Background: an optimization exercise with open tools, aiming at small area. Do not read the settings as production practice.
The RTL was checked by simulation tests, not by an equivalence proof against the original design.
The series may have gaps, and a smaller design here may also do less where the tests do not look.
Treat power and IR drop as tool artefacts here; the default activity estimate runs too high for this design.

==> flow/design.v <==
`timescale 1ns / 1ps
module mtm_Alu_deserializer (
    input wire clk,
    input wire rst,
    input wire serial_in,
    input wire ack_in,
    output reg [31:0] data_out_A,
    output reg [31:0] data_out_B,
    output reg ack,
    output reg frame_error,
    output reg crc_error, 
    output reg [2 :0] opcode
    );
  localparam 
       DES_IDLE               = 4'b0000,        
       START_BIT_SAMPLING     = 4'b0001,      
       PACKET_TYPE_SAMPLING   = 4'b0010,     
       DATA_BITS_SAMPLING     = 4'b0011,
       CMD_FIRST_BIT_SAMPLING = 4'b0100,
       CMD_OPCODE_SAMPLING    = 4'b0101,
       CMD_CRC_SAMPLING       = 4'b0110,
       STOP_BIT_SAMPLING      = 4'b0111,        
       LATCH_DATA             = 4'b1000, 
       FRAME_ERROR            = 4'b1001,
       CRC_CALC               = 4'b1010,
       CRC_ERROR              = 4'b1011,
       FRAME_SIZE = 7, 
       A_DATA_LAST = 4,
       B_DATA_LAST = 8,
       CMD_FRAME = 8,
       FRAME_NUMBER = 9,
       OVERSAMPLING_NUMBER = 15,
       DATA_OUT_SIZE = 31,  
       OPCODE_OUT_SIZE = 2,
       CRC_OUT_SIZE = 3;   
    reg[31:0] data_out_A_nxt;
    reg[31:0] data_out_B_nxt;
    reg ack_nxt;
    reg frame_error_nxt;    
    reg [2:0] opcode_nxt;
    reg crc_error_nxt;
    reg [DATA_OUT_SIZE:0] parallel_data_A;
    reg [DATA_OUT_SIZE:0] parallel_data_A_nxt; 
    reg [DATA_OUT_SIZE:0] parallel_data_B;
    reg [DATA_OUT_SIZE:0] parallel_data_B_nxt; 
    reg [CRC_OUT_SIZE:0] parallel_crc;
    reg [CRC_OUT_SIZE:0] parallel_crc_nxt;
    reg [OPCODE_OUT_SIZE:0] parallel_opcode; 
    reg [OPCODE_OUT_SIZE:0] parallel_opcode_nxt;
    reg [3:0] oversample_counter;  
    reg [3:0] oversample_counter_nxt;    
    reg [5:0] bit_counter; 
    reg [5:0] bit_counter_nxt;    
    reg [3:0] frame_counter;
    reg [3:0] frame_counter_nxt;
    reg [3:0]des_state;
    reg [3:0]des_state_nxt; 
    reg [3:0]crc_calc;
    reg [3:0]crc_calc_nxt; 
    always @( posedge clk)                                            
    begin 
        if(rst == 0)                                                                  
        begin
            data_out_A <= 32'b0;
            data_out_B <= 32'b0;
            ack <= 1'b0;       
            opcode <= 3'b0;
            frame_error <= 1'b0;  
            parallel_crc <= 4'b0;
            parallel_opcode <= 3'b0;
            oversample_counter <= 4'b0;           
            des_state <= DES_IDLE;            
            bit_counter <= 6'b0;
            parallel_data_A <= 32'b0;            
            parallel_data_B <= 32'b0;
            frame_counter <= 4'b0;          
            crc_calc <= 4'b0;
            crc_error <= 1'b0;
        end
        else                                                                                 
        begin 
            data_out_A <= data_out_A_nxt;
            data_out_B <= data_out_B_nxt;
            frame_error <=  frame_error_nxt;
            ack <= ack_nxt;
            opcode <= opcode_nxt;
            crc_error <= crc_error_nxt;
            parallel_data_A <= parallel_data_A_nxt;
            parallel_data_B <= parallel_data_B_nxt;
            parallel_crc <= parallel_crc_nxt;
            parallel_opcode <= parallel_opcode_nxt;
            oversample_counter <= oversample_counter_nxt; 
            frame_counter <= frame_counter_nxt;   
            bit_counter <= bit_counter_nxt; 
            crc_calc <= crc_calc_nxt;
            des_state <= des_state_nxt;
        end          
    end    
    always @*                                                                                 
    begin
    case( des_state )                                                                        
        DES_IDLE:                                                                            
        begin 
            data_out_A_nxt = data_out_A;
            data_out_B_nxt = data_out_B;                             
            opcode_nxt = opcode;
            ack_nxt = 1'b0; 
            frame_error_nxt = 1'b0;
            crc_error_nxt = 1'b0;
            parallel_data_A_nxt = parallel_data_A;
            parallel_data_B_nxt = parallel_data_B;
            parallel_crc_nxt = parallel_crc;
            parallel_opcode_nxt = parallel_opcode;
            frame_counter_nxt = frame_counter;
            oversample_counter_nxt = 4'b0;
            bit_counter_nxt = 6'b0; 
            crc_calc_nxt = crc_calc;
            if(( serial_in == 0 ) ) des_state_nxt = START_BIT_SAMPLING;
            else  des_state_nxt = DES_IDLE;
        end
        START_BIT_SAMPLING:                                                               
        begin 
            data_out_A_nxt = data_out_A;
            data_out_B_nxt = data_out_B;                             
            opcode_nxt = opcode;
            ack_nxt = 1'b0; 
            frame_error_nxt = 1'b0;
            crc_error_nxt = 1'b0; 
            parallel_crc_nxt = parallel_crc;
            parallel_opcode_nxt = parallel_opcode;
             crc_calc_nxt = crc_calc;
            if( oversample_counter == OVERSAMPLING_NUMBER/2 )
            begin                  
                if( frame_counter < A_DATA_LAST ) begin
                    parallel_data_A_nxt = parallel_data_A<<1;
                    parallel_data_B_nxt = parallel_data_B;
                end
                else if (frame_counter < B_DATA_LAST)
                begin
                    parallel_data_A_nxt = parallel_data_A;   
                    parallel_data_B_nxt = parallel_data_B<<1;
                end
                else 
                begin
                    parallel_data_A_nxt = parallel_data_A;   
                    parallel_data_B_nxt = parallel_data_B;
                end
                frame_counter_nxt       = frame_counter;
                oversample_counter_nxt  = 4'b0;
                bit_counter_nxt         = 6'b0; 
                des_state_nxt = PACKET_TYPE_SAMPLING;            
            end
            else 
            begin
                parallel_data_A_nxt = parallel_data_A;
                parallel_data_B_nxt = parallel_data_B;
                frame_counter_nxt       = frame_counter;
                oversample_counter_nxt  = oversample_counter+1'b1;
                bit_counter_nxt         = 6'b0; 
                 des_state_nxt = START_BIT_SAMPLING; 
            end       
        end
        PACKET_TYPE_SAMPLING:                                                         
        begin    
            data_out_A_nxt = data_out_A;
            data_out_B_nxt = data_out_B;                             
            opcode_nxt = opcode;
            ack_nxt = 1'b0; 
            frame_error_nxt = 1'b0;
            crc_error_nxt = 1'b0;
            parallel_data_A_nxt = parallel_data_A;
            parallel_data_B_nxt = parallel_data_B;
            parallel_crc_nxt = parallel_crc;
            parallel_opcode_nxt = parallel_opcode;
            crc_calc_nxt = crc_calc;
            if( oversample_counter == OVERSAMPLING_NUMBER )
            begin
                frame_counter_nxt       = frame_counter;
                oversample_counter_nxt  = 4'b0;
                bit_counter_nxt         = 6'b0; 
                if( ( serial_in == 1 ) && ( frame_counter == 8 ) ) 
                    des_state_nxt = CMD_FIRST_BIT_SAMPLING;
                else if( ( serial_in == 0 ) && ( frame_counter < 8 ) )
                    des_state_nxt = DATA_BITS_SAMPLING;     
                else 
                    des_state_nxt = FRAME_ERROR;            
            end
            else 
            begin       
                frame_counter_nxt       = frame_counter;
                oversample_counter_nxt  = oversample_counter+1'b1;
                bit_counter_nxt         = 6'b0; 
                des_state_nxt = PACKET_TYPE_SAMPLING;
            end            
        end
        DATA_BITS_SAMPLING:                                                                             
        begin       
            data_out_A_nxt = data_out_A;
            data_out_B_nxt = data_out_B;                            
            opcode_nxt = opcode;
            ack_nxt = 1'b0; 
            frame_error_nxt = 1'b0; 
            crc_error_nxt = 1'b0;
            parallel_crc_nxt = parallel_crc;
            parallel_opcode_nxt = parallel_opcode;  
             crc_calc_nxt = crc_calc;                                            
            if(( bit_counter == FRAME_SIZE ) && ( oversample_counter == OVERSAMPLING_NUMBER ))
            begin
                parallel_data_A_nxt = parallel_data_A;
                parallel_data_B_nxt = parallel_data_B;
                frame_counter_nxt       = frame_counter;
                oversample_counter_nxt  = 4'b0;
                bit_counter_nxt         = 6'b0; 
                des_state_nxt = STOP_BIT_SAMPLING;
            end            
            else if(oversample_counter == OVERSAMPLING_NUMBER)
            begin       
                if( frame_counter < A_DATA_LAST ) begin
                    parallel_data_A_nxt = parallel_data_A<<1;
                    parallel_data_B_nxt = parallel_data_B;
                end
                else 
                begin
                    parallel_data_A_nxt = parallel_data_A;   
                    parallel_data_B_nxt = parallel_data_B<<1;
                end
                frame_counter_nxt       = frame_counter;
                oversample_counter_nxt  = 4'b0;
                bit_counter_nxt         = bit_counter+1'b1;
                des_state_nxt = DATA_BITS_SAMPLING;              
            end
            else 
            begin  
                if( frame_counter < A_DATA_LAST )
                begin
                    parallel_data_A_nxt = { parallel_data_A[31:1] , serial_in };
                    parallel_data_B_nxt = parallel_data_B;
                end
                else 
                begin
                    parallel_data_A_nxt = parallel_data_A;  
                    parallel_data_B_nxt = { parallel_data_B[31:1] , serial_in };                                             
                end
                frame_counter_nxt       = frame_counter;
                oversample_counter_nxt  = oversample_counter+1'b1;
                bit_counter_nxt         = bit_counter;
                des_state_nxt = DATA_BITS_SAMPLING;                 
            end           
        end
        CMD_FIRST_BIT_SAMPLING:
        begin 
            data_out_A_nxt = data_out_A;
            data_out_B_nxt = data_out_B;                             
            opcode_nxt = opcode;
            ack_nxt = 1'b0; 
            frame_error_nxt = 1'b0;
            crc_error_nxt = 1'b0;
            parallel_data_A_nxt = parallel_data_A;
            parallel_data_B_nxt = parallel_data_B;
            parallel_crc_nxt = parallel_crc;
            parallel_opcode_nxt = parallel_opcode;
             crc_calc_nxt = crc_calc;
            if( oversample_counter == OVERSAMPLING_NUMBER )
            begin           
                frame_counter_nxt       = frame_counter;
                oversample_counter_nxt  = 4'b0;
                bit_counter_nxt         = 6'b0; 
                if( serial_in == 1 ) 
                    des_state_nxt = CMD_OPCODE_SAMPLING;
                else 
                    des_state_nxt = FRAME_ERROR;                
            end
            else 
            begin       
                frame_counter_nxt       = frame_counter;
                oversample_counter_nxt  = oversample_counter+1'b1;
                bit_counter_nxt         = 6'b0; 
                des_state_nxt = CMD_FIRST_BIT_SAMPLING;
            end            
        end
        CMD_OPCODE_SAMPLING:
        begin
            data_out_A_nxt = data_out_A;
            data_out_B_nxt = data_out_B;                             
            opcode_nxt = opcode;
            ack_nxt = 1'b0; 
            frame_error_nxt = 1'b0;
            crc_error_nxt = 1'b0;
            parallel_data_A_nxt = parallel_data_A;
            parallel_data_B_nxt = parallel_data_B;
            parallel_crc_nxt = parallel_crc;
             crc_calc_nxt = crc_calc;
            if(( bit_counter == OPCODE_OUT_SIZE ) && ( oversample_counter == OVERSAMPLING_NUMBER ))
            begin
                parallel_opcode_nxt = parallel_opcode;
                frame_counter_nxt       = frame_counter;
                oversample_counter_nxt  = 4'b0;
                bit_counter_nxt         = 6'b0; 
                des_state_nxt = CMD_CRC_SAMPLING;
            end            
            else if(oversample_counter == OVERSAMPLING_NUMBER)
            begin       
                parallel_opcode_nxt = parallel_opcode << 1;
                frame_counter_nxt       = frame_counter;
                oversample_counter_nxt  = 4'b0;
                bit_counter_nxt         = bit_counter+1'b1;
                des_state_nxt = CMD_OPCODE_SAMPLING;              
            end
            else 
            begin  
                parallel_opcode_nxt = {parallel_opcode[2:1], serial_in};
                frame_counter_nxt       = frame_counter;
                oversample_counter_nxt  = oversample_counter+1'b1;
                bit_counter_nxt         = bit_counter;
                des_state_nxt = CMD_OPCODE_SAMPLING;                 
            end           
        end
        CMD_CRC_SAMPLING:
        begin
            data_out_A_nxt = data_out_A;
            data_out_B_nxt = data_out_B;                             
            opcode_nxt = opcode;
            ack_nxt = 1'b0; 
            frame_error_nxt = 1'b0;
            crc_error_nxt = 1'b0;
            parallel_data_A_nxt = parallel_data_A;
            parallel_data_B_nxt = parallel_data_B;
            parallel_opcode_nxt = parallel_opcode;
             crc_calc_nxt = crc_calc;
            if(( bit_counter == CRC_OUT_SIZE ) && ( oversample_counter == OVERSAMPLING_NUMBER ))
            begin
                parallel_crc_nxt = parallel_crc;
                frame_counter_nxt       = frame_counter;
                oversample_counter_nxt  = 4'b0;
                bit_counter_nxt         = 6'b0; 
                des_state_nxt = STOP_BIT_SAMPLING;
            end            
            else if(oversample_counter == OVERSAMPLING_NUMBER)
            begin       
                parallel_crc_nxt = parallel_crc << 1;
                frame_counter_nxt       = frame_counter;
                oversample_counter_nxt  = 4'b0;
                bit_counter_nxt         = bit_counter+1'b1;
                des_state_nxt = CMD_CRC_SAMPLING;              
            end
            else 
            begin  
                parallel_crc_nxt = {parallel_crc[3:1], serial_in};
                frame_counter_nxt       = frame_counter;
                oversample_counter_nxt  = oversample_counter+1'b1;
                bit_counter_nxt         = bit_counter;
                des_state_nxt = CMD_CRC_SAMPLING;                 
            end           
        end
        STOP_BIT_SAMPLING:
        begin 
            data_out_A_nxt = data_out_A;
            data_out_B_nxt = data_out_B;                             
            opcode_nxt = opcode;
            ack_nxt = 1'b0; 
            frame_error_nxt = 1'b0;
            crc_error_nxt = 1'b0;
            parallel_data_A_nxt = parallel_data_A;
            parallel_data_B_nxt = parallel_data_B;
            parallel_crc_nxt = parallel_crc;
            parallel_opcode_nxt = parallel_opcode;
             crc_calc_nxt = crc_calc;
            if(oversample_counter == OVERSAMPLING_NUMBER)
            begin
                frame_counter_nxt       = frame_counter+1'b1;
                oversample_counter_nxt  = 4'b0;
                bit_counter_nxt         = 6'b0; 
                if( serial_in != 1 )
                    des_state_nxt = FRAME_ERROR;
                if(frame_counter == CMD_FRAME)
                    des_state_nxt = CRC_CALC;
                else
                    des_state_nxt = DES_IDLE;    
            end
            else 
            begin
                frame_counter_nxt       = frame_counter;
                oversample_counter_nxt  = oversample_counter+1'b1;
                bit_counter_nxt         = 6'b0; 
                des_state_nxt = STOP_BIT_SAMPLING;
            end                
        end
        CRC_CALC: 
        begin     
           data_out_A_nxt = data_out_A;
           data_out_B_nxt = data_out_B;                             
           opcode_nxt = opcode;
           ack_nxt = 1'b0; 
           frame_error_nxt = 1'b0;
           crc_error_nxt = 1'b0;
            parallel_data_A_nxt = parallel_data_A;
            parallel_data_B_nxt = parallel_data_B;
            parallel_crc_nxt = parallel_crc;
            parallel_opcode_nxt = parallel_opcode;
             crc_calc_nxt = nextCRC4_D68({parallel_data_A, parallel_data_B, 1'b1, parallel_opcode}, 4'b0000);
            frame_counter_nxt       = 4'b0;
            oversample_counter_nxt  = 4'b0;
            bit_counter_nxt         = 6'b0; 
            des_state_nxt = LATCH_DATA;
        end      
        LATCH_DATA: 
        begin     
            data_out_A_nxt = parallel_data_A;
            data_out_B_nxt = parallel_data_B;                             
            opcode_nxt = parallel_opcode;
            ack_nxt = 1'b1; 
            frame_error_nxt = 1'b0;
            crc_error_nxt = 1'b0;
            parallel_data_A_nxt = parallel_data_A;
            parallel_data_B_nxt = parallel_data_B;
            parallel_crc_nxt = parallel_crc;
            parallel_opcode_nxt = parallel_opcode;
             crc_calc_nxt = crc_calc;
            frame_counter_nxt       = 4'b0;
            oversample_counter_nxt  = 4'b0;
            bit_counter_nxt         = 6'b0; 
            if(crc_calc != parallel_crc) des_state_nxt =CRC_ERROR;
            else if( ack_in == 1'b1 )des_state_nxt = DES_IDLE;
            else des_state_nxt = LATCH_DATA;
        end        
        FRAME_ERROR: 
        begin     
            data_out_A_nxt = data_out_A;
            data_out_B_nxt = data_out_B;                            
            opcode_nxt = parallel_opcode;
            ack_nxt = 1'b0; 
            frame_error_nxt = 1'b1;
            crc_error_nxt = 1'b0;
            parallel_data_A_nxt = parallel_data_A;
            parallel_data_B_nxt = parallel_data_B;
            parallel_crc_nxt = parallel_crc;
            parallel_opcode_nxt = parallel_opcode;
            crc_calc_nxt = crc_calc;
            frame_counter_nxt       = 4'b0;
            oversample_counter_nxt  = 4'b0;
            bit_counter_nxt         = 6'b0; 
            des_state_nxt = FRAME_ERROR;
        end   
        CRC_ERROR: 
        begin     
            data_out_A_nxt = data_out_A;
            data_out_B_nxt = data_out_B;                            
            opcode_nxt = parallel_opcode;
            ack_nxt = 1'b0; 
            frame_error_nxt = 1'b0;
            crc_error_nxt = 1'b1;
            parallel_data_A_nxt = parallel_data_A;
            parallel_data_B_nxt = parallel_data_B;
            parallel_crc_nxt = parallel_crc;
            parallel_opcode_nxt = parallel_opcode;
            frame_counter_nxt       = 4'b0;
            oversample_counter_nxt  = 4'b0;
            bit_counter_nxt         = 6'b0; 
            des_state_nxt = CRC_ERROR;
            crc_calc_nxt = crc_calc;
        end   
        default: 
        begin     
            data_out_A_nxt = 0;
            data_out_B_nxt = 0;                            
            opcode_nxt = 3'b0;
            ack_nxt = 1'b0; 
            frame_error_nxt = 1'b0;
            crc_error_nxt = 1'b0;
            parallel_data_A_nxt = 0;
            parallel_data_B_nxt = 0;
            parallel_crc_nxt = 4'b0;
            parallel_opcode_nxt = 3'b0;
            frame_counter_nxt       = 4'b0;
            oversample_counter_nxt  = 4'b0;
            bit_counter_nxt         = 6'b0; 
            des_state_nxt = DES_IDLE;
            crc_calc_nxt = 4'b0;
        end   
    endcase
    end
    function [3:0] nextCRC4_D68;
      input [67:0] Data;
      input [3:0] crc;
      reg [67:0] d;
      reg [3:0] c;
      reg [3:0] newcrc;
    begin
      d = Data;
      c = crc;
      newcrc[0] = d[66] ^ d[64] ^ d[63] ^ d[60] ^ d[56] ^ d[55] ^ d[54] ^ d[53] ^ d[51] ^ d[49] ^ d[48] ^ d[45] ^ d[41] ^ d[40] ^ d[39] ^ d[38] ^ d[36] ^ d[34] ^ d[33] ^ d[30] ^ d[26] ^ d[25] ^ d[24] ^ d[23] ^ d[21] ^ d[19] ^ d[18] ^ d[15] ^ d[11] ^ d[10] ^ d[9] ^ d[8] ^ d[6] ^ d[4] ^ d[3] ^ d[0] ^ c[0] ^ c[2];
      newcrc[1] = d[67] ^ d[66] ^ d[65] ^ d[63] ^ d[61] ^ d[60] ^ d[57] ^ d[53] ^ d[52] ^ d[51] ^ d[50] ^ d[48] ^ d[46] ^ d[45] ^ d[42] ^ d[38] ^ d[37] ^ d[36] ^ d[35] ^ d[33] ^ d[31] ^ d[30] ^ d[27] ^ d[23] ^ d[22] ^ d[21] ^ d[20] ^ d[18] ^ d[16] ^ d[15] ^ d[12] ^ d[8] ^ d[7] ^ d[6] ^ d[5] ^ d[3] ^ d[1] ^ d[0] ^ c[1] ^ c[2] ^ c[3];
      newcrc[2] = d[67] ^ d[66] ^ d[64] ^ d[62] ^ d[61] ^ d[58] ^ d[54] ^ d[53] ^ d[52] ^ d[51] ^ d[49] ^ d[47] ^ d[46] ^ d[43] ^ d[39] ^ d[38] ^ d[37] ^ d[36] ^ d[34] ^ d[32] ^ d[31] ^ d[28] ^ d[24] ^ d[23] ^ d[22] ^ d[21] ^ d[19] ^ d[17] ^ d[16] ^ d[13] ^ d[9] ^ d[8] ^ d[7] ^ d[6] ^ d[4] ^ d[2] ^ d[1] ^ c[0] ^ c[2] ^ c[3];
      newcrc[3] = d[67] ^ d[65] ^ d[63] ^ d[62] ^ d[59] ^ d[55] ^ d[54] ^ d[53] ^ d[52] ^ d[50] ^ d[48] ^ d[47] ^ d[44] ^ d[40] ^ d[39] ^ d[38] ^ d[37] ^ d[35] ^ d[33] ^ d[32] ^ d[29] ^ d[25] ^ d[24] ^ d[23] ^ d[22] ^ d[20] ^ d[18] ^ d[17] ^ d[14] ^ d[10] ^ d[9] ^ d[8] ^ d[7] ^ d[5] ^ d[3] ^ d[2] ^ c[1] ^ c[3];
      nextCRC4_D68 = newcrc;
    end
    endfunction
endmodule
`timescale 1ns / 1ps
module  mtm_Alu_core(
        input wire clk,
        input wire rst,
        input wire req,
        input wire ack_in,
        output reg ack, 
        input  wire [31:0] a,
        input  wire [31:0] b,
        input  wire [2:0]  ALUControl,
        output reg  [31:0] Result,
        output reg         OP_Err,
        output reg [3:0]  ALUFlags,
        output reg [2:0]crc_out,
        output reg des_ack
        );
        localparam 
            IDLE = 3'b000,
            PROCESSING = 3'b001,
            CRC = 3'b010,
            FINISH = 3'b011,
            OP_ERR = 3'b101;
      reg [2:0]alu_state;
      reg [2:0]alu_state_nxt;
      reg  [31:0] Result_nxt;
      reg         OP_Err_nxt;
      reg [3:0]  ALUFlags_nxt;
      wire [32:0]   sum_nxt;
      reg [2:0]crc_out_nxt;
      reg ack_nxt;
       reg des_ack_nxt;
        wire  neg, zero, carry, overflow;
        wire [31:0] condinvb;
        wire [32:0]   sum;
        assign condinvb = ALUControl[0] ? ~b : b;
        assign sum      = {1'b0,a} + ({1'b0,condinvb} + {30'b0,ALUControl[0]});
        always @(posedge clk) begin
            if(rst==0) begin    
                alu_state <= IDLE;
                Result <= 0;
                ALUFlags <= 4'b0;
                OP_Err <= 1'b0;  
                ack <= 1'b0;           
                crc_out <= 3'b0;      
                des_ack <= 1'b0;
            end
            else begin
                alu_state <= alu_state_nxt;
                Result <= Result_nxt;
                ALUFlags <= ALUFlags_nxt;
                OP_Err <= OP_Err_nxt; 
                ack <= ack_nxt;    
                crc_out <= crc_out_nxt;    
                des_ack <= des_ack_nxt; 
            end
        end
        always @*
            case(alu_state) 
            IDLE:
            begin
                crc_out_nxt = crc_out; 
                Result_nxt = Result;
                OP_Err_nxt = OP_Err;
                ALUFlags_nxt = ALUFlags;
                des_ack_nxt <= 1'b0;
                ack_nxt = 1'b0;
                if(req == 1) alu_state_nxt = PROCESSING;               
                else alu_state_nxt = IDLE;
            end
            PROCESSING:
            begin
                des_ack_nxt <= 1'b1;
                ALUFlags_nxt ={neg, zero, carry, overflow};
                ack_nxt = 1'b0;    
                crc_out_nxt = crc_out; 
                casex (ALUControl[2:0])
                    3'b000: begin
                                Result_nxt = a & b;   
                                OP_Err_nxt = 1'b0;        
                                alu_state_nxt = CRC; 
                            end
                    3'b001: begin
                                Result_nxt = a | b;
                                OP_Err_nxt = 1'b0;
                                alu_state_nxt = CRC;
                            end
                    3'b10?: begin
                                Result_nxt = sum[31:0];
                                OP_Err_nxt = 1'b0;
                                alu_state_nxt = CRC;
                            end
                    default: begin 
                            Result_nxt = 0;
                            OP_Err_nxt = 1'b1;
                            alu_state_nxt = OP_ERR;
                        end
                endcase
              end
              CRC: 
              begin
                des_ack_nxt <= 1'b1;
                ALUFlags_nxt = ALUFlags;
                crc_out_nxt = nextCRC3_D37({Result, 1'b1, ALUFlags}, 3'b000); 
                Result_nxt = Result;
                OP_Err_nxt = OP_Err;
                ack_nxt = 1'b0;
                alu_state_nxt = FINISH;               
              end
              FINISH: 
              begin
                des_ack_nxt <= 1'b1;
                ALUFlags_nxt = ALUFlags;
                crc_out_nxt = crc_out; 
                Result_nxt = Result;
                OP_Err_nxt = OP_Err;
                ack_nxt = 1'b1;
                if(ack_in==1)alu_state_nxt = IDLE;   
                else alu_state_nxt = FINISH;             
              end
              OP_ERR: 
              begin
                des_ack_nxt <= 1'b0;
                ALUFlags_nxt = ALUFlags;
                crc_out_nxt = crc_out; 
                Result_nxt = Result;
                OP_Err_nxt = OP_Err;
                ack_nxt = 1'b0;
                alu_state_nxt = IDLE;              
              end
              default: 
              begin
               des_ack_nxt <= 1'b0;
                  crc_out_nxt = crc_out; 
                  Result_nxt = Result;
                  OP_Err_nxt = OP_Err;
                  ALUFlags_nxt = ALUFlags;
                  ack_nxt = 1'b0;
                  alu_state_nxt = IDLE;
              end
        endcase
    assign neg      = Result_nxt[31];
    assign zero     = (Result_nxt == {32{1'b0}});
    assign carry    = ( sum[32]&&((ALUControl == 3'b100))||(((ALUControl == 3'b101) && (b>a))) );
    assign overflow = sum[31]&&((ALUControl == 3'b100)&(!a[31]&!b[31]) )||!sum[31]&&(((ALUControl == 3'b101) & (a[31]&!b[31])));
      function [2:0] nextCRC3_D37;
        input [36:0] Data;
        input [2:0] crc;
        reg [36:0] d;
        reg [2:0] c;
        reg [2:0] newcrc;
      begin
        d = Data;
        c = crc;
        newcrc[0] = d[35] ^ d[32] ^ d[31] ^ d[30] ^ d[28] ^ d[25] ^ d[24] ^ d[23] ^ d[21] ^ d[18] ^ d[17] ^ d[16] ^ d[14] ^ d[11] ^ d[10] ^ d[9] ^ d[7] ^ d[4] ^ d[3] ^ d[2] ^ d[0] ^ c[1];
        newcrc[1] = d[36] ^ d[35] ^ d[33] ^ d[30] ^ d[29] ^ d[28] ^ d[26] ^ d[23] ^ d[22] ^ d[21] ^ d[19] ^ d[16] ^ d[15] ^ d[14] ^ d[12] ^ d[9] ^ d[8] ^ d[7] ^ d[5] ^ d[2] ^ d[1] ^ d[0] ^ c[1] ^ c[2];
        newcrc[2] = d[36] ^ d[34] ^ d[31] ^ d[30] ^ d[29] ^ d[27] ^ d[24] ^ d[23] ^ d[22] ^ d[20] ^ d[17] ^ d[16] ^ d[15] ^ d[13] ^ d[10] ^ d[9] ^ d[8] ^ d[6] ^ d[3] ^ d[2] ^ d[1] ^ c[0] ^ c[2];
        nextCRC3_D37 = newcrc;
      end
      endfunction
    endmodule
`timescale 1ns / 1ps
module mtm_Alu_serializer(
    input wire clk,
    input wire rst,
    input wire req,
    input wire [31:0]data_in,
    input wire [2:0]crc_in,
    input wire [3:0]alu_flags_in,
    input wire data_err_in,
    input wire crc_err_in,
    input wire op_err_in,
    output reg serial_out,
    output reg ack
    );
    reg serial_out_nxt;
    reg ack_nxt;
    reg [3:0] state;
    reg [3:0] state_nxt;
    reg [4:0] bit_counter;
    reg [4:0] bit_counter_nxt;
    reg [4:0] frame_counter;
    reg [4:0] frame_counter_nxt;
    reg [31:0]internal_data;
    reg [2:0]internal_crc;
    reg [3:0]internal_alu_flags;
    reg [31:0]internal_data_nxt;
    reg [2:0]internal_crc_nxt;
    reg [3:0]internal_alu_flags_nxt;
    reg [5:0] internal_errors;
    reg [5:0] internal_errors_nxt;
    reg [3:0] pclk_ctr;
    reg prst;
    localparam 
        IDLE = 4'b0000,
        LATCH_DATA = 4'b0001,
        START_SENDING = 4'b0010,
        CTL_BIT_SENDING = 4'b0011,
        DATA_BIT_SENDING = 4'b0100,
        DATA_BITS_SENDING = 4'b0101,
        CTL_FIRST_BIT_SENDING = 4'b0110,
        FLAGS_SENDING = 4'b0111,
        CRC_SENDING = 4'b1000,
        ERR_FLAGS_SENDING = 4'b1001,
        PARITY_SENDING = 4'b1010,
        STOP_SENDING = 4'b1011,
        ERROR_STOP = 4'b1100;   
always @(posedge clk ) begin
    if( rst == 0) begin 
        serial_out             <= 1'b1;
        ack                    <= 1'b1;
        state                  <= IDLE;
        bit_counter            <= 5'b0;
        frame_counter          <= 5'b0;
        internal_data          <= 32'b0;
        internal_crc           <= 3'b0;
        internal_alu_flags     <= 4'b0;
        internal_errors        <= 6'b0;
        pclk_ctr <= 4'b0;
    end 
    else begin
        serial_out             <= serial_out_nxt;
        ack                    <= ack_nxt;
        state                  <= state_nxt;
        bit_counter            <= bit_counter_nxt;
        frame_counter          <= frame_counter_nxt;
        internal_data          <= internal_data_nxt;
        internal_crc           <= internal_crc_nxt;
        internal_alu_flags     <= internal_alu_flags_nxt;
        internal_errors        <= internal_errors_nxt;
        pclk_ctr <= pclk_ctr +1'b1;
    end
end
always @* begin
if( pclk_ctr == 0 ) begin
    case( state ) 
        IDLE:  
        begin
            serial_out_nxt = 1'b1;
            ack_nxt = 1'b1;
            bit_counter_nxt = 5'b0;
            frame_counter_nxt = 5'b0;
            internal_data_nxt = internal_data;
            internal_crc_nxt = internal_crc;
            internal_alu_flags_nxt = internal_alu_flags;
            internal_errors_nxt = 6'b0;
            if((req == 1)||(crc_err_in|op_err_in|data_err_in)) state_nxt = LATCH_DATA;
            else state_nxt = IDLE;            
         end
         LATCH_DATA:
         begin
             serial_out_nxt = 1'b1;
             ack_nxt = 1'b1;
             bit_counter_nxt = 5'b0;
             frame_counter_nxt = 5'b0;
             internal_data_nxt = data_in;
             internal_crc_nxt = crc_in;
             internal_alu_flags_nxt = alu_flags_in;
             internal_errors_nxt = {crc_err_in,op_err_in,data_err_in, crc_err_in,op_err_in,data_err_in};
             state_nxt = START_SENDING;            
          end
          START_SENDING:
          begin
              serial_out_nxt = 1'b0;
              ack_nxt = 1'b0;
              bit_counter_nxt =   5'b0;
              frame_counter_nxt = frame_counter;
              internal_data_nxt = internal_data;
              internal_crc_nxt = internal_crc;
              internal_alu_flags_nxt = internal_alu_flags;
              internal_errors_nxt = internal_errors;
              if((frame_counter < 4 )&&(internal_errors == 0) )state_nxt = DATA_BIT_SENDING;
              else state_nxt = CTL_BIT_SENDING;
           end
           DATA_BIT_SENDING:
           begin
               serial_out_nxt = 1'b0;
               ack_nxt = 1'b0;
               bit_counter_nxt = 5'b0;
               frame_counter_nxt = frame_counter;
               internal_data_nxt = internal_data;
               internal_crc_nxt = internal_crc;
               internal_alu_flags_nxt = internal_alu_flags;
               internal_errors_nxt = internal_errors;
               state_nxt = DATA_BITS_SENDING;            
            end
           DATA_BITS_SENDING:
           begin
               serial_out_nxt = internal_data[31];
               ack_nxt = 1'b0;
               bit_counter_nxt = bit_counter + 1'b1;
               frame_counter_nxt = frame_counter;
               internal_data_nxt = internal_data<<1;
               internal_crc_nxt = internal_crc;
               internal_alu_flags_nxt = internal_alu_flags;
                internal_errors_nxt = internal_errors;
               if(bit_counter == 7) state_nxt = STOP_SENDING;
               else state_nxt = DATA_BITS_SENDING;            
            end
            STOP_SENDING:
            begin
                serial_out_nxt = 1'b1;
                ack_nxt = 1'b0;
                bit_counter_nxt = 5'b0;
                frame_counter_nxt = frame_counter+1'b1;
                internal_data_nxt = internal_data;
                internal_crc_nxt = internal_crc;
                internal_alu_flags_nxt = internal_alu_flags;
                 internal_errors_nxt = internal_errors;
                if(frame_counter < 4) state_nxt = START_SENDING;  
                else state_nxt = IDLE;
             end    
             CTL_BIT_SENDING:
             begin
                 serial_out_nxt = 1'b1;
                 ack_nxt = 1'b0;
                 bit_counter_nxt = 5'b0;
                 frame_counter_nxt = frame_counter;
                 internal_data_nxt = internal_data;
                 internal_crc_nxt = internal_crc;
                 internal_alu_flags_nxt = internal_alu_flags;
                 internal_errors_nxt = internal_errors;
                 state_nxt = CTL_FIRST_BIT_SENDING;            
              end 
              CTL_FIRST_BIT_SENDING:
              begin
                  serial_out_nxt = 1'b1;
                  ack_nxt = 1'b0;
                  bit_counter_nxt = 5'b0;
                  frame_counter_nxt = frame_counter;
                  internal_data_nxt = internal_data;
                  internal_crc_nxt = internal_crc;
                  internal_alu_flags_nxt = internal_alu_flags;
                  internal_errors_nxt = internal_errors;
                  if(internal_errors!=0) state_nxt = ERR_FLAGS_SENDING;
                  else state_nxt = FLAGS_SENDING;            
               end 
              FLAGS_SENDING:
              begin
                serial_out_nxt = internal_alu_flags[3];
                ack_nxt = 1'b0;
                bit_counter_nxt = bit_counter + 1'b1;
                frame_counter_nxt = frame_counter;
                internal_data_nxt = internal_data;
                internal_crc_nxt = internal_crc;
                internal_alu_flags_nxt = internal_alu_flags<<1;
                internal_errors_nxt = internal_errors;
                if(bit_counter == 3) state_nxt = CRC_SENDING;
                else state_nxt = FLAGS_SENDING;            
              end 
              CRC_SENDING:
              begin
                serial_out_nxt = internal_crc[2];
                ack_nxt = 1'b0;
                bit_counter_nxt = bit_counter + 1'b1;
                frame_counter_nxt = frame_counter;
                internal_data_nxt = internal_data;
                internal_crc_nxt = internal_crc<<1;
                internal_alu_flags_nxt = internal_alu_flags;
                internal_errors_nxt = internal_errors;
                if(bit_counter == 6) state_nxt = STOP_SENDING;
                else state_nxt = CRC_SENDING;            
              end 
              ERR_FLAGS_SENDING:
              begin
                serial_out_nxt = internal_errors[5];
                ack_nxt = 1'b0;
                bit_counter_nxt = bit_counter + 1'b1;
                frame_counter_nxt = frame_counter;
                internal_data_nxt = internal_data;
                internal_crc_nxt = internal_crc;
                internal_alu_flags_nxt = internal_alu_flags;
                internal_errors_nxt = internal_errors<<1;
                if(bit_counter == 5) state_nxt = PARITY_SENDING;
                else state_nxt = ERR_FLAGS_SENDING;            
              end 
              PARITY_SENDING:
              begin
                  serial_out_nxt = (^internal_errors)^1'b1;
                  ack_nxt = 1'b0;
                  bit_counter_nxt = 5'b0;
                  frame_counter_nxt = frame_counter;
                  internal_data_nxt = internal_data;
                  internal_crc_nxt = internal_crc;
                  internal_alu_flags_nxt = internal_alu_flags;
                  internal_errors_nxt = internal_errors;
               state_nxt = ERROR_STOP;            
               end
               ERROR_STOP:
               begin
                   serial_out_nxt = 1'b1;
                   ack_nxt = 1'b0;
                   bit_counter_nxt = 5'b0;
                   frame_counter_nxt = frame_counter;
                   internal_data_nxt = internal_data;
                   internal_crc_nxt = internal_crc;
                   internal_alu_flags_nxt = internal_alu_flags;
                   internal_errors_nxt = internal_errors;
                   state_nxt = ERROR_STOP;            
                end
                default:  
                begin
                    serial_out_nxt = 1'b1;
                    ack_nxt = 1'b1;
                    bit_counter_nxt = 5'b0;
                    frame_counter_nxt = 5'b0;
                    internal_data_nxt = internal_data;
                    internal_crc_nxt = internal_crc;
                    internal_alu_flags_nxt = internal_alu_flags;
                    internal_errors_nxt = 6'b0;
                    state_nxt = IDLE;            
                 end
    endcase
end    
 else begin
     serial_out_nxt = serial_out;
     ack_nxt = ack;
     bit_counter_nxt = bit_counter;
     frame_counter_nxt = frame_counter;
     internal_data_nxt = internal_data;
     internal_crc_nxt = internal_crc;
     internal_alu_flags_nxt = internal_alu_flags;
     internal_errors_nxt = internal_errors;
     state_nxt = state;            
 end 
end
endmodule
`timescale 1ns / 1ps
module mtm_Alu(
    input clk,
    input rst_n,
    input sin,
    output sout
    );
    wire [31:0]data_A;
    wire [31:0]data_B;
    wire [2:0]opcode;
    wire ack_des;
    wire ack_ser;
    wire data_error;
    wire crc_error;
    wire ack_alu;
    wire [31:0]result;
    wire op_err;
    wire [2:0]crc_out;
    wire [3:0]flags_out;
    wire des_ack;
    mtm_Alu_deserializer u_mtm_Alu_deserializer(
        .clk(clk),
        .rst(rst_n),
        .serial_in(sin),
        .data_out_A(data_A),
        .data_out_B(data_B),
        .ack(ack_des),
        .frame_error(data_error),
        .crc_error(crc_error), 
        .opcode(opcode),
        .ack_in(des_ack)
    );
    mtm_Alu_core u_mtm_Alu_core(
            .clk(clk),
            .rst(rst_n),
            .req(ack_des),
            .ack_in(!ack_ser),
            .ack(ack_alu), 
            .a(data_A),
            .b(data_B),
            .ALUControl(opcode),
            .Result(result),
            .OP_Err(op_err),
            .ALUFlags(flags_out),
            .crc_out(crc_out),
            .des_ack(des_ack)
            );
   mtm_Alu_serializer u_mtm_Alu_serializer(
        .clk(clk),
        .rst(rst_n),
        .req(ack_alu),
        .data_in(result),
        .crc_in(crc_out),
        .alu_flags_in(flags_out),
        .data_err_in(data_error),
        .crc_err_in(crc_error),
        .op_err_in(op_err),
        .serial_out(sout),
        .ack(ack_ser)
    );
endmodule
==> flow/run.sh <==
#!/bin/bash
# synth_recipe.tcl (not shown) runs the flow's synth.tcl, then flattens the netlist and writes it again
# the make line also repeats each setting of config.mk as NAME=value (left out here)
make -C /OpenROAD-flow-scripts/flow DESIGN_CONFIG=/design/flow/config.mk WORK_HOME=/design/flow/orfs CLKGATE_MAP_FILE= SYNTH_SCRIPT=/design/flow/synth_recipe.tcl finish
==> flow/config.mk <==
export PLATFORM = sky130hd
export DESIGN_NAME = mtm_Alu
export DESIGN_NICKNAME = mtm_Alu
export VERILOG_FILES = /design/flow/design.v
export SDC_FILE = /design/flow/constraint.sdc
export NUM_CORES = 4
export LEC_CHECK = 0
export CAP_MARGIN = 20
export CORE_MARGIN = 2
export CORE_UTILIZATION = 40
export SLEW_MARGIN = 20
==> flow/constraint.sdc <==
create_clock -name core_clock -period 10.0 [get_ports {clk}]
set_input_delay 2.0000 -clock core_clock [delete_from_list [all_inputs] [get_ports {clk}]]
set_output_delay 2.0000 -clock core_clock [all_outputs]
set_load 0.01 [all_outputs]
Fig. 1: run 1, M1 wires
Scale: 2 px per um. Supply wires on this layer in gray.
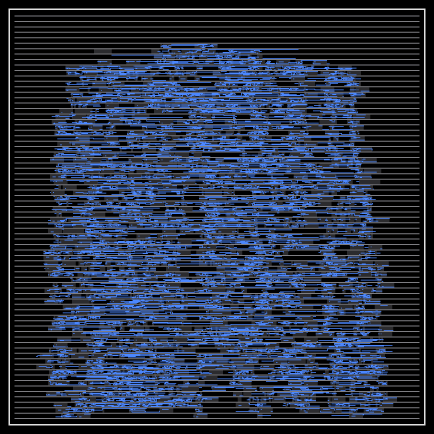
main direction: horizontal
share of all routed wire: 49%
longest straight run: 53.8 um
nets with wire on the layer: 2,004
DRT Wirelength: 42,790 um
met1 Track Usage GR: 0.2846
vias after detailed routing: 13,970

Fig. 2: run 1, M2 wires
Scale: 3 px per um.
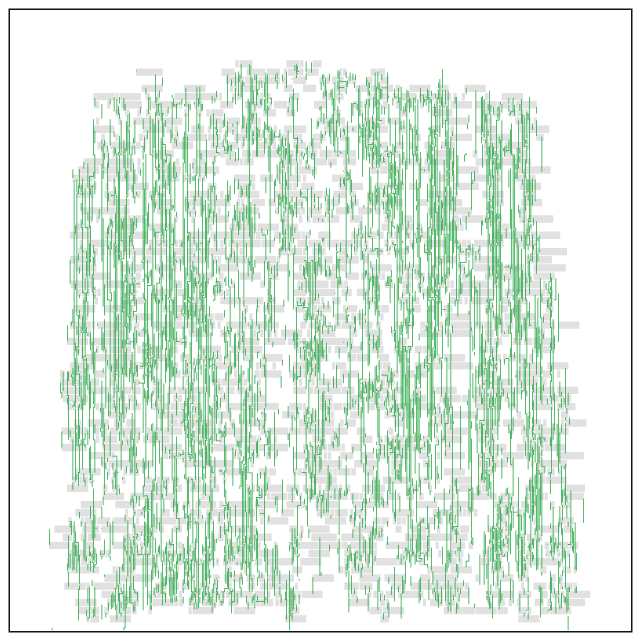
nets with wire on the layer: 1,612
share of all routed wire: 45%
main direction: vertical
longest straight run: 67.5 um

Fig. 3: run 1, met3 routing
Scale: 2 px per um.
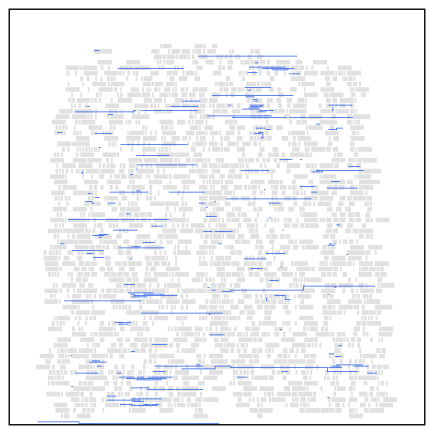
nets with wire on the layer: 114
main direction: horizontal
met3 routing resource usage after global routing: 0.01834

==> impl.org, run 1 <==
** Global route
- For this run, the total global-route usage over all layers was measured as 0.1947.
- Initial antenna violation count :: 0
- Entering global routing, the biggest net connects 87 pins.
- Gr ovfl total :: 0
- The via count of the first global-routing pass is ~13,000.
- Most Crowded Layer GR :: met2
- For met2 alone, demand over resource in global routing was 0.3109.
- Wire length of the first global-routing pass :: about 70,000 um

** Yosys
- A synthesized cell averages between 7 and 8 um2.
- Synth Area in Adders :: 0.1090
- Counting flops with a built-in enable in the synthesized netlist gives 0.
- By area the synthesized netlist is led by sky130_fd_sc_hd__dfxtp_1, sky130_fd_sc_hd__ha_1, sky130_fd_sc_hd__a21oi_1, sky130_fd_sc_hd__xnor2_1, sky130_fd_sc_hd__nor2_1.
- Cells after Synth :: 2,078
- Synthesis instantiated 84 different standard cells from the library.
- Among all flip-flop cells after synthesis, the most frequent one is sky130_fd_sc_hd__dfxtp_1.
- Synth Area in XOR/XNOR :: 0.1017
- Fraction of synthesized area in multiplexers :: 0.01616
- Most frequently used cell type in the post-synthesis netlist :: sky130_fd_sc_hd__dfxtp_1
- Fraction of the yosys area taken by sequential cells :: 0.3315
- Synthesis inferred between 200 and 300 register bits.
- Syn. warnings :: 3
- Area of the mapped netlist :: between 15,000 and 20,000 um2
- List of most frequent post-synthesis cells :: sky130_fd_sc_hd__dfxtp_1, sky130_fd_sc_hd__nor2_1, sky130_fd_sc_hd__nand2_1
- After synthesis, the largest family of logic cells by area is compound AO/OA/AOI/OAI gates.

** Drt
- Wire length on met1 :: approximately 21,000 um
- Count of unresolved DRC violations after routing :: 0
- Summed over all nets, wire length on met3 after detailed routing comes to between 1500 and 2000 um.
- The detailed router finished its first iteration with between 900 and 1,000 violations.
- Once detail routing completed, the nets flagged for antenna violations numbered 0.
- Detailed routing placed a total of between 15,000 and 20,000 um of wire on met2.
- Before antenna repair, the detailed router went through 5 iterations.
- Dividing the detail-routed via count by the number of cells gives ~5.4.
- Routed signal wires occupy layers up through met4.

** Worst setup path
- The critical path is of the reg -> reg type.
- The critical path ends at u_mtm_Alu_core.ALUFlags[2]$_SDFFE_PN0N_.
- Slowest cell on the critical path :: sky130_fd_sc_hd__a41oi_1
- The worst setup path is launched from a flip-flop.
- Setup slack on the worst reg-to-reg path comes out at 5.13 ns.
- For the worst setup path, the data required time is 10.46 ns.
- Critical path peak fanout :: 80
- The worst setup path is captured at a flip-flop.
- Depth of the worst register-to-register path :: 14
- Reg-to-reg endpoint :: u_mtm_Alu_core.ALUFlags[2]$_SDFFE_PN0N_
- Number of cells on the critical path :: 14
- The kind of cell with the highest combined delay along the critical path is compound AO/OA/AOI/OAI gates.
- Reg-to-reg startpoint :: u_mtm_Alu_deserializer.opcode[0]$_SDFFE_PN0N_
- Cells along the critical path :: buf_4 -> mux2_4 -> inv_1 -> fa_1 -> nor2b_1 -> o2111ai_1 -> a41oi_1 -> a21oi_2 -> o21ai_1 -> a21boi_0 -> xnor2_1 -> a222oi_1 -> nand4_1 -> o31ai_1
- Data arrival time at the worst-slack endpoint :: 5.33 ns

** Floorplan
- Total core area :: between 40,000 and 50,000 um2
- Measured along the x axis, the die boundary spans just over 200 um.
- Num rows :: between 70 and 80
- IO Pins :: 4

** Placed design
- Pre-CTS setup slack :: around 4.7 ns
- Final HPWL from detailed placement :: between 30,000 and 40,000 um
- The placed instances occupy a cell area of 16,900 um2.
- In this run the tool buffered the top-level ports with 3 buffer cells.

** Clock network
- Number of cells upsized or downsized after cts :: 0
- Number of buffers inserted during clock tree synthesis :: 30
- The number of setup buffers added after CTS is 0.
- The longest clock path from root to sink contains 3 buffers.
- TritonCTS built the clock tree.
- CTS built an H-tree with a depth of 1.

** Cells and area
- Sequential cells placed in the final layout were counted as 273.
- Once layout is done, the placed cells without fillers occupy 17,940 um2.
- Fill count :: between 4,000 and 5,000
- Final cell count without fillers :: 2,563
- Highest-count cells in the layout ignoring fill and taps :: sky130_fd_sc_hd__dfxtp_1, sky130_fd_sc_hd__nor2_1, sky130_fd_sc_hd__nand2_1
- Multi-Input Combinational :: around 1,600
- Signal inverters :: about 120
- Post-layout net count :: 2,156
- The number of antenna diodes in the final layout is 0.
- The multi-input combinational cells in the finished layout cover a total of slightly above 10,000 um2.
- Summing all flip-flop and latch instances after layout gives around 5500 um2.
- Growth of design area from synthesis to finish :: 8.819%

** Run status
- The run finished with no timing, DRC or antenna violations.

** STA
- Setup repair after global routing left no endpoint under its margin.
- For this run, the top clock speed supported by timing is just over 200 MHz.
- Least setup slack across all paths after layout :: about 5.1 ns
- At the pin with the least slew margin, the transition time is 1.018 ns.
- Subtracting the final worst setup slack from the clock period gives between 4 and 5 ns.
- Remaining max-slew budget at the tightest pin :: 0.3216
- Max-slew violation count :: 0

** Hold path
- Along the worst hold path, the cell count comes to 1.
- The min-delay analysis places its worst path in the category reg -> reg.
- Hold-critical path endpoint :: u_mtm_Alu_deserializer.oversample_counter[0]$_SDFF_PN0_
Fig. 4: run 1, wires after detailed routing
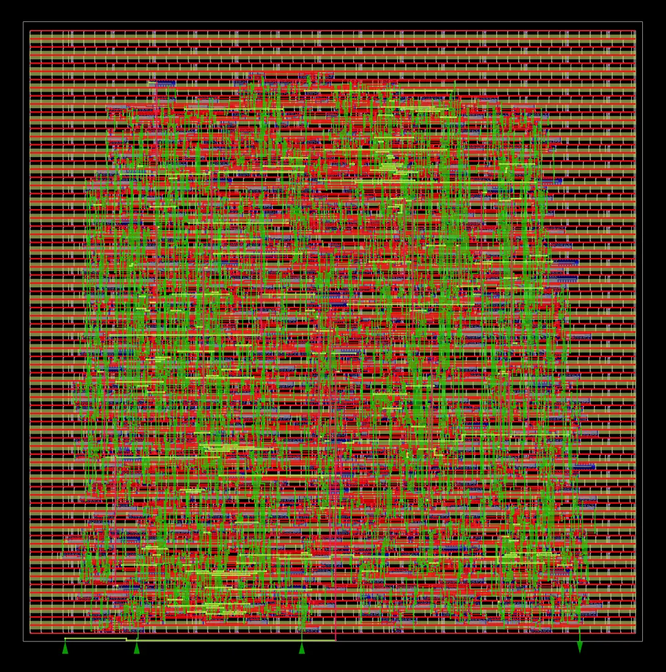

## Run 2: files that changed since run 1, shown whole
==> flow/design.v <==
module mtm_Alu (
    input  clk,
    input  rst_n,
    input  sin,
    output sout
);
  reg [5:0] ph;
  always @(posedge clk) ph <= ph + 6'd1;
  reg  [63:0] ring;
  reg         tx_act;
  reg  [2:0]  tfc;
  wire        txgo;
  reg       rx_act;    
  reg [3:0] os;        
  reg [3:0] bc;        
  reg [3:0] fc;        
  reg       cmd;       
  reg [3:0] c4;        
  reg [2:0] op;
  reg [2:0] err;       
  wire      dead = |err;
  wire smp  = rx_act & (os == 4'd7);
  wire pay  = ~bc[3];
  wire fb4  = c4[3] ^ sin;
  wire [3:0] c4n = {c4[2:0], 1'b0} ^ {2'b00, fb4, fb4};
  reg pend, run, cy;
  reg fN, fZ, fC, fV;
  reg resp;            
  wire a   = ring[15];
  wire b   = ring[47];
  wire i0  = (ph == 6'd48);
  wire i31 = (ph == 6'd15);
  wire cin = i0 ? op[0] : cy;
  wire bb  = b ^ op[0];
  wire s   = a ^ bb ^ cin;
  wire co  = (a & bb) | (a & cin) | (bb & cin);
  wire r   = op[2] ? s : (op[0] ? (a | b) : (a & b));
  wire [5:0]  u   = {fc[2:0], bc[2:0]} + ph + 6'd1;
  wire        dwr = rx_act & ~dead & ~cmd & pay & (u[3:0] == 4'd0);
  wire [3:0]  we;
  assign we[0] = dwr & (u[5:4] == 2'd0);
  assign we[1] = dwr & (u[5:4] == 2'd1);
  assign we[2] = dwr & (u[5:4] == 2'd2);
  assign we[3] = (dwr & (u[5:4] == 2'd3)) | run;
  wire din = run ? r : sin;
  genvar g;
  generate
    for (g = 0; g < 64; g = g + 1) begin : rg
      if (g % 16 == 0) begin : ins
        always @(posedge clk) ring[g] <= we[g / 16] ? din : ring[(g + 63) % 64];
      end else begin : sh
        always @(posedge clk) ring[g] <= ring[g - 1];
      end
    end
  endgenerate
  always @(posedge clk) begin
    if (!rst_n) begin
      rx_act <= 1'b0;
      fc     <= 4'd0;
      c4     <= 4'd0;
      err    <= 3'd0;
      pend   <= 1'b0;
      run    <= 1'b0;
      resp   <= 1'b0;
    end else begin
      if (!rx_act) begin
        if (!sin && !dead) begin
          rx_act <= 1'b1;
          os     <= 4'd1;
          bc     <= 4'd14;
        end
      end else begin
        os <= os + 4'd1;
        if (os == 4'd15) begin
          bc <= bc + 4'd1;
          if (bc == 4'd7) begin
            rx_act <= 1'b0;
            if (!cmd) fc <= fc + 4'd1;
          end
        end
      end
      if (smp && !dead) begin
        if (bc == 4'd15) begin
          cmd <= sin;
          if (sin ? (fc != 4'd8) : (fc == 4'd8)) err <= 3'b001;
        end
        if (pay) c4 <= c4n;
        if (cmd && bc == 4'd0 && !sin) err <= 3'b001;
        if (cmd && (bc == 4'd1 || bc == 4'd2 || bc == 4'd3)) op <= {op[1:0], sin};
        if (cmd && bc == 4'd3) pend <= 1'b1;
        if (cmd && bc == 4'd7) begin
          fc <= 4'd0;
          if (c4n != 4'd0) err <= {1'b1, op[1], 1'b0};
          else if (op[1]) err <= 3'b010;
          else resp <= 1'b1;
        end
      end
      if (pend && ph == 6'd47) begin
        pend <= 1'b0;
        run  <= 1'b1;
      end
      if (run && i31) run <= 1'b0;
      if (txgo && !dead) resp <= 1'b0;
    end
  end
  always @(posedge clk) begin
    if (run) begin
      cy <= co;
      fZ <= (i0 | fZ) & ~r;
      if (i31) begin
        fN <= r;
        fC <= op[2] & (co ^ op[0]);
        fV <= op[2] & ~b & (a ^ s) & ~(a ^ op[0]);
      end
    end
  end
  reg [3:0] tbc;       
  reg       so;
  reg       stg;       
  reg [2:0] c3;        
  wire bnd  = (ph[3:0] == 4'd15);
  assign txgo = bnd & ~tx_act & ((resp & ~pend & ~run) | (dead & (tfc != 3'd4)));
  wire [4:0] k    = {tfc[1:0], 3'b000} + {1'b0, tbc[3:0]} - 5'd1;
  wire [5:0] w    = {1'b0, k} + ph + 6'd1;
  wire       fwin = tx_act & ~tfc[2] & (tbc >= 4'd1) & (tbc <= 4'd8);
  wire       fet  = fwin & (w[3:0] == 4'd0);
  wire       tap  = (w[5:4] == 2'd0) ? ring[31] :
                    (w[5:4] == 2'd1) ? ring[47] :
                    (w[5:4] == 2'd2) ? ring[63] : ring[15];
  always @(posedge clk) if (fet) stg <= tap;
  wire [3:0] nb = tbc + 4'd1;
  wire [2:0] pp = nb[2:0] - 3'd2;      
  reg        pv;                       
  always @(*) begin
    if (!tfc[2]) pv = fet ? tap : stg;
    else if (dead)
      case (pp)
        3'd0, 3'd7: pv = 1'b1;
        3'd1, 3'd4: pv = err[2];
        3'd2, 3'd5: pv = err[1];
        default:    pv = err[0];
      endcase
    else
      case (pp)
        3'd0:    pv = 1'b1;
        3'd1:    pv = fN;
        3'd2:    pv = fZ;
        3'd3:    pv = fC;
        3'd4:    pv = fV;
        default: pv = c3[2];
      endcase
  end
  wire npay = (nb >= 4'd2) & (nb <= 4'd9);
  wire fb3  = c3[2] ^ pv;
  always @(posedge clk) begin
    if (!rst_n) begin
      tx_act <= 1'b0;
      tfc    <= 3'd0;
      so     <= 1'b1;
      c3     <= 3'd0;
    end else if (bnd) begin
      if (!tx_act) begin
        if (txgo) begin
          tx_act <= 1'b1;
          tbc    <= 4'd0;
          tfc    <= dead ? 3'd4 : 3'd0;
          so     <= 1'b0;
        end
      end else if (tbc == 4'd10) begin
        if (tfc == 3'd4) begin
          tx_act <= 1'b0;
          if (!dead) tfc <= 3'd0;
        end else begin
          tfc <= tfc + 3'd1;
          tbc <= 4'd0;
          so  <= 1'b0;
        end
      end else begin
        tbc <= nb;
        if (nb == 4'd1) so <= tfc[2];
        else if (nb == 4'd10) so <= 1'b1;
        else begin
          so <= pv;
          c3 <= {c3[1:0], 1'b0} ^ {1'b0, fb3, fb3};
        end
      end
    end
  end
  assign sout = so;
endmodule
==> flow/config.mk <==
export PLATFORM = sky130hd
export DESIGN_NAME = mtm_Alu
export DESIGN_NICKNAME = mtm_Alu
export VERILOG_FILES = /design/flow/design.v
export SDC_FILE = /design/flow/constraint.sdc
export NUM_CORES = 4
export LEC_CHECK = 0
export CAP_MARGIN = 20
export CORE_MARGIN = 2
export CORE_UTILIZATION = 40
export CTS_BUF_LIST = sky130_fd_sc_hd__clkbuf_4
export CTS_CLUSTER_DIAMETER = 200
export CTS_CLUSTER_SIZE = 60
export SLEW_MARGIN = 20
Fig. 5: run 2, wires after detailed routing
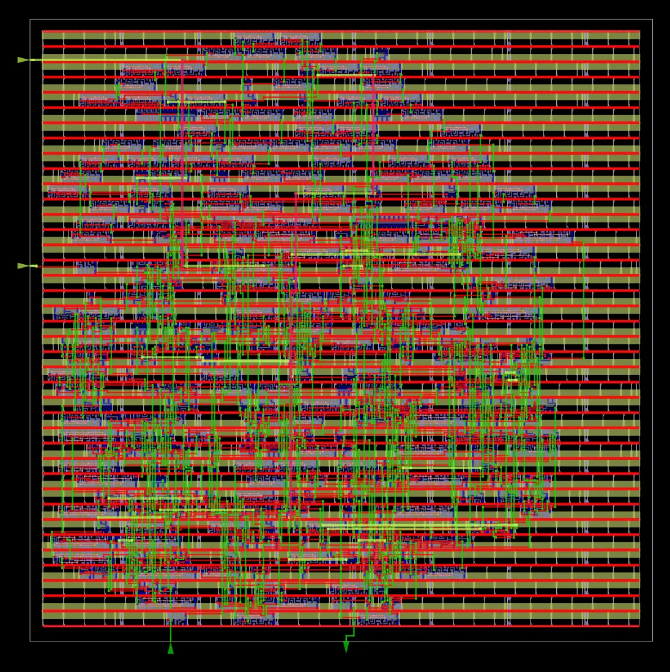
global-route total usage across every layer: 0.1432
length of routed met3 wiring: 288 um

Fig. 6: run 2, met4 routing
Scale: 4 px per um. Supply wires on this layer in gray.
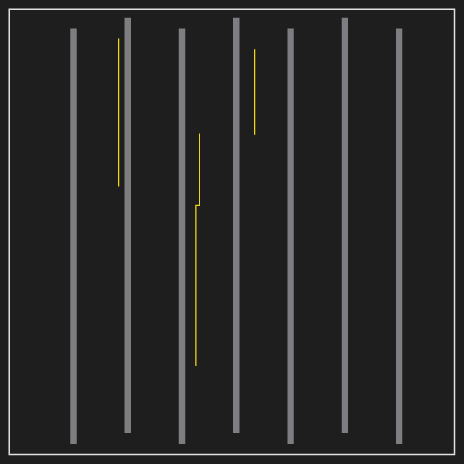
wire length on this layer: 117 um
main direction: vertical

==> run 2 against run 1 <==
Net effect: via count decreased by 79%; critical path depth unchanged; register-to-register slack gained 1.2 ns; synthesized area down 72%; cell area decreased by 72%; synthesized cell count shrank 80%; clock skew grew 0.0087 ns; critical endpoint is now c3[1]$_SDFFE_PN0P_.
==> impl.org, run 2 <==
** Drt
- Count of unresolved DRC violations after routing :: 0 (unchanged)
- The count of vias placed by the detailed router is 2,907 (was 13,970).
- The met2 routed wirelength is 3596 um (was 19,290 um).
- The post-detailed-routing wire length came to 7832 um (was 42,790 um).
- The number of search-and-repair iterations in the first detailed-routing pass was 4 (was 5).
- Wire length on met1 :: 3830 um (was 21,100 um)
- Top routing layer in use :: met4 (unchanged)
- The per-cell via count in the routed design came to 4.910 (was 5.450).
- The number of antenna-violating nets in the routed design is 0 (unchanged).

** STA
- Setup repair after global routing missed its margin: no (unchanged).
- Final min period :: 3.657 ns (was 4.870 ns)
- Fmax :: 273.4 MHz (was 205.3 MHz)
- The max-slew violation count is 0 (unchanged).
- The worst-margin pin slew is 0.9338 ns (was 1.018 ns).
- The post-layout worst setup margin was 6.343 ns (was 5.130 ns).
- Remaining max-slew budget at the tightest pin :: 0.3717 (was 0.3216)

** Worst setup path
- The slack of the worst reg-to-reg path came to 6.34 ns (was 5.13 ns).
- The worst reg2reg path endpoint is c3[1]$_SDFFE_PN0P_ (was u_mtm_Alu_core.ALUFlags[2]$_SDFFE_PN0N_).
- Worst setup endpoint :: c3[1]$_SDFFE_PN0P_ (was u_mtm_Alu_core.ALUFlags[2]$_SDFFE_PN0N_)
- Cells along the critical path: inv_1 -> ha_1 -> inv_1 -> fa_1 -> xnor2_1 -> ha_1 -> or2_0 -> a2111oi_0 -> o21ai_0 -> a31oi_1 -> a32o_1 -> mux2_4 -> xnor3_1 -> a21oi_1 (was buf_4 -> mux2_4 -> inv_1 -> fa_1 -> nor2b_1 -> o2111ai_1 -> a41oi_1 -> a21oi_2 -> o21ai_1 -> a21boi_0 -> xnor2_1 -> a222oi_1 -> nand4_1 -> o31ai_1).
- The kind of end point of the critical path is a flip-flop (unchanged).
- The type of the worst setup path is reg -> reg (unchanged).
- Worst Setup Start Kind :: flip-flop (unchanged)
- The maximum fanout along the worst path came to 8 (was 80).
- Reg-to-reg startpoint :: tbc[1]$_SDFFCE_PP0P_ (was u_mtm_Alu_deserializer.opcode[0]$_SDFFE_PN0N_)
- The critical path data arrival time is 4.10 ns (was 5.33 ns).
- Critical path's top delay family :: compound AO/OA/AOI/OAI gates (unchanged)
- The cell count of the worst reg-to-reg path is 14 (unchanged).
- The cell depth of the worst setup path is 14 (unchanged).

** Yosys
- The mux contribution to synthesized area came to 0.04074 (was 0.01616).
- The fraction of synthesized cell area in xor and xnor cells is 0.05989 (was 0.1017).
- The simple-gate share of the synthesized area came to 0.1430 (was 0.1894).
- The post-synthesis average cell area is 10.84 um2 (was 7.934 um2).
- Cells after Synth :: 422 (was 2,078)
- Yosys cell types :: 52 (was 84)
- Number of flip-flops and latches in the synthesized netlist :: 115 (was 273)
- The most repeated cell in the gate-level netlist after synthesis is sky130_fd_sc_hd__dfxtp_1 (unchanged).
- Fraction of the yosys area taken by sequential cells :: 0.5491 (was 0.3315)
- Main combinational cell family by area after synthesis :: simple AND/OR/NAND/NOR gates (was compound AO/OA/AOI/OAI gates)
- Area of the mapped netlist :: 4576 um2 (was 16,490 um2)
- Area contributors post-synth: sky130_fd_sc_hd__dfxtp_1, sky130_fd_sc_hd__edfxtp_1, sky130_fd_sc_hd__ha_1, sky130_fd_sc_hd__nor2_1, sky130_fd_sc_hd__xnor2_1 (was sky130_fd_sc_hd__dfxtp_1, sky130_fd_sc_hd__ha_1, sky130_fd_sc_hd__a21oi_1, sky130_fd_sc_hd__xnor2_1, sky130_fd_sc_hd__nor2_1).
- EDFF count, synth :: 21 (was 0)
- List of most frequent post-synthesis cells: sky130_fd_sc_hd__dfxtp_1, sky130_fd_sc_hd__nor2_1, sky130_fd_sc_hd__ha_1 (was sky130_fd_sc_hd__dfxtp_1, sky130_fd_sc_hd__nor2_1, sky130_fd_sc_hd__nand2_1).
- The count of synthesis-stage warnings from yosys is 1 (was 3).
- The area share of fa/ha/maj cells after synthesis came to 0.09899 (was 0.1090).

** Global route
- The initial antenna violation count was 0 (unchanged).
- Met3 routing resource usage after global routing :: 0.04921 (was 0.01834)
- The met1 track demand over resource in global routing was 0.1908 (was 0.2846).
- The most utilized layer in the global route result is met2 (unchanged).

** Hold path
- The worst hold path cell count came to 0 (was 1).
- Class of the tightest hold or removal check :: reg -> reg (unchanged)
- Start point of the worst min-delay path :: ring[29]$_DFF_P_ (was u_mtm_Alu_deserializer.oversample_counter[0]$_SDFF_PN0_)
- Hold-critical path endpoint :: ring[30]$_DFF_P_ (was u_mtm_Alu_deserializer.oversample_counter[0]$_SDFF_PN0_)

** Clock network
- The total clock buffers created by CTS is 17 (was 30).
- Number of clock sinks :: 115 (was 273)
- The number of setup buffers added after CTS is 0 (unchanged).
- TritonCTS clock tree :: done (unchanged)
- Worst-skew pair later-pin latency :: 0.52 ns (was 0.55 ns)
- The buffer levels on the longest clock path was 2 (was 3).
- Clock Pin Slew Worst Setup and Hold Paths :: 0.11 ns (was 0.06 ns)

** Placed design
- The minimum setup slack after placement is 6.310 ns (was 4.716 ns).
- DP Area :: 4752 um2 (was 16,900 um2)
- Final HPWL from detailed placement :: 5767 um (was 31,170 um)
- Quantity of I/O buffers inserted on ports :: 3 (unchanged)

** Run status
- Outcome: finished clean (unchanged).

** Cells and area
- Summed area of non-filler cells in the final layout :: 5039 um2 (was 17,940 um2)
- Sequential standard cell area :: 2512 um2 (was 5469 um2)
- Growth of design area from synthesis to finish :: 10.12% (was 8.819%)
- Footprint of the multi-input gates :: 1941 um2 (was 10,160 um2)
- Highest-count cells in the layout ignoring fill and taps: sky130_fd_sc_hd__dfxtp_1, sky130_fd_sc_hd__nor2_1, sky130_fd_sc_hd__ha_1 (was sky130_fd_sc_hd__dfxtp_1, sky130_fd_sc_hd__nor2_1, sky130_fd_sc_hd__nand2_1).
- The total number of sequential cells came to 115 (was 273).
- The number of multi-input combinational cells in the layout came to 275 (was 1,567).
- The layout net count was 474 (was 2,156).
- The number of diodes added for antenna fixing was 0 (unchanged).
- Fill count :: 1,056 (was 4,053)
- The inverter count of the layout excluding clock inverters came to 24 (was 116).
- Final cell count without fillers :: 592 (was 2,563)

** Floorplan
- Total core area :: 11,270 um2 (was 40,740 um2)
- The row count came to 39 (was 74).
- The number of top-level design ports is 4 (unchanged).
- Die outline width :: 111.0 um (was 207.0 um)
Fig. 7: run 2, M2 wires
Scale: 4 px per um.
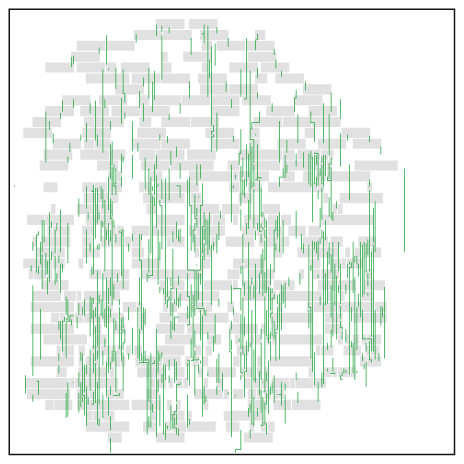
main direction: vertical
share of all routed wire: 46%
longest straight run: 38.1 um

Fig. 8: run 2, met3 routing
Scale: 3 px per um.
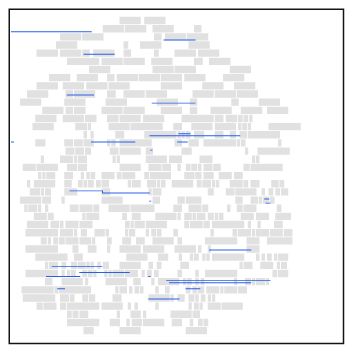
longest straight run: 34.5 um
main direction: horizontal
nets with wire on the layer: 14
share of all routed wire: 3.7%
wire length on this layer: 289 um

Fig. 9: run 2, M1 wires
Scale: 4 px per um. Supply wires on this layer in gray.
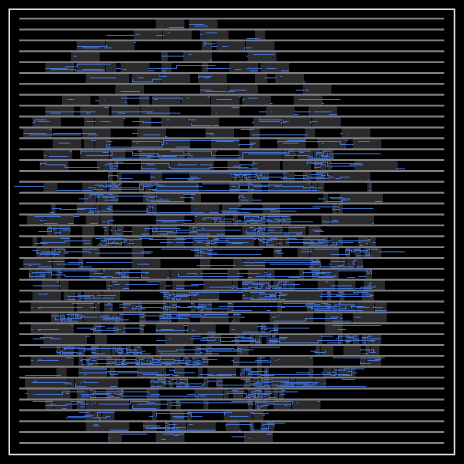

==> inputs of run 3 (changes only) <==
--- a/flow/config.mk
+++ b/flow/config.mk
@@ -8,7 +8,4 @@
 export CAP_MARGIN = 20
 export CORE_MARGIN = 2
 export CORE_UTILIZATION = 40
-export CTS_BUF_LIST = sky130_fd_sc_hd__clkbuf_4
-export CTS_CLUSTER_DIAMETER = 200
-export CTS_CLUSTER_SIZE = 60
 export SLEW_MARGIN = 20
Fig. 10: run 3, M1 wires
Scale: 4 px per um. Supply wires on this layer in gray.
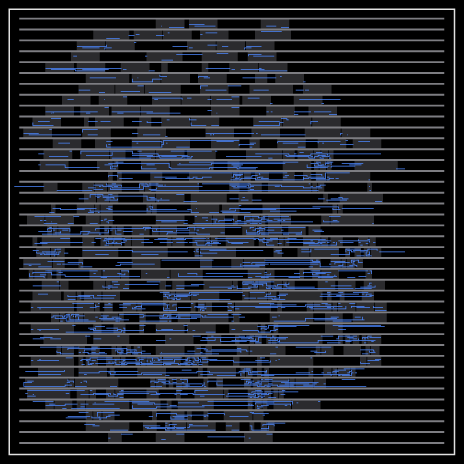
main direction: horizontal
nets with wire on the layer: 450
longest straight run: 42.3 um
share of all routed wire: 50%
met1 Track Usage GR: 0.1914
vias after detailed routing: 2,910
DRT Wirelength: 7944 um

Fig. 11: run 3, M2 wires
Scale: 4 px per um.
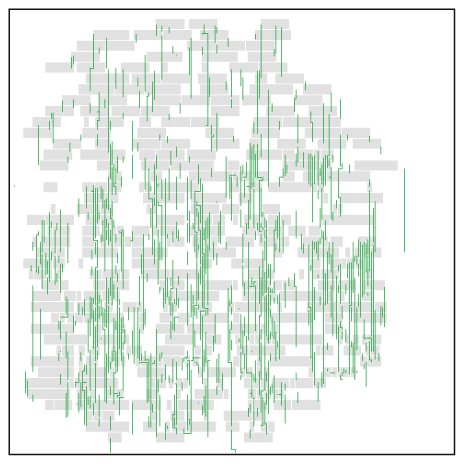
wire length on this layer: 3,630 um
nets with wire on the layer: 386
share of all routed wire: 46%
longest straight run: 38.1 um
main direction: vertical

==> run 3 against run 2 <==
Net effect: still clean on timing, DRC and antenna; synthesized area unchanged; sequential cell count unchanged; maximum frequency about the same; sequential share of layout area decreased by 2.7 points; critical path type unchanged.
==> impl.org, run 3 <==
** Run status
- Outcome :: finished clean (unchanged)

** Cells and area
- Antenna Diode Count :: 0 (unchanged)
- Footprint of the multi-input gates :: 1941 um2 (unchanged)
- Final cell count without fillers :: 592 (unchanged)
- Final-layout clock buffer total :: 18 (unchanged)
- Summed area of non-filler cells in the final layout :: 5333 um2 (was 5039 um2)
- The fraction of the core area covered by cells at the end of the flow is 0.4731 (was 0.4470).
- Post-layout net count :: 474 (unchanged)
- Fill count :: 1,024 (was 1,056)
- Share of cells above drive strength 1 :: 0.09800 (was 0.1002)
- Multi-Input Combinational :: 275 (unchanged)
- Layout buffering overhead excluding clock cells :: 0.005631 (was 0.005960)
- The total number of sequential cells was 115 (unchanged).
- Highest-count cells in the layout ignoring fill and taps :: sky130_fd_sc_hd__dfxtp_1, sky130_fd_sc_hd__nor2_1, sky130_fd_sc_hd__ha_1 (unchanged)
- The clock network contribution to total cell area was 0.1089 (was 0.05687).
- Signal inverters :: 24 (unchanged)
- The area of all sequential standard cells was 2512 um2 (unchanged).
- Count of plain and timing-repair buffers in the layout :: 3 (unchanged)
- Largest registers: ring (64), ph (6) (unchanged).
- The largest cell class by area was registers (unchanged).
- The layout overhead on the synthesized area came to 16.54% (was 10.12%).
- The sequential share of cell area was 0.4711 (was 0.4986).
- The largest register by flop count was ring (unchanged).
- Share of cell area taken by multi-input logic gates :: 0.3639 (was 0.3852)
- Most common library cell in the layout ignoring fill and taps :: sky130_fd_sc_hd__dfxtp_1 (unchanged)

** Yosys
- Yosys cell types :: 52 (unchanged)
- The count of synthesis-stage warnings from yosys is 1 (unchanged).
- Synth Area in XOR/XNOR :: 0.05989 (unchanged)
- Fraction of synthesized area in multiplexers :: 0.04074 (unchanged)
- The synthesis-stage register bit count came to 115 (unchanged).
- The synthesized net count is 460 (unchanged).
- Area share of the largest cell type after synthesis :: 0.4113 (unchanged)
- The post-synthesis cell type with the largest combined area is sky130_fd_sc_hd__dfxtp_1 (unchanged).
- The number of synthesized flops with an enable pin is 21 (unchanged).
- List of most frequent post-synthesis cells :: sky130_fd_sc_hd__dfxtp_1, sky130_fd_sc_hd__nor2_1, sky130_fd_sc_hd__ha_1 (unchanged)
- The combinational family with the most area after synthesis is simple AND/OR/NAND/NOR gates (unchanged).
- Synth Area in Adders :: 0.09899 (unchanged)
- The most used flip-flop cell after synthesis is sky130_fd_sc_hd__dfxtp_1 (unchanged).
- The most repeated cell in the gate-level netlist after synthesis is sky130_fd_sc_hd__dfxtp_1 (unchanged).
- Share of synthesized cell area in and, or, nand and nor gates :: 0.1430 (unchanged)
- Area contributors post-synth :: sky130_fd_sc_hd__dfxtp_1, sky130_fd_sc_hd__edfxtp_1, sky130_fd_sc_hd__ha_1, sky130_fd_sc_hd__nor2_1, sky130_fd_sc_hd__xnor2_1 (unchanged)
- The sequential element share of the synthesized area is 0.5491 (unchanged).
- Share of synthesized registers carrying an async set or reset :: 0 (unchanged)
- Area of the mapped netlist :: 4576 um2 (unchanged)
- The gate count after technology mapping came to 422 (unchanged).
- The compound-gate portion of the synthesized area came to 0.08149 (unchanged).
- The post-synthesis average cell area was 10.84 um2 (unchanged).

** Floorplan
- Total core area :: 11,270 um2 (unchanged)
- Height of the chip :: 111.0 um (unchanged)
- The row count came to 39 (unchanged).
- The overall die area is 12,310 um2 (unchanged).
- IO Pins :: 4 (unchanged)
- The well-tap cell count is 143 (unchanged).
- Starting utilization of the core area :: 0.4059 (unchanged)
- The die width is 111.0 um (unchanged).

** STA
- Setup repair after global routing missed its margin :: no (unchanged)
- Count of final setup violators :: 0 (unchanged)
- The final critical-path share of the clock period came to 0.3661 (was 0.3657).
- The normalized max-slew margin was 0.3675 (was 0.3717).
- The post-layout worst setup margin was 6.339 ns (was 6.343 ns).
- Fmax :: 273.2 MHz (was 273.4 MHz)
- Fin. Hold Viols :: 0 (unchanged)
- Clock tree skew after final layout :: 0.007600 ns (was 0.02151 ns)
- The post-route worst hold slack is 0.3215 ns (was 0.3202 ns).
- The summed negative setup slack over all endpoints came to 0 ns (unchanged).
- The worst-margin pin slew came to 0.9402 ns (was 0.9338 ns).
- Max-slew violation count :: 0 (unchanged)
- Final min period :: 3.661 ns (was 3.657 ns)

** Global route
- Via count of the first global-routing pass :: 2,848 (was 2,822)
- Largest net degree at the start of global routing :: 17 (unchanged)
- The aggregate global routing overflow was 0 (unchanged).
- Wire length of the first global-routing pass :: 13,900 um (was 13,820 um)
- The most utilized layer in the global route result is met2 (unchanged).
- The initial antenna violation count was 0 (unchanged).
- Met3 routing resource usage after global routing :: 0.04265 (was 0.04921)
- The total routing resource utilization after global routing was 0.1444 (was 0.1432).
- The met2 track utilization from global routing was 0.2176 (was 0.2151).

** Hold path
- Start point of the worst min-delay path :: ring[35]$_DFF_P_ (was ring[29]$_DFF_P_)
- The worst hold path cell count was 0 (unchanged).
- The path category of the worst min-delay check is reg -> reg (unchanged).
- Hold-critical path endpoint :: ring[36]$_DFF_P_ (was ring[30]$_DFF_P_)

** Clock network
- The root buffer cell is sky130_fd_sc_hd__clkbuf_16 (was sky130_fd_sc_hd__clkbuf_4).
- The total clock buffers created by CTS was 17 (unchanged).
- Number of cells upsized or downsized after cts :: 0 (unchanged)
- Hold buffer count at cts :: 0 (unchanged)
- The buffer levels on the longest clock path came to 2 (unchanged).
- Number of clock sinks :: 115 (unchanged)
- The number of setup buffers added after CTS came to 0 (unchanged).
- Worst-skew pair later-pin latency :: 0.41 ns (was 0.52 ns)
- Number of H-tree levels :: 4 (unchanged)
- Clock Pin Slew Worst Setup and Hold Paths :: 0.05 ns (was 0.11 ns)
- The CTS tree was done (unchanged).

** Placed design
- The count of placed standard cells including taps came to 560 (unchanged).
- DP Area :: 4752 um2 (unchanged)
- The final HPWL from detailed placement is 5767 um (unchanged).
- The minimum setup slack after placement came to 6.310 ns (unchanged).
- Quantity of I/O buffers inserted on ports :: 3 (unchanged)
- The placer congestion estimate was 0.8228 (unchanged).

** Drt
- The length of routed wiring on met1 is 3954 um (was 3830 um).
- The met2 routed wirelength was 3632 um (was 3596 um).
- First-pass DRT Iterations :: 5 (was 4)
- Count of unresolved DRC violations after routing :: 0 (unchanged)
- The number of antenna-violating nets in the routed design is 0 (unchanged).
- The uppermost layer routed is met4 (unchanged).
- Routed vias/inst :: 4.916 (was 4.910)
- Number of violations reported at the end of detailed-routing iteration 0 :: 164 (was 155)

** Worst setup path
- The end point of the critical path is c3[1]$_SDFFE_PN0P_ (unchanged).
- The startpoint type of the worst setup path is a flip-flop (unchanged).
- The combined buffer and inverter count along the critical path is 2 (unchanged).
- The worst reg2reg path endpoint was c3[1]$_SDFFE_PN0P_ (unchanged).
- The slack of the worst reg-to-reg path was 6.34 ns (about the same).
- The standard cell with the maximum stage delay on the critical path is sky130_fd_sc_hd__edfxtp_1 (unchanged).
- Data arrival time at the worst-slack endpoint :: 4.00 ns (was 4.10 ns)
- The kind of end point of the critical path is a flip-flop (unchanged).
- The maximum fanout along the worst path was 8 (unchanged).
- Cells along the critical path :: inv_1 -> ha_1 -> inv_1 -> fa_1 -> xnor2_1 -> ha_1 -> or2_0 -> a2111oi_0 -> o21ai_0 -> a31oi_1 -> a32o_1 -> mux2_4 -> xnor3_1 -> a21oi_1 (unchanged)
- The launch point of the critical path is tbc[1]$_SDFFCE_PP0P_ (unchanged).
- The gate family responsible for the most delay along the worst path is compound AO/OA/AOI/OAI gates (unchanged).
- The cell count of the worst reg-to-reg path was 14 (unchanged).
- The maximum cell stage delay along the critical path came to 0.51 ns (was 0.52 ns).
- The cell depth of the worst setup path came to 14 (unchanged).
- The type of the worst setup path is reg -> reg (unchanged).
- Reg-to-reg startpoint :: tbc[1]$_SDFFCE_PP0P_ (unchanged)
- The endpoint required time on the critical path was 10.34 ns (was 10.45 ns).

** Flow run
- Max cap viols :: 0 (unchanged)
Fig. 12: run 3, wires after detailed routing
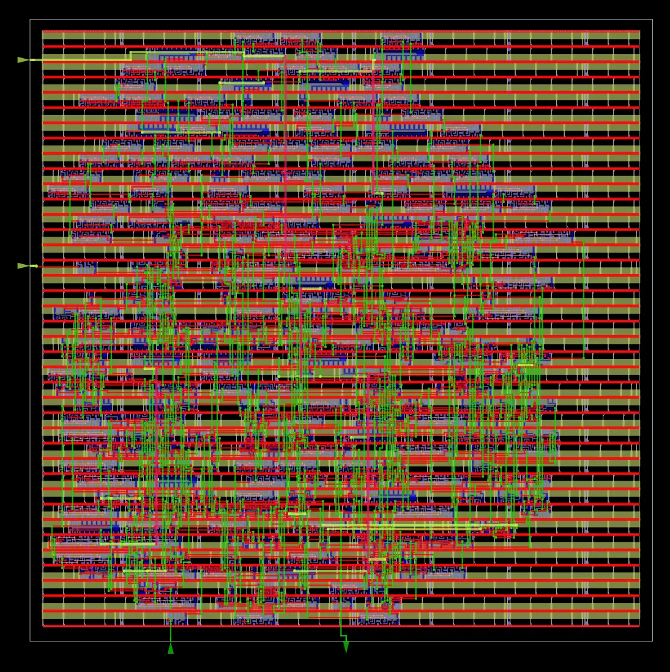
detail-routed net length per standard cell: 13.42 um
length of routed met3 wiring: 218 um

Fig. 13: run 3, met3 routing
Scale: 3 px per um.
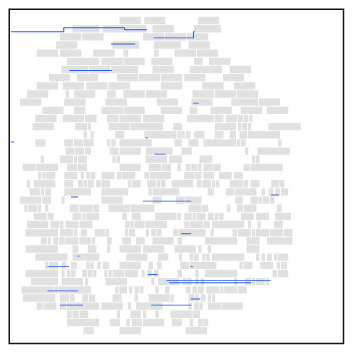
longest straight run: 34.5 um
share of all routed wire: 2.8%

--- run 4 (changed files replaced; the others as in run 3) ---
==> flow/design.v <==
module mtm_Alu (
    input  clk,
    input  rst_n,
    input  sin,
    output sout
);
  reg [5:0] ph;
  always @(posedge clk) ph <= ph + 6'd1;
  wire tick = (ph[3:0] == 4'd15);
  reg  [63:0] ring;
  reg [3:0] bc;        
  reg [3:0] fc;        
  reg       cmd;       
  reg       h, hv;     
  reg [3:0] c4;        
  reg [2:0] op;
  reg [1:0] e;         
  wire      dead = |e;
  wire s_type = tick & (bc == 4'd14);
  wire s_pay  = tick & ((bc == 4'd15) | (bc <= 4'd6));    
  wire s_stop = tick & (bc == 4'd7);
  wire fb4    = c4[3] ^ sin;
  wire [3:0] c4n = {c4[2:0], 1'b0} ^ {2'b00, fb4, fb4};
  reg pend, run, resp, cy;
  reg fN, fZ, fC, fV;
  wire a   = ring[15];
  wire b   = ring[47];
  wire i0  = (ph == 6'd48);
  wire i31 = (ph == 6'd15);
  wire cin = i0 ? op[0] : cy;
  wire bb  = b ^ op[0];
  wire s   = a ^ bb ^ cin;
  wire co  = (a & bb) | (a & cin) | (bb & cin);
  wire r   = op[2] ? s : (op[0] ? (a | b) : (a & b));
  wire       dwr = hv & (ph[3:0] == ~{fc[0], bc[2:0]});
  wire [1:0] dsel = fc[2:1] + ph[5:4] + 2'd1;
  wire [3:0] we;
  assign we[0] = dwr & (dsel == 2'd0);
  assign we[1] = dwr & (dsel == 2'd1);
  assign we[2] = dwr & (dsel == 2'd2);
  assign we[3] = (dwr & (dsel == 2'd3)) | run;
  wire din = run ? r : h;
  genvar g;
  generate
    for (g = 0; g < 64; g = g + 1) begin : rg
      if (g % 16 == 0) begin : ins
        always @(posedge clk) ring[g] <= we[g / 16] ? din : ring[(g + 63) % 64];
      end else begin : sh
        always @(posedge clk) ring[g] <= ring[g - 1];
      end
    end
  endgenerate
  reg [3:0] tbc;       
  reg [2:0] tfc;       
  reg       so;
  reg       stg;       
  reg [2:0] c3;        
  wire txgo = (tbc == 4'd14) & ((resp & ~pend & ~run) | dead);
  wire       fet  = ~tfc[2] & ~tbc[3] & (ph[3:0] == ~{tfc[0], tbc[2:0]});
  wire [1:0] tsel = ph[5:4] + {1'b0, tfc[1]} + 2'd2;
  wire       tap  = (tsel == 2'd0) ? ring[15] :
                    (tsel == 2'd1) ? ring[31] :
                    (tsel == 2'd2) ? ring[47] : ring[63];
  always @(posedge clk) if (fet) stg <= tap;
  reg pv;              
  always @(*) begin
    if (!tfc[2]) pv = fet ? tap : stg;
    else if (dead)
      case (tbc[2:0])
        3'd0, 3'd7: pv = 1'b1;
        3'd1, 3'd4: pv = e[1] & e[0];
        3'd2, 3'd5: pv = e[1] & op[1];
        default:    pv = ~e[1];
      endcase
    else
      case (tbc[2:0])
        3'd0:    pv = 1'b1;
        3'd1:    pv = fN;
        3'd2:    pv = fZ;
        3'd3:    pv = fC;
        3'd4:    pv = fV;
        default: pv = c3[2];
      endcase
  end
  wire fb3 = c3[2] ^ pv;
  always @(posedge clk) begin
    if (!rst_n) begin
      bc   <= 4'd8;
      fc   <= 4'd0;
      c4   <= 4'd0;
      e    <= 2'd0;
      pend <= 1'b0;
      run  <= 1'b0;
      resp <= 1'b0;
    end else begin
      if (bc == 4'd8) begin
        if (!sin && !dead) bc <= tick ? 4'd14 : 4'd13;
      end else if (tick) bc <= bc + 4'd1;
      if (!dead) begin
        if (s_type) begin
          cmd <= sin;
          if (sin ^ fc[3]) e <= 2'b01;
        end
        if (s_stop && !cmd) fc <= fc + 4'd1;
        if (s_pay) begin
          c4 <= c4n;
          if (cmd) begin
            if (bc == 4'd15 && !sin) e <= 2'b01;
            if (bc <= 4'd2) op <= {op[1:0], sin};
            if (bc == 4'd2) pend <= 1'b1;
            if (bc == 4'd6) begin
              fc <= 4'd0;
              if (c4n != 4'd0) e <= 2'b11;
              else if (op[1]) e <= 2'b10;
              else resp <= 1'b1;
            end
          end
        end
      end
      if (pend && ph == 6'd47) begin
        pend <= 1'b0;
        run  <= 1'b1;
      end
      if (run && i31) run <= 1'b0;
      if (tick && txgo) resp <= 1'b0;
    end
  end
  always @(posedge clk) begin
    if (dwr) hv <= 1'b0;
    if (s_pay && !cmd) begin
      h  <= sin;
      hv <= 1'b1;
    end
  end
  always @(posedge clk) begin
    if (run) begin
      cy <= co;
      fZ <= (i0 | fZ) & ~r;
      if (i31) begin
        fN <= r;
        fC <= op[2] & (co ^ op[0]);
        fV <= op[2] & ~b & (a ^ s) & ~(a ^ op[0]);
      end
    end
  end
  always @(posedge clk) begin
    if (!rst_n) begin
      tbc <= 4'd14;
      so  <= 1'b1;
      c3  <= 3'd0;
    end else if (tick) begin
      case (tbc)
        4'd14: if (txgo) begin
          tbc <= 4'd15;
          tfc <= dead ? 3'd4 : 3'd0;
          so  <= 1'b0;
        end
        4'd13: ;
        4'd15: begin
          tbc <= 4'd0;
          so  <= tfc[2];
        end
        4'd8: begin
          tbc <= 4'd9;
          so  <= 1'b1;
        end
        4'd9: begin
          if (tfc[2]) tbc <= dead ? 4'd13 : 4'd14;
          else begin
            tbc <= 4'd15;
            tfc <= tfc + 3'd1;
            so  <= 1'b0;
          end
        end
        default: begin
          tbc <= tbc + 4'd1;
          so  <= pv;
          c3  <= {c3[1:0], 1'b0} ^ {1'b0, fb3, fb3};
        end
      endcase
    end
  end
  assign sout = so;
endmodule
==> flow/config.mk <==
export PLATFORM = sky130hd
export DESIGN_NAME = mtm_Alu
export DESIGN_NICKNAME = mtm_Alu
export VERILOG_FILES = /design/flow/design.v
export SDC_FILE = /design/flow/constraint.sdc
export NUM_CORES = 4
export LEC_CHECK = 0
export CAP_MARGIN = 20
export CORE_MARGIN = 2
export CORE_UTILIZATION = 40
export CTS_BUF_LIST = sky130_fd_sc_hd__clkbuf_4 sky130_fd_sc_hd__clkbuf_8
export SLEW_MARGIN = 20
Fig. 14: run 4, met3 routing
Scale: 4 px per um.
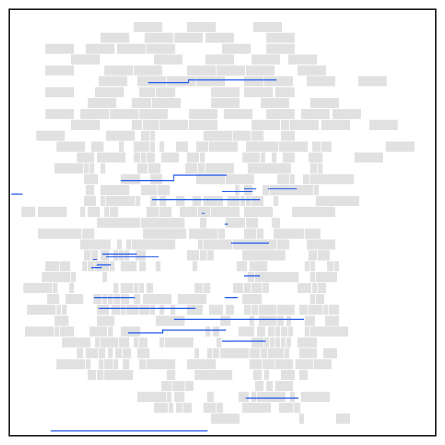
wire length on this layer: 303 um
main direction: horizontal
met3 routing resource usage after global routing: 0.03433
vias after detailed routing: 2,569
DRT Wirelength: 7111 um

Fig. 15: run 4, drive-strength map
Scale: 4 px per um.
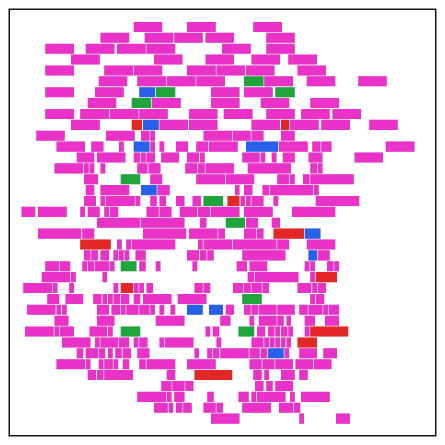
| size | color | cells | share |
|---|---|---|---|
| x2 | blue | 10 | 2.6% |
| x6 and larger | green | 11 | 2.9% |
| x1 and smaller | magenta | 350 | 92% |
| x3 and x4 | red | 10 | 2.6% |
count of plain and timing-repair buffers in the layout: 3
least setup slack across all paths after layout: 6.168 ns
growth of design area from synthesis to finish: 6.405%
summed area of non-filler cells in the final layout: 4448 um2

==> run 4 against run 3 <==
Net effect: non-clock buffer count is the same; maximum frequency shrank 4.5%; via count is 12% lower; highest routed layer unchanged; final cell count down 13%; synthesized area shrank 8.6%.
==> impl.org, run 4 <==
** Run status
- Outcome: finished clean (unchanged).

** Worst setup path
- The standard cell with the maximum stage delay on the critical path was sky130_fd_sc_hd__clkdlybuf4s50_1 (was sky130_fd_sc_hd__edfxtp_1).
- CP endpoint kind :: flip-flop (unchanged)
- Data arrival time at the worst-slack endpoint :: 3.87 ns (was 4.00 ns)
- Worst Setup Start Kind :: input port (was flip-flop)
- Critical path's top delay family :: buffers and inverters (was compound AO/OA/AOI/OAI gates)
- The end point of the critical path is tfc[1]$_SDFFCE_PN0P_ (was c3[1]$_SDFFE_PN0P_).
- Slowest Stage Delay on Critical Path :: 0.78 ns (was 0.51 ns)
- Reg-to-reg startpoint :: ph[0]$_DFF_P_ (was tbc[1]$_SDFFCE_PP0P_)
- The combined buffer and inverter count along the critical path came to 2 (unchanged).
- Type of the worst setup path :: in -> reg (was reg -> reg)
- The endpoint required time on the critical path was 10.04 ns (was 10.34 ns).
- Cells along the critical path :: clkdlybuf4s50_1 -> inv_1 -> a211oi_1 -> a21boi_0 (was inv_1 -> ha_1 -> inv_1 -> fa_1 -> xnor2_1 -> ha_1 -> or2_0 -> a2111oi_0 -> o21ai_0 -> a31oi_1 -> a32o_1 -> mux2_4 -> xnor3_1 -> a21oi_1)

** Floorplan
- Die outline width :: 106.2 um (was 111.0 um)
- Starting utilization of the core area :: 0.4086 (was 0.4059)
- The row count came to 37 (was 39).
- The well-tap cell count was 136 (was 143).
- The overall die area is 11,280 um2 (was 12,310 um2).
- Total core area :: 10,230 um2 (was 11,270 um2)

** STA
- Worst Max-Slew Pin Slew :: 0.7149 ns (was 0.9402 ns)
- The worst clock skew on the final layout was 0.006913 ns (was 0.007600 ns).
- The final critical-path share of the clock period came to 0.3832 (was 0.3661).
- The summed negative setup slack over all endpoints was 0 ns (unchanged).
- The achievable clock frequency was 261.0 MHz (was 273.2 MHz).
- Final min period :: 3.832 ns (was 3.661 ns)
- The post-route worst hold slack came to 0.3318 ns (was 0.3215 ns).
- Remaining max-slew budget at the tightest pin :: 0.5228 (was 0.3675)
- Max-slew violation count :: 0 (unchanged)

** Clock network
- The number of sinks driven by the clock tree is 110 (was 115).
- Number of buffers on the longest clock path :: 2 (unchanged)
- Cell at the root of the clock tree :: sky130_fd_sc_hd__clkbuf_8 (was sky130_fd_sc_hd__clkbuf_16)
- TritonCTS clock tree :: done (unchanged)
- Hold buffer count at cts :: 0 (unchanged)
- Number of H-tree levels :: 3 (was 4)
- The total clock buffers created by CTS came to 9 (was 17).
- Number of buffers inserted by post-CTS setup repair :: 0 (unchanged)

** Drt
- Number of violations reported at the end of detailed-routing iteration 0 :: 128 (was 164)
- The number of antenna-violating nets in the routed design is 0 (unchanged).
- Top routing layer in use :: met4 (unchanged)
- The DRC violation count after routing is 0 (unchanged).
- First-pass DRT Iterations :: 5 (unchanged)

** Placed design
- Final weighted congestion of routability-driven global placement :: 0.8457 (was 0.8228)
- The total placed instance area came to 4270 um2 (was 4752 um2).
- The final HPWL from detailed placement is 5085 um (was 5767 um).
- Pre-CTS setup slack :: 5.754 ns (was 6.310 ns)

** Cells and area
- The share of cells above drive strength 1 came to 0.08136 (was 0.09800).
- Multi-Input Combinational :: 233 (was 275)
- Footprint of the multi-input gates :: 1663 um2 (was 1941 um2)
- Top register by number of flip-flops :: ring (unchanged)
- Dominant kind of cell by area :: registers (unchanged)
- Final-layout clock buffer total :: 9 (was 18)
- The clock network contribution to total cell area was 0.03994 (was 0.1089).
- The total number of sequential cells came to 110 (was 115).
- The most common library cell in the layout ignoring fill and taps is sky130_fd_sc_hd__dfxtp_1 (unchanged).
- The fraction of the core area covered by cells at the end of the flow was 0.4348 (was 0.4731).
- Largest registers :: ring (64), ph (6) (unchanged)
- The layout net count came to 399 (was 474).

** Yosys
- Area contributors post-synth :: sky130_fd_sc_hd__dfxtp_1, sky130_fd_sc_hd__edfxtp_1, sky130_fd_sc_hd__ha_1, sky130_fd_sc_hd__nor2_1, sky130_fd_sc_hd__xor2_1 (was sky130_fd_sc_hd__dfxtp_1, sky130_fd_sc_hd__edfxtp_1, sky130_fd_sc_hd__ha_1, sky130_fd_sc_hd__nor2_1, sky130_fd_sc_hd__xnor2_1)
- The most used flip-flop cell after synthesis is sky130_fd_sc_hd__dfxtp_1 (unchanged).
- The synthesis-stage register bit count came to 110 (was 115).
- List of most frequent post-synthesis cells: sky130_fd_sc_hd__dfxtp_1, sky130_fd_sc_hd__nor2_1, sky130_fd_sc_hd__nand2_1 (was sky130_fd_sc_hd__dfxtp_1, sky130_fd_sc_hd__nor2_1, sky130_fd_sc_hd__ha_1).
- The gate count after technology mapping was 377 (was 422).
- Yosys cell types :: 59 (was 52)
- EDFF count, synth :: 13 (was 21)
- Synth Area in XOR/XNOR :: 0.05028 (was 0.05989)
- The simple-gate share of the synthesized area was 0.1398 (was 0.1430).
- The count of synthesis-stage warnings from yosys was 1 (unchanged).
- The most repeated cell in the gate-level netlist after synthesis is sky130_fd_sc_hd__dfxtp_1 (unchanged).
- Fraction of synthesized area in multiplexers :: 0.04400 (was 0.04074)
- Share of synthesized registers carrying an async set or reset :: 0 (unchanged)
- Synthesized Nets :: 399 (was 460)
- Compound-gate portion of the synthesized area :: 0.1027 (was 0.08149)

** Hold path
- The capture endpoint of the worst hold path was ring[55]$_DFF_P_ (was ring[36]$_DFF_P_).
- The path category of the worst min-delay check is reg -> reg (unchanged).
- The worst hold path cell count is 0 (unchanged).

** Flow run
- The number of max-capacitance violations reported is 0 (unchanged).

** Global route
- Largest net degree at the start of global routing :: 20 (was 17)
- The initial antenna violation count came to 0 (unchanged).
- Wire length of the first global-routing pass :: 12,210 um (was 13,900 um)
Fig. 16: run 4, wires after detailed routing
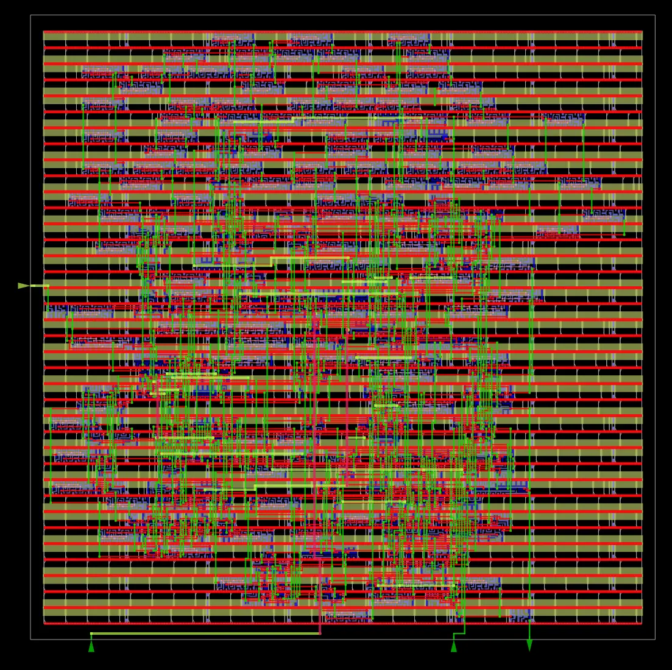
length of routed met3 wiring: 302 um
met2 layer wire length in the routed design: 3184 um
wire length on met1: 3532 um
global-route total usage across every layer: 0.1385

Fig. 17: run 4, M1 wires
Scale: 4 px per um. Supply wires on this layer in gray.
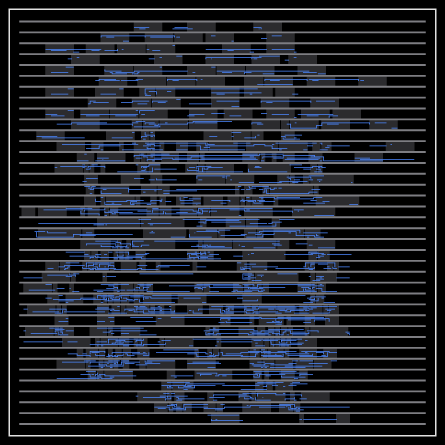
nets with wire on the layer: 374
share of all routed wire: 50%
longest straight run: 38.2 um
main direction: horizontal
wire length on this layer: 3,530 um

Fig. 18: run 4, M2 wires
Scale: 6 px per um.
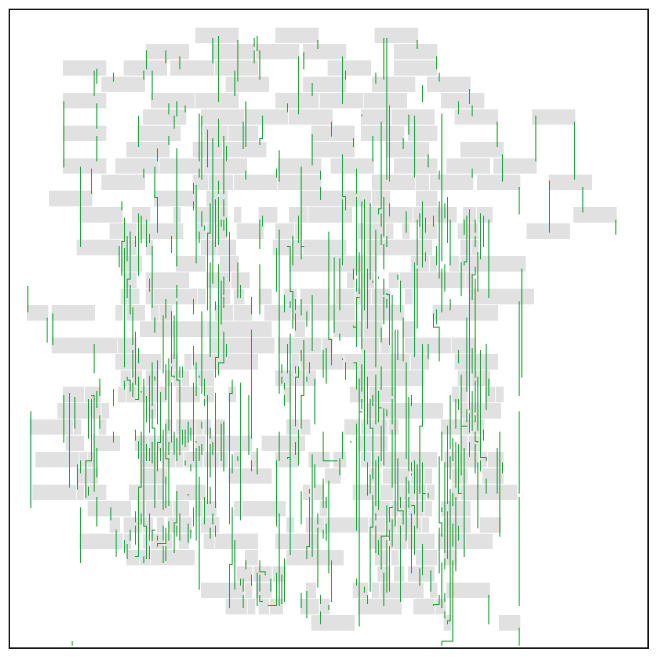

==> inputs of run 5 (changes only) <==
==> flow/config.mk (replaced) <==
export PLATFORM = sky130hd
export DESIGN_NAME = mtm_Alu
export DESIGN_NICKNAME = mtm_Alu
export VERILOG_FILES = /design/flow/design.v
export SDC_FILE = /design/flow/constraint.sdc
export NUM_CORES = 4
export LEC_CHECK = 0
export ABC_AREA = 1
export CAP_MARGIN = 20
export CORE_MARGIN = 2
export CORE_UTILIZATION = 40
export CTS_BUF_LIST = sky130_fd_sc_hd__clkbuf_8
export SLEW_MARGIN = 20
Fig. 19: run 5, M2 wires
Scale: 6 px per um.
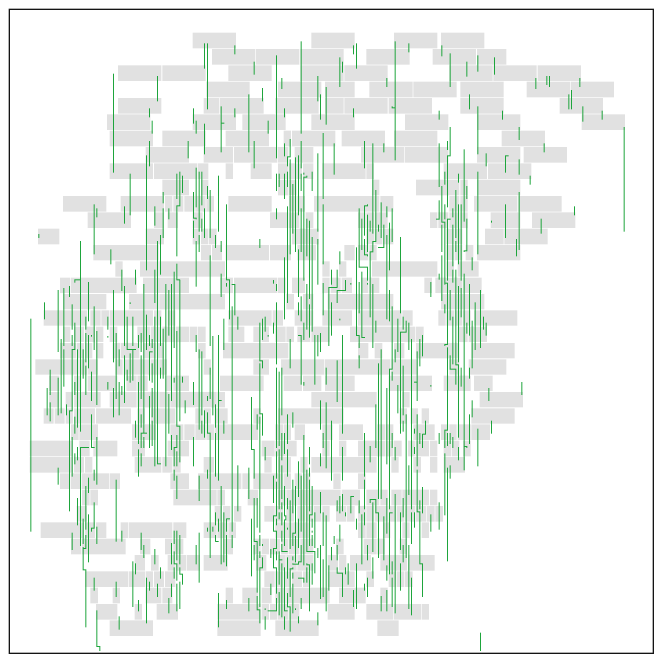
main direction: vertical
wire length on this layer: 3,450 um
nets with wire on the layer: 377
longest straight run: 37.4 um

Fig. 20: run 5, met4 routing
Scale: 6 px per um. Supply wires on this layer in gray.
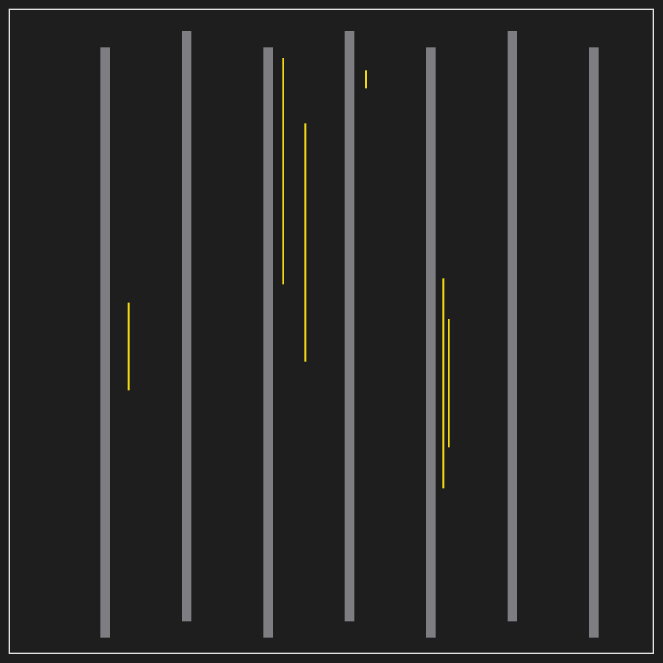
vias after detailed routing: 2,883
DRT Wirelength: 7693 um

==> run 5 against run 4 <==
Net effect: synthesized area rose by 1.7%; global-route usage up 1.3 points; maximum frequency grew 3.2%; hold slack got worse by 0.0055 ns; non-clock buffer count stayed put; clock-buffer cell count unchanged; setup slack improved by 0.12 ns; utilization up 1.3 points; final cell count is 17% higher; critical endpoint is now tfc[0]$_SDFFCE_PN0P_.
==> impl.org, run 5 <==
** Clock network
- Hold buffer count at cts :: 0 (unchanged)
- Number of clock sinks :: 110 (unchanged)
- Clock Pin Slew Worst Setup and Hold Paths :: 0.11 ns (was 0.10 ns)
- The post-CTS resize count is 0 (unchanged).
- The number of H-tree branching levels came to 3 (unchanged).
- Number of buffers inserted by post-CTS setup repair :: 0 (unchanged)
- Worst-skew pair later-pin latency :: 0.38 ns (was 0.36 ns)
- Cell at the root of the clock tree :: sky130_fd_sc_hd__clkbuf_8 (unchanged)
- The buffer levels on the longest clock path came to 2 (unchanged).

** Cells and area
- Share of cells above drive strength 1 :: 0.1242 (was 0.08136)
- Final cell count without fillers :: 603 (was 517)
- The number of fill cells in the layout is 975 (was 953).
- Footprint of the multi-input gates :: 1635 um2 (was 1663 um2)
- The post-route standard cell area excluding fillers came to 4624 um2 (was 4448 um2).
- Growth of design area from synthesis to finish :: 8.770% (was 6.405%)
- Multi-Input Combinational :: 270 (was 233)
- The inverter count of the layout excluding clock inverters was 68 (was 20).
- Layout buffering overhead excluding clock cells :: 0.006493 (was 0.006751)
- The number of diodes added for antenna fixing came to 0 (unchanged).
- The clock network contribution to total cell area was 0.04356 (was 0.03994).
- Dominant kind of cell by area :: registers (unchanged)
- Sequential standard cell area :: 2332 um2 (unchanged)
- Sequential cell area share :: 0.5043 (was 0.5243)
- The proportion of cell area occupied by multi-input gates was 0.3536 (was 0.3738).
- Most common library cell in the layout ignoring fill and taps :: sky130_fd_sc_hd__dfxtp_1 (unchanged)
- Top register by number of flip-flops :: ring (unchanged)
- Count of plain and timing-repair buffers in the layout :: 3 (unchanged)
- The layout net count was 484 (was 399).
- The fraction of the core area covered by cells at the end of the flow was 0.4479 (was 0.4348).

** Placed design
- The total placed instance area is 4423 um2 (was 4270 um2).
- Placed Instances :: 587 (was 502)
- The count of input and output buffers came to 3 (unchanged).
- The placer congestion estimate came to 0.9293 (was 0.8457).

** Worst setup path
- The cell depth of the worst setup path is 5 (was 4).
- The maximum cell stage delay along the critical path is 0.87 ns (was 0.78 ns).
- The maximum fanout along the worst path is 18 (was 15).
- The standard cell with the maximum stage delay on the critical path was sky130_fd_sc_hd__clkdlybuf4s50_1 (unchanged).
- Cells along the critical path: clkdlybuf4s50_1 -> inv_1 -> nor2_1 -> nand2_1 -> nor3_1 (was clkdlybuf4s50_1 -> inv_1 -> a211oi_1 -> a21boi_0).
- The kind of end point of the critical path is a flip-flop (unchanged).
- Type of the worst setup path :: in -> reg (unchanged)
- The launch point of the critical path is rst_n (unchanged).
- The startpoint type of the worst setup path is an input port (unchanged).
- The combined buffer and inverter count along the critical path is 2 (unchanged).
- Data arrival time at the worst-slack endpoint :: 3.78 ns (was 3.87 ns)
- The slack of the worst reg-to-reg path is 7.47 ns (was 7.43 ns).
- The endpoint required time on the critical path is 10.06 ns (was 10.04 ns).
- Worst setup endpoint :: tfc[0]$_SDFFCE_PN0P_ (was tfc[1]$_SDFFCE_PN0P_)
- Reg-to-reg endpoint :: ring[16]$_DFF_P_ (unchanged)

** Yosys
- Synthesized Nets :: 475 (was 399)
- Fraction of the yosys area taken by sequential cells :: 0.5486 (was 0.5579)
- The count of synthesis-stage warnings from yosys was 1 (unchanged).
- The share of synthesized registers carrying an async set or reset was 0 (unchanged).
- The post-synthesis average cell area is 9.385 um2 (was 11.09 um2).
- Area contributors post-synth: sky130_fd_sc_hd__dfxtp_1, sky130_fd_sc_hd__edfxtp_1, sky130_fd_sc_hd__inv_1, sky130_fd_sc_hd__ha_1, sky130_fd_sc_hd__nand2_1 (was sky130_fd_sc_hd__dfxtp_1, sky130_fd_sc_hd__edfxtp_1, sky130_fd_sc_hd__ha_1, sky130_fd_sc_hd__nor2_1, sky130_fd_sc_hd__xor2_1).
- Post-synth top area cell :: sky130_fd_sc_hd__dfxtp_1 (unchanged)
- Area share of the largest cell type after synthesis :: 0.4567 (was 0.4645)
- The count of distinct cell types in the synthesized netlist is 42 (was 59).
- Synth Area in XOR/XNOR :: 0.02472 (was 0.05028)
- List of most frequent post-synthesis cells :: sky130_fd_sc_hd__dfxtp_1, sky130_fd_sc_hd__inv_1, sky130_fd_sc_hd__nand2_1 (was sky130_fd_sc_hd__dfxtp_1, sky130_fd_sc_hd__nor2_1, sky130_fd_sc_hd__nand2_1)
- The simple-gate share of the synthesized area is 0.2045 (was 0.1398).
- Cells after Synth :: 453 (was 377)
- Area of the mapped netlist :: 4252 um2 (was 4180 um2)
- Most frequently used cell type in the post-synthesis netlist :: sky130_fd_sc_hd__dfxtp_1 (unchanged)
- The mux contribution to synthesized area was 0.004709 (was 0.04400).
- The most used flip-flop cell after synthesis is sky130_fd_sc_hd__dfxtp_1 (unchanged).

** STA
- Clock tree skew after final layout :: 0.008600 ns (was 0.006913 ns)
- Setup TNS :: 0 ns (unchanged)
- Setup repair after global routing missed its margin: no (unchanged).
- The clock period minus final worst setup slack came to 3.714 ns (was 3.832 ns).
- The final critical-path share of the clock period was 0.3714 (was 0.3832).
- The achievable clock frequency is 269.3 MHz (was 261.0 MHz).
- The worst-margin pin slew is 0.6201 ns (was 0.7149 ns).
- Count of final setup violators :: 0 (unchanged)
- The post-layout worst setup margin came to 6.286 ns (was 6.168 ns).
- The post-route worst hold slack was 0.3262 ns (was 0.3318 ns).

** Global route
- The global-route met3 utilization is 0.05471 (was 0.03433).
- The aggregate global routing overflow came to 0 (unchanged).
- The maximum number of pins on one net before global-route repair is 22 (was 20).
- Global-route total usage across every layer :: 0.1511 (was 0.1385)
- GR met2 Demand/Resource :: 0.2206 (was 0.2106)
- The most utilized layer in the global route result was met2 (unchanged).
- The global-route wire length before repair is 13,280 um (was 12,210 um).
- The met1 track demand over resource in global routing came to 0.2023 (was 0.1900).

** Hold path
- Class of the tightest hold or removal check :: reg -> reg (unchanged)
- The capture endpoint of the worst hold path is ring[26]$_DFF_P_ (was ring[55]$_DFF_P_).
- The start point of the worst min-delay path was ring[25]$_DFF_P_ (was ring[54]$_DFF_P_).

** Drt
- Count of unresolved DRC violations after routing :: 0 (unchanged)
- Number of violations reported at the end of detailed-routing iteration 0 :: 189 (was 128)
- The uppermost layer routed was met4 (unchanged).
- Met2 layer wire length in the routed design :: 3445 um (was 3184 um)
- The per-cell via count in the routed design came to 4.781 (was 4.969).

** Floorplan
- The overall die area was 11,470 um2 (was 11,280 um2).
- Height of the chip :: 107.1 um (was 106.2 um)

** Run status
- Outcome :: finished clean (unchanged)

** Flow run
- The number of max-capacitance violations reported is 0 (unchanged).
Fig. 21: run 5, wires after detailed routing
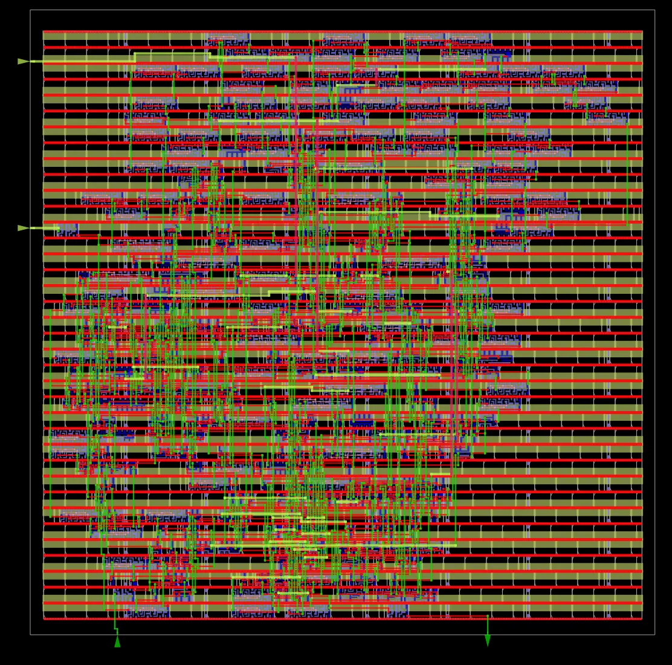
length of routed met3 wiring: 423 um
wire length on met1: 3674 um

Fig. 22: run 5, M1 wires
Scale: 4 px per um. Supply wires on this layer in gray.
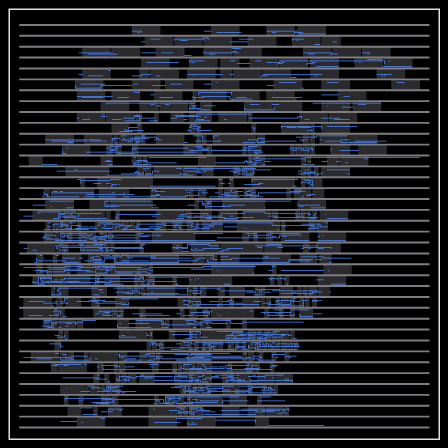
longest straight run: 28.5 um
share of all routed wire: 48%
wire length on this layer: 3,670 um

==> inputs of run 6 (changes only) <==
--- a/flow/config.mk
+++ b/flow/config.mk
@@ -5,7 +5,6 @@
 export SDC_FILE = /design/flow/constraint.sdc
 export NUM_CORES = 4
 export LEC_CHECK = 0
-export ABC_AREA = 1
 export CAP_MARGIN = 20
 export CORE_MARGIN = 2
 export CORE_UTILIZATION = 40
==> run 6 against run 5 <==
Net effect: global-route usage shrank 1.3 points; die area fell by 1.6%; critical path type unchanged; highest routed layer unchanged; largest cell class unchanged.
==> impl.org, run 6 <==
** Clock network
- The clock-pin slew on the worst setup and hold paths is 0.10 ns (was 0.11 ns).
- Number of H-tree levels :: 3 (unchanged)
- The cts-stage hold buffer count came to 0 (unchanged).
- Number of clock sinks :: 110 (unchanged)
- Number of buffers inserted by post-CTS setup repair :: 0 (unchanged)
- Number of buffers on the longest clock path :: 2 (unchanged)
- Number of cells upsized or downsized after cts :: 0 (unchanged)
- The root buffer cell is sky130_fd_sc_hd__clkbuf_8 (unchanged).

** Floorplan
- The row count came to 37 (unchanged).
- IO Pins :: 4 (unchanged)
- Tapcells :: 136 (unchanged)

** Worst setup path
- Depth of the worst register-to-register path :: 9 (unchanged)
- The kind of end point of the critical path was a flip-flop (unchanged).
- Critical path required time :: 10.04 ns (was 10.06 ns)
- The slack of the worst reg-to-reg path was 7.43 ns (was 7.47 ns).
- The cell depth of the worst setup path came to 4 (was 5).
- The worst reg2reg path endpoint is ring[16]$_DFF_P_ (unchanged).
- The standard cell with the maximum stage delay on the critical path is sky130_fd_sc_hd__clkdlybuf4s50_1 (unchanged).

** Cells and area
- Highest-count cells in the layout ignoring fill and taps: sky130_fd_sc_hd__dfxtp_1, sky130_fd_sc_hd__nor2_1, sky130_fd_sc_hd__nand2_1 (was sky130_fd_sc_hd__dfxtp_1, sky130_fd_sc_hd__inv_1, sky130_fd_sc_hd__nand2_1).
- Clock-cell share :: 0.03994 (was 0.04356)
- Count of plain and timing-repair buffers in the layout :: 3 (unchanged)
- The number of clock buffers in the layout is 9 (unchanged).
- The area share of buffers outside the clock network is 0.006751 (was 0.006493).
- Share of cells above drive strength 1 :: 0.08136 (was 0.1242)
- The layout net count came to 399 (was 484).
- The layout overhead on the synthesized area was 6.405% (was 8.770%).
- Utilization of the core after routing :: 0.4348 (was 0.4479)
- Sequential cell area share :: 0.5243 (was 0.5043)
- Largest registers: ring (64), ph (6) (unchanged).
- The number of multi-input combinational cells in the layout was 233 (was 270).
- The total number of sequential cells is 110 (unchanged).
- Fill count :: 953 (was 975)

** Flow run
- Max cap viols :: 0 (unchanged)

** Yosys
- The post-synthesis average cell area came to 11.09 um2 (was 9.385 um2).
- Yosys cell types :: 59 (was 42)
- Synth Area in XOR/XNOR :: 0.05028 (was 0.02472)
- Most used flip-flop cell after synthesis :: sky130_fd_sc_hd__dfxtp_1 (unchanged)
- List of most frequent post-synthesis cells :: sky130_fd_sc_hd__dfxtp_1, sky130_fd_sc_hd__nor2_1, sky130_fd_sc_hd__nand2_1 (was sky130_fd_sc_hd__dfxtp_1, sky130_fd_sc_hd__inv_1, sky130_fd_sc_hd__nand2_1)
- The mux contribution to synthesized area came to 0.04400 (was 0.004709).
- The simple-gate share of the synthesized area came to 0.1398 (was 0.2045).
- Post-synth top area cell :: sky130_fd_sc_hd__dfxtp_1 (unchanged)
- Compound-gate portion of the synthesized area :: 0.1027 (was 0.09300)
- Most frequently used cell type in the post-synthesis netlist :: sky130_fd_sc_hd__dfxtp_1 (unchanged)
- Main combinational cell family by area after synthesis :: simple AND/OR/NAND/NOR gates (unchanged)
- Fraction of the yosys area taken by sequential cells :: 0.5579 (was 0.5486)
- The share of synthesized registers carrying an async set or reset is 0 (unchanged).
- The number of synthesized flops with an enable pin was 13 (unchanged).
- Syn. warnings :: 1 (unchanged)

** Global route
- Global-route total usage across every layer :: 0.1385 (was 0.1511)
- Wire length of the first global-routing pass :: 12,210 um (was 13,280 um)
- The met1 track demand over resource in global routing is 0.1900 (was 0.2023).
- The met2 track utilization from global routing was 0.2106 (was 0.2206).
- Largest net degree at the start of global routing :: 20 (was 22)
- Met3 routing resource usage after global routing :: 0.03433 (was 0.05471)
- Via count of the first global-routing pass :: 2,449 (was 2,732)

** Placed design
- Final weighted congestion of routability-driven global placement :: 0.8457 (was 0.9293)
- The count of placed standard cells including taps came to 502 (was 587).
- The minimum setup slack after placement came to 5.754 ns (was 5.860 ns).

** STA
- The post-layout worst setup margin was 6.168 ns (was 6.286 ns).
- Worst Max-Slew Pin Slew :: 0.7149 ns (was 0.6201 ns)

** Run status
- Outcome: finished clean (unchanged).

** Drt
- The DRC violation count after routing came to 0 (unchanged).
- DRT Wirelength :: 7111 um (was 7693 um)
- Vias after detailed routing :: 2,569 (was 2,883)
- The final routed wire length divided by cell count was 13.75 um (was 12.76 um).
- Wire length on met1 :: 3532 um (was 3674 um)

** Hold path
- Class of the tightest hold or removal check :: reg -> reg (unchanged)
- Hold depth :: 0 (unchanged)
==> inputs of run 7 (changes only) <==
--- a/flow/design.v
+++ b/flow/design.v
@@ -10,19 +10,21 @@
   reg  [63:0] ring;
   reg [3:0] bc;        
   reg [3:0] fc;        
-  reg       cmd;       
-  reg       h, hv;     
+  reg       h;         
   reg [3:0] c4;        
   reg [2:0] op;
   reg [1:0] e;         
   wire      dead = |e;
+  wire      cmd  = fc[3];
   wire s_type = tick & (bc == 4'd14);
   wire s_pay  = tick & ((bc == 4'd15) | (bc <= 4'd6));    
   wire s_stop = tick & (bc == 4'd7);
   wire fb4    = c4[3] ^ sin;
   wire [3:0] c4n = {c4[2:0], 1'b0} ^ {2'b00, fb4, fb4};
-  reg pend, run, resp, cy;
+  reg cy;
   reg fN, fZ, fC, fV;
+  wire run = cmd & (ph[5:4] == 2'd3 ? (bc >= 4'd3 && bc <= 4'd6) :
+                    ph[5:4] == 2'd0 ? (bc >= 4'd4 && bc <= 4'd7) : 1'b0);
   wire a   = ring[15];
   wire b   = ring[47];
   wire i0  = (ph == 6'd48);
@@ -32,7 +34,7 @@
   wire s   = a ^ bb ^ cin;
   wire co  = (a & bb) | (a & cin) | (bb & cin);
   wire r   = op[2] ? s : (op[0] ? (a | b) : (a & b));
-  wire       dwr = hv & (ph[3:0] == ~{fc[0], bc[2:0]});
+  wire       dwr = ~cmd & ~bc[3] & (ph[3:0] == ~{fc[0], bc[2:0]});
   wire [1:0] dsel = fc[2:1] + ph[5:4] + 2'd1;
   wire [3:0] we;
   assign we[0] = dwr & (dsel == 2'd0);
@@ -55,7 +57,7 @@
   reg       so;
   reg       stg;       
   reg [2:0] c3;        
-  wire txgo = (tbc == 4'd14) & ((resp & ~pend & ~run) | dead);
+  wire txgo = ((tbc == 4'd12) & ~run) | ((tbc == 4'd14) & dead);
   wire       fet  = ~tfc[2] & ~tbc[3] & (ph[3:0] == ~{tfc[0], tbc[2:0]});
   wire [1:0] tsel = ph[5:4] + {1'b0, tfc[1]} + 2'd2;
   wire       tap  = (tsel == 2'd0) ? ring[15] :
@@ -89,52 +91,31 @@
       fc   <= 4'd0;
       c4   <= 4'd0;
       e    <= 2'd0;
-      pend <= 1'b0;
-      run  <= 1'b0;
-      resp <= 1'b0;
     end else begin
       if (bc == 4'd8) begin
         if (!sin && !dead) bc <= tick ? 4'd14 : 4'd13;
       end else if (tick) bc <= bc + 4'd1;
       if (!dead) begin
-        if (s_type) begin
-          cmd <= sin;
-          if (sin ^ fc[3]) e <= 2'b01;
-        end
-        if (s_stop && !cmd) fc <= fc + 4'd1;
+        if (s_type && (sin ^ cmd)) e <= 2'b01;
+        if (s_stop) fc <= cmd ? 4'd0 : fc + 4'd1;
         if (s_pay) begin
           c4 <= c4n;
           if (cmd) begin
             if (bc == 4'd15 && !sin) e <= 2'b01;
             if (bc <= 4'd2) op <= {op[1:0], sin};
-            if (bc == 4'd2) pend <= 1'b1;
             if (bc == 4'd6) begin
-              fc <= 4'd0;
               if (c4n != 4'd0) e <= 2'b11;
               else if (op[1]) e <= 2'b10;
-              else resp <= 1'b1;
             end
           end
         end
       end
-      if (pend && ph == 6'd47) begin
-        pend <= 1'b0;
-        run  <= 1'b1;
-      end
-      if (run && i31) run <= 1'b0;
-      if (tick && txgo) resp <= 1'b0;
     end
   end
+  always @(posedge clk) if (s_pay && !cmd) h <= sin;
   always @(posedge clk) begin
-    if (dwr) hv <= 1'b0;
-    if (s_pay && !cmd) begin
-      h  <= sin;
-      hv <= 1'b1;
-    end
-  end
-  always @(posedge clk) begin
+    cy <= co;
     if (run) begin
-      cy <= co;
       fZ <= (i0 | fZ) & ~r;
       if (i31) begin
         fN <= r;
@@ -148,9 +129,11 @@
       tbc <= 4'd14;
       so  <= 1'b1;
       c3  <= 3'd0;
+    end else if (!dead && s_pay && cmd && bc == 4'd6 && c4n == 4'd0 && !op[1]) begin
+      tbc <= 4'd12;
     end else if (tick) begin
       case (tbc)
-        4'd14: if (txgo) begin
+        4'd12, 4'd14: if (txgo) begin
           tbc <= 4'd15;
           tfc <= dead ? 3'd4 : 3'd0;
           so  <= 1'b0;
Fig. 23: run 7, M2 wires
Scale: 6 px per um.
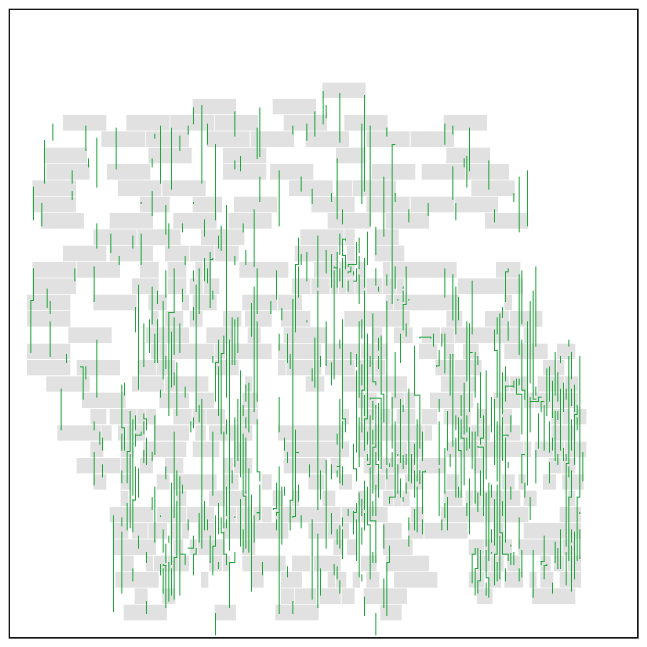
nets with wire on the layer: 320
main direction: vertical

Fig. 24: run 7, wires after detailed routing
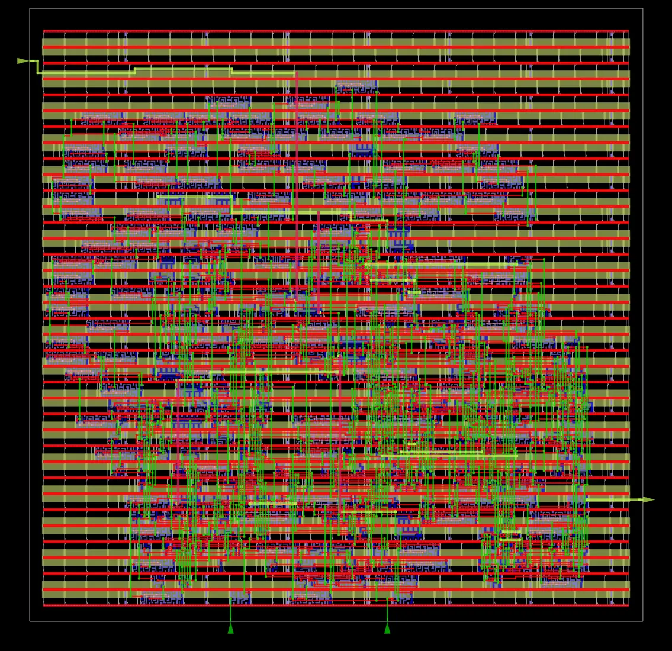
wire length on met1: 3643 um
vias after detailed routing: 2,585
global-route total usage across every layer: 0.1414
top routing layer in use: met4
met2 layer wire length in the routed design: 3231 um

Fig. 25: run 7, met3 routing
Scale: 4 px per um.
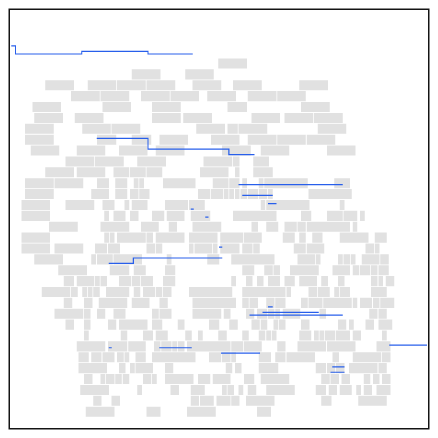
wire length on this layer: 227 um
nets with wire on the layer: 12
longest straight run: 25.8 um

Fig. 26: run 7, M1 wires
Scale: 4 px per um. Supply wires on this layer in gray.
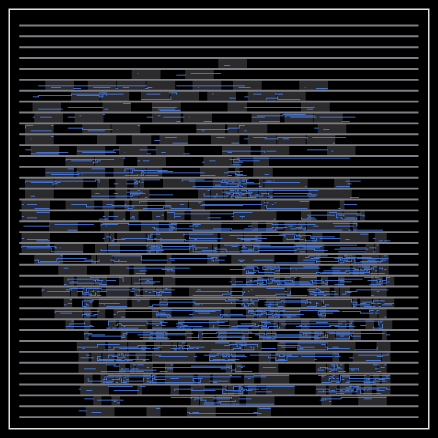
main direction: horizontal
longest straight run: 29.9 um
wire length on this layer: 3,640 um
share of all routed wire: 51%
DRT Wirelength: 7205 um
met1 Track Usage GR: 0.1986

==> run 7 against run 6 <==
Net effect: hold slack improved by 0.0039 ns; clock skew rose by 0.00080 ns; first-iteration DRC count fell by 20%; non-clock buffer count did not move; global-route usage rose by 0.29 points; synthesized cell count fell by 0.53%; clock-buffer cell count did not move; synthesized area fell by 3.4%; critical endpoint is now c3[0]$_SDFFE_PN0P_; highest routed layer unchanged.
==> impl.org, run 7 <==
** Yosys
- The area share of the leading cell type in the synthesized netlist was 0.4658 (was 0.4645).
- The gate count after technology mapping was 375 (was 377).
- Synthesized Nets :: 395 (was 399)
- The post-synthesis average cell area came to 10.77 um2 (was 11.09 um2).
- The most used flip-flop cell after synthesis is sky130_fd_sc_hd__dfxtp_1 (unchanged).
- The count of synthesis-stage warnings from yosys is 1 (unchanged).
- Fraction of synthesized area in multiplexers :: 0.05048 (was 0.04400)
- Compound-gate portion of the synthesized area :: 0.09446 (was 0.1027)
- The sequential element share of the synthesized area was 0.5475 (was 0.5579).
- EDFF count, synth :: 11 (was 13)
- The area share of fa/ha/maj cells after synthesis came to 0.05451 (was 0.06106).
- Area contributors post-synth: sky130_fd_sc_hd__dfxtp_1, sky130_fd_sc_hd__edfxtp_1, sky130_fd_sc_hd__ha_1, sky130_fd_sc_hd__xor2_1, sky130_fd_sc_hd__mux2_2 (was sky130_fd_sc_hd__dfxtp_1, sky130_fd_sc_hd__edfxtp_1, sky130_fd_sc_hd__ha_1, sky130_fd_sc_hd__nor2_1, sky130_fd_sc_hd__xor2_1).
- The synthesis-stage register bit count is 105 (was 110).
- The synthesized area came to 4040 um2 (was 4180 um2).
- List of most frequent post-synthesis cells :: sky130_fd_sc_hd__dfxtp_1, sky130_fd_sc_hd__nor2_1, sky130_fd_sc_hd__a21oi_1, sky130_fd_sc_hd__ha_1 (was sky130_fd_sc_hd__dfxtp_1, sky130_fd_sc_hd__nor2_1, sky130_fd_sc_hd__nand2_1)
- Synth Area in XOR/XNOR :: 0.04738 (was 0.05028)
- Most frequently used cell type in the post-synthesis netlist :: sky130_fd_sc_hd__dfxtp_1 (unchanged)
- The simple-gate share of the synthesized area was 0.1675 (was 0.1398).
- The combinational family with the most area after synthesis is simple AND/OR/NAND/NOR gates (unchanged).

** Worst setup path
- The critical path data arrival time is 4.47 ns (was 3.87 ns).
- Slowest cell on the critical path :: sky130_fd_sc_hd__clkdlybuf4s50_1 (unchanged)
- Reg-to-reg startpoint :: ph[5]$_DFF_P_ (was ph[0]$_DFF_P_)
- Worst setup endpoint :: c3[0]$_SDFFE_PN0P_ (was tfc[1]$_SDFFCE_PN0P_)
- The maximum fanout along the worst path was 7 (was 15).
- Reg-to-reg endpoint :: ring[16]$_DFF_P_ (unchanged)
- The type of the worst setup path was in -> reg (unchanged).
- The cell count of the worst reg-to-reg path came to 8 (was 9).
- Cells along the critical path :: clkdlybuf4s50_1 -> xnor2_1 -> ha_1 -> nor4b_1 -> nand4_1 -> nor4_2 -> nor3_1 -> o21ai_0 -> a31oi_1 (was clkdlybuf4s50_1 -> inv_1 -> a211oi_1 -> a21boi_0)
- The endpoint required time on the critical path came to 10.23 ns (was 10.04 ns).
- The combined buffer and inverter count along the critical path was 1 (was 2).
- The cell depth of the worst setup path came to 9 (was 4).
- The startpoint type of the worst setup path was an input port (unchanged).

** Drt
- The DRC violation count after routing is 0 (unchanged).
- The per-cell via count in the routed design is 5.069 (was 4.969).
- Length of routed met3 wiring :: 226 um (was 302 um)
- First-pass DRT Iterations :: 4 (was 5)

** Floorplan
- The core outline area is 9774 um2 (was 10,230 um2).
- Die Outline Area :: 10,920 um2 (was 11,280 um2)
- Num rows :: 36 (was 37)
- The starting utilization of the core area came to 0.4133 (was 0.4086).
- Tapcells :: 133 (was 136)
- The vertical die dimension was 104.5 um (was 106.2 um).

** STA
- Clock tree skew after final layout :: 0.007716 ns (was 0.006913 ns)
- The final critical-path share of the clock period was 0.4246 (was 0.3832).
- Setup repair after global routing missed its margin :: no (unchanged)
- Remaining max-slew budget at the tightest pin :: 0.4487 (was 0.5228)
- The number of failing hold endpoints at the final stage is 0 (unchanged).
- Hold_ws :: 0.3357 ns (was 0.3318 ns)
- The post-layout worst setup margin is 5.754 ns (was 6.168 ns).

** Cells and area
- Highest-count cells in the layout ignoring fill and taps: sky130_fd_sc_hd__dfxtp_1, sky130_fd_sc_hd__nor2_1, sky130_fd_sc_hd__a21oi_1, sky130_fd_sc_hd__ha_1 (was sky130_fd_sc_hd__dfxtp_1, sky130_fd_sc_hd__nor2_1, sky130_fd_sc_hd__nand2_1).
- The layout net count is 392 (was 399).
- The fraction of the core area covered by cells at the end of the flow was 0.4443 (was 0.4348).
- Top register by number of flip-flops :: ring (unchanged)
- The sequential share of cell area was 0.5094 (was 0.5243).
- Clock-cell share :: 0.04696 (was 0.03994)
- Footprint of the multi-input gates :: 1674 um2 (was 1663 um2)
- Sequential standard cell area :: 2212 um2 (was 2332 um2)
- The layout overhead on the synthesized area is 7.495% (was 6.405%).
- The filler-free cell count of the finished design came to 510 (was 517).
- The post-route standard cell area excluding fillers came to 4343 um2 (was 4448 um2).
- The proportion of cell area occupied by multi-input gates was 0.3855 (was 0.3738).
- The inverter count of the layout excluding clock inverters came to 15 (was 20).
- Largest registers :: ring (64), ph (6) (unchanged)

** Clock network
- The CTS tree is done (unchanged).
- Number of buffers on the longest clock path :: 2 (unchanged)
- The total clock buffers created by CTS is 9 (unchanged).
- The post-CTS resize count was 0 (unchanged).
- The root buffer cell is sky130_fd_sc_hd__clkbuf_8 (unchanged).
- Clock Pin Slew Worst Setup and Hold Paths :: 0.11 ns (was 0.10 ns)
- The cts-stage hold buffer count came to 0 (unchanged).

** Placed design
- Final weighted congestion of routability-driven global placement :: 0.8515 (was 0.8457)
- The total placed instance area was 4139 um2 (was 4270 um2).
- The count of placed standard cells including taps is 494 (was 502).
- The final HPWL from detailed placement is 4970 um (was 5085 um).
- Quantity of I/O buffers inserted on ports :: 3 (unchanged)

** Run status
- Outcome :: finished clean (unchanged)

** Global route
- The global-route met3 utilization was 0.03258 (was 0.03433).
- The aggregate global routing overflow is 0 (unchanged).
- The most utilized layer in the global route result is met2 (unchanged).
Fig. 27: run 7, drive-strength map
Scale: 4 px per um.
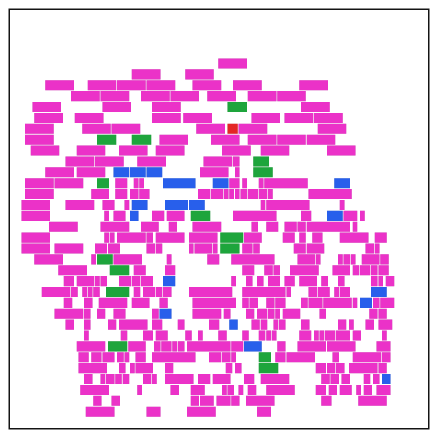

==> inputs of run 8 (changes only) <==
==> flow/flow/run.sh (new file) <==
#!/bin/bash
# Standard layout, with clock tree synthesis told not to add dummy loads.
set -euo pipefail
export CTS_ARGS="-sink_clustering_enable -repair_clock_nets -buf_list sky130_fd_sc_hd__clkbuf_8 -dont_use_dummy_load"
bash standard.sh > standard.log 2>&1
==> flow/standard.sh (new file) <==
#!/bin/bash
# synth_recipe.tcl (not shown) runs the flow's synth.tcl, then flattens the netlist and writes it again
# the make line also repeats each setting of config.mk as NAME=value (left out here)
make -C /OpenROAD-flow-scripts/flow DESIGN_CONFIG=/design/flow/config.mk WORK_HOME=/design/flow/orfs CLKGATE_MAP_FILE= SYNTH_SCRIPT=/design/flow/synth_recipe.tcl "${@:-finish}"
removed: flow/run.sh
Fig. 28: run 8, drive-strength map
Scale: 4 px per um.
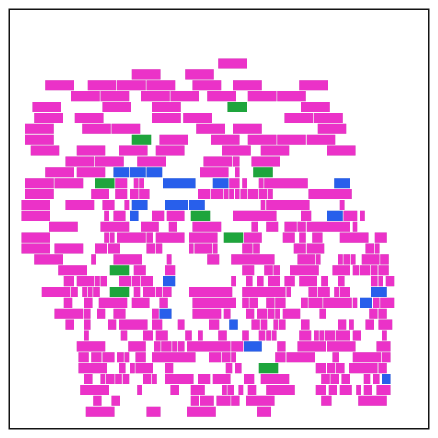
| size | color | cells | share |
|---|---|---|---|
| x6 and larger | green | 9 | 2.4% |
| x2 | blue | 18 | 4.9% |
| x1 and smaller | magenta | 343 | 93% |
summed area of non-filler cells in the final layout: 4263 um2
least setup slack across all paths after layout: 5.717 ns
growth of design area from synthesis to finish: 5.513%

Fig. 29: run 8, met3 routing
Scale: 4 px per um.
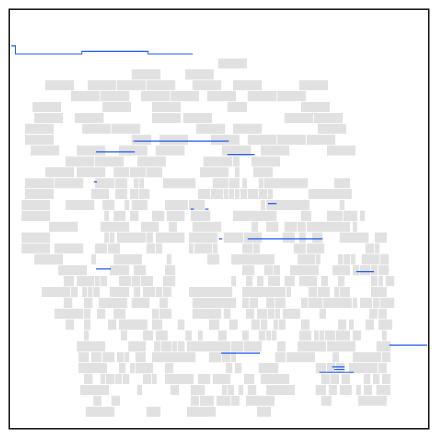
wire length on this layer: 148 um
nets with wire on the layer: 9
share of all routed wire: 2.1%

Fig. 30: run 8, wires after detailed routing
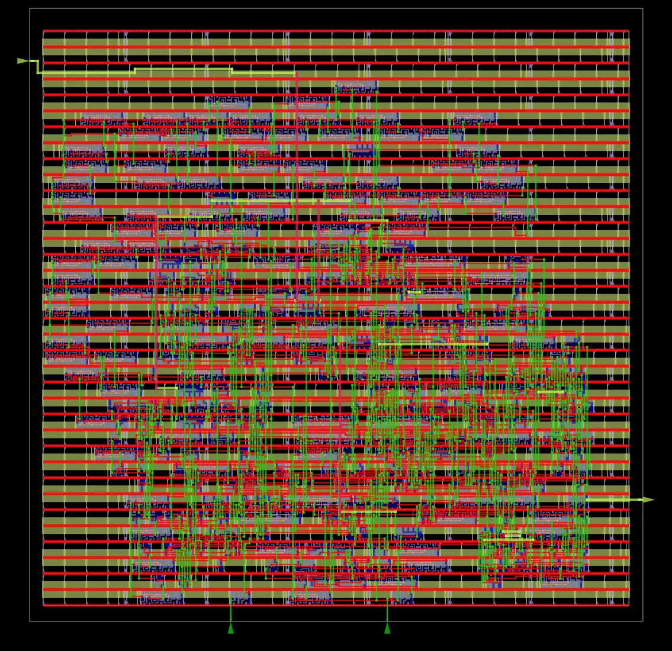
length of routed met3 wiring: 148 um
detail-routed net length per standard cell: 14.23 um
global-route total usage across every layer: 0.1406

Fig. 31: run 8, M2 wires
Scale: 6 px per um.
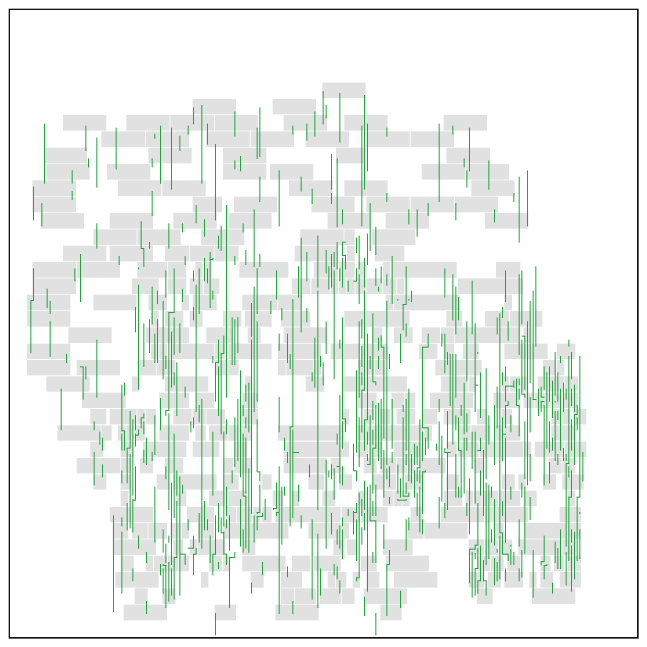
wire length on this layer: 3,210 um
main direction: vertical
share of all routed wire: 45%
nets with wire on the layer: 316
longest straight run: 36.5 um

==> run 8 against run 7 <==
Net effect: die area did not move; clock skew up 0.024 ns; largest cell class unchanged; clock-buffer cell count unchanged.
==> impl.org, run 8 <==
** Cells and area
- The sequential share of cell area is 0.5189 (was 0.5094).
- The clock network contribution to total cell area was 0.02906 (was 0.04696).
- Largest registers :: ring (64), ph (6) (unchanged)
- Final-layout clock buffer total :: 9 (unchanged)
- Multi-Input Combinational :: 238 (unchanged)
- Fill count :: 956 (was 955)
- Layout buffering overhead excluding clock cells :: 0.007044 (was 0.006914)
- The footprint of the multi-input gates is 1674 um2 (unchanged).
- The layout net count was 392 (unchanged).
- Final cell count without fillers :: 503 (was 510)
- Sequential standard cell area :: 2212 um2 (unchanged)
- Count of plain and timing-repair buffers in the layout :: 3 (unchanged)
- Most common library cell in the layout ignoring fill and taps :: sky130_fd_sc_hd__dfxtp_1 (unchanged)
- The number of flip-flops under the largest register name is 64 (unchanged).
- The fraction of the core area covered by cells at the end of the flow was 0.4361 (was 0.4443).
- Top register by number of flip-flops :: ring (unchanged)
- Dominant kind of cell by area :: registers (unchanged)
- Highest-count cells in the layout ignoring fill and taps: sky130_fd_sc_hd__dfxtp_1, sky130_fd_sc_hd__nor2_1, sky130_fd_sc_hd__a21oi_1, sky130_fd_sc_hd__ha_1 (unchanged).
- Share of cells above drive strength 1 :: 0.07297 (was 0.09019)
- Number of sequential cells in the layout :: 105 (unchanged)
- Signal inverters :: 15 (unchanged)
- The number of diodes added for antenna fixing is 0 (unchanged).
- The proportion of cell area occupied by multi-input gates is 0.3927 (was 0.3855).

** STA
- The worst clock skew on the final layout came to 0.03218 ns (was 0.007716 ns).
- The normalized max-slew margin was 0.4501 (was 0.4487).
- The summed negative setup slack over all endpoints was 0 ns (unchanged).
- Max-slew violation count :: 0 (unchanged)
- Setup repair after global routing missed its margin :: no (unchanged)
- The final critical-path share of the clock period came to 0.4283 (was 0.4246).
- Final min period :: 4.283 ns (was 4.246 ns)
- Worst Max-Slew Pin Slew :: 0.8173 ns (was 0.8193 ns)
- The post-route worst hold slack was 0.3120 ns (was 0.3357 ns).
- The achievable clock frequency came to 233.5 MHz (was 235.5 MHz).
- Count of final setup violators :: 0 (unchanged)
- The number of failing hold endpoints at the final stage is 0 (unchanged).

** Clock network
- TritonCTS clock tree :: done (unchanged)
- The number of sinks driven by the clock tree was 105 (unchanged).
- Number of buffers inserted by post-CTS setup repair :: 0 (unchanged)
- The root buffer cell was sky130_fd_sc_hd__clkbuf_8 (unchanged).
- The number of H-tree branching levels came to 3 (unchanged).
- Worst-skew pair later-pin latency :: 0.36 ns (was 0.37 ns)
- The total clock buffers created by CTS came to 9 (unchanged).
- The post-CTS resize count is 0 (unchanged).
- Clock Pin Slew Worst Setup and Hold Paths :: 0.11 ns (about the same)
- The cts-stage hold buffer count was 0 (unchanged).
- Number of buffers on the longest clock path :: 2 (unchanged)

** Floorplan
- Die outline width :: 104.5 um (unchanged)
- The core outline area was 9774 um2 (unchanged).
- The overall die area is 10,920 um2 (unchanged).
- Tapcells :: 133 (unchanged)
- The number of top-level design ports was 4 (unchanged).
- The starting utilization of the core area is 0.4133 (unchanged).
- Height of the chip :: 104.5 um (unchanged)
- The row count came to 36 (unchanged).

** Yosys
- Post-synth top area cell :: sky130_fd_sc_hd__dfxtp_1 (unchanged)
- List of most frequent post-synthesis cells: sky130_fd_sc_hd__dfxtp_1, sky130_fd_sc_hd__nor2_1, sky130_fd_sc_hd__a21oi_1, sky130_fd_sc_hd__ha_1 (unchanged).
- Most frequently used cell type in the post-synthesis netlist :: sky130_fd_sc_hd__dfxtp_1 (unchanged)
- The gate count after technology mapping came to 375 (unchanged).
- The synthesis-stage register bit count is 105 (unchanged).
- Yosys cell types :: 53 (unchanged)
- The most used flip-flop cell after synthesis is sky130_fd_sc_hd__dfxtp_1 (unchanged).
- The synthesized area was 4040 um2 (unchanged).
- Area contributors post-synth: sky130_fd_sc_hd__dfxtp_1, sky130_fd_sc_hd__edfxtp_1, sky130_fd_sc_hd__ha_1, sky130_fd_sc_hd__xor2_1, sky130_fd_sc_hd__mux2_2 (unchanged).
- The sequential element share of the synthesized area is 0.5475 (unchanged).
- EDFF count, synth :: 11 (unchanged)
- The combinational family with the most area after synthesis is simple AND/OR/NAND/NOR gates (unchanged).
- The synthesized net count came to 395 (unchanged).
- The mux contribution to synthesized area came to 0.05048 (unchanged).
- Share of synthesized cell area in and, or, nand and nor gates :: 0.1675 (unchanged)
- The share of synthesized registers carrying an async set or reset was 0 (unchanged).
- Compound-gate portion of the synthesized area :: 0.09446 (unchanged)
- Average instance area after synthesis :: 10.77 um2 (unchanged)
- Syn. warnings :: 1 (unchanged)
- Synth Area in Adders :: 0.05451 (unchanged)
- Area share of the largest cell type after synthesis :: 0.4658 (unchanged)
- The fraction of synthesized cell area in xor and xnor cells is 0.04738 (unchanged).

** Drt
- The uppermost layer routed is met4 (unchanged).
- First-pass DRT Iterations :: 4 (unchanged)
- Vias after detailed routing :: 2,555 (was 2,585)
- The per-cell via count in the routed design was 5.080 (was 5.069).
- The post-detailed-routing wire length is 7156 um (was 7205 um).
- The DRC violation count after routing is 0 (unchanged).
- The met2 routed wirelength was 3210 um (was 3231 um).
- Wire length on met1 :: 3684 um (was 3643 um)
- The initial detailed-routing violation count was 122 (was 103).
- The number of antenna-violating nets in the routed design is 0 (unchanged).

** Worst setup path
- The gate family responsible for the most delay along the worst path was simple AND/OR/NAND/NOR gates (unchanged).
- The critical path data arrival time is 4.49 ns (was 4.47 ns).
- The end point of the critical path is c3[0]$_SDFFE_PN0P_ (unchanged).
- The startpoint type of the worst setup path is an input port (unchanged).
- CP endpoint kind :: flip-flop (unchanged)
- The worst reg2reg path endpoint is ring[16]$_DFF_P_ (unchanged).
- Reg2Reg Setup Slack :: 7.06 ns (about the same)
- The endpoint required time on the critical path is 10.20 ns (was 10.23 ns).
- Buf+Inv Stages, Crit Path :: 1 (unchanged)
- The type of the worst setup path is in -> reg (unchanged).
- The cell count of the worst reg-to-reg path came to 8 (unchanged).
- Worst setup path startpoint :: sin (unchanged)
- The maximum fanout along the worst path came to 7 (unchanged).
- The launch point of the worst reg-to-reg path is ph[5]$_DFF_P_ (unchanged).
- Number of cells on the critical path :: 9 (unchanged)
- Cells along the critical path :: clkdlybuf4s50_1 -> xnor2_1 -> ha_1 -> nor4b_1 -> nand4_1 -> nor4_2 -> nor3_1 -> o21ai_0 -> a31oi_1 (unchanged)
- The standard cell with the maximum stage delay on the critical path is sky130_fd_sc_hd__clkdlybuf4s50_1 (unchanged).
- Slowest Stage Delay on Critical Path :: 0.60 ns (about the same)

** Placed design
- Final weighted congestion of routability-driven global placement :: 0.8515 (unchanged)
- The count of placed standard cells including taps came to 494 (unchanged).
- The count of input and output buffers was 3 (unchanged).
- The minimum setup slack after placement is 5.424 ns (unchanged).
- Final HPWL from detailed placement :: 4970 um (unchanged)
- The total placed instance area came to 4139 um2 (unchanged).

** Global route
- Met3 routing resource usage after global routing :: 0.02506 (was 0.03258)
- Most Crowded Layer GR :: met2 (unchanged)
- The aggregate global routing overflow is 0 (unchanged).
- The met2 track utilization from global routing was 0.2096 (was 0.2101).
- Met1 Track Usage GR :: 0.1982 (was 0.1986)
- Via count of the first global-routing pass :: 2,484 (was 2,485)
- The maximum number of pins on one net before global-route repair is 27 (unchanged).
- The global-route wire length before repair came to 12,150 um (was 12,190 um).
- The initial antenna violation count was 0 (unchanged).

** Hold path
- Class of the tightest hold or removal check :: reg -> reg (unchanged)
- The capture endpoint of the worst hold path is ring[1]$_DFF_P_ (was ring[41]$_DFF_P_).
- Start point of the worst min-delay path :: ring[0]$_DFF_P_ (was ring[40]$_DFF_P_)
- Hold depth :: 0 (unchanged)

** Flow run
- Max cap viols :: 0 (unchanged)

** Run status
- Outcome: finished clean (unchanged).
Fig. 32: run 8, M1 wires
Scale: 4 px per um. Supply wires on this layer in gray.
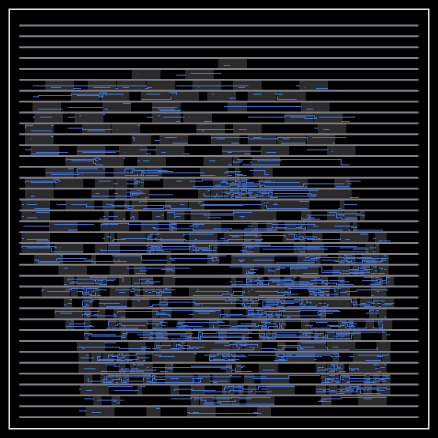

==> inputs of run 9 (changes only) <==
==> flow/flow/run.sh (replaced) <==
#!/bin/bash
# Standard layout, with a flatter clock tree: large clusters, no dummy loads.
set -euo pipefail
export CTS_ARGS="-sink_clustering_enable -repair_clock_nets -buf_list sky130_fd_sc_hd__clkbuf_16 -root_buf sky130_fd_sc_hd__clkbuf_16 -sink_clustering_size 100 -sink_clustering_max_diameter 500 -dont_use_dummy_load"
bash standard.sh > standard.log 2>&1
Fig. 33: run 9, M1 wires
Scale: 4 px per um. Supply wires on this layer in gray.
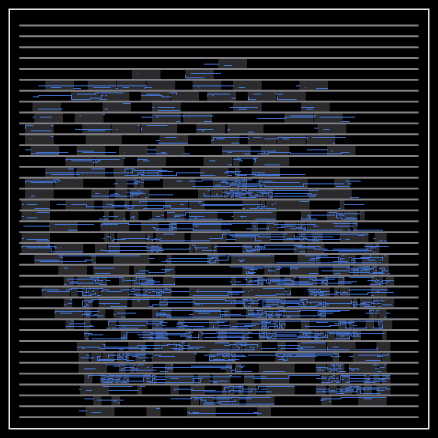
share of all routed wire: 51%
longest straight run: 29.9 um
vias after detailed routing: 2,558
DRT Wirelength: 7240 um
met1 Track Usage GR: 0.1990

Fig. 34: run 9, drive-strength map
Scale: 4 px per um.
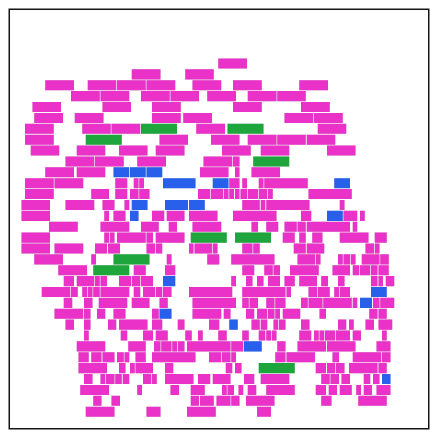
| size | color | cells | share |
|---|---|---|---|
| x2 | blue | 18 | 4.9% |
| x1 and smaller | magenta | 343 | 93% |
| x6 and larger | green | 9 | 2.4% |
growth of design area from synthesis to finish: 8.021%
least setup slack across all paths after layout: 5.692 ns
summed area of non-filler cells in the final layout: 4364 um2

==> run 9 against run 8 <==
Net effect: critical path depth is the same; sequential cell count unchanged; sequential share of layout area decreased by 1.2 points; highest routed layer unchanged; global-route usage grew 0.11 points; die area unchanged; still clean; synthesized area unchanged; maximum frequency is 0.60% lower; via count grew 0.12%; cell area up 2.4%; synthesized cell count unchanged; largest cell class unchanged.
==> impl.org, run 9 <==
** Run status
- Outcome :: finished clean (unchanged)

** Worst setup path
- The maximum cell stage delay along the critical path was 0.60 ns (about the same).
- The startpoint type of the worst setup path is an input port (unchanged).
- Cells along the critical path :: clkdlybuf4s50_1 -> xnor2_1 -> ha_1 -> nor4b_1 -> nand4_1 -> nor4_2 -> nor3_1 -> o21ai_0 -> a31oi_1 (unchanged)
- Buf+Inv Stages, Crit Path :: 1 (unchanged)
- The cell count of the worst reg-to-reg path came to 8 (unchanged).
- Critical path's top delay family :: simple AND/OR/NAND/NOR gates (unchanged)
- The critical path data arrival time came to 4.49 ns (about the same).
- CP endpoint kind :: flip-flop (unchanged)
- The maximum fanout along the worst path is 7 (unchanged).
- The standard cell with the maximum stage delay on the critical path was sky130_fd_sc_hd__clkdlybuf4s50_1 (unchanged).
- The launch point of the critical path is sin (unchanged).
- Reg2Reg Setup Slack :: 7.03 ns (was 7.06 ns)
- The endpoint required time on the critical path is 10.18 ns (was 10.20 ns).
- The cell depth of the worst setup path came to 9 (unchanged).
- Reg-to-reg startpoint :: ph[5]$_DFF_P_ (unchanged)
- Worst setup endpoint :: c3[0]$_SDFFE_PN0P_ (unchanged)
- Reg-to-reg endpoint :: ring[48]$_DFF_P_ (was ring[16]$_DFF_P_)
- The type of the worst setup path is in -> reg (unchanged).

** Cells and area
- Highest-count cells in the layout ignoring fill and taps: sky130_fd_sc_hd__dfxtp_1, sky130_fd_sc_hd__nor2_1, sky130_fd_sc_hd__a21oi_1, sky130_fd_sc_hd__ha_1 (unchanged).
- The inverter count of the layout excluding clock inverters came to 15 (unchanged).
- Final cell count without fillers :: 503 (unchanged)
- The number of multi-input combinational cells in the layout is 238 (unchanged).
- Most common library cell in the layout ignoring fill and taps :: sky130_fd_sc_hd__dfxtp_1 (unchanged)
- The share of cells above drive strength 1 was 0.07297 (unchanged).
- Number of sequential cells in the layout :: 105 (unchanged)
- The area share of buffers outside the clock network came to 0.006881 (was 0.007044).
- The largest register by flop count was ring (unchanged).
- The number of clock buffers in the layout came to 9 (unchanged).
- The number of fill cells in the layout came to 942 (was 956).
- Antenna Diode Count :: 0 (unchanged)
- The buffer count excluding the clock tree in the final layout is 3 (unchanged).
- Largest registers :: ring (64), ph (6) (unchanged)
- Share of cell area taken by multi-input logic gates :: 0.3836 (was 0.3927)
- Dominant kind of cell by area :: registers (unchanged)
- Sequential cell area share :: 0.5069 (was 0.5189)
- The area of all sequential standard cells was 2212 um2 (unchanged).
- The footprint of the multi-input gates is 1674 um2 (unchanged).
- Utilization of the core after routing :: 0.4465 (was 0.4361)
- The number of flip-flops under the largest register name is 64 (unchanged).
- Clock-cell share :: 0.05161 (was 0.02906)
- The layout net count came to 392 (unchanged).

** Yosys
- Syn. warnings :: 1 (unchanged)
- The gate count after technology mapping was 375 (unchanged).
- Compound-gate portion of the synthesized area :: 0.09446 (unchanged)
- The most used flip-flop cell after synthesis is sky130_fd_sc_hd__dfxtp_1 (unchanged).
- Average instance area after synthesis :: 10.77 um2 (unchanged)
- Post-synth top area cell :: sky130_fd_sc_hd__dfxtp_1 (unchanged)
- EDFF count, synth :: 11 (unchanged)
- Main combinational cell family by area after synthesis :: simple AND/OR/NAND/NOR gates (unchanged)
- The area share of the leading cell type in the synthesized netlist was 0.4658 (unchanged).
- The sequential element share of the synthesized area was 0.5475 (unchanged).
- The count of distinct cell types in the synthesized netlist came to 53 (unchanged).
- Share of synthesized registers carrying an async set or reset :: 0 (unchanged)
- Synth Area in XOR/XNOR :: 0.04738 (unchanged)
- Synthesized Nets :: 395 (unchanged)
- List of most frequent post-synthesis cells :: sky130_fd_sc_hd__dfxtp_1, sky130_fd_sc_hd__nor2_1, sky130_fd_sc_hd__a21oi_1, sky130_fd_sc_hd__ha_1 (unchanged)
- Area of the mapped netlist :: 4040 um2 (unchanged)
- The mux contribution to synthesized area came to 0.05048 (unchanged).
- The most repeated cell in the gate-level netlist after synthesis is sky130_fd_sc_hd__dfxtp_1 (unchanged).
- Area contributors post-synth :: sky130_fd_sc_hd__dfxtp_1, sky130_fd_sc_hd__edfxtp_1, sky130_fd_sc_hd__ha_1, sky130_fd_sc_hd__xor2_1, sky130_fd_sc_hd__mux2_2 (unchanged)
- The area share of fa/ha/maj cells after synthesis came to 0.05451 (unchanged).
- Share of synthesized cell area in and, or, nand and nor gates :: 0.1675 (unchanged)

** Floorplan
- The vertical die dimension came to 104.5 um (unchanged).
- Total core area :: 9774 um2 (unchanged)
- The row count is 36 (unchanged).
- The die width came to 104.5 um (unchanged).
- Tapcells :: 133 (unchanged)
- Starting utilization of the core area :: 0.4133 (unchanged)
- IO Pins :: 4 (unchanged)
- Die Outline Area :: 10,920 um2 (unchanged)

** STA
- The final critical-path share of the clock period came to 0.4308 (was 0.4283).
- Worst Max-Slew Pin Slew :: 0.8498 ns (was 0.8173 ns)
- The total setup violations reported at the end of the flow is 0 (unchanged).
- Fin. Hold Viols :: 0 (unchanged)
- Max-slew violation count :: 0 (unchanged)
- The normalized max-slew margin was 0.4282 (was 0.4501).
- The worst clock skew on the final layout came to 0.02015 ns (was 0.03218 ns).
- Final min period :: 4.308 ns (was 4.283 ns)
- The summed negative setup slack over all endpoints was 0 ns (unchanged).
- Fmax :: 232.1 MHz (was 233.5 MHz)
- Hold_ws :: 0.3150 ns (was 0.3120 ns)
- Setup repair after global routing missed its margin: no (unchanged).

** Clock network
- Worst-skew pair later-pin latency :: 0.34 ns (was 0.36 ns)
- Hold buffer count at cts :: 0 (unchanged)
- The root buffer cell is sky130_fd_sc_hd__clkbuf_16 (was sky130_fd_sc_hd__clkbuf_8).
- The number of setup buffers added after CTS is 0 (unchanged).
- Number of buffers on the longest clock path :: 2 (unchanged)
- The clock-pin slew on the worst setup and hold paths was 0.07 ns (was 0.11 ns).
- Number of H-tree levels :: 3 (unchanged)
- The number of sinks driven by the clock tree was 105 (unchanged).
- The post-CTS resize count came to 0 (unchanged).

** Hold path
- The capture endpoint of the worst hold path is ring[1]$_DFF_P_ (unchanged).
- The path category of the worst min-delay check was reg -> reg (unchanged).
- The worst hold path cell count came to 0 (unchanged).
- Start point of the worst min-delay path :: ring[0]$_DFF_P_ (unchanged)

** Drt
- The per-cell via count in the routed design came to 5.085 (was 5.080).
- The uppermost layer routed was met4 (unchanged).
- The initial detailed-routing violation count came to 111 (was 122).
- Detail-routed net length per standard cell :: 14.39 um (was 14.23 um)
- The number of antenna-violating nets in the routed design is 0 (unchanged).
- First-pass DRT Iterations :: 4 (unchanged)
- Count of unresolved DRC violations after routing :: 0 (unchanged)

** Placed design
- The count of placed standard cells including taps came to 494 (unchanged).
- The final HPWL from detailed placement is 4970 um (unchanged).
- Pre-CTS setup slack :: 5.424 ns (unchanged)
- Final weighted congestion of routability-driven global placement :: 0.8515 (unchanged)
- The count of input and output buffers came to 3 (unchanged).
- The total placed instance area is 4139 um2 (unchanged).

** Global route
- The met2 track utilization from global routing was 0.2120 (was 0.2096).
- Largest net degree at the start of global routing :: 27 (unchanged)
- The global-route met3 utilization came to 0.03446 (was 0.02506).
- The initial antenna violation count is 0 (unchanged).
- The most utilized layer in the global route result is met2 (unchanged).
- Via count of the first global-routing pass :: 2,486 (was 2,484)
- The global-route wire length before repair was 12,240 um (was 12,150 um).
- The aggregate global routing overflow is 0 (unchanged).

** Flow run
- Max cap viols :: 0 (unchanged)

** Pwr
Fig. 35: run 9, wires after detailed routing
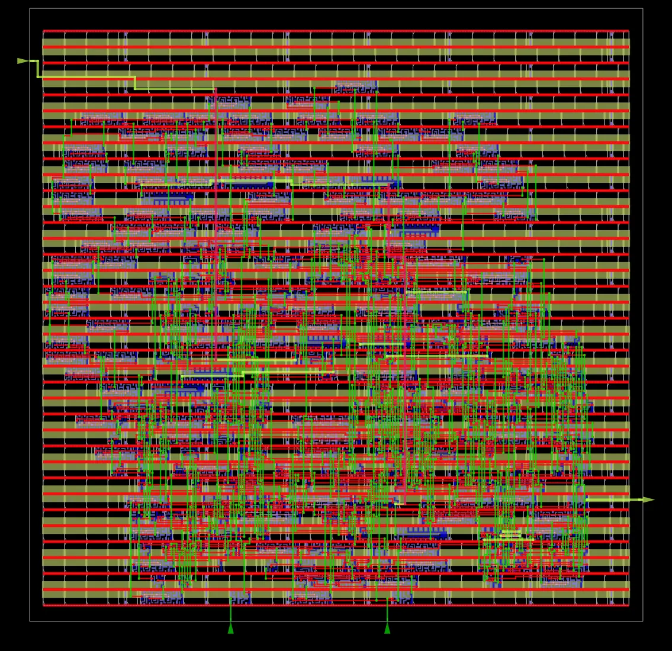
length of routed met3 wiring: 179 um
wire length on met1: 3696 um
global-route total usage across every layer: 0.1416
met2 layer wire length in the routed design: 3261 um

Fig. 36: run 9, met3 routing
Scale: 4 px per um.
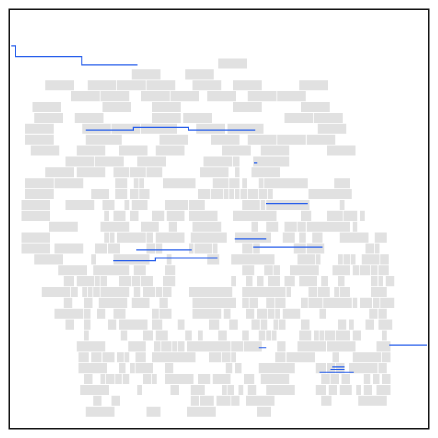
wire length on this layer: 179 um
longest straight run: 17.0 um

Fig. 37: run 9, M2 wires
Scale: 6 px per um.
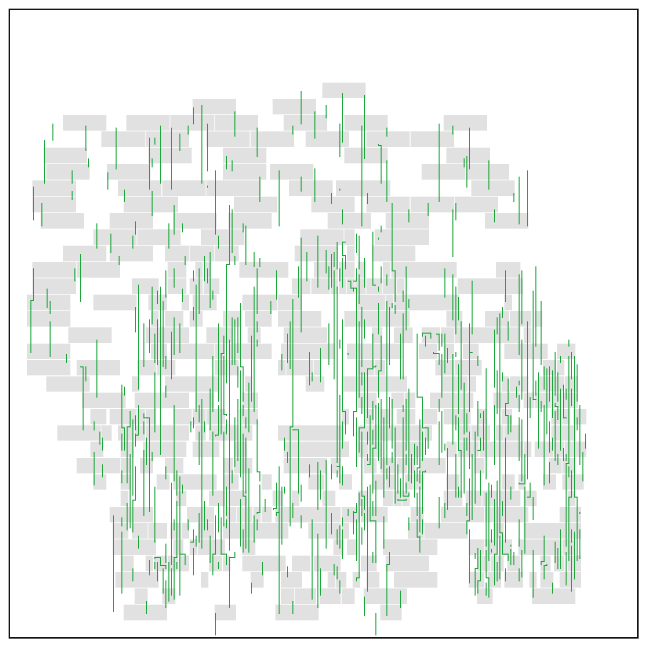

==> inputs of run 10 (changes only) <==
==> flow/flow/run.sh (replaced) <==
#!/bin/bash
# The standard layout (standard.sh), with three changes:
#  - synthesis maps logic with an area-oriented ABC script (ORFS's ABC_AREA
#    path, its script replaced by two rounds of "strash; dch; map -a"),
#  - no adder extraction (ADDER_MAP_FILE empty), so counters are left to ABC,
#  - clock tree synthesis adds no dummy loads.
# Registers come out of synthesis exactly as in the standard flow: ABC and the
# adder step only touch combinational logic.
set -euo pipefail
here=$PWD
rm -rf "$here/scripts_area"
cp -r "$FLOW_HOME/scripts" "$here/scripts_area"
printf 'strash\ndch\nmap -a\nstrash\ndch\nmap -a\n' > "$here/scripts_area/abc_area.script"
export SCRIPTS_DIR="$here/scripts_area"
export ADDER_MAP_FILE=
export ABC_AREA=1
export CTS_ARGS="-repair_clock_nets -buf_list sky130_fd_sc_hd__clkbuf_8 -dont_use_dummy_load"
bash standard.sh > standard.log 2>&1
Fig. 38: run 10, M2 wires
Scale: 6 px per um.
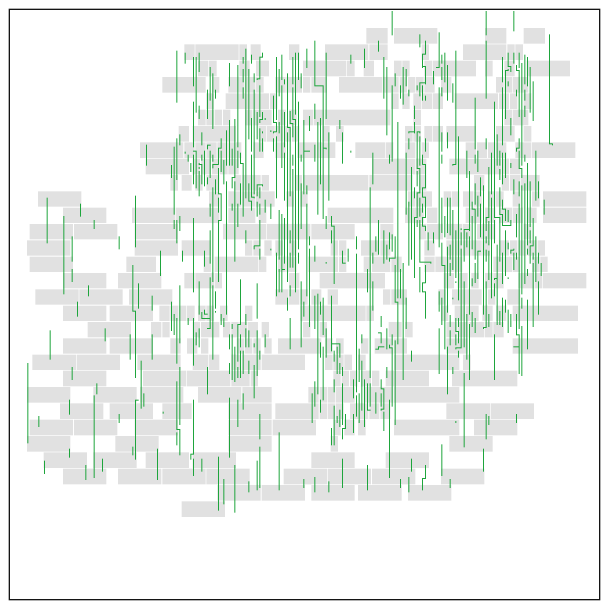
longest straight run: 31.6 um
share of all routed wire: 43%
main direction: vertical
wire length on this layer: 2,810 um

Fig. 39: run 10, M1 wires
Scale: 4 px per um. Supply wires on this layer in gray.
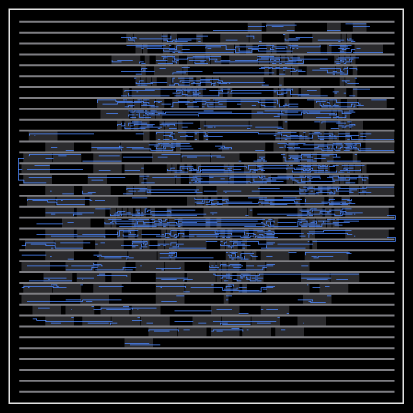
DRT Wirelength: 6578 um
met1 Track Usage GR: 0.2053

==> run 10 against run 9 <==
Net effect: clock skew increased by 0.015 ns; still clean on timing, DRC and antenna; critical endpoint is now c3[1]$_SDFFE_PN0P_; utilization decreased by 0.46 points; die area decreased by 12%; sequential cell count unchanged.
==> impl.org, run 10 <==
** Run status
- Outcome :: finished clean (unchanged)

** Yosys
- Yosys cell types :: 30 (was 53)
- The synthesis-stage register bit count was 105 (unchanged).
- The compound-gate portion of the synthesized area was 0.1493 (was 0.09446).
- The combinational family with the most area after synthesis was compound AO/OA/AOI/OAI gates (was simple AND/OR/NAND/NOR gates).
- Synthesized Nets :: 386 (was 395)
- List of most frequent post-synthesis cells: sky130_fd_sc_hd__dfxtp_1, sky130_fd_sc_hd__nor2_1, sky130_fd_sc_hd__clkinv_1 (was sky130_fd_sc_hd__dfxtp_1, sky130_fd_sc_hd__nor2_1, sky130_fd_sc_hd__a21oi_1, sky130_fd_sc_hd__ha_1).
- Average instance area after synthesis :: 9.258 um2 (was 10.77 um2)
- Post-synth top area cell :: sky130_fd_sc_hd__dfxtp_1 (unchanged)
- The synthesized area is 3546 um2 (was 4040 um2).
- Share of synthesized registers carrying an async set or reset :: 0 (unchanged)
- The gate count after technology mapping is 383 (was 375).
- Area contributors post-synth :: sky130_fd_sc_hd__dfxtp_1, sky130_fd_sc_hd__edfxtp_1, sky130_fd_sc_hd__nor2_1, sky130_fd_sc_hd__clkinv_1, sky130_fd_sc_hd__a21oi_1 (was sky130_fd_sc_hd__dfxtp_1, sky130_fd_sc_hd__edfxtp_1, sky130_fd_sc_hd__ha_1, sky130_fd_sc_hd__xor2_1, sky130_fd_sc_hd__mux2_2)
- The area share of the leading cell type in the synthesized netlist is 0.5307 (was 0.4658).
- The number of synthesized flops with an enable pin came to 11 (unchanged).
- The count of synthesis-stage warnings from yosys came to 1 (unchanged).
- Synth Area in XOR/XNOR :: 0.02223 (was 0.04738)
- Fraction of synthesized area in multiplexers :: 0 (was 0.05048)
- Share of synthesized cell area in and, or, nand and nor gates :: 0.1443 (was 0.1675)
- The area share of fa/ha/maj cells after synthesis is 0 (was 0.05451).

** STA
- Setup repair after global routing missed its margin :: no (unchanged)
- Max-slew violation count :: 0 (unchanged)
- The post-route worst hold slack was 0.3154 ns (was 0.3150 ns).
- Final min period :: 3.914 ns (was 4.308 ns)
- The final critical-path share of the clock period is 0.3914 (was 0.4308).
- The achievable clock frequency was 255.5 MHz (was 232.1 MHz).
- The worst-margin pin slew was 0.5934 ns (was 0.8498 ns).
- The summed negative setup slack over all endpoints is 0 ns (unchanged).
- Fin. Hold Viols :: 0 (unchanged)
- Remaining max-slew budget at the tightest pin :: 0.6007 (was 0.4282)
- Clock tree skew after final layout :: 0.03551 ns (was 0.02015 ns)

** Clock network
- The number of setup buffers added after CTS was 0 (unchanged).
- Hold buffer count at cts :: 0 (unchanged)
- Clock Pin Slew Worst Setup and Hold Paths :: 0.10 ns (was 0.07 ns)
- Cell at the root of the clock tree :: sky130_fd_sc_hd__clkbuf_8 (was sky130_fd_sc_hd__clkbuf_16)
- The total clock buffers created by CTS came to 9 (unchanged).
- The number of H-tree branching levels is 3 (unchanged).

** Worst setup path
- Cells along the critical path :: clkdlybuf4s50_1 -> xnor2_1 -> clkinv_1 -> nor2_1 -> clkinv_1 -> nor3_1 -> clkinv_1 -> nor2_1 -> nand3_1 -> clkinv_1 -> nor3_1 -> clkinv_1 -> nand2_1 -> nand2_1 -> nor2_1 -> a211oi_1 (was clkdlybuf4s50_1 -> xnor2_1 -> ha_1 -> nor4b_1 -> nand4_1 -> nor4_2 -> nor3_1 -> o21ai_0 -> a31oi_1)
- Reg2Reg Setup Slack :: 6.99 ns (was 7.03 ns)
- The maximum fanout along the worst path is 5 (was 7).
- Worst Setup Start Kind :: input port (unchanged)
- The critical path data arrival time is 4.16 ns (was 4.49 ns).
- The launch point of the critical path is sin (unchanged).
- The gate family responsible for the most delay along the worst path is buffers and inverters (was simple AND/OR/NAND/NOR gates).
- The launch point of the worst reg-to-reg path is bc[0]$_SDFFE_PN0P_ (was ph[5]$_DFF_P_).
- The end point of the critical path is c3[1]$_SDFFE_PN0P_ (was c3[0]$_SDFFE_PN0P_).
- Slowest Stage Delay on Critical Path :: 0.59 ns (was 0.60 ns)
- The cell count of the worst reg-to-reg path came to 12 (was 8).
- Buf+Inv Stages, Crit Path :: 6 (was 1)
- The kind of end point of the critical path was a flip-flop (unchanged).
- The standard cell with the maximum stage delay on the critical path is sky130_fd_sc_hd__clkdlybuf4s50_1 (unchanged).

** Placed design
- Placed Instances :: 494 (unchanged)
- The placer congestion estimate came to 0.8519 (was 0.8515).
- The minimum setup slack after placement is 5.695 ns (was 5.424 ns).
- The final HPWL from detailed placement was 4724 um (was 4970 um).

** Cells and area
- Antenna Diode Count :: 0 (unchanged)
- Final-layout clock buffer total :: 9 (unchanged)
- Multi-Input Combinational :: 221 (was 238)
- The largest register by flop count is ring (unchanged).
- The number of flip-flops under the largest register name came to 64 (unchanged).
- Final cell count without fillers :: 503 (unchanged)
- Sequential standard cell area :: 2212 um2 (unchanged)
- Fill count :: 831 (was 942)
- Largest registers: ring (64), ph (6) (unchanged).
- The total number of sequential cells is 105 (unchanged).
- The inverter count of the layout excluding clock inverters came to 57 (was 15).
- Highest-count cells in the layout ignoring fill and taps :: sky130_fd_sc_hd__dfxtp_1, sky130_fd_sc_hd__nor2_1, sky130_fd_sc_hd__clkinv_1 (was sky130_fd_sc_hd__dfxtp_1, sky130_fd_sc_hd__nor2_1, sky130_fd_sc_hd__a21oi_1, sky130_fd_sc_hd__ha_1)
- The buffer count excluding the clock tree in the final layout is 3 (unchanged).
- Clock-cell share :: 0.03230 (was 0.05161)
- Utilization of the core after routing :: 0.4419 (was 0.4465)
- The most common library cell in the layout ignoring fill and taps was sky130_fd_sc_hd__dfxtp_1 (unchanged).
- Share of cells above drive strength 1 :: 0.02532 (was 0.07297)
- The layout net count is 400 (was 392).
- Layout buffering overhead excluding clock cells :: 0.007830 (was 0.006881)
- The footprint of the multi-input gates came to 1120 um2 (was 1674 um2).

** Global route
- GR met2 Demand/Resource :: 0.2081 (was 0.2120)
- Met3 routing resource usage after global routing :: 0.04939 (was 0.03446)
- Via count of the first global-routing pass :: 2,345 (was 2,486)
- The global-route wire length before repair was 11,140 um (was 12,240 um).
- Gr ovfl total :: 0 (unchanged)
- The maximum number of pins on one net before global-route repair came to 22 (was 27).
- Initial antenna violation count :: 0 (unchanged)
- The most utilized layer in the global route result was met2 (unchanged).

** Hold path
- The worst hold path cell count was 0 (unchanged).
- Start point of the worst min-delay path :: ring[5]$_DFF_P_ (was ring[0]$_DFF_P_)

** Drt
- The DRC violation count after routing came to 0 (unchanged).
- The routed length on met3 was 283 um (was 179 um).
- The initial detailed-routing violation count is 114 (was 111).
- Top routing layer in use :: met4 (unchanged)
- First-pass DRT Iterations :: 4 (unchanged)
- The per-cell via count in the routed design was 5.050 (was 5.085).

** Floorplan
- The die width is 98.15 um (was 104.5 um).
- Num rows :: 34 (was 36)
- The number of top-level design ports is 4 (unchanged).
- Starting utilization of the core area :: 0.4086 (was 0.4133)
- Height of the chip :: 98.15 um (was 104.5 um)
- The overall die area was 9633 um2 (was 10,920 um2).
- Tapcells :: 108 (was 133)
- Total core area :: 8678 um2 (was 9774 um2)

** Flow run
- The number of max-capacitance violations reported came to 0 (unchanged).
Fig. 40: run 10, wires after detailed routing
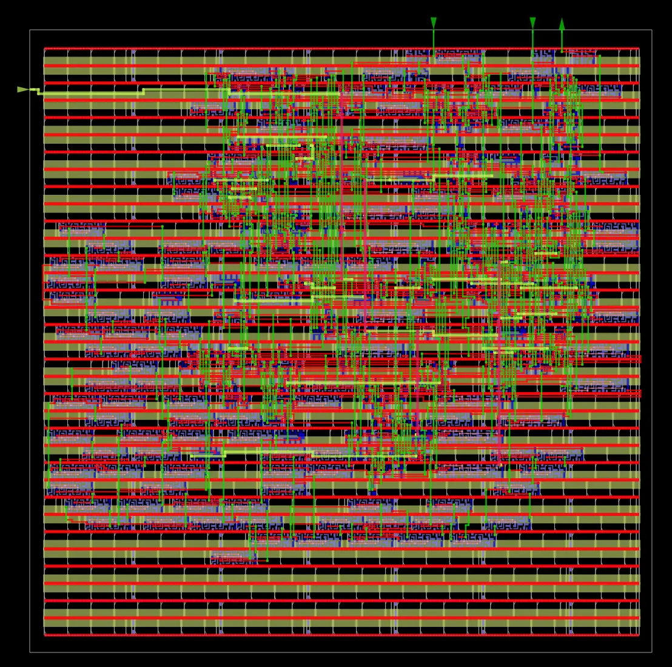
wire length on met1: 3384 um
vias after detailed routing: 2,540
met2 layer wire length in the routed design: 2809 um
detail-routed net length per standard cell: 13.08 um
global-route total usage across every layer: 0.1449

Fig. 41: run 10, drive-strength map
Scale: 4 px per um.
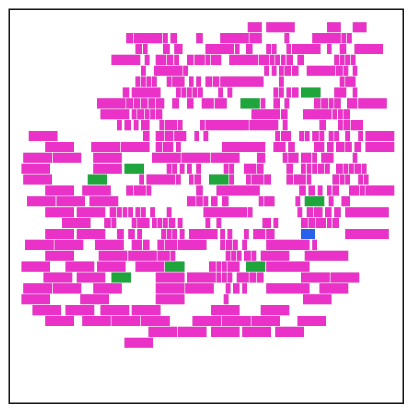
summed area of non-filler cells in the final layout: 3835 um2
growth of design area from synthesis to finish: 8.151%
least setup slack across all paths after layout: 6.086 ns

==> inputs of run 11 (changes only) <==
--- a/flow/flow/run.sh
+++ b/flow/flow/run.sh
@@ -14,5 +14,5 @@
 export SCRIPTS_DIR="$here/scripts_area"
 export ADDER_MAP_FILE=
 export ABC_AREA=1
-export CTS_ARGS="-repair_clock_nets -buf_list sky130_fd_sc_hd__clkbuf_8 -dont_use_dummy_load"
+export CTS_ARGS="-sink_clustering_enable -repair_clock_nets -buf_list sky130_fd_sc_hd__clkbuf_8 -dont_use_dummy_load -sink_clustering_size 50 -sink_clustering_max_diameter 300"
 bash standard.sh > standard.log 2>&1
Fig. 42: run 11, met3 routing
Scale: 4 px per um.
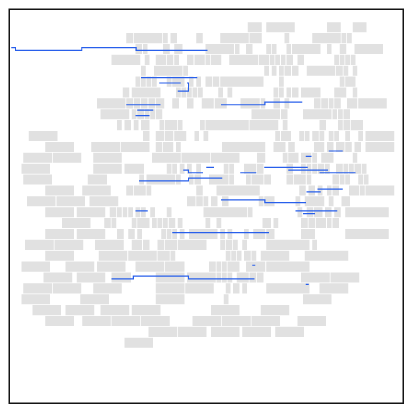
wire length on this layer: 283 um
nets with wire on the layer: 20
met3 routing resource usage after global routing: 0.04939

==> run 11 against run 10 <==
Net effect: still clean on timing, DRC and antenna; final cell count unchanged; setup slack unchanged; via count stayed put; maximum frequency did not move; register-to-register slack is essentially flat.
==> impl.org, run 11 <==
** Cells and area
- The area of all sequential standard cells is 2212 um2 (unchanged).
- Share of cell area taken by multi-input logic gates :: 0.2920 (unchanged)
- Number of sequential cells in the layout :: 105 (unchanged)
- Layout buffering overhead excluding clock cells :: 0.007830 (unchanged)
- The largest cell class by area was registers (unchanged).
- Final-layout clock buffer total :: 9 (unchanged)
- Sequential cell area share :: 0.5768 (unchanged)
- The number of fill cells in the layout came to 831 (unchanged).
- Summed area of non-filler cells in the final layout :: 3835 um2 (unchanged)
- Count of plain and timing-repair buffers in the layout :: 3 (unchanged)
- The number of multi-input combinational cells in the layout is 221 (unchanged).
- Growth of design area from synthesis to finish :: 8.151% (unchanged)
- The footprint of the multi-input gates was 1120 um2 (unchanged).
- The inverter count of the layout excluding clock inverters was 57 (unchanged).
- Clock-cell share :: 0.03230 (unchanged)
- The largest register by flop count was ring (unchanged).
- Flip-flop count of the largest register after layout :: 64 (unchanged)
- The fraction of the core area covered by cells at the end of the flow is 0.4419 (unchanged).
- Largest registers: ring (64), ph (6) (unchanged).
- Highest-count cells in the layout ignoring fill and taps: sky130_fd_sc_hd__dfxtp_1, sky130_fd_sc_hd__nor2_1, sky130_fd_sc_hd__clkinv_1 (unchanged).
- The share of cells above drive strength 1 came to 0.02532 (unchanged).
- Antenna Diode Count :: 0 (unchanged)
- Final cell count without fillers :: 503 (unchanged)

** Yosys
- Post-synth top area cell :: sky130_fd_sc_hd__dfxtp_1 (unchanged)
- Share of synthesized cell area in and, or, nand and nor gates :: 0.1443 (unchanged)
- The mux contribution to synthesized area is 0 (unchanged).
- The share of synthesized registers carrying an async set or reset came to 0 (unchanged).
- The combinational family with the most area after synthesis was compound AO/OA/AOI/OAI gates (unchanged).
- List of most frequent post-synthesis cells: sky130_fd_sc_hd__dfxtp_1, sky130_fd_sc_hd__nor2_1, sky130_fd_sc_hd__clkinv_1 (unchanged).
- Number of flip-flops and latches in the synthesized netlist :: 105 (unchanged)
- The count of synthesis-stage warnings from yosys came to 1 (unchanged).
- The compound-gate portion of the synthesized area was 0.1493 (unchanged).
- Synthesized Nets :: 386 (unchanged)
- Most used flip-flop cell after synthesis :: sky130_fd_sc_hd__dfxtp_1 (unchanged)
- The synthesized area came to 3546 um2 (unchanged).
- The number of synthesized flops with an enable pin came to 11 (unchanged).
- The area share of fa/ha/maj cells after synthesis was 0 (unchanged).
- The count of distinct cell types in the synthesized netlist came to 30 (unchanged).
- Area contributors post-synth: sky130_fd_sc_hd__dfxtp_1, sky130_fd_sc_hd__edfxtp_1, sky130_fd_sc_hd__nor2_1, sky130_fd_sc_hd__clkinv_1, sky130_fd_sc_hd__a21oi_1 (unchanged).
- Synth Area in XOR/XNOR :: 0.02223 (unchanged)
- The area share of the leading cell type in the synthesized netlist is 0.5307 (unchanged).
- Cells after Synth :: 383 (unchanged)
- The post-synthesis average cell area was 9.258 um2 (unchanged).
- Fraction of the yosys area taken by sequential cells :: 0.6239 (unchanged)

** STA
- The final critical-path share of the clock period is 0.3914 (unchanged).
- Worst Max-Slew Pin Slew :: 0.5934 ns (unchanged)
- Setup TNS :: 0 ns (unchanged)
- The max-slew violation count came to 0 (unchanged).
- The worst clock skew on the final layout is 0.03551 ns (unchanged).
- Remaining max-slew budget at the tightest pin :: 0.6007 (unchanged)
- The achievable clock frequency came to 255.5 MHz (unchanged).
- The total setup violations reported at the end of the flow was 0 (unchanged).
- The clock period minus final worst setup slack is 3.914 ns (unchanged).
- The post-layout worst setup margin is 6.086 ns (unchanged).
- Setup repair after global routing missed its margin :: no (unchanged)
- Fin. Hold Viols :: 0 (unchanged)
- The post-route worst hold slack came to 0.3154 ns (unchanged).

** Floorplan
- The number of top-level design ports is 4 (unchanged).
- Height of the chip :: 98.15 um (unchanged)
- Starting utilization of the core area :: 0.4086 (unchanged)
- The die width was 98.15 um (unchanged).
- The overall die area was 9633 um2 (unchanged).
- The core outline area came to 8678 um2 (unchanged).
- Tapcells :: 108 (unchanged)

** Global route
- The maximum number of pins on one net before global-route repair came to 22 (unchanged).
- GR met2 Demand/Resource :: 0.2081 (unchanged)
- The via count of the first global-routing pass is 2,345 (unchanged).
- The most utilized layer in the global route result was met2 (unchanged).
- Global-route total usage across every layer :: 0.1449 (unchanged)
- The global-route wire length before repair came to 11,140 um (unchanged).
- Gr ovfl total :: 0 (unchanged)
- Initial antenna violation count :: 0 (unchanged)

** Worst setup path
- Critical path's top delay family :: buffers and inverters (unchanged)
- Worst Setup Start Kind :: input port (unchanged)
- Data arrival time at the worst-slack endpoint :: 4.16 ns (about the same)
- The end point of the critical path is c3[1]$_SDFFE_PN0P_ (unchanged).
- CP endpoint kind :: flip-flop (unchanged)
- Slowest Stage Delay on Critical Path :: 0.59 ns (about the same)
- Cells along the critical path :: clkdlybuf4s50_1 -> xnor2_1 -> clkinv_1 -> nor2_1 -> clkinv_1 -> nor3_1 -> clkinv_1 -> nor2_1 -> nand3_1 -> clkinv_1 -> nor3_1 -> clkinv_1 -> nand2_1 -> nand2_1 -> nor2_1 -> a211oi_1 (unchanged)
- Slowest cell on the critical path :: sky130_fd_sc_hd__clkdlybuf4s50_1 (unchanged)
- The combined buffer and inverter count along the critical path is 6 (unchanged).
- The endpoint required time on the critical path is 10.24 ns (about the same).
- The most prevalent standard cell on the critical path was sky130_fd_sc_hd__clkinv_1 (unchanged).
- Critical path peak fanout :: 5 (unchanged)
- Worst setup path startpoint :: sin (unchanged)
- Number of cells on the critical path :: 16 (unchanged)
- The type of the worst setup path is in -> reg (unchanged).

** Drt
- The number of search-and-repair iterations in the first detailed-routing pass was 4 (unchanged).
- The count of vias placed by the detailed router was 2,540 (unchanged).
- The initial detailed-routing violation count was 114 (unchanged).
- The routed length on met3 was 283 um (unchanged).
- The per-cell via count in the routed design was 5.050 (unchanged).
- The met2 routed wirelength came to 2809 um (unchanged).
- DRT Wirelength :: 6578 um (unchanged)
- Detail-routed net length per standard cell :: 13.08 um (unchanged)
- The length of routed wiring on met1 is 3384 um (unchanged).
- Top routing layer in use :: met4 (unchanged)

** Placed design
- Quantity of I/O buffers inserted on ports :: 3 (unchanged)
- The placer congestion estimate came to 0.8519 (unchanged).
- The total placed instance area is 3711 um2 (unchanged).
- Placed Instances :: 494 (unchanged)

** Clock network
- The post-CTS resize count came to 0 (unchanged).
- The buffer levels on the longest clock path is 2 (unchanged).
- Hold buffer count at cts :: 0 (unchanged)
- Cell at the root of the clock tree :: sky130_fd_sc_hd__clkbuf_8 (unchanged)
- Clock Pin Slew Worst Setup and Hold Paths :: 0.10 ns (about the same)
- Number of clock sinks :: 105 (unchanged)
- The CTS tree was done (unchanged).
- Worst-skew pair later-pin latency :: 0.37 ns (about the same)
- The number of H-tree branching levels came to 3 (unchanged).
- The total clock buffers created by CTS was 9 (unchanged).
- Number of buffers inserted by post-CTS setup repair :: 0 (unchanged)

** Flow run
- Max cap viols :: 0 (unchanged)

** Run status
- Outcome: finished clean (unchanged).

** Hold path
- Start point of the worst min-delay path :: ring[5]$_DFF_P_ (unchanged)
- Hold-critical path endpoint :: ring[6]$_DFF_P_ (unchanged)
- The worst hold path cell count was 0 (unchanged).
- The path category of the worst min-delay check is reg -> reg (unchanged).
==> inputs of run 12 (changes only) <==
--- a/flow/flow/run.sh
+++ b/flow/flow/run.sh
@@ -14,5 +14,5 @@
 export SCRIPTS_DIR="$here/scripts_area"
 export ADDER_MAP_FILE=
 export ABC_AREA=1
-export CTS_ARGS="-sink_clustering_enable -repair_clock_nets -buf_list sky130_fd_sc_hd__clkbuf_8 -dont_use_dummy_load -sink_clustering_size 50 -sink_clustering_max_diameter 300"
+export CTS_ARGS="-sink_clustering_enable -repair_clock_nets -buf_list sky130_fd_sc_hd__clkbuf_8 -dont_use_dummy_load"
 bash standard.sh > standard.log 2>&1
--- a/flow/config.mk
+++ b/flow/config.mk
@@ -7,6 +7,7 @@
 export LEC_CHECK = 0
 export CAP_MARGIN = 20
 export CORE_MARGIN = 2
-export CORE_UTILIZATION = 40
+export CORE_UTILIZATION = 80
 export CTS_BUF_LIST = sky130_fd_sc_hd__clkbuf_8
+export PLACE_DENSITY = 0.9
 export SLEW_MARGIN = 20
Fig. 43: run 12, met3 routing
Scale: 6 px per um.
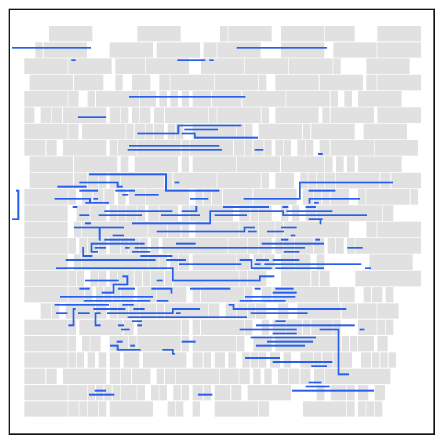
wire length on this layer: 836 um
nets with wire on the layer: 70
longest straight run: 28.1 um
vias after detailed routing: 2,979
DRT Wirelength: 8856 um
met3 routing resource usage after global routing: 0.1140

Fig. 44: run 12, M1 wires
Scale: 6 px per um. Supply wires on this layer in gray.
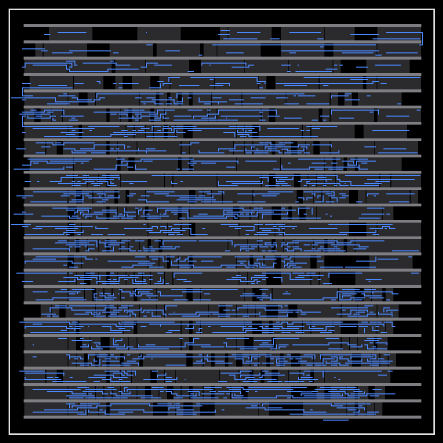
longest straight run: 30.8 um
nets with wire on the layer: 395
met1 Track Usage GR: 0.4109

==> run 12 against run 11 <==
Net effect: first-iteration DRC count grew to 4.0 times the previous value; via count increased by 17%; synthesized cell count did not move; critical path type unchanged; critical endpoint unchanged; largest cell class unchanged.
==> impl.org, run 12 <==
** STA
- Setup repair after global routing missed its margin: no (unchanged).
- The clock period minus final worst setup slack was 4.198 ns (was 3.914 ns).
- Count of final setup violators :: 0 (unchanged)
- The worst-margin pin slew was 0.7979 ns (was 0.5934 ns).
- The final critical-path share of the clock period is 0.4198 (was 0.3914).
- The post-route worst hold slack was 0.3148 ns (was 0.3154 ns).
- Setup TNS :: 0 ns (unchanged)
- Max-slew violation count :: 0 (unchanged)
- The post-layout worst setup margin came to 5.802 ns (was 6.086 ns).
- Remaining max-slew budget at the tightest pin :: 0.4632 (was 0.6007)
- Fin. Hold Viols :: 0 (unchanged)
- The worst clock skew on the final layout is 0.01332 ns (was 0.03551 ns).
- The achievable clock frequency came to 238.2 MHz (was 255.5 MHz).

** Cells and area
- Multi-Input Combinational :: 221 (unchanged)
- The footprint of the multi-input gates is 1120 um2 (unchanged).
- Sequential cell area share :: 0.5876 (was 0.5768)
- The largest cell class by area is registers (unchanged).
- The buffer count excluding the clock tree in the final layout came to 3 (unchanged).
- Highest-count cells in the layout ignoring fill and taps: sky130_fd_sc_hd__dfxtp_1, sky130_fd_sc_hd__nor2_1, sky130_fd_sc_hd__clkinv_1 (unchanged).
- Top register by number of flip-flops :: ring (unchanged)
- The total number of sequential cells was 105 (unchanged).
- Clock-cell share :: 0.03290 (was 0.03230)
- The most common library cell in the layout ignoring fill and taps was sky130_fd_sc_hd__dfxtp_1 (unchanged).
- Final cell count without fillers :: 447 (was 503)
- Largest registers: ring (64), ph (6) (unchanged).
- Sequential standard cell area :: 2212 um2 (unchanged)
- Share of cell area taken by multi-input logic gates :: 0.2974 (was 0.2920)
- Layout buffering overhead excluding clock cells :: 0.007976 (was 0.007830)
- Signal inverters :: 57 (unchanged)
- The layout net count is 400 (unchanged).
- Summed area of non-filler cells in the final layout :: 3765 um2 (was 3835 um2)
- The share of cells above drive strength 1 is 0.02532 (unchanged).
- The number of clock buffers in the layout is 9 (unchanged).
- The number of fill cells in the layout came to 206 (was 831).
- Growth of design area from synthesis to finish :: 6.175% (was 8.151%)
- Antenna Diode Count :: 0 (unchanged)
- The fraction of the core area covered by cells at the end of the flow is 0.8707 (was 0.4419).
- Flip-flop count of the largest register after layout :: 64 (unchanged)

** Global route
- Largest net degree at the start of global routing :: 17 (was 22)
- Most Crowded Layer GR :: met2 (unchanged)
- The initial antenna violation count came to 0 (unchanged).
- Gr ovfl total :: 0 (unchanged)
- Via count of the first global-routing pass :: 2,924 (was 2,345)
- Wire length of the first global-routing pass :: 13,850 um (was 11,140 um)

** Yosys
- Fraction of the yosys area taken by sequential cells :: 0.6239 (unchanged)
- The simple-gate share of the synthesized area is 0.1443 (unchanged).
- Main combinational cell family by area after synthesis :: compound AO/OA/AOI/OAI gates (unchanged)
- The area share of the leading cell type in the synthesized netlist came to 0.5307 (unchanged).
- EDFF count, synth :: 11 (unchanged)
- The count of synthesis-stage warnings from yosys came to 1 (unchanged).
- Average instance area after synthesis :: 9.258 um2 (unchanged)
- Most frequently used cell type in the post-synthesis netlist :: sky130_fd_sc_hd__dfxtp_1 (unchanged)
- The synthesis-stage register bit count was 105 (unchanged).
- Synth Area in XOR/XNOR :: 0.02223 (unchanged)
- Synthesized Nets :: 386 (unchanged)
- Compound-gate portion of the synthesized area :: 0.1493 (unchanged)
- List of most frequent post-synthesis cells :: sky130_fd_sc_hd__dfxtp_1, sky130_fd_sc_hd__nor2_1, sky130_fd_sc_hd__clkinv_1 (unchanged)
- Area of the mapped netlist :: 3546 um2 (unchanged)
- Share of synthesized registers carrying an async set or reset :: 0 (unchanged)
- The mux contribution to synthesized area was 0 (unchanged).
- Yosys cell types :: 30 (unchanged)
- The area share of fa/ha/maj cells after synthesis came to 0 (unchanged).
- Area contributors post-synth: sky130_fd_sc_hd__dfxtp_1, sky130_fd_sc_hd__edfxtp_1, sky130_fd_sc_hd__nor2_1, sky130_fd_sc_hd__clkinv_1, sky130_fd_sc_hd__a21oi_1 (unchanged).
- The gate count after technology mapping came to 383 (unchanged).
- Post-synth top area cell :: sky130_fd_sc_hd__dfxtp_1 (unchanged)
- The most used flip-flop cell after synthesis is sky130_fd_sc_hd__dfxtp_1 (unchanged).

** Floorplan
- Die outline width :: 70.58 um (was 98.15 um)
- The number of top-level design ports is 4 (unchanged).
- The row count is 24 (was 34).
- The starting utilization of the core area came to 0.8200 (was 0.4086).
- Die Outline Area :: 4981 um2 (was 9633 um2)
- Total core area :: 4324 um2 (was 8678 um2)
- Tapcells :: 52 (was 108)
- Height of the chip :: 70.58 um (was 98.15 um)

** Clock network
- Number of buffers on the longest clock path :: 2 (unchanged)
- The cts-stage hold buffer count is 0 (unchanged).
- The clock-pin slew on the worst setup and hold paths is 0.09 ns (was 0.10 ns).
- The total clock buffers created by CTS was 9 (unchanged).
- TritonCTS clock tree :: done (unchanged)
- Number of cells upsized or downsized after cts :: 0 (unchanged)
- The clock network latency to the later pin of the worst-skew pair is 0.36 ns (was 0.37 ns).
- The root buffer cell was sky130_fd_sc_hd__clkbuf_8 (unchanged).
- Number of buffers inserted by post-CTS setup repair :: 0 (unchanged)
- Number of clock sinks :: 105 (unchanged)
- The number of H-tree branching levels is 3 (unchanged).

** Worst setup path
- Reg-to-reg endpoint :: op[0]$_DFFE_PP_ (was op[2]$_DFFE_PP_)
- The slack of the worst reg-to-reg path came to 6.63 ns (was 6.99 ns).
- The endpoint required time on the critical path came to 10.27 ns (was 10.24 ns).
- The launch point of the critical path is sin (unchanged).
- The gate family responsible for the most delay along the worst path was buffers and inverters (unchanged).
- Reg-to-reg startpoint :: ph[2]$_DFF_P_ (was bc[0]$_SDFFE_PN0P_)
- The cell depth of the worst setup path is 16 (unchanged).
- The end point of the critical path was c3[1]$_SDFFE_PN0P_ (unchanged).
- Type of the worst setup path :: in -> reg (unchanged)
- Critical path peak fanout :: 5 (unchanged)
- The critical path data arrival time came to 4.47 ns (was 4.16 ns).
- Buf+Inv Stages, Crit Path :: 6 (unchanged)
- CP endpoint kind :: flip-flop (unchanged)
- The cell count of the worst reg-to-reg path came to 8 (was 12).
- Worst Setup Start Kind :: input port (unchanged)
- Slowest cell on the critical path :: sky130_fd_sc_hd__clkdlybuf4s50_1 (unchanged)
- Slowest Stage Delay on Critical Path :: 0.55 ns (was 0.59 ns)
- Cells along the critical path: clkdlybuf4s50_1 -> xnor2_1 -> clkinv_1 -> nor2_1 -> clkinv_1 -> nor3_1 -> clkinv_1 -> nor2_1 -> nand3_1 -> clkinv_1 -> nor3_1 -> clkinv_1 -> nand2_1 -> nand2_1 -> nor2_1 -> a211oi_1 (unchanged).
- Cell occurring most often along the worst timing path :: sky130_fd_sc_hd__clkinv_1 (unchanged)

** Drt
- The number of search-and-repair iterations in the first detailed-routing pass is 5 (was 4).
- Top routing layer in use :: met4 (unchanged)
- The DRC violation count after routing is 0 (unchanged).
- Routed vias/inst :: 6.664 (was 5.050)
- The number of antenna-violating nets in the routed design came to 0 (unchanged).
- The initial detailed-routing violation count was 453 (was 114).

** Placed design
- The count of placed standard cells including taps was 438 (was 494).
- The total placed instance area was 3641 um2 (was 3711 um2).
- Final HPWL from detailed placement :: 6222 um (was 4724 um)
- Final weighted congestion of routability-driven global placement :: 0.9305 (was 0.8519)
- The minimum setup slack after placement is 5.594 ns (was 5.695 ns).
- The count of input and output buffers was 3 (unchanged).

** Hold path
- The worst hold path cell count was 0 (unchanged).
- Class of the tightest hold or removal check :: reg -> reg (unchanged)
- The capture endpoint of the worst hold path is ring[8]$_DFF_P_ (was ring[6]$_DFF_P_).
- The start point of the worst min-delay path is ring[7]$_DFF_P_ (was ring[5]$_DFF_P_).

** Flow run
- The number of max-capacitance violations reported came to 0 (unchanged).

** Run status
- Outcome: finished clean (unchanged).
Fig. 45: run 12, M2 wires
Scale: 8 px per um.
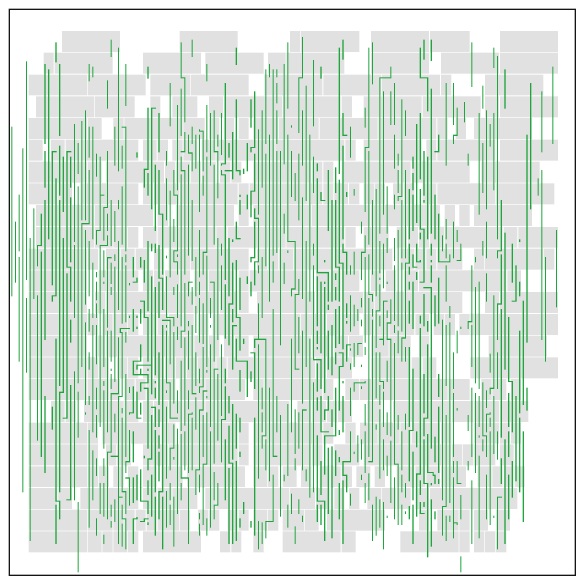
share of all routed wire: 49%
wire length on this layer: 4,380 um
main direction: vertical
GR met2 Demand/Resource: 0.6384

Fig. 46: run 12, wires after detailed routing
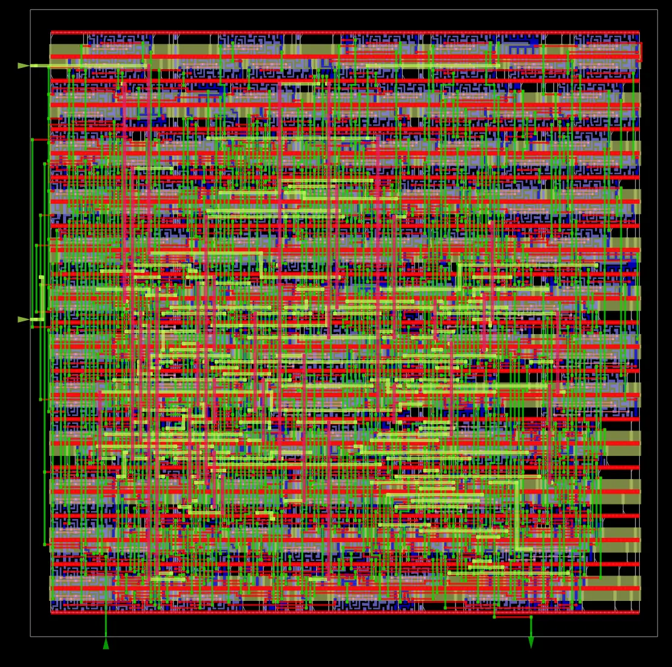
length of routed met3 wiring: 836 um
met2 layer wire length in the routed design: 4380 um
global-route total usage across every layer: 0.3710
wire length on met1: 3165 um
detail-routed net length per standard cell: 19.81 um

==> inputs of run 13 (changes only) <==
--- a/flow/config.mk
+++ b/flow/config.mk
@@ -7,7 +7,6 @@
 export LEC_CHECK = 0
 export CAP_MARGIN = 20
 export CORE_MARGIN = 2
-export CORE_UTILIZATION = 80
+export CORE_UTILIZATION = 65
 export CTS_BUF_LIST = sky130_fd_sc_hd__clkbuf_8
-export PLACE_DENSITY = 0.9
 export SLEW_MARGIN = 20
Fig. 47: run 13, met3 routing
Scale: 4 px per um.
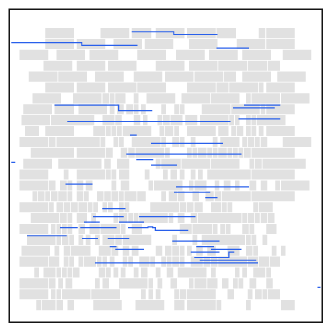
met3 routing resource usage after global routing: 0.08256
vias after detailed routing: 2,605

Fig. 48: run 13, drive-strength map
Scale: 4 px per um.
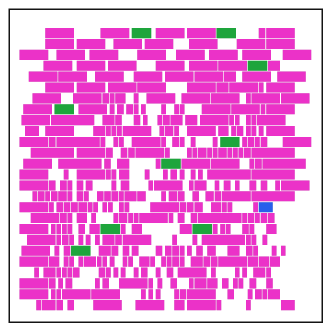
| size | color | cells | share |
|---|---|---|---|
| x2 | blue | 1 | 0.25% |
| x6 and larger | green | 9 | 2.3% |
| x1 and smaller | magenta | 385 | 97% |

==> run 13 against run 12 <==
Net effect: sequential cell count did not move; still clean; highest routed layer unchanged; via count is 13% lower; wire length down 21%; register-to-register slack better by 0.40 ns; non-clock buffer count unchanged; synthesized area unchanged.
==> impl.org, run 13 <==
** Floorplan
- Tapcells :: 70 (was 52)
- Num rows :: 26 (was 24)
- Total core area :: 5172 um2 (was 4324 um2)
- Die Outline Area :: 6062 um2 (was 4981 um2)
- Starting utilization of the core area :: 0.6855 (was 0.8200)
- The vertical die dimension is 77.86 um (was 70.58 um).
- The die width was 77.86 um (was 70.58 um).
- IO Pins :: 4 (unchanged)

** Yosys
- Average instance area after synthesis :: 9.258 um2 (unchanged)
- The most used flip-flop cell after synthesis was sky130_fd_sc_hd__dfxtp_1 (unchanged).
- The synthesis-stage register bit count is 105 (unchanged).
- List of most frequent post-synthesis cells: sky130_fd_sc_hd__dfxtp_1, sky130_fd_sc_hd__nor2_1, sky130_fd_sc_hd__clkinv_1 (unchanged).
- Fraction of the yosys area taken by sequential cells :: 0.6239 (unchanged)
- Compound-gate portion of the synthesized area :: 0.1493 (unchanged)
- Area contributors post-synth :: sky130_fd_sc_hd__dfxtp_1, sky130_fd_sc_hd__edfxtp_1, sky130_fd_sc_hd__nor2_1, sky130_fd_sc_hd__clkinv_1, sky130_fd_sc_hd__a21oi_1 (unchanged)
- Area share of the largest cell type after synthesis :: 0.5307 (unchanged)
- Share of synthesized registers carrying an async set or reset :: 0 (unchanged)
- The synthesized area came to 3546 um2 (unchanged).
- The count of distinct cell types in the synthesized netlist is 30 (unchanged).
- Synthesized Nets :: 386 (unchanged)
- The count of synthesis-stage warnings from yosys was 1 (unchanged).
- The number of synthesized flops with an enable pin is 11 (unchanged).
- The area share of fa/ha/maj cells after synthesis was 0 (unchanged).
- Fraction of synthesized area in multiplexers :: 0 (unchanged)
- Cells after Synth :: 383 (unchanged)
- Most frequently used cell type in the post-synthesis netlist :: sky130_fd_sc_hd__dfxtp_1 (unchanged)
- The combinational family with the most area after synthesis is compound AO/OA/AOI/OAI gates (unchanged).
- Share of synthesized cell area in and, or, nand and nor gates :: 0.1443 (unchanged)

** Cells and area
- Multi-Input Combinational :: 221 (unchanged)
- Footprint of the multi-input gates :: 1120 um2 (unchanged)
- The share of cells above drive strength 1 is 0.02532 (unchanged).
- Final-layout clock buffer total :: 9 (unchanged)
- Most common library cell in the layout ignoring fill and taps :: sky130_fd_sc_hd__dfxtp_1 (unchanged)
- Top register by number of flip-flops :: ring (unchanged)
- Highest-count cells in the layout ignoring fill and taps: sky130_fd_sc_hd__dfxtp_1, sky130_fd_sc_hd__nor2_1, sky130_fd_sc_hd__clkinv_1 (unchanged).
- The area of all sequential standard cells is 2212 um2 (unchanged).
- Sequential cell area share :: 0.5841 (was 0.5876)
- The number of fill cells in the layout came to 358 (was 206).
- The filler-free cell count of the finished design came to 465 (was 447).
- The clock network contribution to total cell area came to 0.03271 (was 0.03290).
- The number of flip-flops under the largest register name is 64 (unchanged).
- The inverter count of the layout excluding clock inverters was 57 (unchanged).
- Summed area of non-filler cells in the final layout :: 3787 um2 (was 3765 um2)
- Number of sequential cells in the layout :: 105 (unchanged)
- Largest registers: ring (64), ph (6) (unchanged).
- Antenna Diode Count :: 0 (unchanged)
- Post-layout net count :: 400 (unchanged)
- Share of cell area taken by multi-input logic gates :: 0.2957 (was 0.2974)
- Utilization of the core after routing :: 0.7322 (was 0.8707)
- The buffer count excluding the clock tree in the final layout is 3 (unchanged).
- The layout overhead on the synthesized area is 6.810% (was 6.175%).
- The area share of buffers outside the clock network is 0.007929 (was 0.007976).

** STA
- The final critical-path share of the clock period was 0.4000 (was 0.4198).
- Final min period :: 4.000 ns (was 4.198 ns)
- Setup repair after global routing missed its margin :: no (unchanged)
- Clock tree skew after final layout :: 0.02481 ns (was 0.01332 ns)
- The max-slew violation count was 0 (unchanged).
- The post-route worst hold slack was 0.3069 ns (was 0.3148 ns).
- Fin. Hold Viols :: 0 (unchanged)
- The total setup violations reported at the end of the flow was 0 (unchanged).
- Least setup slack across all paths after layout :: 6.000 ns (was 5.802 ns)
- Setup TNS :: 0 ns (unchanged)
- The achievable clock frequency came to 250.0 MHz (was 238.2 MHz).
- Worst Max-Slew Pin Slew :: 0.6643 ns (was 0.7979 ns)
- Remaining max-slew budget at the tightest pin :: 0.5531 (was 0.4632)

** Worst setup path
- The slack of the worst reg-to-reg path is 7.03 ns (was 6.63 ns).
- Slowest Stage Delay on Critical Path :: 0.61 ns (was 0.55 ns)
- The type of the worst setup path is in -> reg (unchanged).
- Buf+Inv Stages, Crit Path :: 6 (unchanged)
- Critical path peak fanout :: 5 (unchanged)
- The cell depth of the worst setup path is 13 (was 16).
- Cell occurring most often along the worst timing path :: sky130_fd_sc_hd__clkinv_1 (unchanged)
- The cell count of the worst reg-to-reg path was 16 (was 8).
- The end point of the critical path was tfc[0]$_SDFFCE_PN0P_ (was c3[1]$_SDFFE_PN0P_).
- The launch point of the critical path was sin (unchanged).
- The endpoint required time on the critical path came to 9.97 ns (was 10.27 ns).
- Data arrival time at the worst-slack endpoint :: 3.97 ns (was 4.47 ns)
- Cells along the critical path: clkdlybuf4s50_1 -> xnor2_1 -> clkinv_1 -> nor2_1 -> clkinv_1 -> nor3_1 -> clkinv_1 -> nor2_1 -> nand3_1 -> clkinv_1 -> nor2_1 -> clkinv_1 -> nor4_1 (was clkdlybuf4s50_1 -> xnor2_1 -> clkinv_1 -> nor2_1 -> clkinv_1 -> nor3_1 -> clkinv_1 -> nor2_1 -> nand3_1 -> clkinv_1 -> nor3_1 -> clkinv_1 -> nand2_1 -> nand2_1 -> nor2_1 -> a211oi_1).
- The kind of end point of the critical path is a flip-flop (unchanged).
- The standard cell with the maximum stage delay on the critical path is sky130_fd_sc_hd__clkdlybuf4s50_1 (unchanged).
- The launch point of the worst reg-to-reg path is bc[1]$_SDFFE_PN0P_ (was ph[2]$_DFF_P_).
- The startpoint type of the worst setup path is an input port (unchanged).
- Reg-to-reg endpoint :: tfc[0]$_SDFFCE_PN0P_ (was op[0]$_DFFE_PP_)
- Critical path's top delay family :: buffers and inverters (unchanged)

** Placed design
- The count of placed standard cells including taps came to 456 (was 438).
- Final HPWL from detailed placement :: 4992 um (was 6222 um)
- DP Area :: 3664 um2 (was 3641 um2)
- Final weighted congestion of routability-driven global placement :: 0.8937 (was 0.9305)
- Quantity of I/O buffers inserted on ports :: 3 (unchanged)
- Pre-CTS setup slack :: 5.720 ns (was 5.594 ns)

** Clock network
- The clock-pin slew on the worst setup and hold paths was 0.09 ns (about the same).
- Number of buffers on the longest clock path :: 2 (unchanged)
- Cell at the root of the clock tree :: sky130_fd_sc_hd__clkbuf_8 (unchanged)
- Number of buffers inserted by post-CTS setup repair :: 0 (unchanged)
- TritonCTS clock tree :: done (unchanged)
- Worst-skew pair later-pin latency :: 0.36 ns (about the same)
- Number of buffers inserted during clock tree synthesis :: 9 (unchanged)
- The post-CTS resize count was 0 (unchanged).
- Number of H-tree levels :: 3 (unchanged)
- The cts-stage hold buffer count was 0 (unchanged).
- The number of sinks driven by the clock tree is 105 (unchanged).

** Drt
- Routed vias/inst :: 5.602 (was 6.664)
- The number of antenna-violating nets in the routed design came to 0 (unchanged).
- Top routing layer in use :: met4 (unchanged)
- Number of violations reported at the end of detailed-routing iteration 0 :: 226 (was 453)
- The number of search-and-repair iterations in the first detailed-routing pass came to 4 (was 5).
- Count of unresolved DRC violations after routing :: 0 (unchanged)

** Hold path
- The start point of the worst min-delay path is ring[9]$_DFF_P_ (was ring[7]$_DFF_P_).
- Hold depth :: 0 (unchanged)
- Class of the tightest hold or removal check :: reg -> reg (unchanged)
- The capture endpoint of the worst hold path is ring[10]$_DFF_P_ (was ring[8]$_DFF_P_).

** Global route
- Gr ovfl total :: 0 (unchanged)
- GR met2 Demand/Resource :: 0.4078 (was 0.6384)
- The global-route wire length before repair was 11,810 um (was 13,850 um).
- The most utilized layer in the global route result was met2 (unchanged).
- Largest net degree at the start of global routing :: 19 (was 17)
- Via count of the first global-routing pass :: 2,468 (was 2,924)

** Run status
- Outcome: finished clean (unchanged).

** Flow run
- The number of max-capacitance violations reported came to 0 (unchanged).
Fig. 49: run 13, M1 wires
Scale: 6 px per um. Supply wires on this layer in gray.
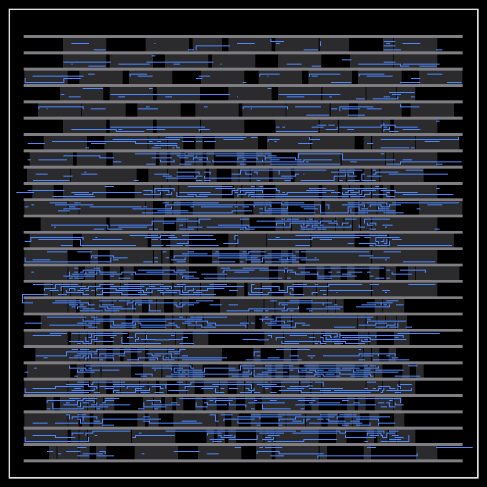
longest straight run: 36.8 um
share of all routed wire: 45%
DRT Wirelength: 7018 um
met1 Track Usage GR: 0.3372

Fig. 50: run 13, wires after detailed routing
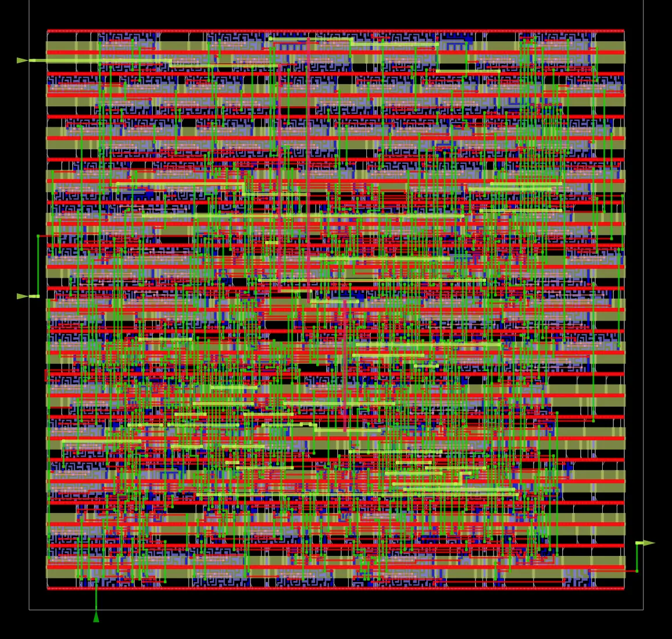
global-route total usage across every layer: 0.2572
wire length on met1: 3178 um
detail-routed net length per standard cell: 15.09 um
length of routed met3 wiring: 438 um
met2 layer wire length in the routed design: 3324 um

==> inputs of run 14 (changes only) <==
--- a/flow/config.mk
+++ b/flow/config.mk
@@ -7,6 +7,6 @@
 export LEC_CHECK = 0
 export CAP_MARGIN = 20
 export CORE_MARGIN = 2
-export CORE_UTILIZATION = 65
+export CORE_UTILIZATION = 40
 export CTS_BUF_LIST = sky130_fd_sc_hd__clkbuf_8
 export SLEW_MARGIN = 20
==> run 14 against run 13 <==
Net effect: global-route usage shrank 11 points; sequential cell count is the same; sequential share of layout area shrank 0.72 points; critical endpoint is now c3[1]$_SDFFE_PN0P_; still clean on timing, DRC and antenna; highest routed layer unchanged; synthesized area is the same.
==> impl.org, run 14 <==
** Worst setup path
- Critical path peak fanout :: 5 (unchanged)
- The combined buffer and inverter count along the critical path was 6 (unchanged).
- Reg-to-reg endpoint :: op[2]$_DFFE_PP_ (was tfc[0]$_SDFFCE_PN0P_)
- The startpoint type of the worst setup path is an input port (unchanged).
- Cell occurring most often along the worst timing path :: sky130_fd_sc_hd__clkinv_1 (unchanged)
- Reg2Reg Setup Slack :: 6.99 ns (was 7.03 ns)
- The critical path data arrival time is 4.16 ns (was 3.97 ns).

** Drt
- Length of routed met3 wiring :: 283 um (was 438 um)
- Number of violations reported at the end of detailed-routing iteration 0 :: 114 (was 226)
- Detail-routed net length per standard cell :: 13.08 um (was 15.09 um)
- Count of unresolved DRC violations after routing :: 0 (unchanged)

** Yosys
- The count of distinct cell types in the synthesized netlist came to 30 (unchanged).
- Most used flip-flop cell after synthesis :: sky130_fd_sc_hd__dfxtp_1 (unchanged)
- The synthesized net count is 386 (unchanged).
- Share of synthesized registers carrying an async set or reset :: 0 (unchanged)
- Fraction of the yosys area taken by sequential cells :: 0.6239 (unchanged)
- Most frequently used cell type in the post-synthesis netlist :: sky130_fd_sc_hd__dfxtp_1 (unchanged)
- The mux contribution to synthesized area is 0 (unchanged).
- The compound-gate portion of the synthesized area is 0.1493 (unchanged).
- The area share of the leading cell type in the synthesized netlist came to 0.5307 (unchanged).

** Clock network
- The total clock buffers created by CTS is 9 (unchanged).
- Clock Pin Slew Worst Setup and Hold Paths :: 0.10 ns (was 0.09 ns)
- The number of setup buffers added after CTS is 0 (unchanged).
- The buffer levels on the longest clock path is 2 (unchanged).
- Worst-skew pair later-pin latency :: 0.37 ns (was 0.36 ns)
- The number of H-tree branching levels came to 3 (unchanged).

** Cells and area
- The number of fill cells in the layout came to 831 (was 358).
- The clock network contribution to total cell area came to 0.03230 (was 0.03271).
- Largest registers: ring (64), ph (6) (unchanged).
- Dominant kind of cell by area :: registers (unchanged)
- The largest register by flop count is ring (unchanged).
- The fraction of the core area covered by cells at the end of the flow came to 0.4419 (was 0.7322).
- The number of flip-flops under the largest register name came to 64 (unchanged).

** STA
- Clock tree skew after final layout :: 0.03551 ns (was 0.02481 ns)
- The number of failing hold endpoints at the final stage is 0 (unchanged).
- The total setup violations reported at the end of the flow was 0 (unchanged).
- The clock period minus final worst setup slack came to 3.914 ns (was 4.000 ns).
- Setup repair after global routing missed its margin: no (unchanged).
- Least setup slack across all paths after layout :: 6.086 ns (was 6.000 ns)
- The normalized max-slew margin was 0.6007 (was 0.5531).
- The summed negative setup slack over all endpoints is 0 ns (unchanged).
- The final critical-path share of the clock period came to 0.3914 (was 0.4000).

** Run status
- Outcome :: finished clean (unchanged)

** Global route
- Wire length of the first global-routing pass :: 11,140 um (was 11,810 um)
- The via count of the first global-routing pass was 2,345 (was 2,468).
- The maximum number of pins on one net before global-route repair is 22 (was 19).
- Initial antenna violation count :: 0 (unchanged)

** Hold path
- Hold-critical path endpoint :: ring[6]$_DFF_P_ (was ring[10]$_DFF_P_)
- Start point of the worst min-delay path :: ring[5]$_DFF_P_ (was ring[9]$_DFF_P_)

** Floorplan
- The die width came to 98.15 um (was 77.86 um).
- Num rows :: 34 (was 26)
- The number of top-level design ports came to 4 (unchanged).
==> inputs of run 15 (changes only) <==
==> flow/flow/run.sh (replaced) <==
#!/bin/bash
# The standard layout (standard.sh), with these changes:
#  - synthesis maps logic with an area-oriented ABC script (ORFS's ABC_AREA
#    path, with its script replaced by the one below),
#  - no adder extraction (ADDER_MAP_FILE empty), so counters are left to ABC,
#  - the port buffers are the smallest buffer, sky130_fd_sc_hd__buf_1,
#  - clock tree synthesis adds no dummy loads.
# Registers come out of synthesis exactly as in the standard flow: ABC and the
# adder step only touch combinational logic.
set -euo pipefail
here=$PWD
rm -rf "$here/scripts_area"
cp -r "$FLOW_HOME/scripts" "$here/scripts_area"
printf 'strash\ndch\nmap -a\nstrash\n&get -n\n&dch\n&nf -a -R 100\n&put\n' > "$here/scripts_area/abc_area.script"
export SCRIPTS_DIR="$here/scripts_area"
export ADDER_MAP_FILE=
export ABC_AREA=1
export BUFFER_PORTS_ARGS="-buffer_cell sky130_fd_sc_hd__buf_1"
export CTS_ARGS="-sink_clustering_enable -repair_clock_nets -buf_list sky130_fd_sc_hd__clkbuf_8 -dont_use_dummy_load"
bash standard.sh > standard.log 2>&1
Fig. 51: run 15, M2 wires
Scale: 6 px per um.
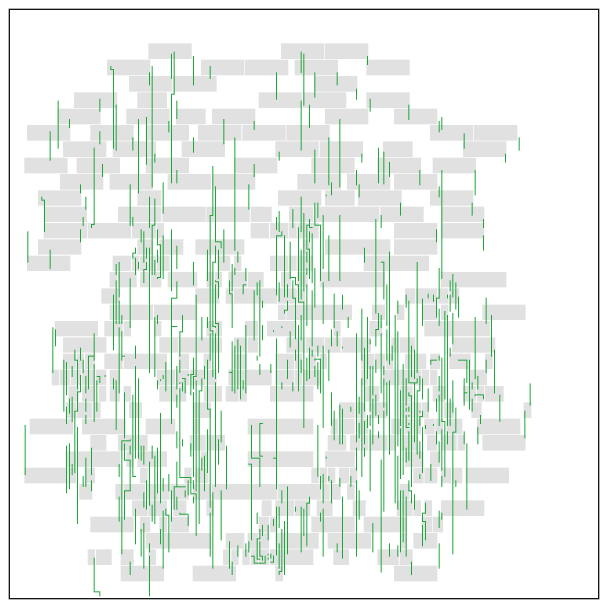
GR met2 Demand/Resource: 0.2071
DRT Wirelength: 6109 um

Fig. 52: run 15, drive-strength map
Scale: 4 px per um.
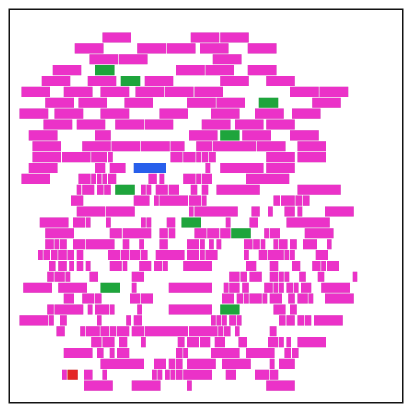
growth of design area from synthesis to finish: 7.861%
least setup slack across all paths after layout: 6.327 ns
summed area of non-filler cells in the final layout: 3811 um2
count of plain and timing-repair buffers in the layout: 4

Fig. 53: run 15, wires after detailed routing
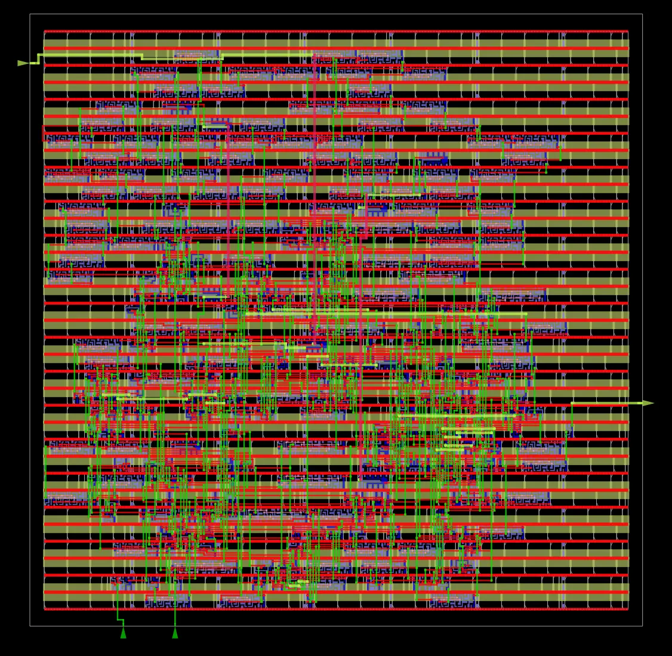
vias after detailed routing: 2,371
global-route total usage across every layer: 0.1364

Fig. 54: run 15, M1 wires
Scale: 4 px per um. Supply wires on this layer in gray.
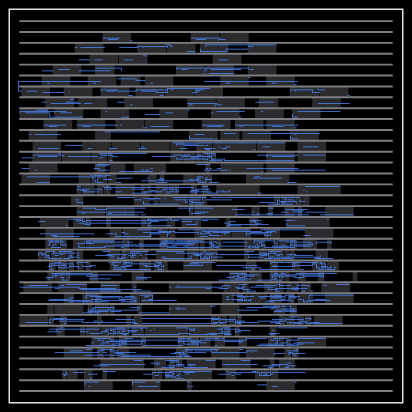
main direction: horizontal
share of all routed wire: 50%
nets with wire on the layer: 336
longest straight run: 34.0 um

==> run 15 against run 14 <==
Net effect: final cell count decreased by 11%; clock-buffer cell count unchanged; die area decreased by 0.34%; still clean; wire length decreased by 7.1%; non-clock buffer count increased by 1; via count decreased by 6.7%.
==> impl.org, run 15 <==
** STA
- Setup repair after global routing missed its margin: no (unchanged).
- Setup TNS :: 0 ns (unchanged)
- Fmax :: 272.2 MHz (was 255.5 MHz)
- Count of final setup violators :: 0 (unchanged)
- Clock tree skew after final layout :: 0.02599 ns (was 0.03551 ns)
- Hold_ws :: 0.3078 ns (was 0.3154 ns)
- The number of failing hold endpoints at the final stage is 0 (unchanged).
- Worst Max-Slew Pin Slew :: 0.9061 ns (was 0.5934 ns)

** Global route
- The maximum number of pins on one net before global-route repair came to 22 (unchanged).
- The via count of the first global-routing pass is 2,187 (was 2,345).
- Wire length of the first global-routing pass :: 10,350 um (was 11,140 um)
- The most utilized layer in the global route result is met2 (unchanged).
- The aggregate global routing overflow was 0 (unchanged).
- Met1 Track Usage GR :: 0.1815 (was 0.2053)

** Yosys
- The most repeated cell in the gate-level netlist after synthesis is sky130_fd_sc_hd__dfxtp_1 (unchanged).
- The post-synthesis cell type with the largest combined area is sky130_fd_sc_hd__dfxtp_1 (unchanged).
- EDFF count, synth :: 11 (unchanged)
- Average instance area after synthesis :: 10.84 um2 (was 9.258 um2)
- The most used flip-flop cell after synthesis was sky130_fd_sc_hd__dfxtp_1 (unchanged).
- Area of the mapped netlist :: 3533 um2 (was 3546 um2)
- Synth Area in XOR/XNOR :: 0.04710 (was 0.02223)
- Area share of the largest cell type after synthesis :: 0.5326 (was 0.5307)
- Fraction of the yosys area taken by sequential cells :: 0.6261 (was 0.6239)
- The area share of fa/ha/maj cells after synthesis is 0.002833 (was 0).
- Compound-gate portion of the synthesized area :: 0.1402 (was 0.1493)
- Cells after Synth :: 326 (was 383)
- The synthesized net count is 329 (was 386).
- The simple-gate share of the synthesized area was 0.1480 (was 0.1443).

** Drt
- Routed vias/inst :: 5.304 (was 5.050)
- Met2 layer wire length in the routed design :: 2698 um (was 2809 um)
- Post-route ant nets :: 0 (unchanged)
- First-pass DRT Iterations :: 4 (unchanged)
- The initial detailed-routing violation count was 125 (was 114).
- Top routing layer in use :: met4 (unchanged)
- Wire length on met1 :: 3057 um (was 3384 um)

** Placed design
- Quantity of I/O buffers inserted on ports :: 3 (unchanged)
- The total placed instance area was 3687 um2 (was 3711 um2).
- Placed Instances :: 438 (was 494)
- Pre-CTS setup slack :: 5.967 ns (was 5.695 ns)

** Worst setup path
- Worst setup path startpoint :: sin (unchanged)
- Worst setup endpoint :: c3[1]$_SDFFE_PN0P_ (unchanged)
- Critical path's top delay family :: simple AND/OR/NAND/NOR gates (was buffers and inverters)
- Cells along the critical path: buf_1 -> xor2_1 -> or4_1 -> nor2_1 -> nand3_1 -> nand3_1 -> mux2_1 -> o211a_1 (was clkdlybuf4s50_1 -> xnor2_1 -> clkinv_1 -> nor2_1 -> clkinv_1 -> nor3_1 -> clkinv_1 -> nor2_1 -> nand3_1 -> clkinv_1 -> nor3_1 -> clkinv_1 -> nand2_1 -> nand2_1 -> nor2_1 -> a211oi_1).
- The cell depth of the worst setup path was 8 (was 16).
- The cell count of the worst reg-to-reg path is 8 (was 12).
- The most prevalent standard cell on the critical path was sky130_fd_sc_hd__nand3_1 (was sky130_fd_sc_hd__clkinv_1).
- The startpoint type of the worst setup path is an input port (unchanged).
- The maximum fanout along the worst path is 6 (was 5).
- The endpoint required time on the critical path was 10.25 ns (was 10.24 ns).
- The critical path data arrival time is 3.92 ns (was 4.16 ns).
- Type of the worst setup path :: in -> reg (unchanged)

** Cells and area
- Clock-cell share :: 0.03250 (was 0.03230)
- The area of all sequential standard cells was 2212 um2 (unchanged).
- The largest register by flop count is ring (unchanged).
- The number of clock buffers in the layout came to 9 (unchanged).
- The area share of buffers outside the clock network is 0.004924 (was 0.007830).
- The number of multi-input combinational cells in the layout came to 214 (was 221).
- Share of cells above drive strength 1 :: 0.03245 (was 0.02532)
- Highest-count cells in the layout ignoring fill and taps: sky130_fd_sc_hd__dfxtp_1, sky130_fd_sc_hd__nor2_1, sky130_fd_sc_hd__nand2_1 (was sky130_fd_sc_hd__dfxtp_1, sky130_fd_sc_hd__nor2_1, sky130_fd_sc_hd__clkinv_1).
- Fill count :: 823 (was 831)
- The sequential share of cell area came to 0.5804 (was 0.5768).
- Dominant kind of cell by area :: registers (unchanged)
- The inverter count of the layout excluding clock inverters was 7 (was 57).
- Largest registers: ring (64), ph (6) (unchanged).
- The fraction of the core area covered by cells at the end of the flow is 0.4413 (was 0.4419).

** Clock network
- Number of buffers inserted by post-CTS setup repair :: 0 (unchanged)
- Number of cells upsized or downsized after cts :: 0 (unchanged)
- The buffer levels on the longest clock path is 2 (unchanged).
- Worst-skew pair later-pin latency :: 0.36 ns (was 0.37 ns)
- The total clock buffers created by CTS came to 9 (unchanged).
- Clock Pin Slew Worst Setup and Hold Paths :: 0.10 ns (about the same)
- Number of clock sinks :: 105 (unchanged)
- Number of H-tree levels :: 3 (unchanged)

** Floorplan
- The vertical die dimension is 97.99 um (was 98.15 um).
- Total core area :: 8636 um2 (was 8678 um2)
- The overall die area was 9601 um2 (was 9633 um2).
- The row count came to 34 (unchanged).
- Die outline width :: 97.99 um (was 98.15 um)
- IO Pins :: 4 (unchanged)

** Run status
- Outcome :: finished clean (unchanged)

** Hold path
- Hold-critical path endpoint :: ring[30]$_DFF_P_ (was ring[6]$_DFF_P_)

** Flow run
- The number of max-capacitance violations reported was 0 (unchanged).
==> inputs of run 16 (changes only) <==
--- a/flow/flow/run.sh
+++ b/flow/flow/run.sh
@@ -16,5 +16,5 @@
 export ADDER_MAP_FILE=
 export ABC_AREA=1
 export BUFFER_PORTS_ARGS="-buffer_cell sky130_fd_sc_hd__buf_1"
-export CTS_ARGS="-sink_clustering_enable -repair_clock_nets -buf_list sky130_fd_sc_hd__clkbuf_8 -dont_use_dummy_load"
+export CTS_ARGS="-sink_clustering_enable -repair_clock_nets -buf_list sky130_fd_sc_hd__clkbuf_4 -root_buf sky130_fd_sc_hd__clkbuf_8 -dont_use_dummy_load"
 bash standard.sh > standard.log 2>&1
Fig. 55: run 16, met3 routing
Scale: 4 px per um.
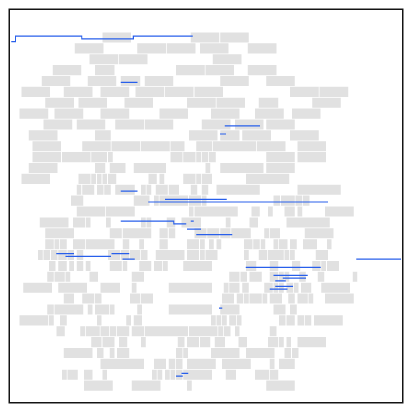
share of all routed wire: 3.8%
nets with wire on the layer: 16
wire length on this layer: 233 um
main direction: horizontal

==> run 16 against run 15 <==
Net effect: still clean on timing, DRC and antenna; setup slack did not move; die area did not move; global-route usage stayed put; sequential share of layout area stayed put; critical path type unchanged; largest cell class unchanged; highest routed layer unchanged.
==> impl.org, run 16 <==
** Run status
- Outcome :: finished clean (unchanged)

** Floorplan
- The overall die area came to 9601 um2 (unchanged).
- Total core area :: 8636 um2 (unchanged)
- The well-tap cell count came to 108 (unchanged).
- Height of the chip :: 97.99 um (unchanged)
- IO Pins :: 4 (unchanged)

** Cells and area
- The largest register by flop count was ring (unchanged).
- The inverter count of the layout excluding clock inverters came to 7 (unchanged).
- Highest-count cells in the layout ignoring fill and taps: sky130_fd_sc_hd__dfxtp_1, sky130_fd_sc_hd__nor2_1, sky130_fd_sc_hd__nand2_1 (unchanged).
- The proportion of cell area occupied by multi-input gates is 0.3398 (unchanged).
- The layout net count is 344 (unchanged).
- Growth of design area from synthesis to finish :: 7.861% (unchanged)
- The largest cell class by area was registers (unchanged).
- The total number of sequential cells is 105 (unchanged).
- The post-route standard cell area excluding fillers is 3811 um2 (unchanged).
- Utilization of the core after routing :: 0.4413 (unchanged)
- The number of flip-flops under the largest register name is 64 (unchanged).
- Multi-Input Combinational :: 214 (unchanged)
- The share of cells above drive strength 1 is 0.03245 (unchanged).
- Fill count :: 823 (unchanged)

** Placed design
- Quantity of I/O buffers inserted on ports :: 3 (unchanged)
- Placed Instances :: 438 (unchanged)
- The minimum setup slack after placement came to 5.967 ns (unchanged).
- DP Area :: 3687 um2 (unchanged)
- The placer congestion estimate came to 0.8354 (unchanged).

** Global route
- GR met2 Demand/Resource :: 0.2071 (unchanged)
- Gr ovfl total :: 0 (unchanged)
- Met3 routing resource usage after global routing :: 0.03293 (unchanged)
- The maximum number of pins on one net before global-route repair was 22 (unchanged).
- Initial antenna violation count :: 0 (unchanged)
- The total routing resource utilization after global routing came to 0.1364 (unchanged).
- Met1 Track Usage GR :: 0.1815 (unchanged)
- Most Crowded Layer GR :: met2 (unchanged)

** STA
- Hold_ws :: 0.3078 ns (unchanged)
- Fin. Hold Viols :: 0 (unchanged)
- Worst Max-Slew Pin Slew :: 0.9061 ns (unchanged)
- Setup TNS :: 0 ns (unchanged)
- Setup repair after global routing missed its margin: no (unchanged).
- Count of final setup violators :: 0 (unchanged)
- Clock tree skew after final layout :: 0.02599 ns (unchanged)
- Fmax :: 272.2 MHz (unchanged)
- Least setup slack across all paths after layout :: 6.327 ns (unchanged)

** Clock network
- The number of setup buffers added after CTS is 0 (unchanged).
- Number of buffers inserted during clock tree synthesis :: 9 (unchanged)
- TritonCTS clock tree :: done (unchanged)
- Clock Pin Slew Worst Setup and Hold Paths :: 0.10 ns (about the same)
- The post-CTS resize count came to 0 (unchanged).

** Worst setup path
- The type of the worst setup path is in -> reg (unchanged).
- Reg-to-reg endpoint :: c3[1]$_SDFFE_PN0P_ (unchanged)
- Depth of the worst register-to-register path :: 8 (unchanged)
- Number of cells on the critical path :: 8 (unchanged)
- Cells along the critical path :: buf_1 -> xor2_1 -> or4_1 -> nor2_1 -> nand3_1 -> nand3_1 -> mux2_1 -> o211a_1 (unchanged)
- Worst setup path startpoint :: sin (unchanged)
- The startpoint type of the worst setup path was an input port (unchanged).
- Critical path peak fanout :: 6 (unchanged)
- The combined buffer and inverter count along the critical path was 1 (unchanged).
- Cell occurring most often along the worst timing path :: sky130_fd_sc_hd__nand3_1 (unchanged)

** Yosys
- The compound-gate portion of the synthesized area was 0.1402 (unchanged).
- The number of synthesized flops with an enable pin was 11 (unchanged).
- The gate count after technology mapping came to 326 (unchanged).
- The area share of the leading cell type in the synthesized netlist came to 0.5326 (unchanged).
- The simple-gate share of the synthesized area came to 0.1480 (unchanged).
- The count of distinct cell types in the synthesized netlist came to 48 (unchanged).
- Fraction of synthesized area in multiplexers :: 0.02833 (unchanged)
- Share of synthesized registers carrying an async set or reset :: 0 (unchanged)
- The fraction of synthesized cell area in xor and xnor cells is 0.04710 (unchanged).
- Area contributors post-synth :: sky130_fd_sc_hd__dfxtp_1, sky130_fd_sc_hd__edfxtp_1, sky130_fd_sc_hd__nor2_1, sky130_fd_sc_hd__nand2_1, sky130_fd_sc_hd__xor2_1 (unchanged)
- Average instance area after synthesis :: 10.84 um2 (unchanged)
- Main combinational cell family by area after synthesis :: simple AND/OR/NAND/NOR gates (unchanged)
- The most repeated cell in the gate-level netlist after synthesis is sky130_fd_sc_hd__dfxtp_1 (unchanged).
- The count of synthesis-stage warnings from yosys came to 1 (unchanged).
- The most used flip-flop cell after synthesis is sky130_fd_sc_hd__dfxtp_1 (unchanged).
- The synthesized net count is 329 (unchanged).

** Drt
- The final routed wire length divided by cell count is 13.67 um (unchanged).
- The routed length on met3 was 232 um (unchanged).
- DRT Wirelength :: 6109 um (unchanged)
- Vias after detailed routing :: 2,371 (unchanged)
- Met2 layer wire length in the routed design :: 2698 um (unchanged)
- Top routing layer in use :: met4 (unchanged)
- The length of routed wiring on met1 came to 3057 um (unchanged).
- First-pass DRT Iterations :: 4 (unchanged)
- The number of antenna-violating nets in the routed design was 0 (unchanged).
- The DRC violation count after routing came to 0 (unchanged).

** Hold path
- The start point of the worst min-delay path is ring[29]$_DFF_P_ (unchanged).
- Hold-critical path endpoint :: ring[30]$_DFF_P_ (unchanged)

** Flow run
- Max cap viols :: 0 (unchanged)
==> inputs of run 17 (changes only) <==
--- a/flow/design.v
+++ b/flow/design.v
@@ -13,8 +13,8 @@
   reg       h;         
   reg [3:0] c4;        
   reg [2:0] op;
-  reg [1:0] e;         
-  wire      dead = |e;
+  reg  [2:0] tfc;      
+  wire      dead = tfc[2] & (tfc[1] | tfc[0]);
   wire      cmd  = fc[3];
   wire s_type = tick & (bc == 4'd14);
   wire s_pay  = tick & ((bc == 4'd15) | (bc <= 4'd6));    
@@ -53,7 +53,6 @@
     end
   endgenerate
   reg [3:0] tbc;       
-  reg [2:0] tfc;       
   reg       so;
   reg       stg;       
   reg [2:0] c3;        
@@ -70,9 +69,9 @@
     else if (dead)
       case (tbc[2:0])
         3'd0, 3'd7: pv = 1'b1;
-        3'd1, 3'd4: pv = e[1] & e[0];
-        3'd2, 3'd5: pv = e[1] & op[1];
-        default:    pv = ~e[1];
+        3'd1, 3'd4: pv = tfc[1] & tfc[0];
+        3'd2, 3'd5: pv = tfc[1] & op[1];
+        default:    pv = ~tfc[1];
       endcase
     else
       case (tbc[2:0])
@@ -90,23 +89,17 @@
       bc   <= 4'd8;
       fc   <= 4'd0;
       c4   <= 4'd0;
-      e    <= 2'd0;
     end else begin
-      if (bc == 4'd8) begin
-        if (!sin && !dead) bc <= tick ? 4'd14 : 4'd13;
-      end else if (tick) bc <= bc + 4'd1;
+      if (tick) begin
+        if (bc != 4'd8) bc <= bc + 4'd1;
+        else if (!sin && !dead) bc <= 4'd14;
+      end
       if (!dead) begin
-        if (s_type && (sin ^ cmd)) e <= 2'b01;
         if (s_stop) fc <= cmd ? 4'd0 : fc + 4'd1;
         if (s_pay) begin
           c4 <= c4n;
           if (cmd) begin
-            if (bc == 4'd15 && !sin) e <= 2'b01;
             if (bc <= 4'd2) op <= {op[1:0], sin};
-            if (bc == 4'd6) begin
-              if (c4n != 4'd0) e <= 2'b11;
-              else if (op[1]) e <= 2'b10;
-            end
           end
         end
       end
@@ -124,18 +117,25 @@
       end
     end
   end
+  wire e_frm = ~dead & ((s_type & (sin ^ cmd)) | (s_pay & cmd & (bc == 4'd15) & ~sin));
+  wire c0    = ~dead & s_pay & cmd & (bc == 4'd6);
   always @(posedge clk) begin
     if (!rst_n) begin
       tbc <= 4'd14;
+      tfc <= 3'd0;
       so  <= 1'b1;
       c3  <= 3'd0;
-    end else if (!dead && s_pay && cmd && bc == 4'd6 && c4n == 4'd0 && !op[1]) begin
-      tbc <= 4'd12;
+    end else if (e_frm) begin
+      tfc <= 3'd5;
+    end else if (c0) begin
+      if (c4n != 4'd0) tfc <= 3'd7;
+      else if (op[1]) tfc <= 3'd6;
+      else tbc <= 4'd12;
     end else if (tick) begin
       case (tbc)
         4'd12, 4'd14: if (txgo) begin
           tbc <= 4'd15;
-          tfc <= dead ? 3'd4 : 3'd0;
+          if (!dead) tfc <= 3'd0;
           so  <= 1'b0;
         end
         4'd13: ;
--- a/flow/flow/run.sh
+++ b/flow/flow/run.sh
@@ -16,5 +16,5 @@
 export ADDER_MAP_FILE=
 export ABC_AREA=1
 export BUFFER_PORTS_ARGS="-buffer_cell sky130_fd_sc_hd__buf_1"
-export CTS_ARGS="-sink_clustering_enable -repair_clock_nets -buf_list sky130_fd_sc_hd__clkbuf_4 -root_buf sky130_fd_sc_hd__clkbuf_8 -dont_use_dummy_load"
+export CTS_ARGS="-sink_clustering_enable -repair_clock_nets -buf_list sky130_fd_sc_hd__clkbuf_8 -dont_use_dummy_load"
 bash standard.sh > standard.log 2>&1
Fig. 56: run 17, wires after detailed routing
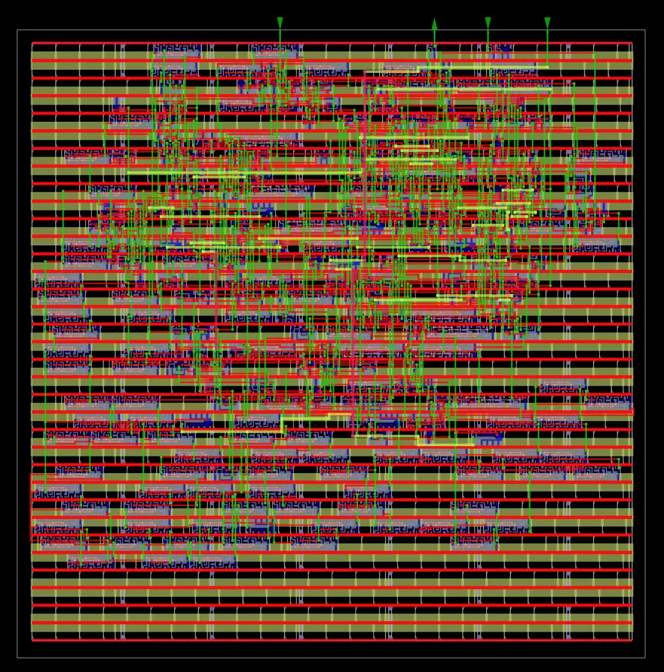
detail-routed net length per standard cell: 14.12 um
DRT Wirelength: 6325 um
vias after detailed routing: 2,403
wire length on met1: 3226 um
met2 layer wire length in the routed design: 2684 um

Fig. 57: run 17, M1 wires
Scale: 4 px per um. Supply wires on this layer in gray.
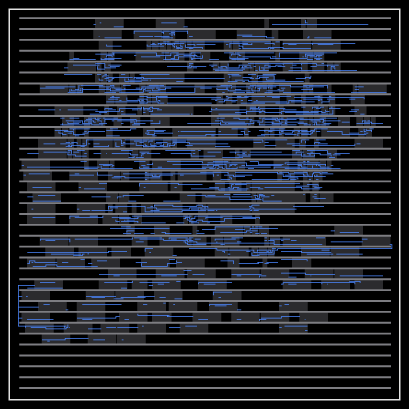
wire length on this layer: 3,230 um
nets with wire on the layer: 331
share of all routed wire: 51%
longest straight run: 34.5 um
main direction: horizontal
met1 Track Usage GR: 0.2019

==> run 17 against run 16 <==
Net effect: still clean; non-clock buffer count grew 1; utilization shrank 0.35 points; wire length rose by 3.5%; die area is 1.5% lower; global-route usage rose by 0.44 points; cell area is 1.3% lower; synthesized area fell by 1.6%; hold slack barely moved.
==> impl.org, run 17 <==
** STA
- The final critical-path share of the clock period is 0.3652 (was 0.3673).
- Remaining max-slew budget at the tightest pin :: 0.4330 (was 0.3803)
- Count of final setup violators :: 0 (unchanged)
- The summed negative setup slack over all endpoints came to 0 ns (unchanged).
- Clock tree skew after final layout :: 0.03885 ns (was 0.02599 ns)
- The number of failing hold endpoints at the final stage is 0 (unchanged).
- Least setup slack across all paths after layout :: 6.348 ns (was 6.327 ns)
- Fmax :: 273.8 MHz (was 272.2 MHz)
- The max-slew violation count came to 0 (unchanged).
- Hold_ws :: 0.3080 ns (was 0.3078 ns)
- Setup repair after global routing missed its margin :: no (unchanged)
- The clock period minus final worst setup slack was 3.652 ns (was 3.673 ns).
- Worst Max-Slew Pin Slew :: 0.8427 ns (was 0.9061 ns)

** Cells and area
- The total number of sequential cells is 103 (was 105).
- Growth of design area from synthesis to finish :: 8.204% (was 7.861%)
- The footprint of the multi-input gates was 1294 um2 (was 1295 um2).
- The layout net count is 345 (was 344).
- Count of plain and timing-repair buffers in the layout :: 5 (was 4)
- Highest-count cells in the layout ignoring fill and taps :: sky130_fd_sc_hd__dfxtp_1, sky130_fd_sc_hd__nor2_1, sky130_fd_sc_hd__nand2_1 (unchanged)
- The number of clock buffers in the layout is 9 (unchanged).
- Utilization of the core after routing :: 0.4378 (was 0.4413)
- The most common library cell in the layout ignoring fill and taps was sky130_fd_sc_hd__dfxtp_1 (unchanged).
- Top register by number of flip-flops :: ring (unchanged)
- Flip-flop count of the largest register after layout :: 64 (unchanged)
- The number of diodes added for antenna fixing is 0 (unchanged).
- Sequential cell area share :: 0.5693 (was 0.5804)
- The area share of buffers outside the clock network is 0.006984 (was 0.004924).
- Sequential standard cell area :: 2142 um2 (was 2212 um2)
- The largest cell class by area was registers (unchanged).

** Placed design
- The final HPWL from detailed placement came to 4272 um (was 4171 um).
- The total placed instance area was 3638 um2 (was 3687 um2).
- Pre-CTS setup slack :: 6.025 ns (was 5.967 ns)
- The count of input and output buffers came to 3 (unchanged).
- Placed Instances :: 439 (was 438)

** Yosys
- The synthesized area was 3477 um2 (was 3533 um2).
- The simple-gate share of the synthesized area is 0.1450 (was 0.1480).
- List of most frequent post-synthesis cells :: sky130_fd_sc_hd__dfxtp_1, sky130_fd_sc_hd__nor2_1, sky130_fd_sc_hd__nand2_1 (unchanged)
- The sequential element share of the synthesized area came to 0.6160 (was 0.6261).
- Fraction of synthesized area in multiplexers :: 0.03778 (was 0.02833)
- Yosys cell types :: 45 (was 48)
- The combinational family with the most area after synthesis is simple AND/OR/NAND/NOR gates (unchanged).
- Area contributors post-synth: sky130_fd_sc_hd__dfxtp_1, sky130_fd_sc_hd__edfxtp_1, sky130_fd_sc_hd__o21ai_0, sky130_fd_sc_hd__a21oi_1, sky130_fd_sc_hd__nor2_1 (was sky130_fd_sc_hd__dfxtp_1, sky130_fd_sc_hd__edfxtp_1, sky130_fd_sc_hd__nor2_1, sky130_fd_sc_hd__nand2_1, sky130_fd_sc_hd__xor2_1).
- The post-synthesis cell type with the largest combined area is sky130_fd_sc_hd__dfxtp_1 (unchanged).
- The most used flip-flop cell after synthesis was sky130_fd_sc_hd__dfxtp_1 (unchanged).
- Synth Area in Adders :: 0.002879 (was 0.002833)
- Synthesized Nets :: 329 (unchanged)
- The post-synthesis average cell area was 10.67 um2 (was 10.84 um2).
- Area share of the largest cell type after synthesis :: 0.5470 (was 0.5326)
- The share of synthesized registers carrying an async set or reset is 0 (unchanged).
- Synth Area in XOR/XNOR :: 0.04282 (was 0.04710)
- Syn. warnings :: 1 (unchanged)
- The gate count after technology mapping was 326 (unchanged).

** Worst setup path
- Data arrival time at the worst-slack endpoint :: 3.91 ns (was 3.92 ns)
- Type of the worst setup path :: in -> reg (unchanged)
- CP endpoint kind :: flip-flop (unchanged)
- The launch point of the worst reg-to-reg path is ph[2]$_DFF_P_ (was tbc[1]$_SDFFE_PN1P_).
- The maximum cell stage delay along the critical path was 0.43 ns (was 0.45 ns).
- Cells along the critical path :: buf_1 -> xor2_1 -> or4_1 -> or3_1 -> and4_1 -> o21a_1 -> o21ai_0 -> o22ai_1 -> nor3_1 (was buf_1 -> xor2_1 -> or4_1 -> nor2_1 -> nand3_1 -> nand3_1 -> mux2_1 -> o211a_1)
- The startpoint type of the worst setup path was an input port (unchanged).
- Critical path required time :: 10.26 ns (was 10.25 ns)
- Number of cells on the critical path :: 9 (was 8)
- Slowest cell on the critical path :: sky130_fd_sc_hd__or4_1 (unchanged)
- The end point of the critical path is tfc[1]$_SDFFE_PP0P_ (was c3[1]$_SDFFE_PN0P_).
- Worst setup path startpoint :: sin (unchanged)
- The combined buffer and inverter count along the critical path came to 1 (unchanged).
- The cell count of the worst reg-to-reg path was 10 (was 8).
- The maximum fanout along the worst path is 6 (unchanged).
- The worst reg2reg path endpoint was tfc[1]$_SDFFE_PP0P_ (was c3[1]$_SDFFE_PN0P_).
- The slack of the worst reg-to-reg path came to 6.85 ns (was 7.17 ns).

** Floorplan
- The die width came to 97.24 um (was 97.99 um).
- The overall die area came to 9455 um2 (was 9601 um2).
- Num rows :: 34 (unchanged)
- Tapcells :: 108 (unchanged)
- The starting utilization of the core area was 0.4046 (was 0.4092).
- Height of the chip :: 97.24 um (was 97.99 um)
- Total core area :: 8593 um2 (was 8636 um2)
- IO Pins :: 4 (unchanged)

** Drt
- The initial detailed-routing violation count was 122 (was 125).
- The DRC violation count after routing was 0 (unchanged).
- The number of search-and-repair iterations in the first detailed-routing pass is 6 (was 4).
- Length of routed met3 wiring :: 344 um (was 232 um)
- Top routing layer in use :: met4 (unchanged)
- Post-route ant nets :: 0 (unchanged)

** Global route
- The global-route wire length before repair came to 10,780 um (was 10,350 um).
- The met2 track utilization from global routing is 0.2019 (was 0.2071).
- The total routing resource utilization after global routing came to 0.1408 (was 0.1364).
- The most utilized layer in the global route result was met2 (unchanged).
- The initial antenna violation count is 0 (unchanged).
- The aggregate global routing overflow is 0 (unchanged).
- The via count of the first global-routing pass was 2,199 (was 2,187).
- The maximum number of pins on one net before global-route repair came to 24 (was 22).

** Clock network
- The root buffer cell was sky130_fd_sc_hd__clkbuf_8 (unchanged).
- The post-CTS resize count was 0 (unchanged).
- Number of clock sinks :: 103 (was 105)
- The number of setup buffers added after CTS is 0 (unchanged).
- Hold buffer count at cts :: 0 (unchanged)
- The CTS tree is done (unchanged).
- Worst-skew pair later-pin latency :: 0.37 ns (was 0.36 ns)

** Hold path
- Hold-critical path endpoint :: ring[33]$_DFF_P_ (was ring[30]$_DFF_P_)
- Class of the tightest hold or removal check :: reg -> reg (unchanged)
- The worst hold path cell count is 0 (unchanged).
- The start point of the worst min-delay path was ring[32]$_DFF_P_ (was ring[29]$_DFF_P_).

** Flow run
- Max cap viols :: 0 (unchanged)

** Run status
- Outcome :: finished clean (unchanged)
Fig. 58: run 17, met3 routing
Scale: 4 px per um.
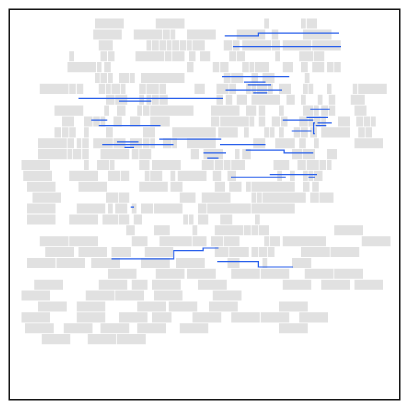
met3 routing resource usage after global routing: 0.04460

Fig. 59: run 17, drive-strength map
Scale: 4 px per um.
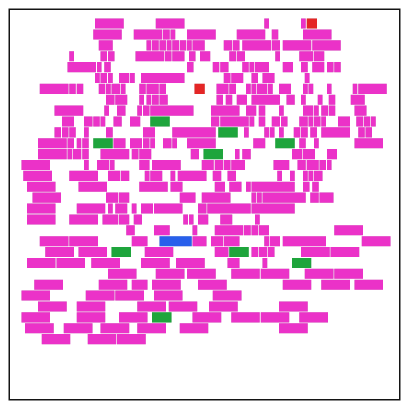
| size | color | cells | share |
|---|---|---|---|
| x1 and smaller | magenta | 328 | 96% |
| x6 and larger | green | 9 | 2.6% |
| x3 and x4 | red | 2 | 0.59% |
| x2 | blue | 1 | 0.29% |

Fig. 60: run 17, M2 wires
Scale: 6 px per um.
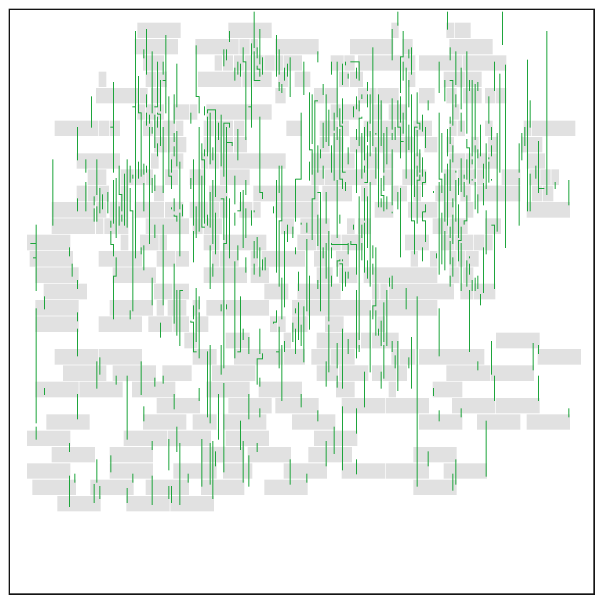

==> inputs of run 18 (changes only) <==
--- a/flow/design.v
+++ b/flow/design.v
@@ -54,18 +54,25 @@
   endgenerate
   reg [3:0] tbc;       
   reg       so;
-  reg       stg;       
   reg [2:0] c3;        
-  wire txgo = ((tbc == 4'd12) & ~run) | ((tbc == 4'd14) & dead);
-  wire       fet  = ~tfc[2] & ~tbc[3] & (ph[3:0] == ~{tfc[0], tbc[2:0]});
-  wire [1:0] tsel = ph[5:4] + {1'b0, tfc[1]} + 2'd2;
-  wire       tap  = (tsel == 2'd0) ? ring[15] :
-                    (tsel == 2'd1) ? ring[31] :
-                    (tsel == 2'd2) ? ring[47] : ring[63];
-  always @(posedge clk) if (fet) stg <= tap;
+  wire ttick = (ph[2:0] == 3'd7) & (ph[3] ^ tfc[0]);
+  wire txgo  = ((tbc == 4'd12) & ((tfc != 3'd0) | (ph[5:4] == 2'd0))) |
+               ((tbc == 4'd14) & dead);
+  reg tap;
+  always @(*)
+    case (tbc[2:0])
+      3'd0: tap = ring[15];
+      3'd1: tap = ring[32];
+      3'd2: tap = ring[49];
+      3'd3: tap = ring[2];
+      3'd4: tap = ring[19];
+      3'd5: tap = ring[36];
+      3'd6: tap = ring[53];
+      default: tap = ring[6];
+    endcase
   reg pv;              
   always @(*) begin
-    if (!tfc[2]) pv = fet ? tap : stg;
+    if (!tfc[2]) pv = tap;
     else if (dead)
       case (tbc[2:0])
         3'd0, 3'd7: pv = 1'b1;
@@ -130,12 +137,14 @@
     end else if (c0) begin
       if (c4n != 4'd0) tfc <= 3'd7;
       else if (op[1]) tfc <= 3'd6;
-      else tbc <= 4'd12;
-    end else if (tick) begin
+      else begin
+        tbc <= 4'd12;
+        tfc <= 3'd0;
+      end
+    end else if (ttick) begin
       case (tbc)
         4'd12, 4'd14: if (txgo) begin
           tbc <= 4'd15;
-          if (!dead) tfc <= 3'd0;
           so  <= 1'b0;
         end
         4'd13: ;
@@ -150,9 +159,8 @@
         4'd9: begin
           if (tfc[2]) tbc <= dead ? 4'd13 : 4'd14;
           else begin
-            tbc <= 4'd15;
+            tbc <= 4'd12;
             tfc <= tfc + 3'd1;
-            so  <= 1'b0;
           end
         end
         default: begin
Fig. 61: run 18, M2 wires
Scale: 6 px per um.
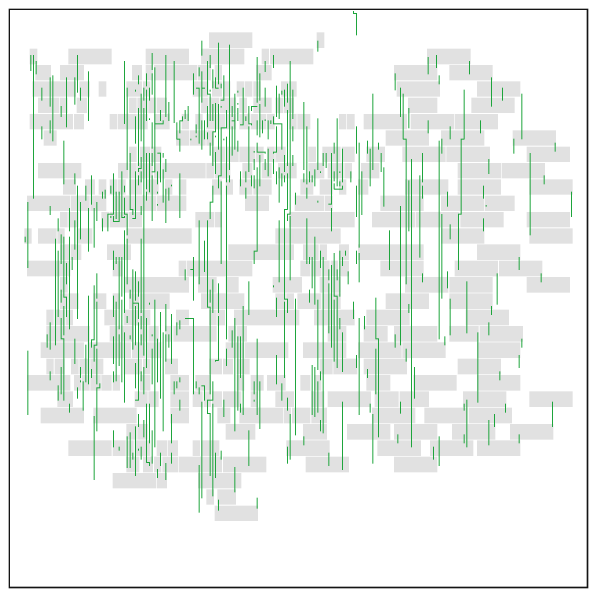
DRT Wirelength: 5864 um
vias after detailed routing: 2,312
GR met2 Demand/Resource: 0.2182

Fig. 62: run 18, wires after detailed routing
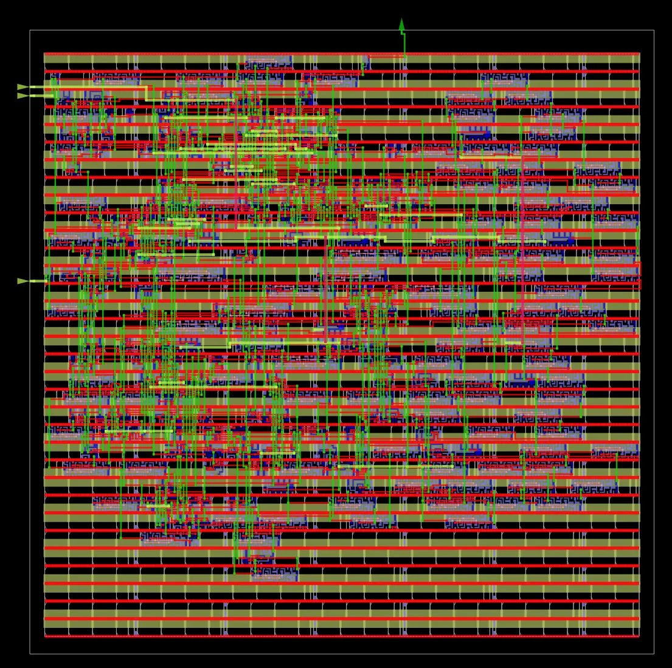
wire length on met1: 2888 um
length of routed met3 wiring: 376 um
global-route total usage across every layer: 0.1447
met2 layer wire length in the routed design: 2535 um

Fig. 63: run 18, met3 routing
Scale: 4 px per um.
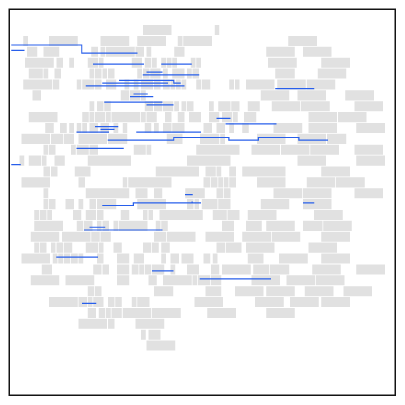
met3 routing resource usage after global routing: 0.05168

Fig. 64: run 18, M1 wires
Scale: 4 px per um. Supply wires on this layer in gray.
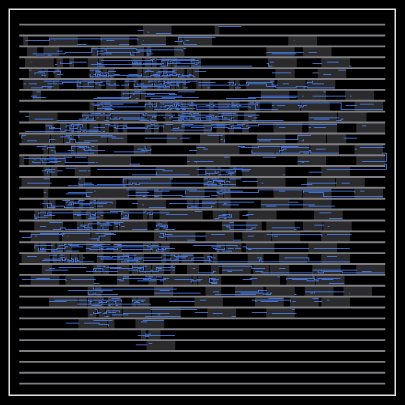
nets with wire on the layer: 329
wire length on this layer: 2,890 um
met1 Track Usage GR: 0.1921

==> run 18 against run 17 <==
Net effect: sequential share of layout area grew 0.89 points; via count shrank 3.8%; utilization grew 0.88 points; setup slack gained 0.14 ns; register-to-register slack gained 0.30 ns; global-route usage grew 0.39 points; sequential cell count shrank 1; largest cell class unchanged.
==> impl.org, run 18 <==
** Run status
- Outcome: finished clean (unchanged).

** STA
- Count of final setup violators :: 0 (unchanged)
- Setup TNS :: 0 ns (unchanged)
- The achievable clock frequency was 284.5 MHz (was 273.8 MHz).
- The post-layout worst setup margin is 6.485 ns (was 6.348 ns).
- Final min period :: 3.515 ns (was 3.652 ns)
- Hold_ws :: 0.3114 ns (was 0.3080 ns)
- Remaining max-slew budget at the tightest pin :: 0.5623 (was 0.4330)
- Max-slew violation count :: 0 (unchanged)
- Worst Max-Slew Pin Slew :: 0.6484 ns (was 0.8427 ns)

** Yosys
- EDFF count, synth :: 8 (unchanged)
- Post-synth top area cell :: sky130_fd_sc_hd__dfxtp_1 (unchanged)
- The simple-gate share of the synthesized area came to 0.1507 (was 0.1450).
- Share of synthesized registers carrying an async set or reset :: 0 (unchanged)
- The sequential element share of the synthesized area came to 0.6249 (was 0.6160).
- The post-synthesis average cell area is 10.48 um2 (was 10.67 um2).
- The most repeated cell in the gate-level netlist after synthesis is sky130_fd_sc_hd__dfxtp_1 (unchanged).
- The combinational family with the most area after synthesis was simple AND/OR/NAND/NOR gates (unchanged).
- Fraction of synthesized area in multiplexers :: 0.02653 (was 0.03778)
- Yosys cell types :: 38 (was 45)
- Number of flip-flops and latches in the synthesized netlist :: 102 (was 103)
- Cells after Synth :: 324 (was 326)

** Worst setup path
- Reg-to-reg startpoint :: tfc[0]$_SDFFE_PN0P_ (was ph[2]$_DFF_P_)
- Reg2Reg Setup Slack :: 7.15 ns (was 6.85 ns)
- Cells along the critical path: buf_1 -> xor2_1 -> or4_1 -> o21ai_0 -> nand2_1 -> a21oi_1 -> nand3_1 -> a21oi_1 -> o211ai_1 (was buf_1 -> xor2_1 -> or4_1 -> or3_1 -> and4_1 -> o21a_1 -> o21ai_0 -> o22ai_1 -> nor3_1).
- Depth of the worst register-to-register path :: 10 (unchanged)
- The worst reg2reg path endpoint was tbc[0]$_SDFFE_PN0P_ (was tfc[1]$_SDFFE_PP0P_).
- Worst setup endpoint :: tbc[3]$_SDFFE_PN1P_ (was tfc[1]$_SDFFE_PP0P_)
- The maximum cell stage delay along the critical path is 0.45 ns (was 0.43 ns).
- Type of the worst setup path :: in -> reg (unchanged)
- The critical path data arrival time was 3.75 ns (was 3.91 ns).

** Drt
- The per-cell via count in the routed design was 5.231 (was 5.364).
- The uppermost layer routed is met4 (unchanged).
- Detail-routed net length per standard cell :: 13.27 um (was 14.12 um)
- The number of antenna-violating nets in the routed design is 0 (unchanged).

** Floorplan
- Die outline width :: 96.14 um (was 97.24 um)
- IO Pins :: 4 (unchanged)
- Height of the chip :: 96.14 um (was 97.24 um)
- The core outline area is 8217 um2 (was 8593 um2).
- Tapcells :: 105 (was 108)
- The overall die area was 9242 um2 (was 9455 um2).

** Cells and area
- The fraction of the core area covered by cells at the end of the flow came to 0.4466 (was 0.4378).
- The proportion of cell area occupied by multi-input gates came to 0.3379 (was 0.3439).
- The total number of sequential cells was 102 (was 103).
- The inverter count of the layout excluding clock inverters came to 9 (was 11).
- Clock-cell share :: 0.03375 (was 0.03292)
- The number of clock buffers in the layout came to 9 (unchanged).
- Fill count :: 792 (was 844)
- Highest-count cells in the layout ignoring fill and taps :: sky130_fd_sc_hd__dfxtp_1, sky130_fd_sc_hd__nand2_1, sky130_fd_sc_hd__nor2_1 (was sky130_fd_sc_hd__dfxtp_1, sky130_fd_sc_hd__nor2_1, sky130_fd_sc_hd__nand2_1)
- Footprint of the multi-input gates :: 1240 um2 (was 1294 um2)
- Multi-Input Combinational :: 213 (was 212)
- Sequential cell area share :: 0.5782 (was 0.5693)
- Flip-flop count of the largest register after layout :: 64 (unchanged)
- The largest register by flop count is ring (unchanged).
- The number of diodes added for antenna fixing was 0 (unchanged).
- The filler-free cell count of the finished design is 442 (was 448).
- The area share of buffers outside the clock network is 0.005114 (was 0.006984).

** Hold path
- The worst hold path cell count was 0 (unchanged).
- Class of the tightest hold or removal check :: reg -> reg (unchanged)

** Clock network
- Hold buffer count at cts :: 0 (unchanged)
- The CTS tree is done (unchanged).
- Number of cells upsized or downsized after cts :: 0 (unchanged)
- The buffer levels on the longest clock path is 2 (unchanged).
- Number of clock sinks :: 102 (was 103)

** Placed design
- The final HPWL from detailed placement is 4143 um (was 4272 um).
- Quantity of I/O buffers inserted on ports :: 3 (unchanged)
- The count of placed standard cells including taps came to 433 (was 439).
- Pre-CTS setup slack :: 6.127 ns (was 6.025 ns)

** Flow run
- Max cap viols :: 0 (unchanged)

** Global route
- The aggregate global routing overflow came to 0 (unchanged).

==> layout pictures side by side <==
Met4 routing.
picture 1
Scale: 4 px per um. Supply wires on this layer in gray.
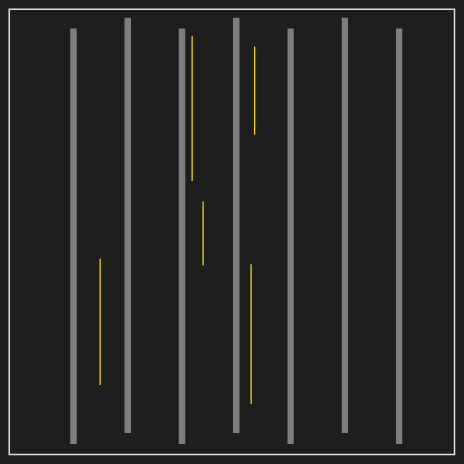
picture 2
Scale: 3 px per um. Supply wires on this layer in gray.
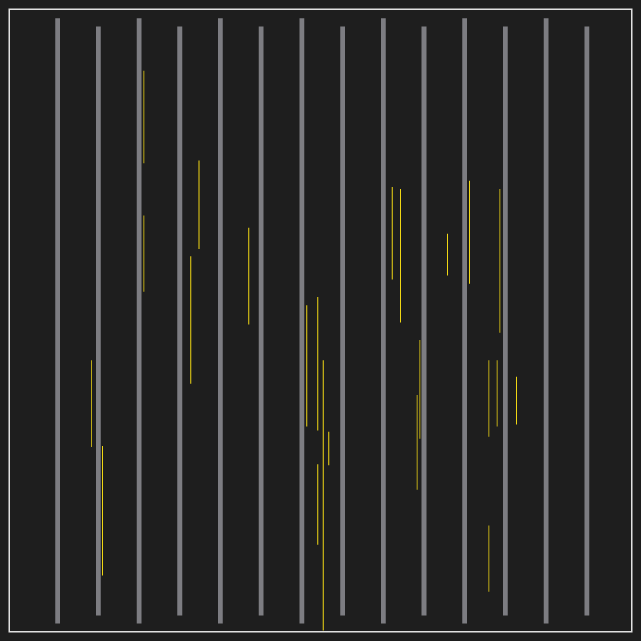
picture 3
Scale: 8 px per um. Supply wires on this layer in gray.
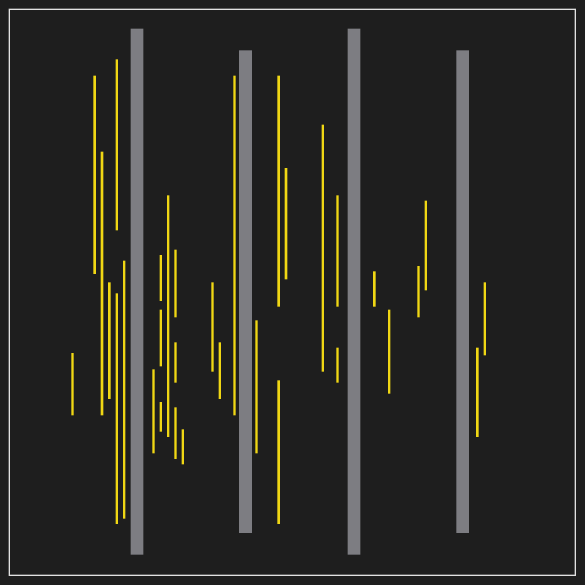
| picture | from |
|---|---|
| picture 2 | run 1 |
| picture 3 | run 12 |
| picture 1 | run 3 |

[port drivers added, routing unchanged]
In the flow no input, the clock included, has a driving cell. The finished layouts below were timed again as built, in two steps.
Step 1: set_driving_cell puts a clkbuf_16 on clk and a buf_2 on each other input, an assumption about the parent block.
Step 2, shift: input delay + t, output delay - t, t = (earliest + latest rising clock arrival at the registers) / 2. This alone moves slack from input paths to output paths.
Slacks: ideal ports / drivers / drivers and shift; pairs: ideal ports / drivers.
run	t (ns)	slack for setup (ns)	worst register clock-pin slew, ns	cell pins on the clock port's net
run 1	0.595	5.130 / 5.130 / 4.750	0.06 / 0.06	1
run 2	0.534	6.343 / 6.343 / 6.336	0.12 / 0.12	1
run 3	0.440	6.339 / 6.339 / 6.331	0.06 / 0.06	1
run 4	0.386	6.168 / 6.164 / 5.778	0.10 / 0.10	1
run 5	0.411	6.286 / 6.296 / 5.885	0.11 / 0.11	1
run 6	0.386	6.168 / 6.164 / 5.778	0.10 / 0.10	1
run 7	0.393	5.754 / 5.762 / 5.369	0.11 / 0.11	1
run 8	0.377	5.717 / 5.725 / 5.348	0.11 / 0.11	1
run 9	0.367	5.692 / 5.708 / 5.341	0.07 / 0.07	1
run 10	0.383	6.086 / 6.094 / 5.711	0.11 / 0.11	1
run 11	0.383	6.086 / 6.094 / 5.711	0.11 / 0.11	1
run 12	0.379	5.802 / 5.799 / 5.420	0.09 / 0.09	1
run 13	0.373	6.000 / 6.003 / 5.630	0.09 / 0.09	1
run 14	0.383	6.086 / 6.094 / 5.711	0.11 / 0.11	1
run 15	0.381	6.326 / 6.336 / 5.955	0.10 / 0.10	1
run 16	0.381	6.326 / 6.336 / 5.955	0.10 / 0.10	1
run 17	0.378	6.348 / 6.352 / 5.975	0.12 / 0.12	1
run 18	0.381	6.485 / 6.494 / 6.114	0.10 / 0.10	1
After both steps setup and hold are still met in every run listed. The setup slack of run 5, which loses most, moves by +0.010 ns with the drivers and by -0.401 ns with both steps.
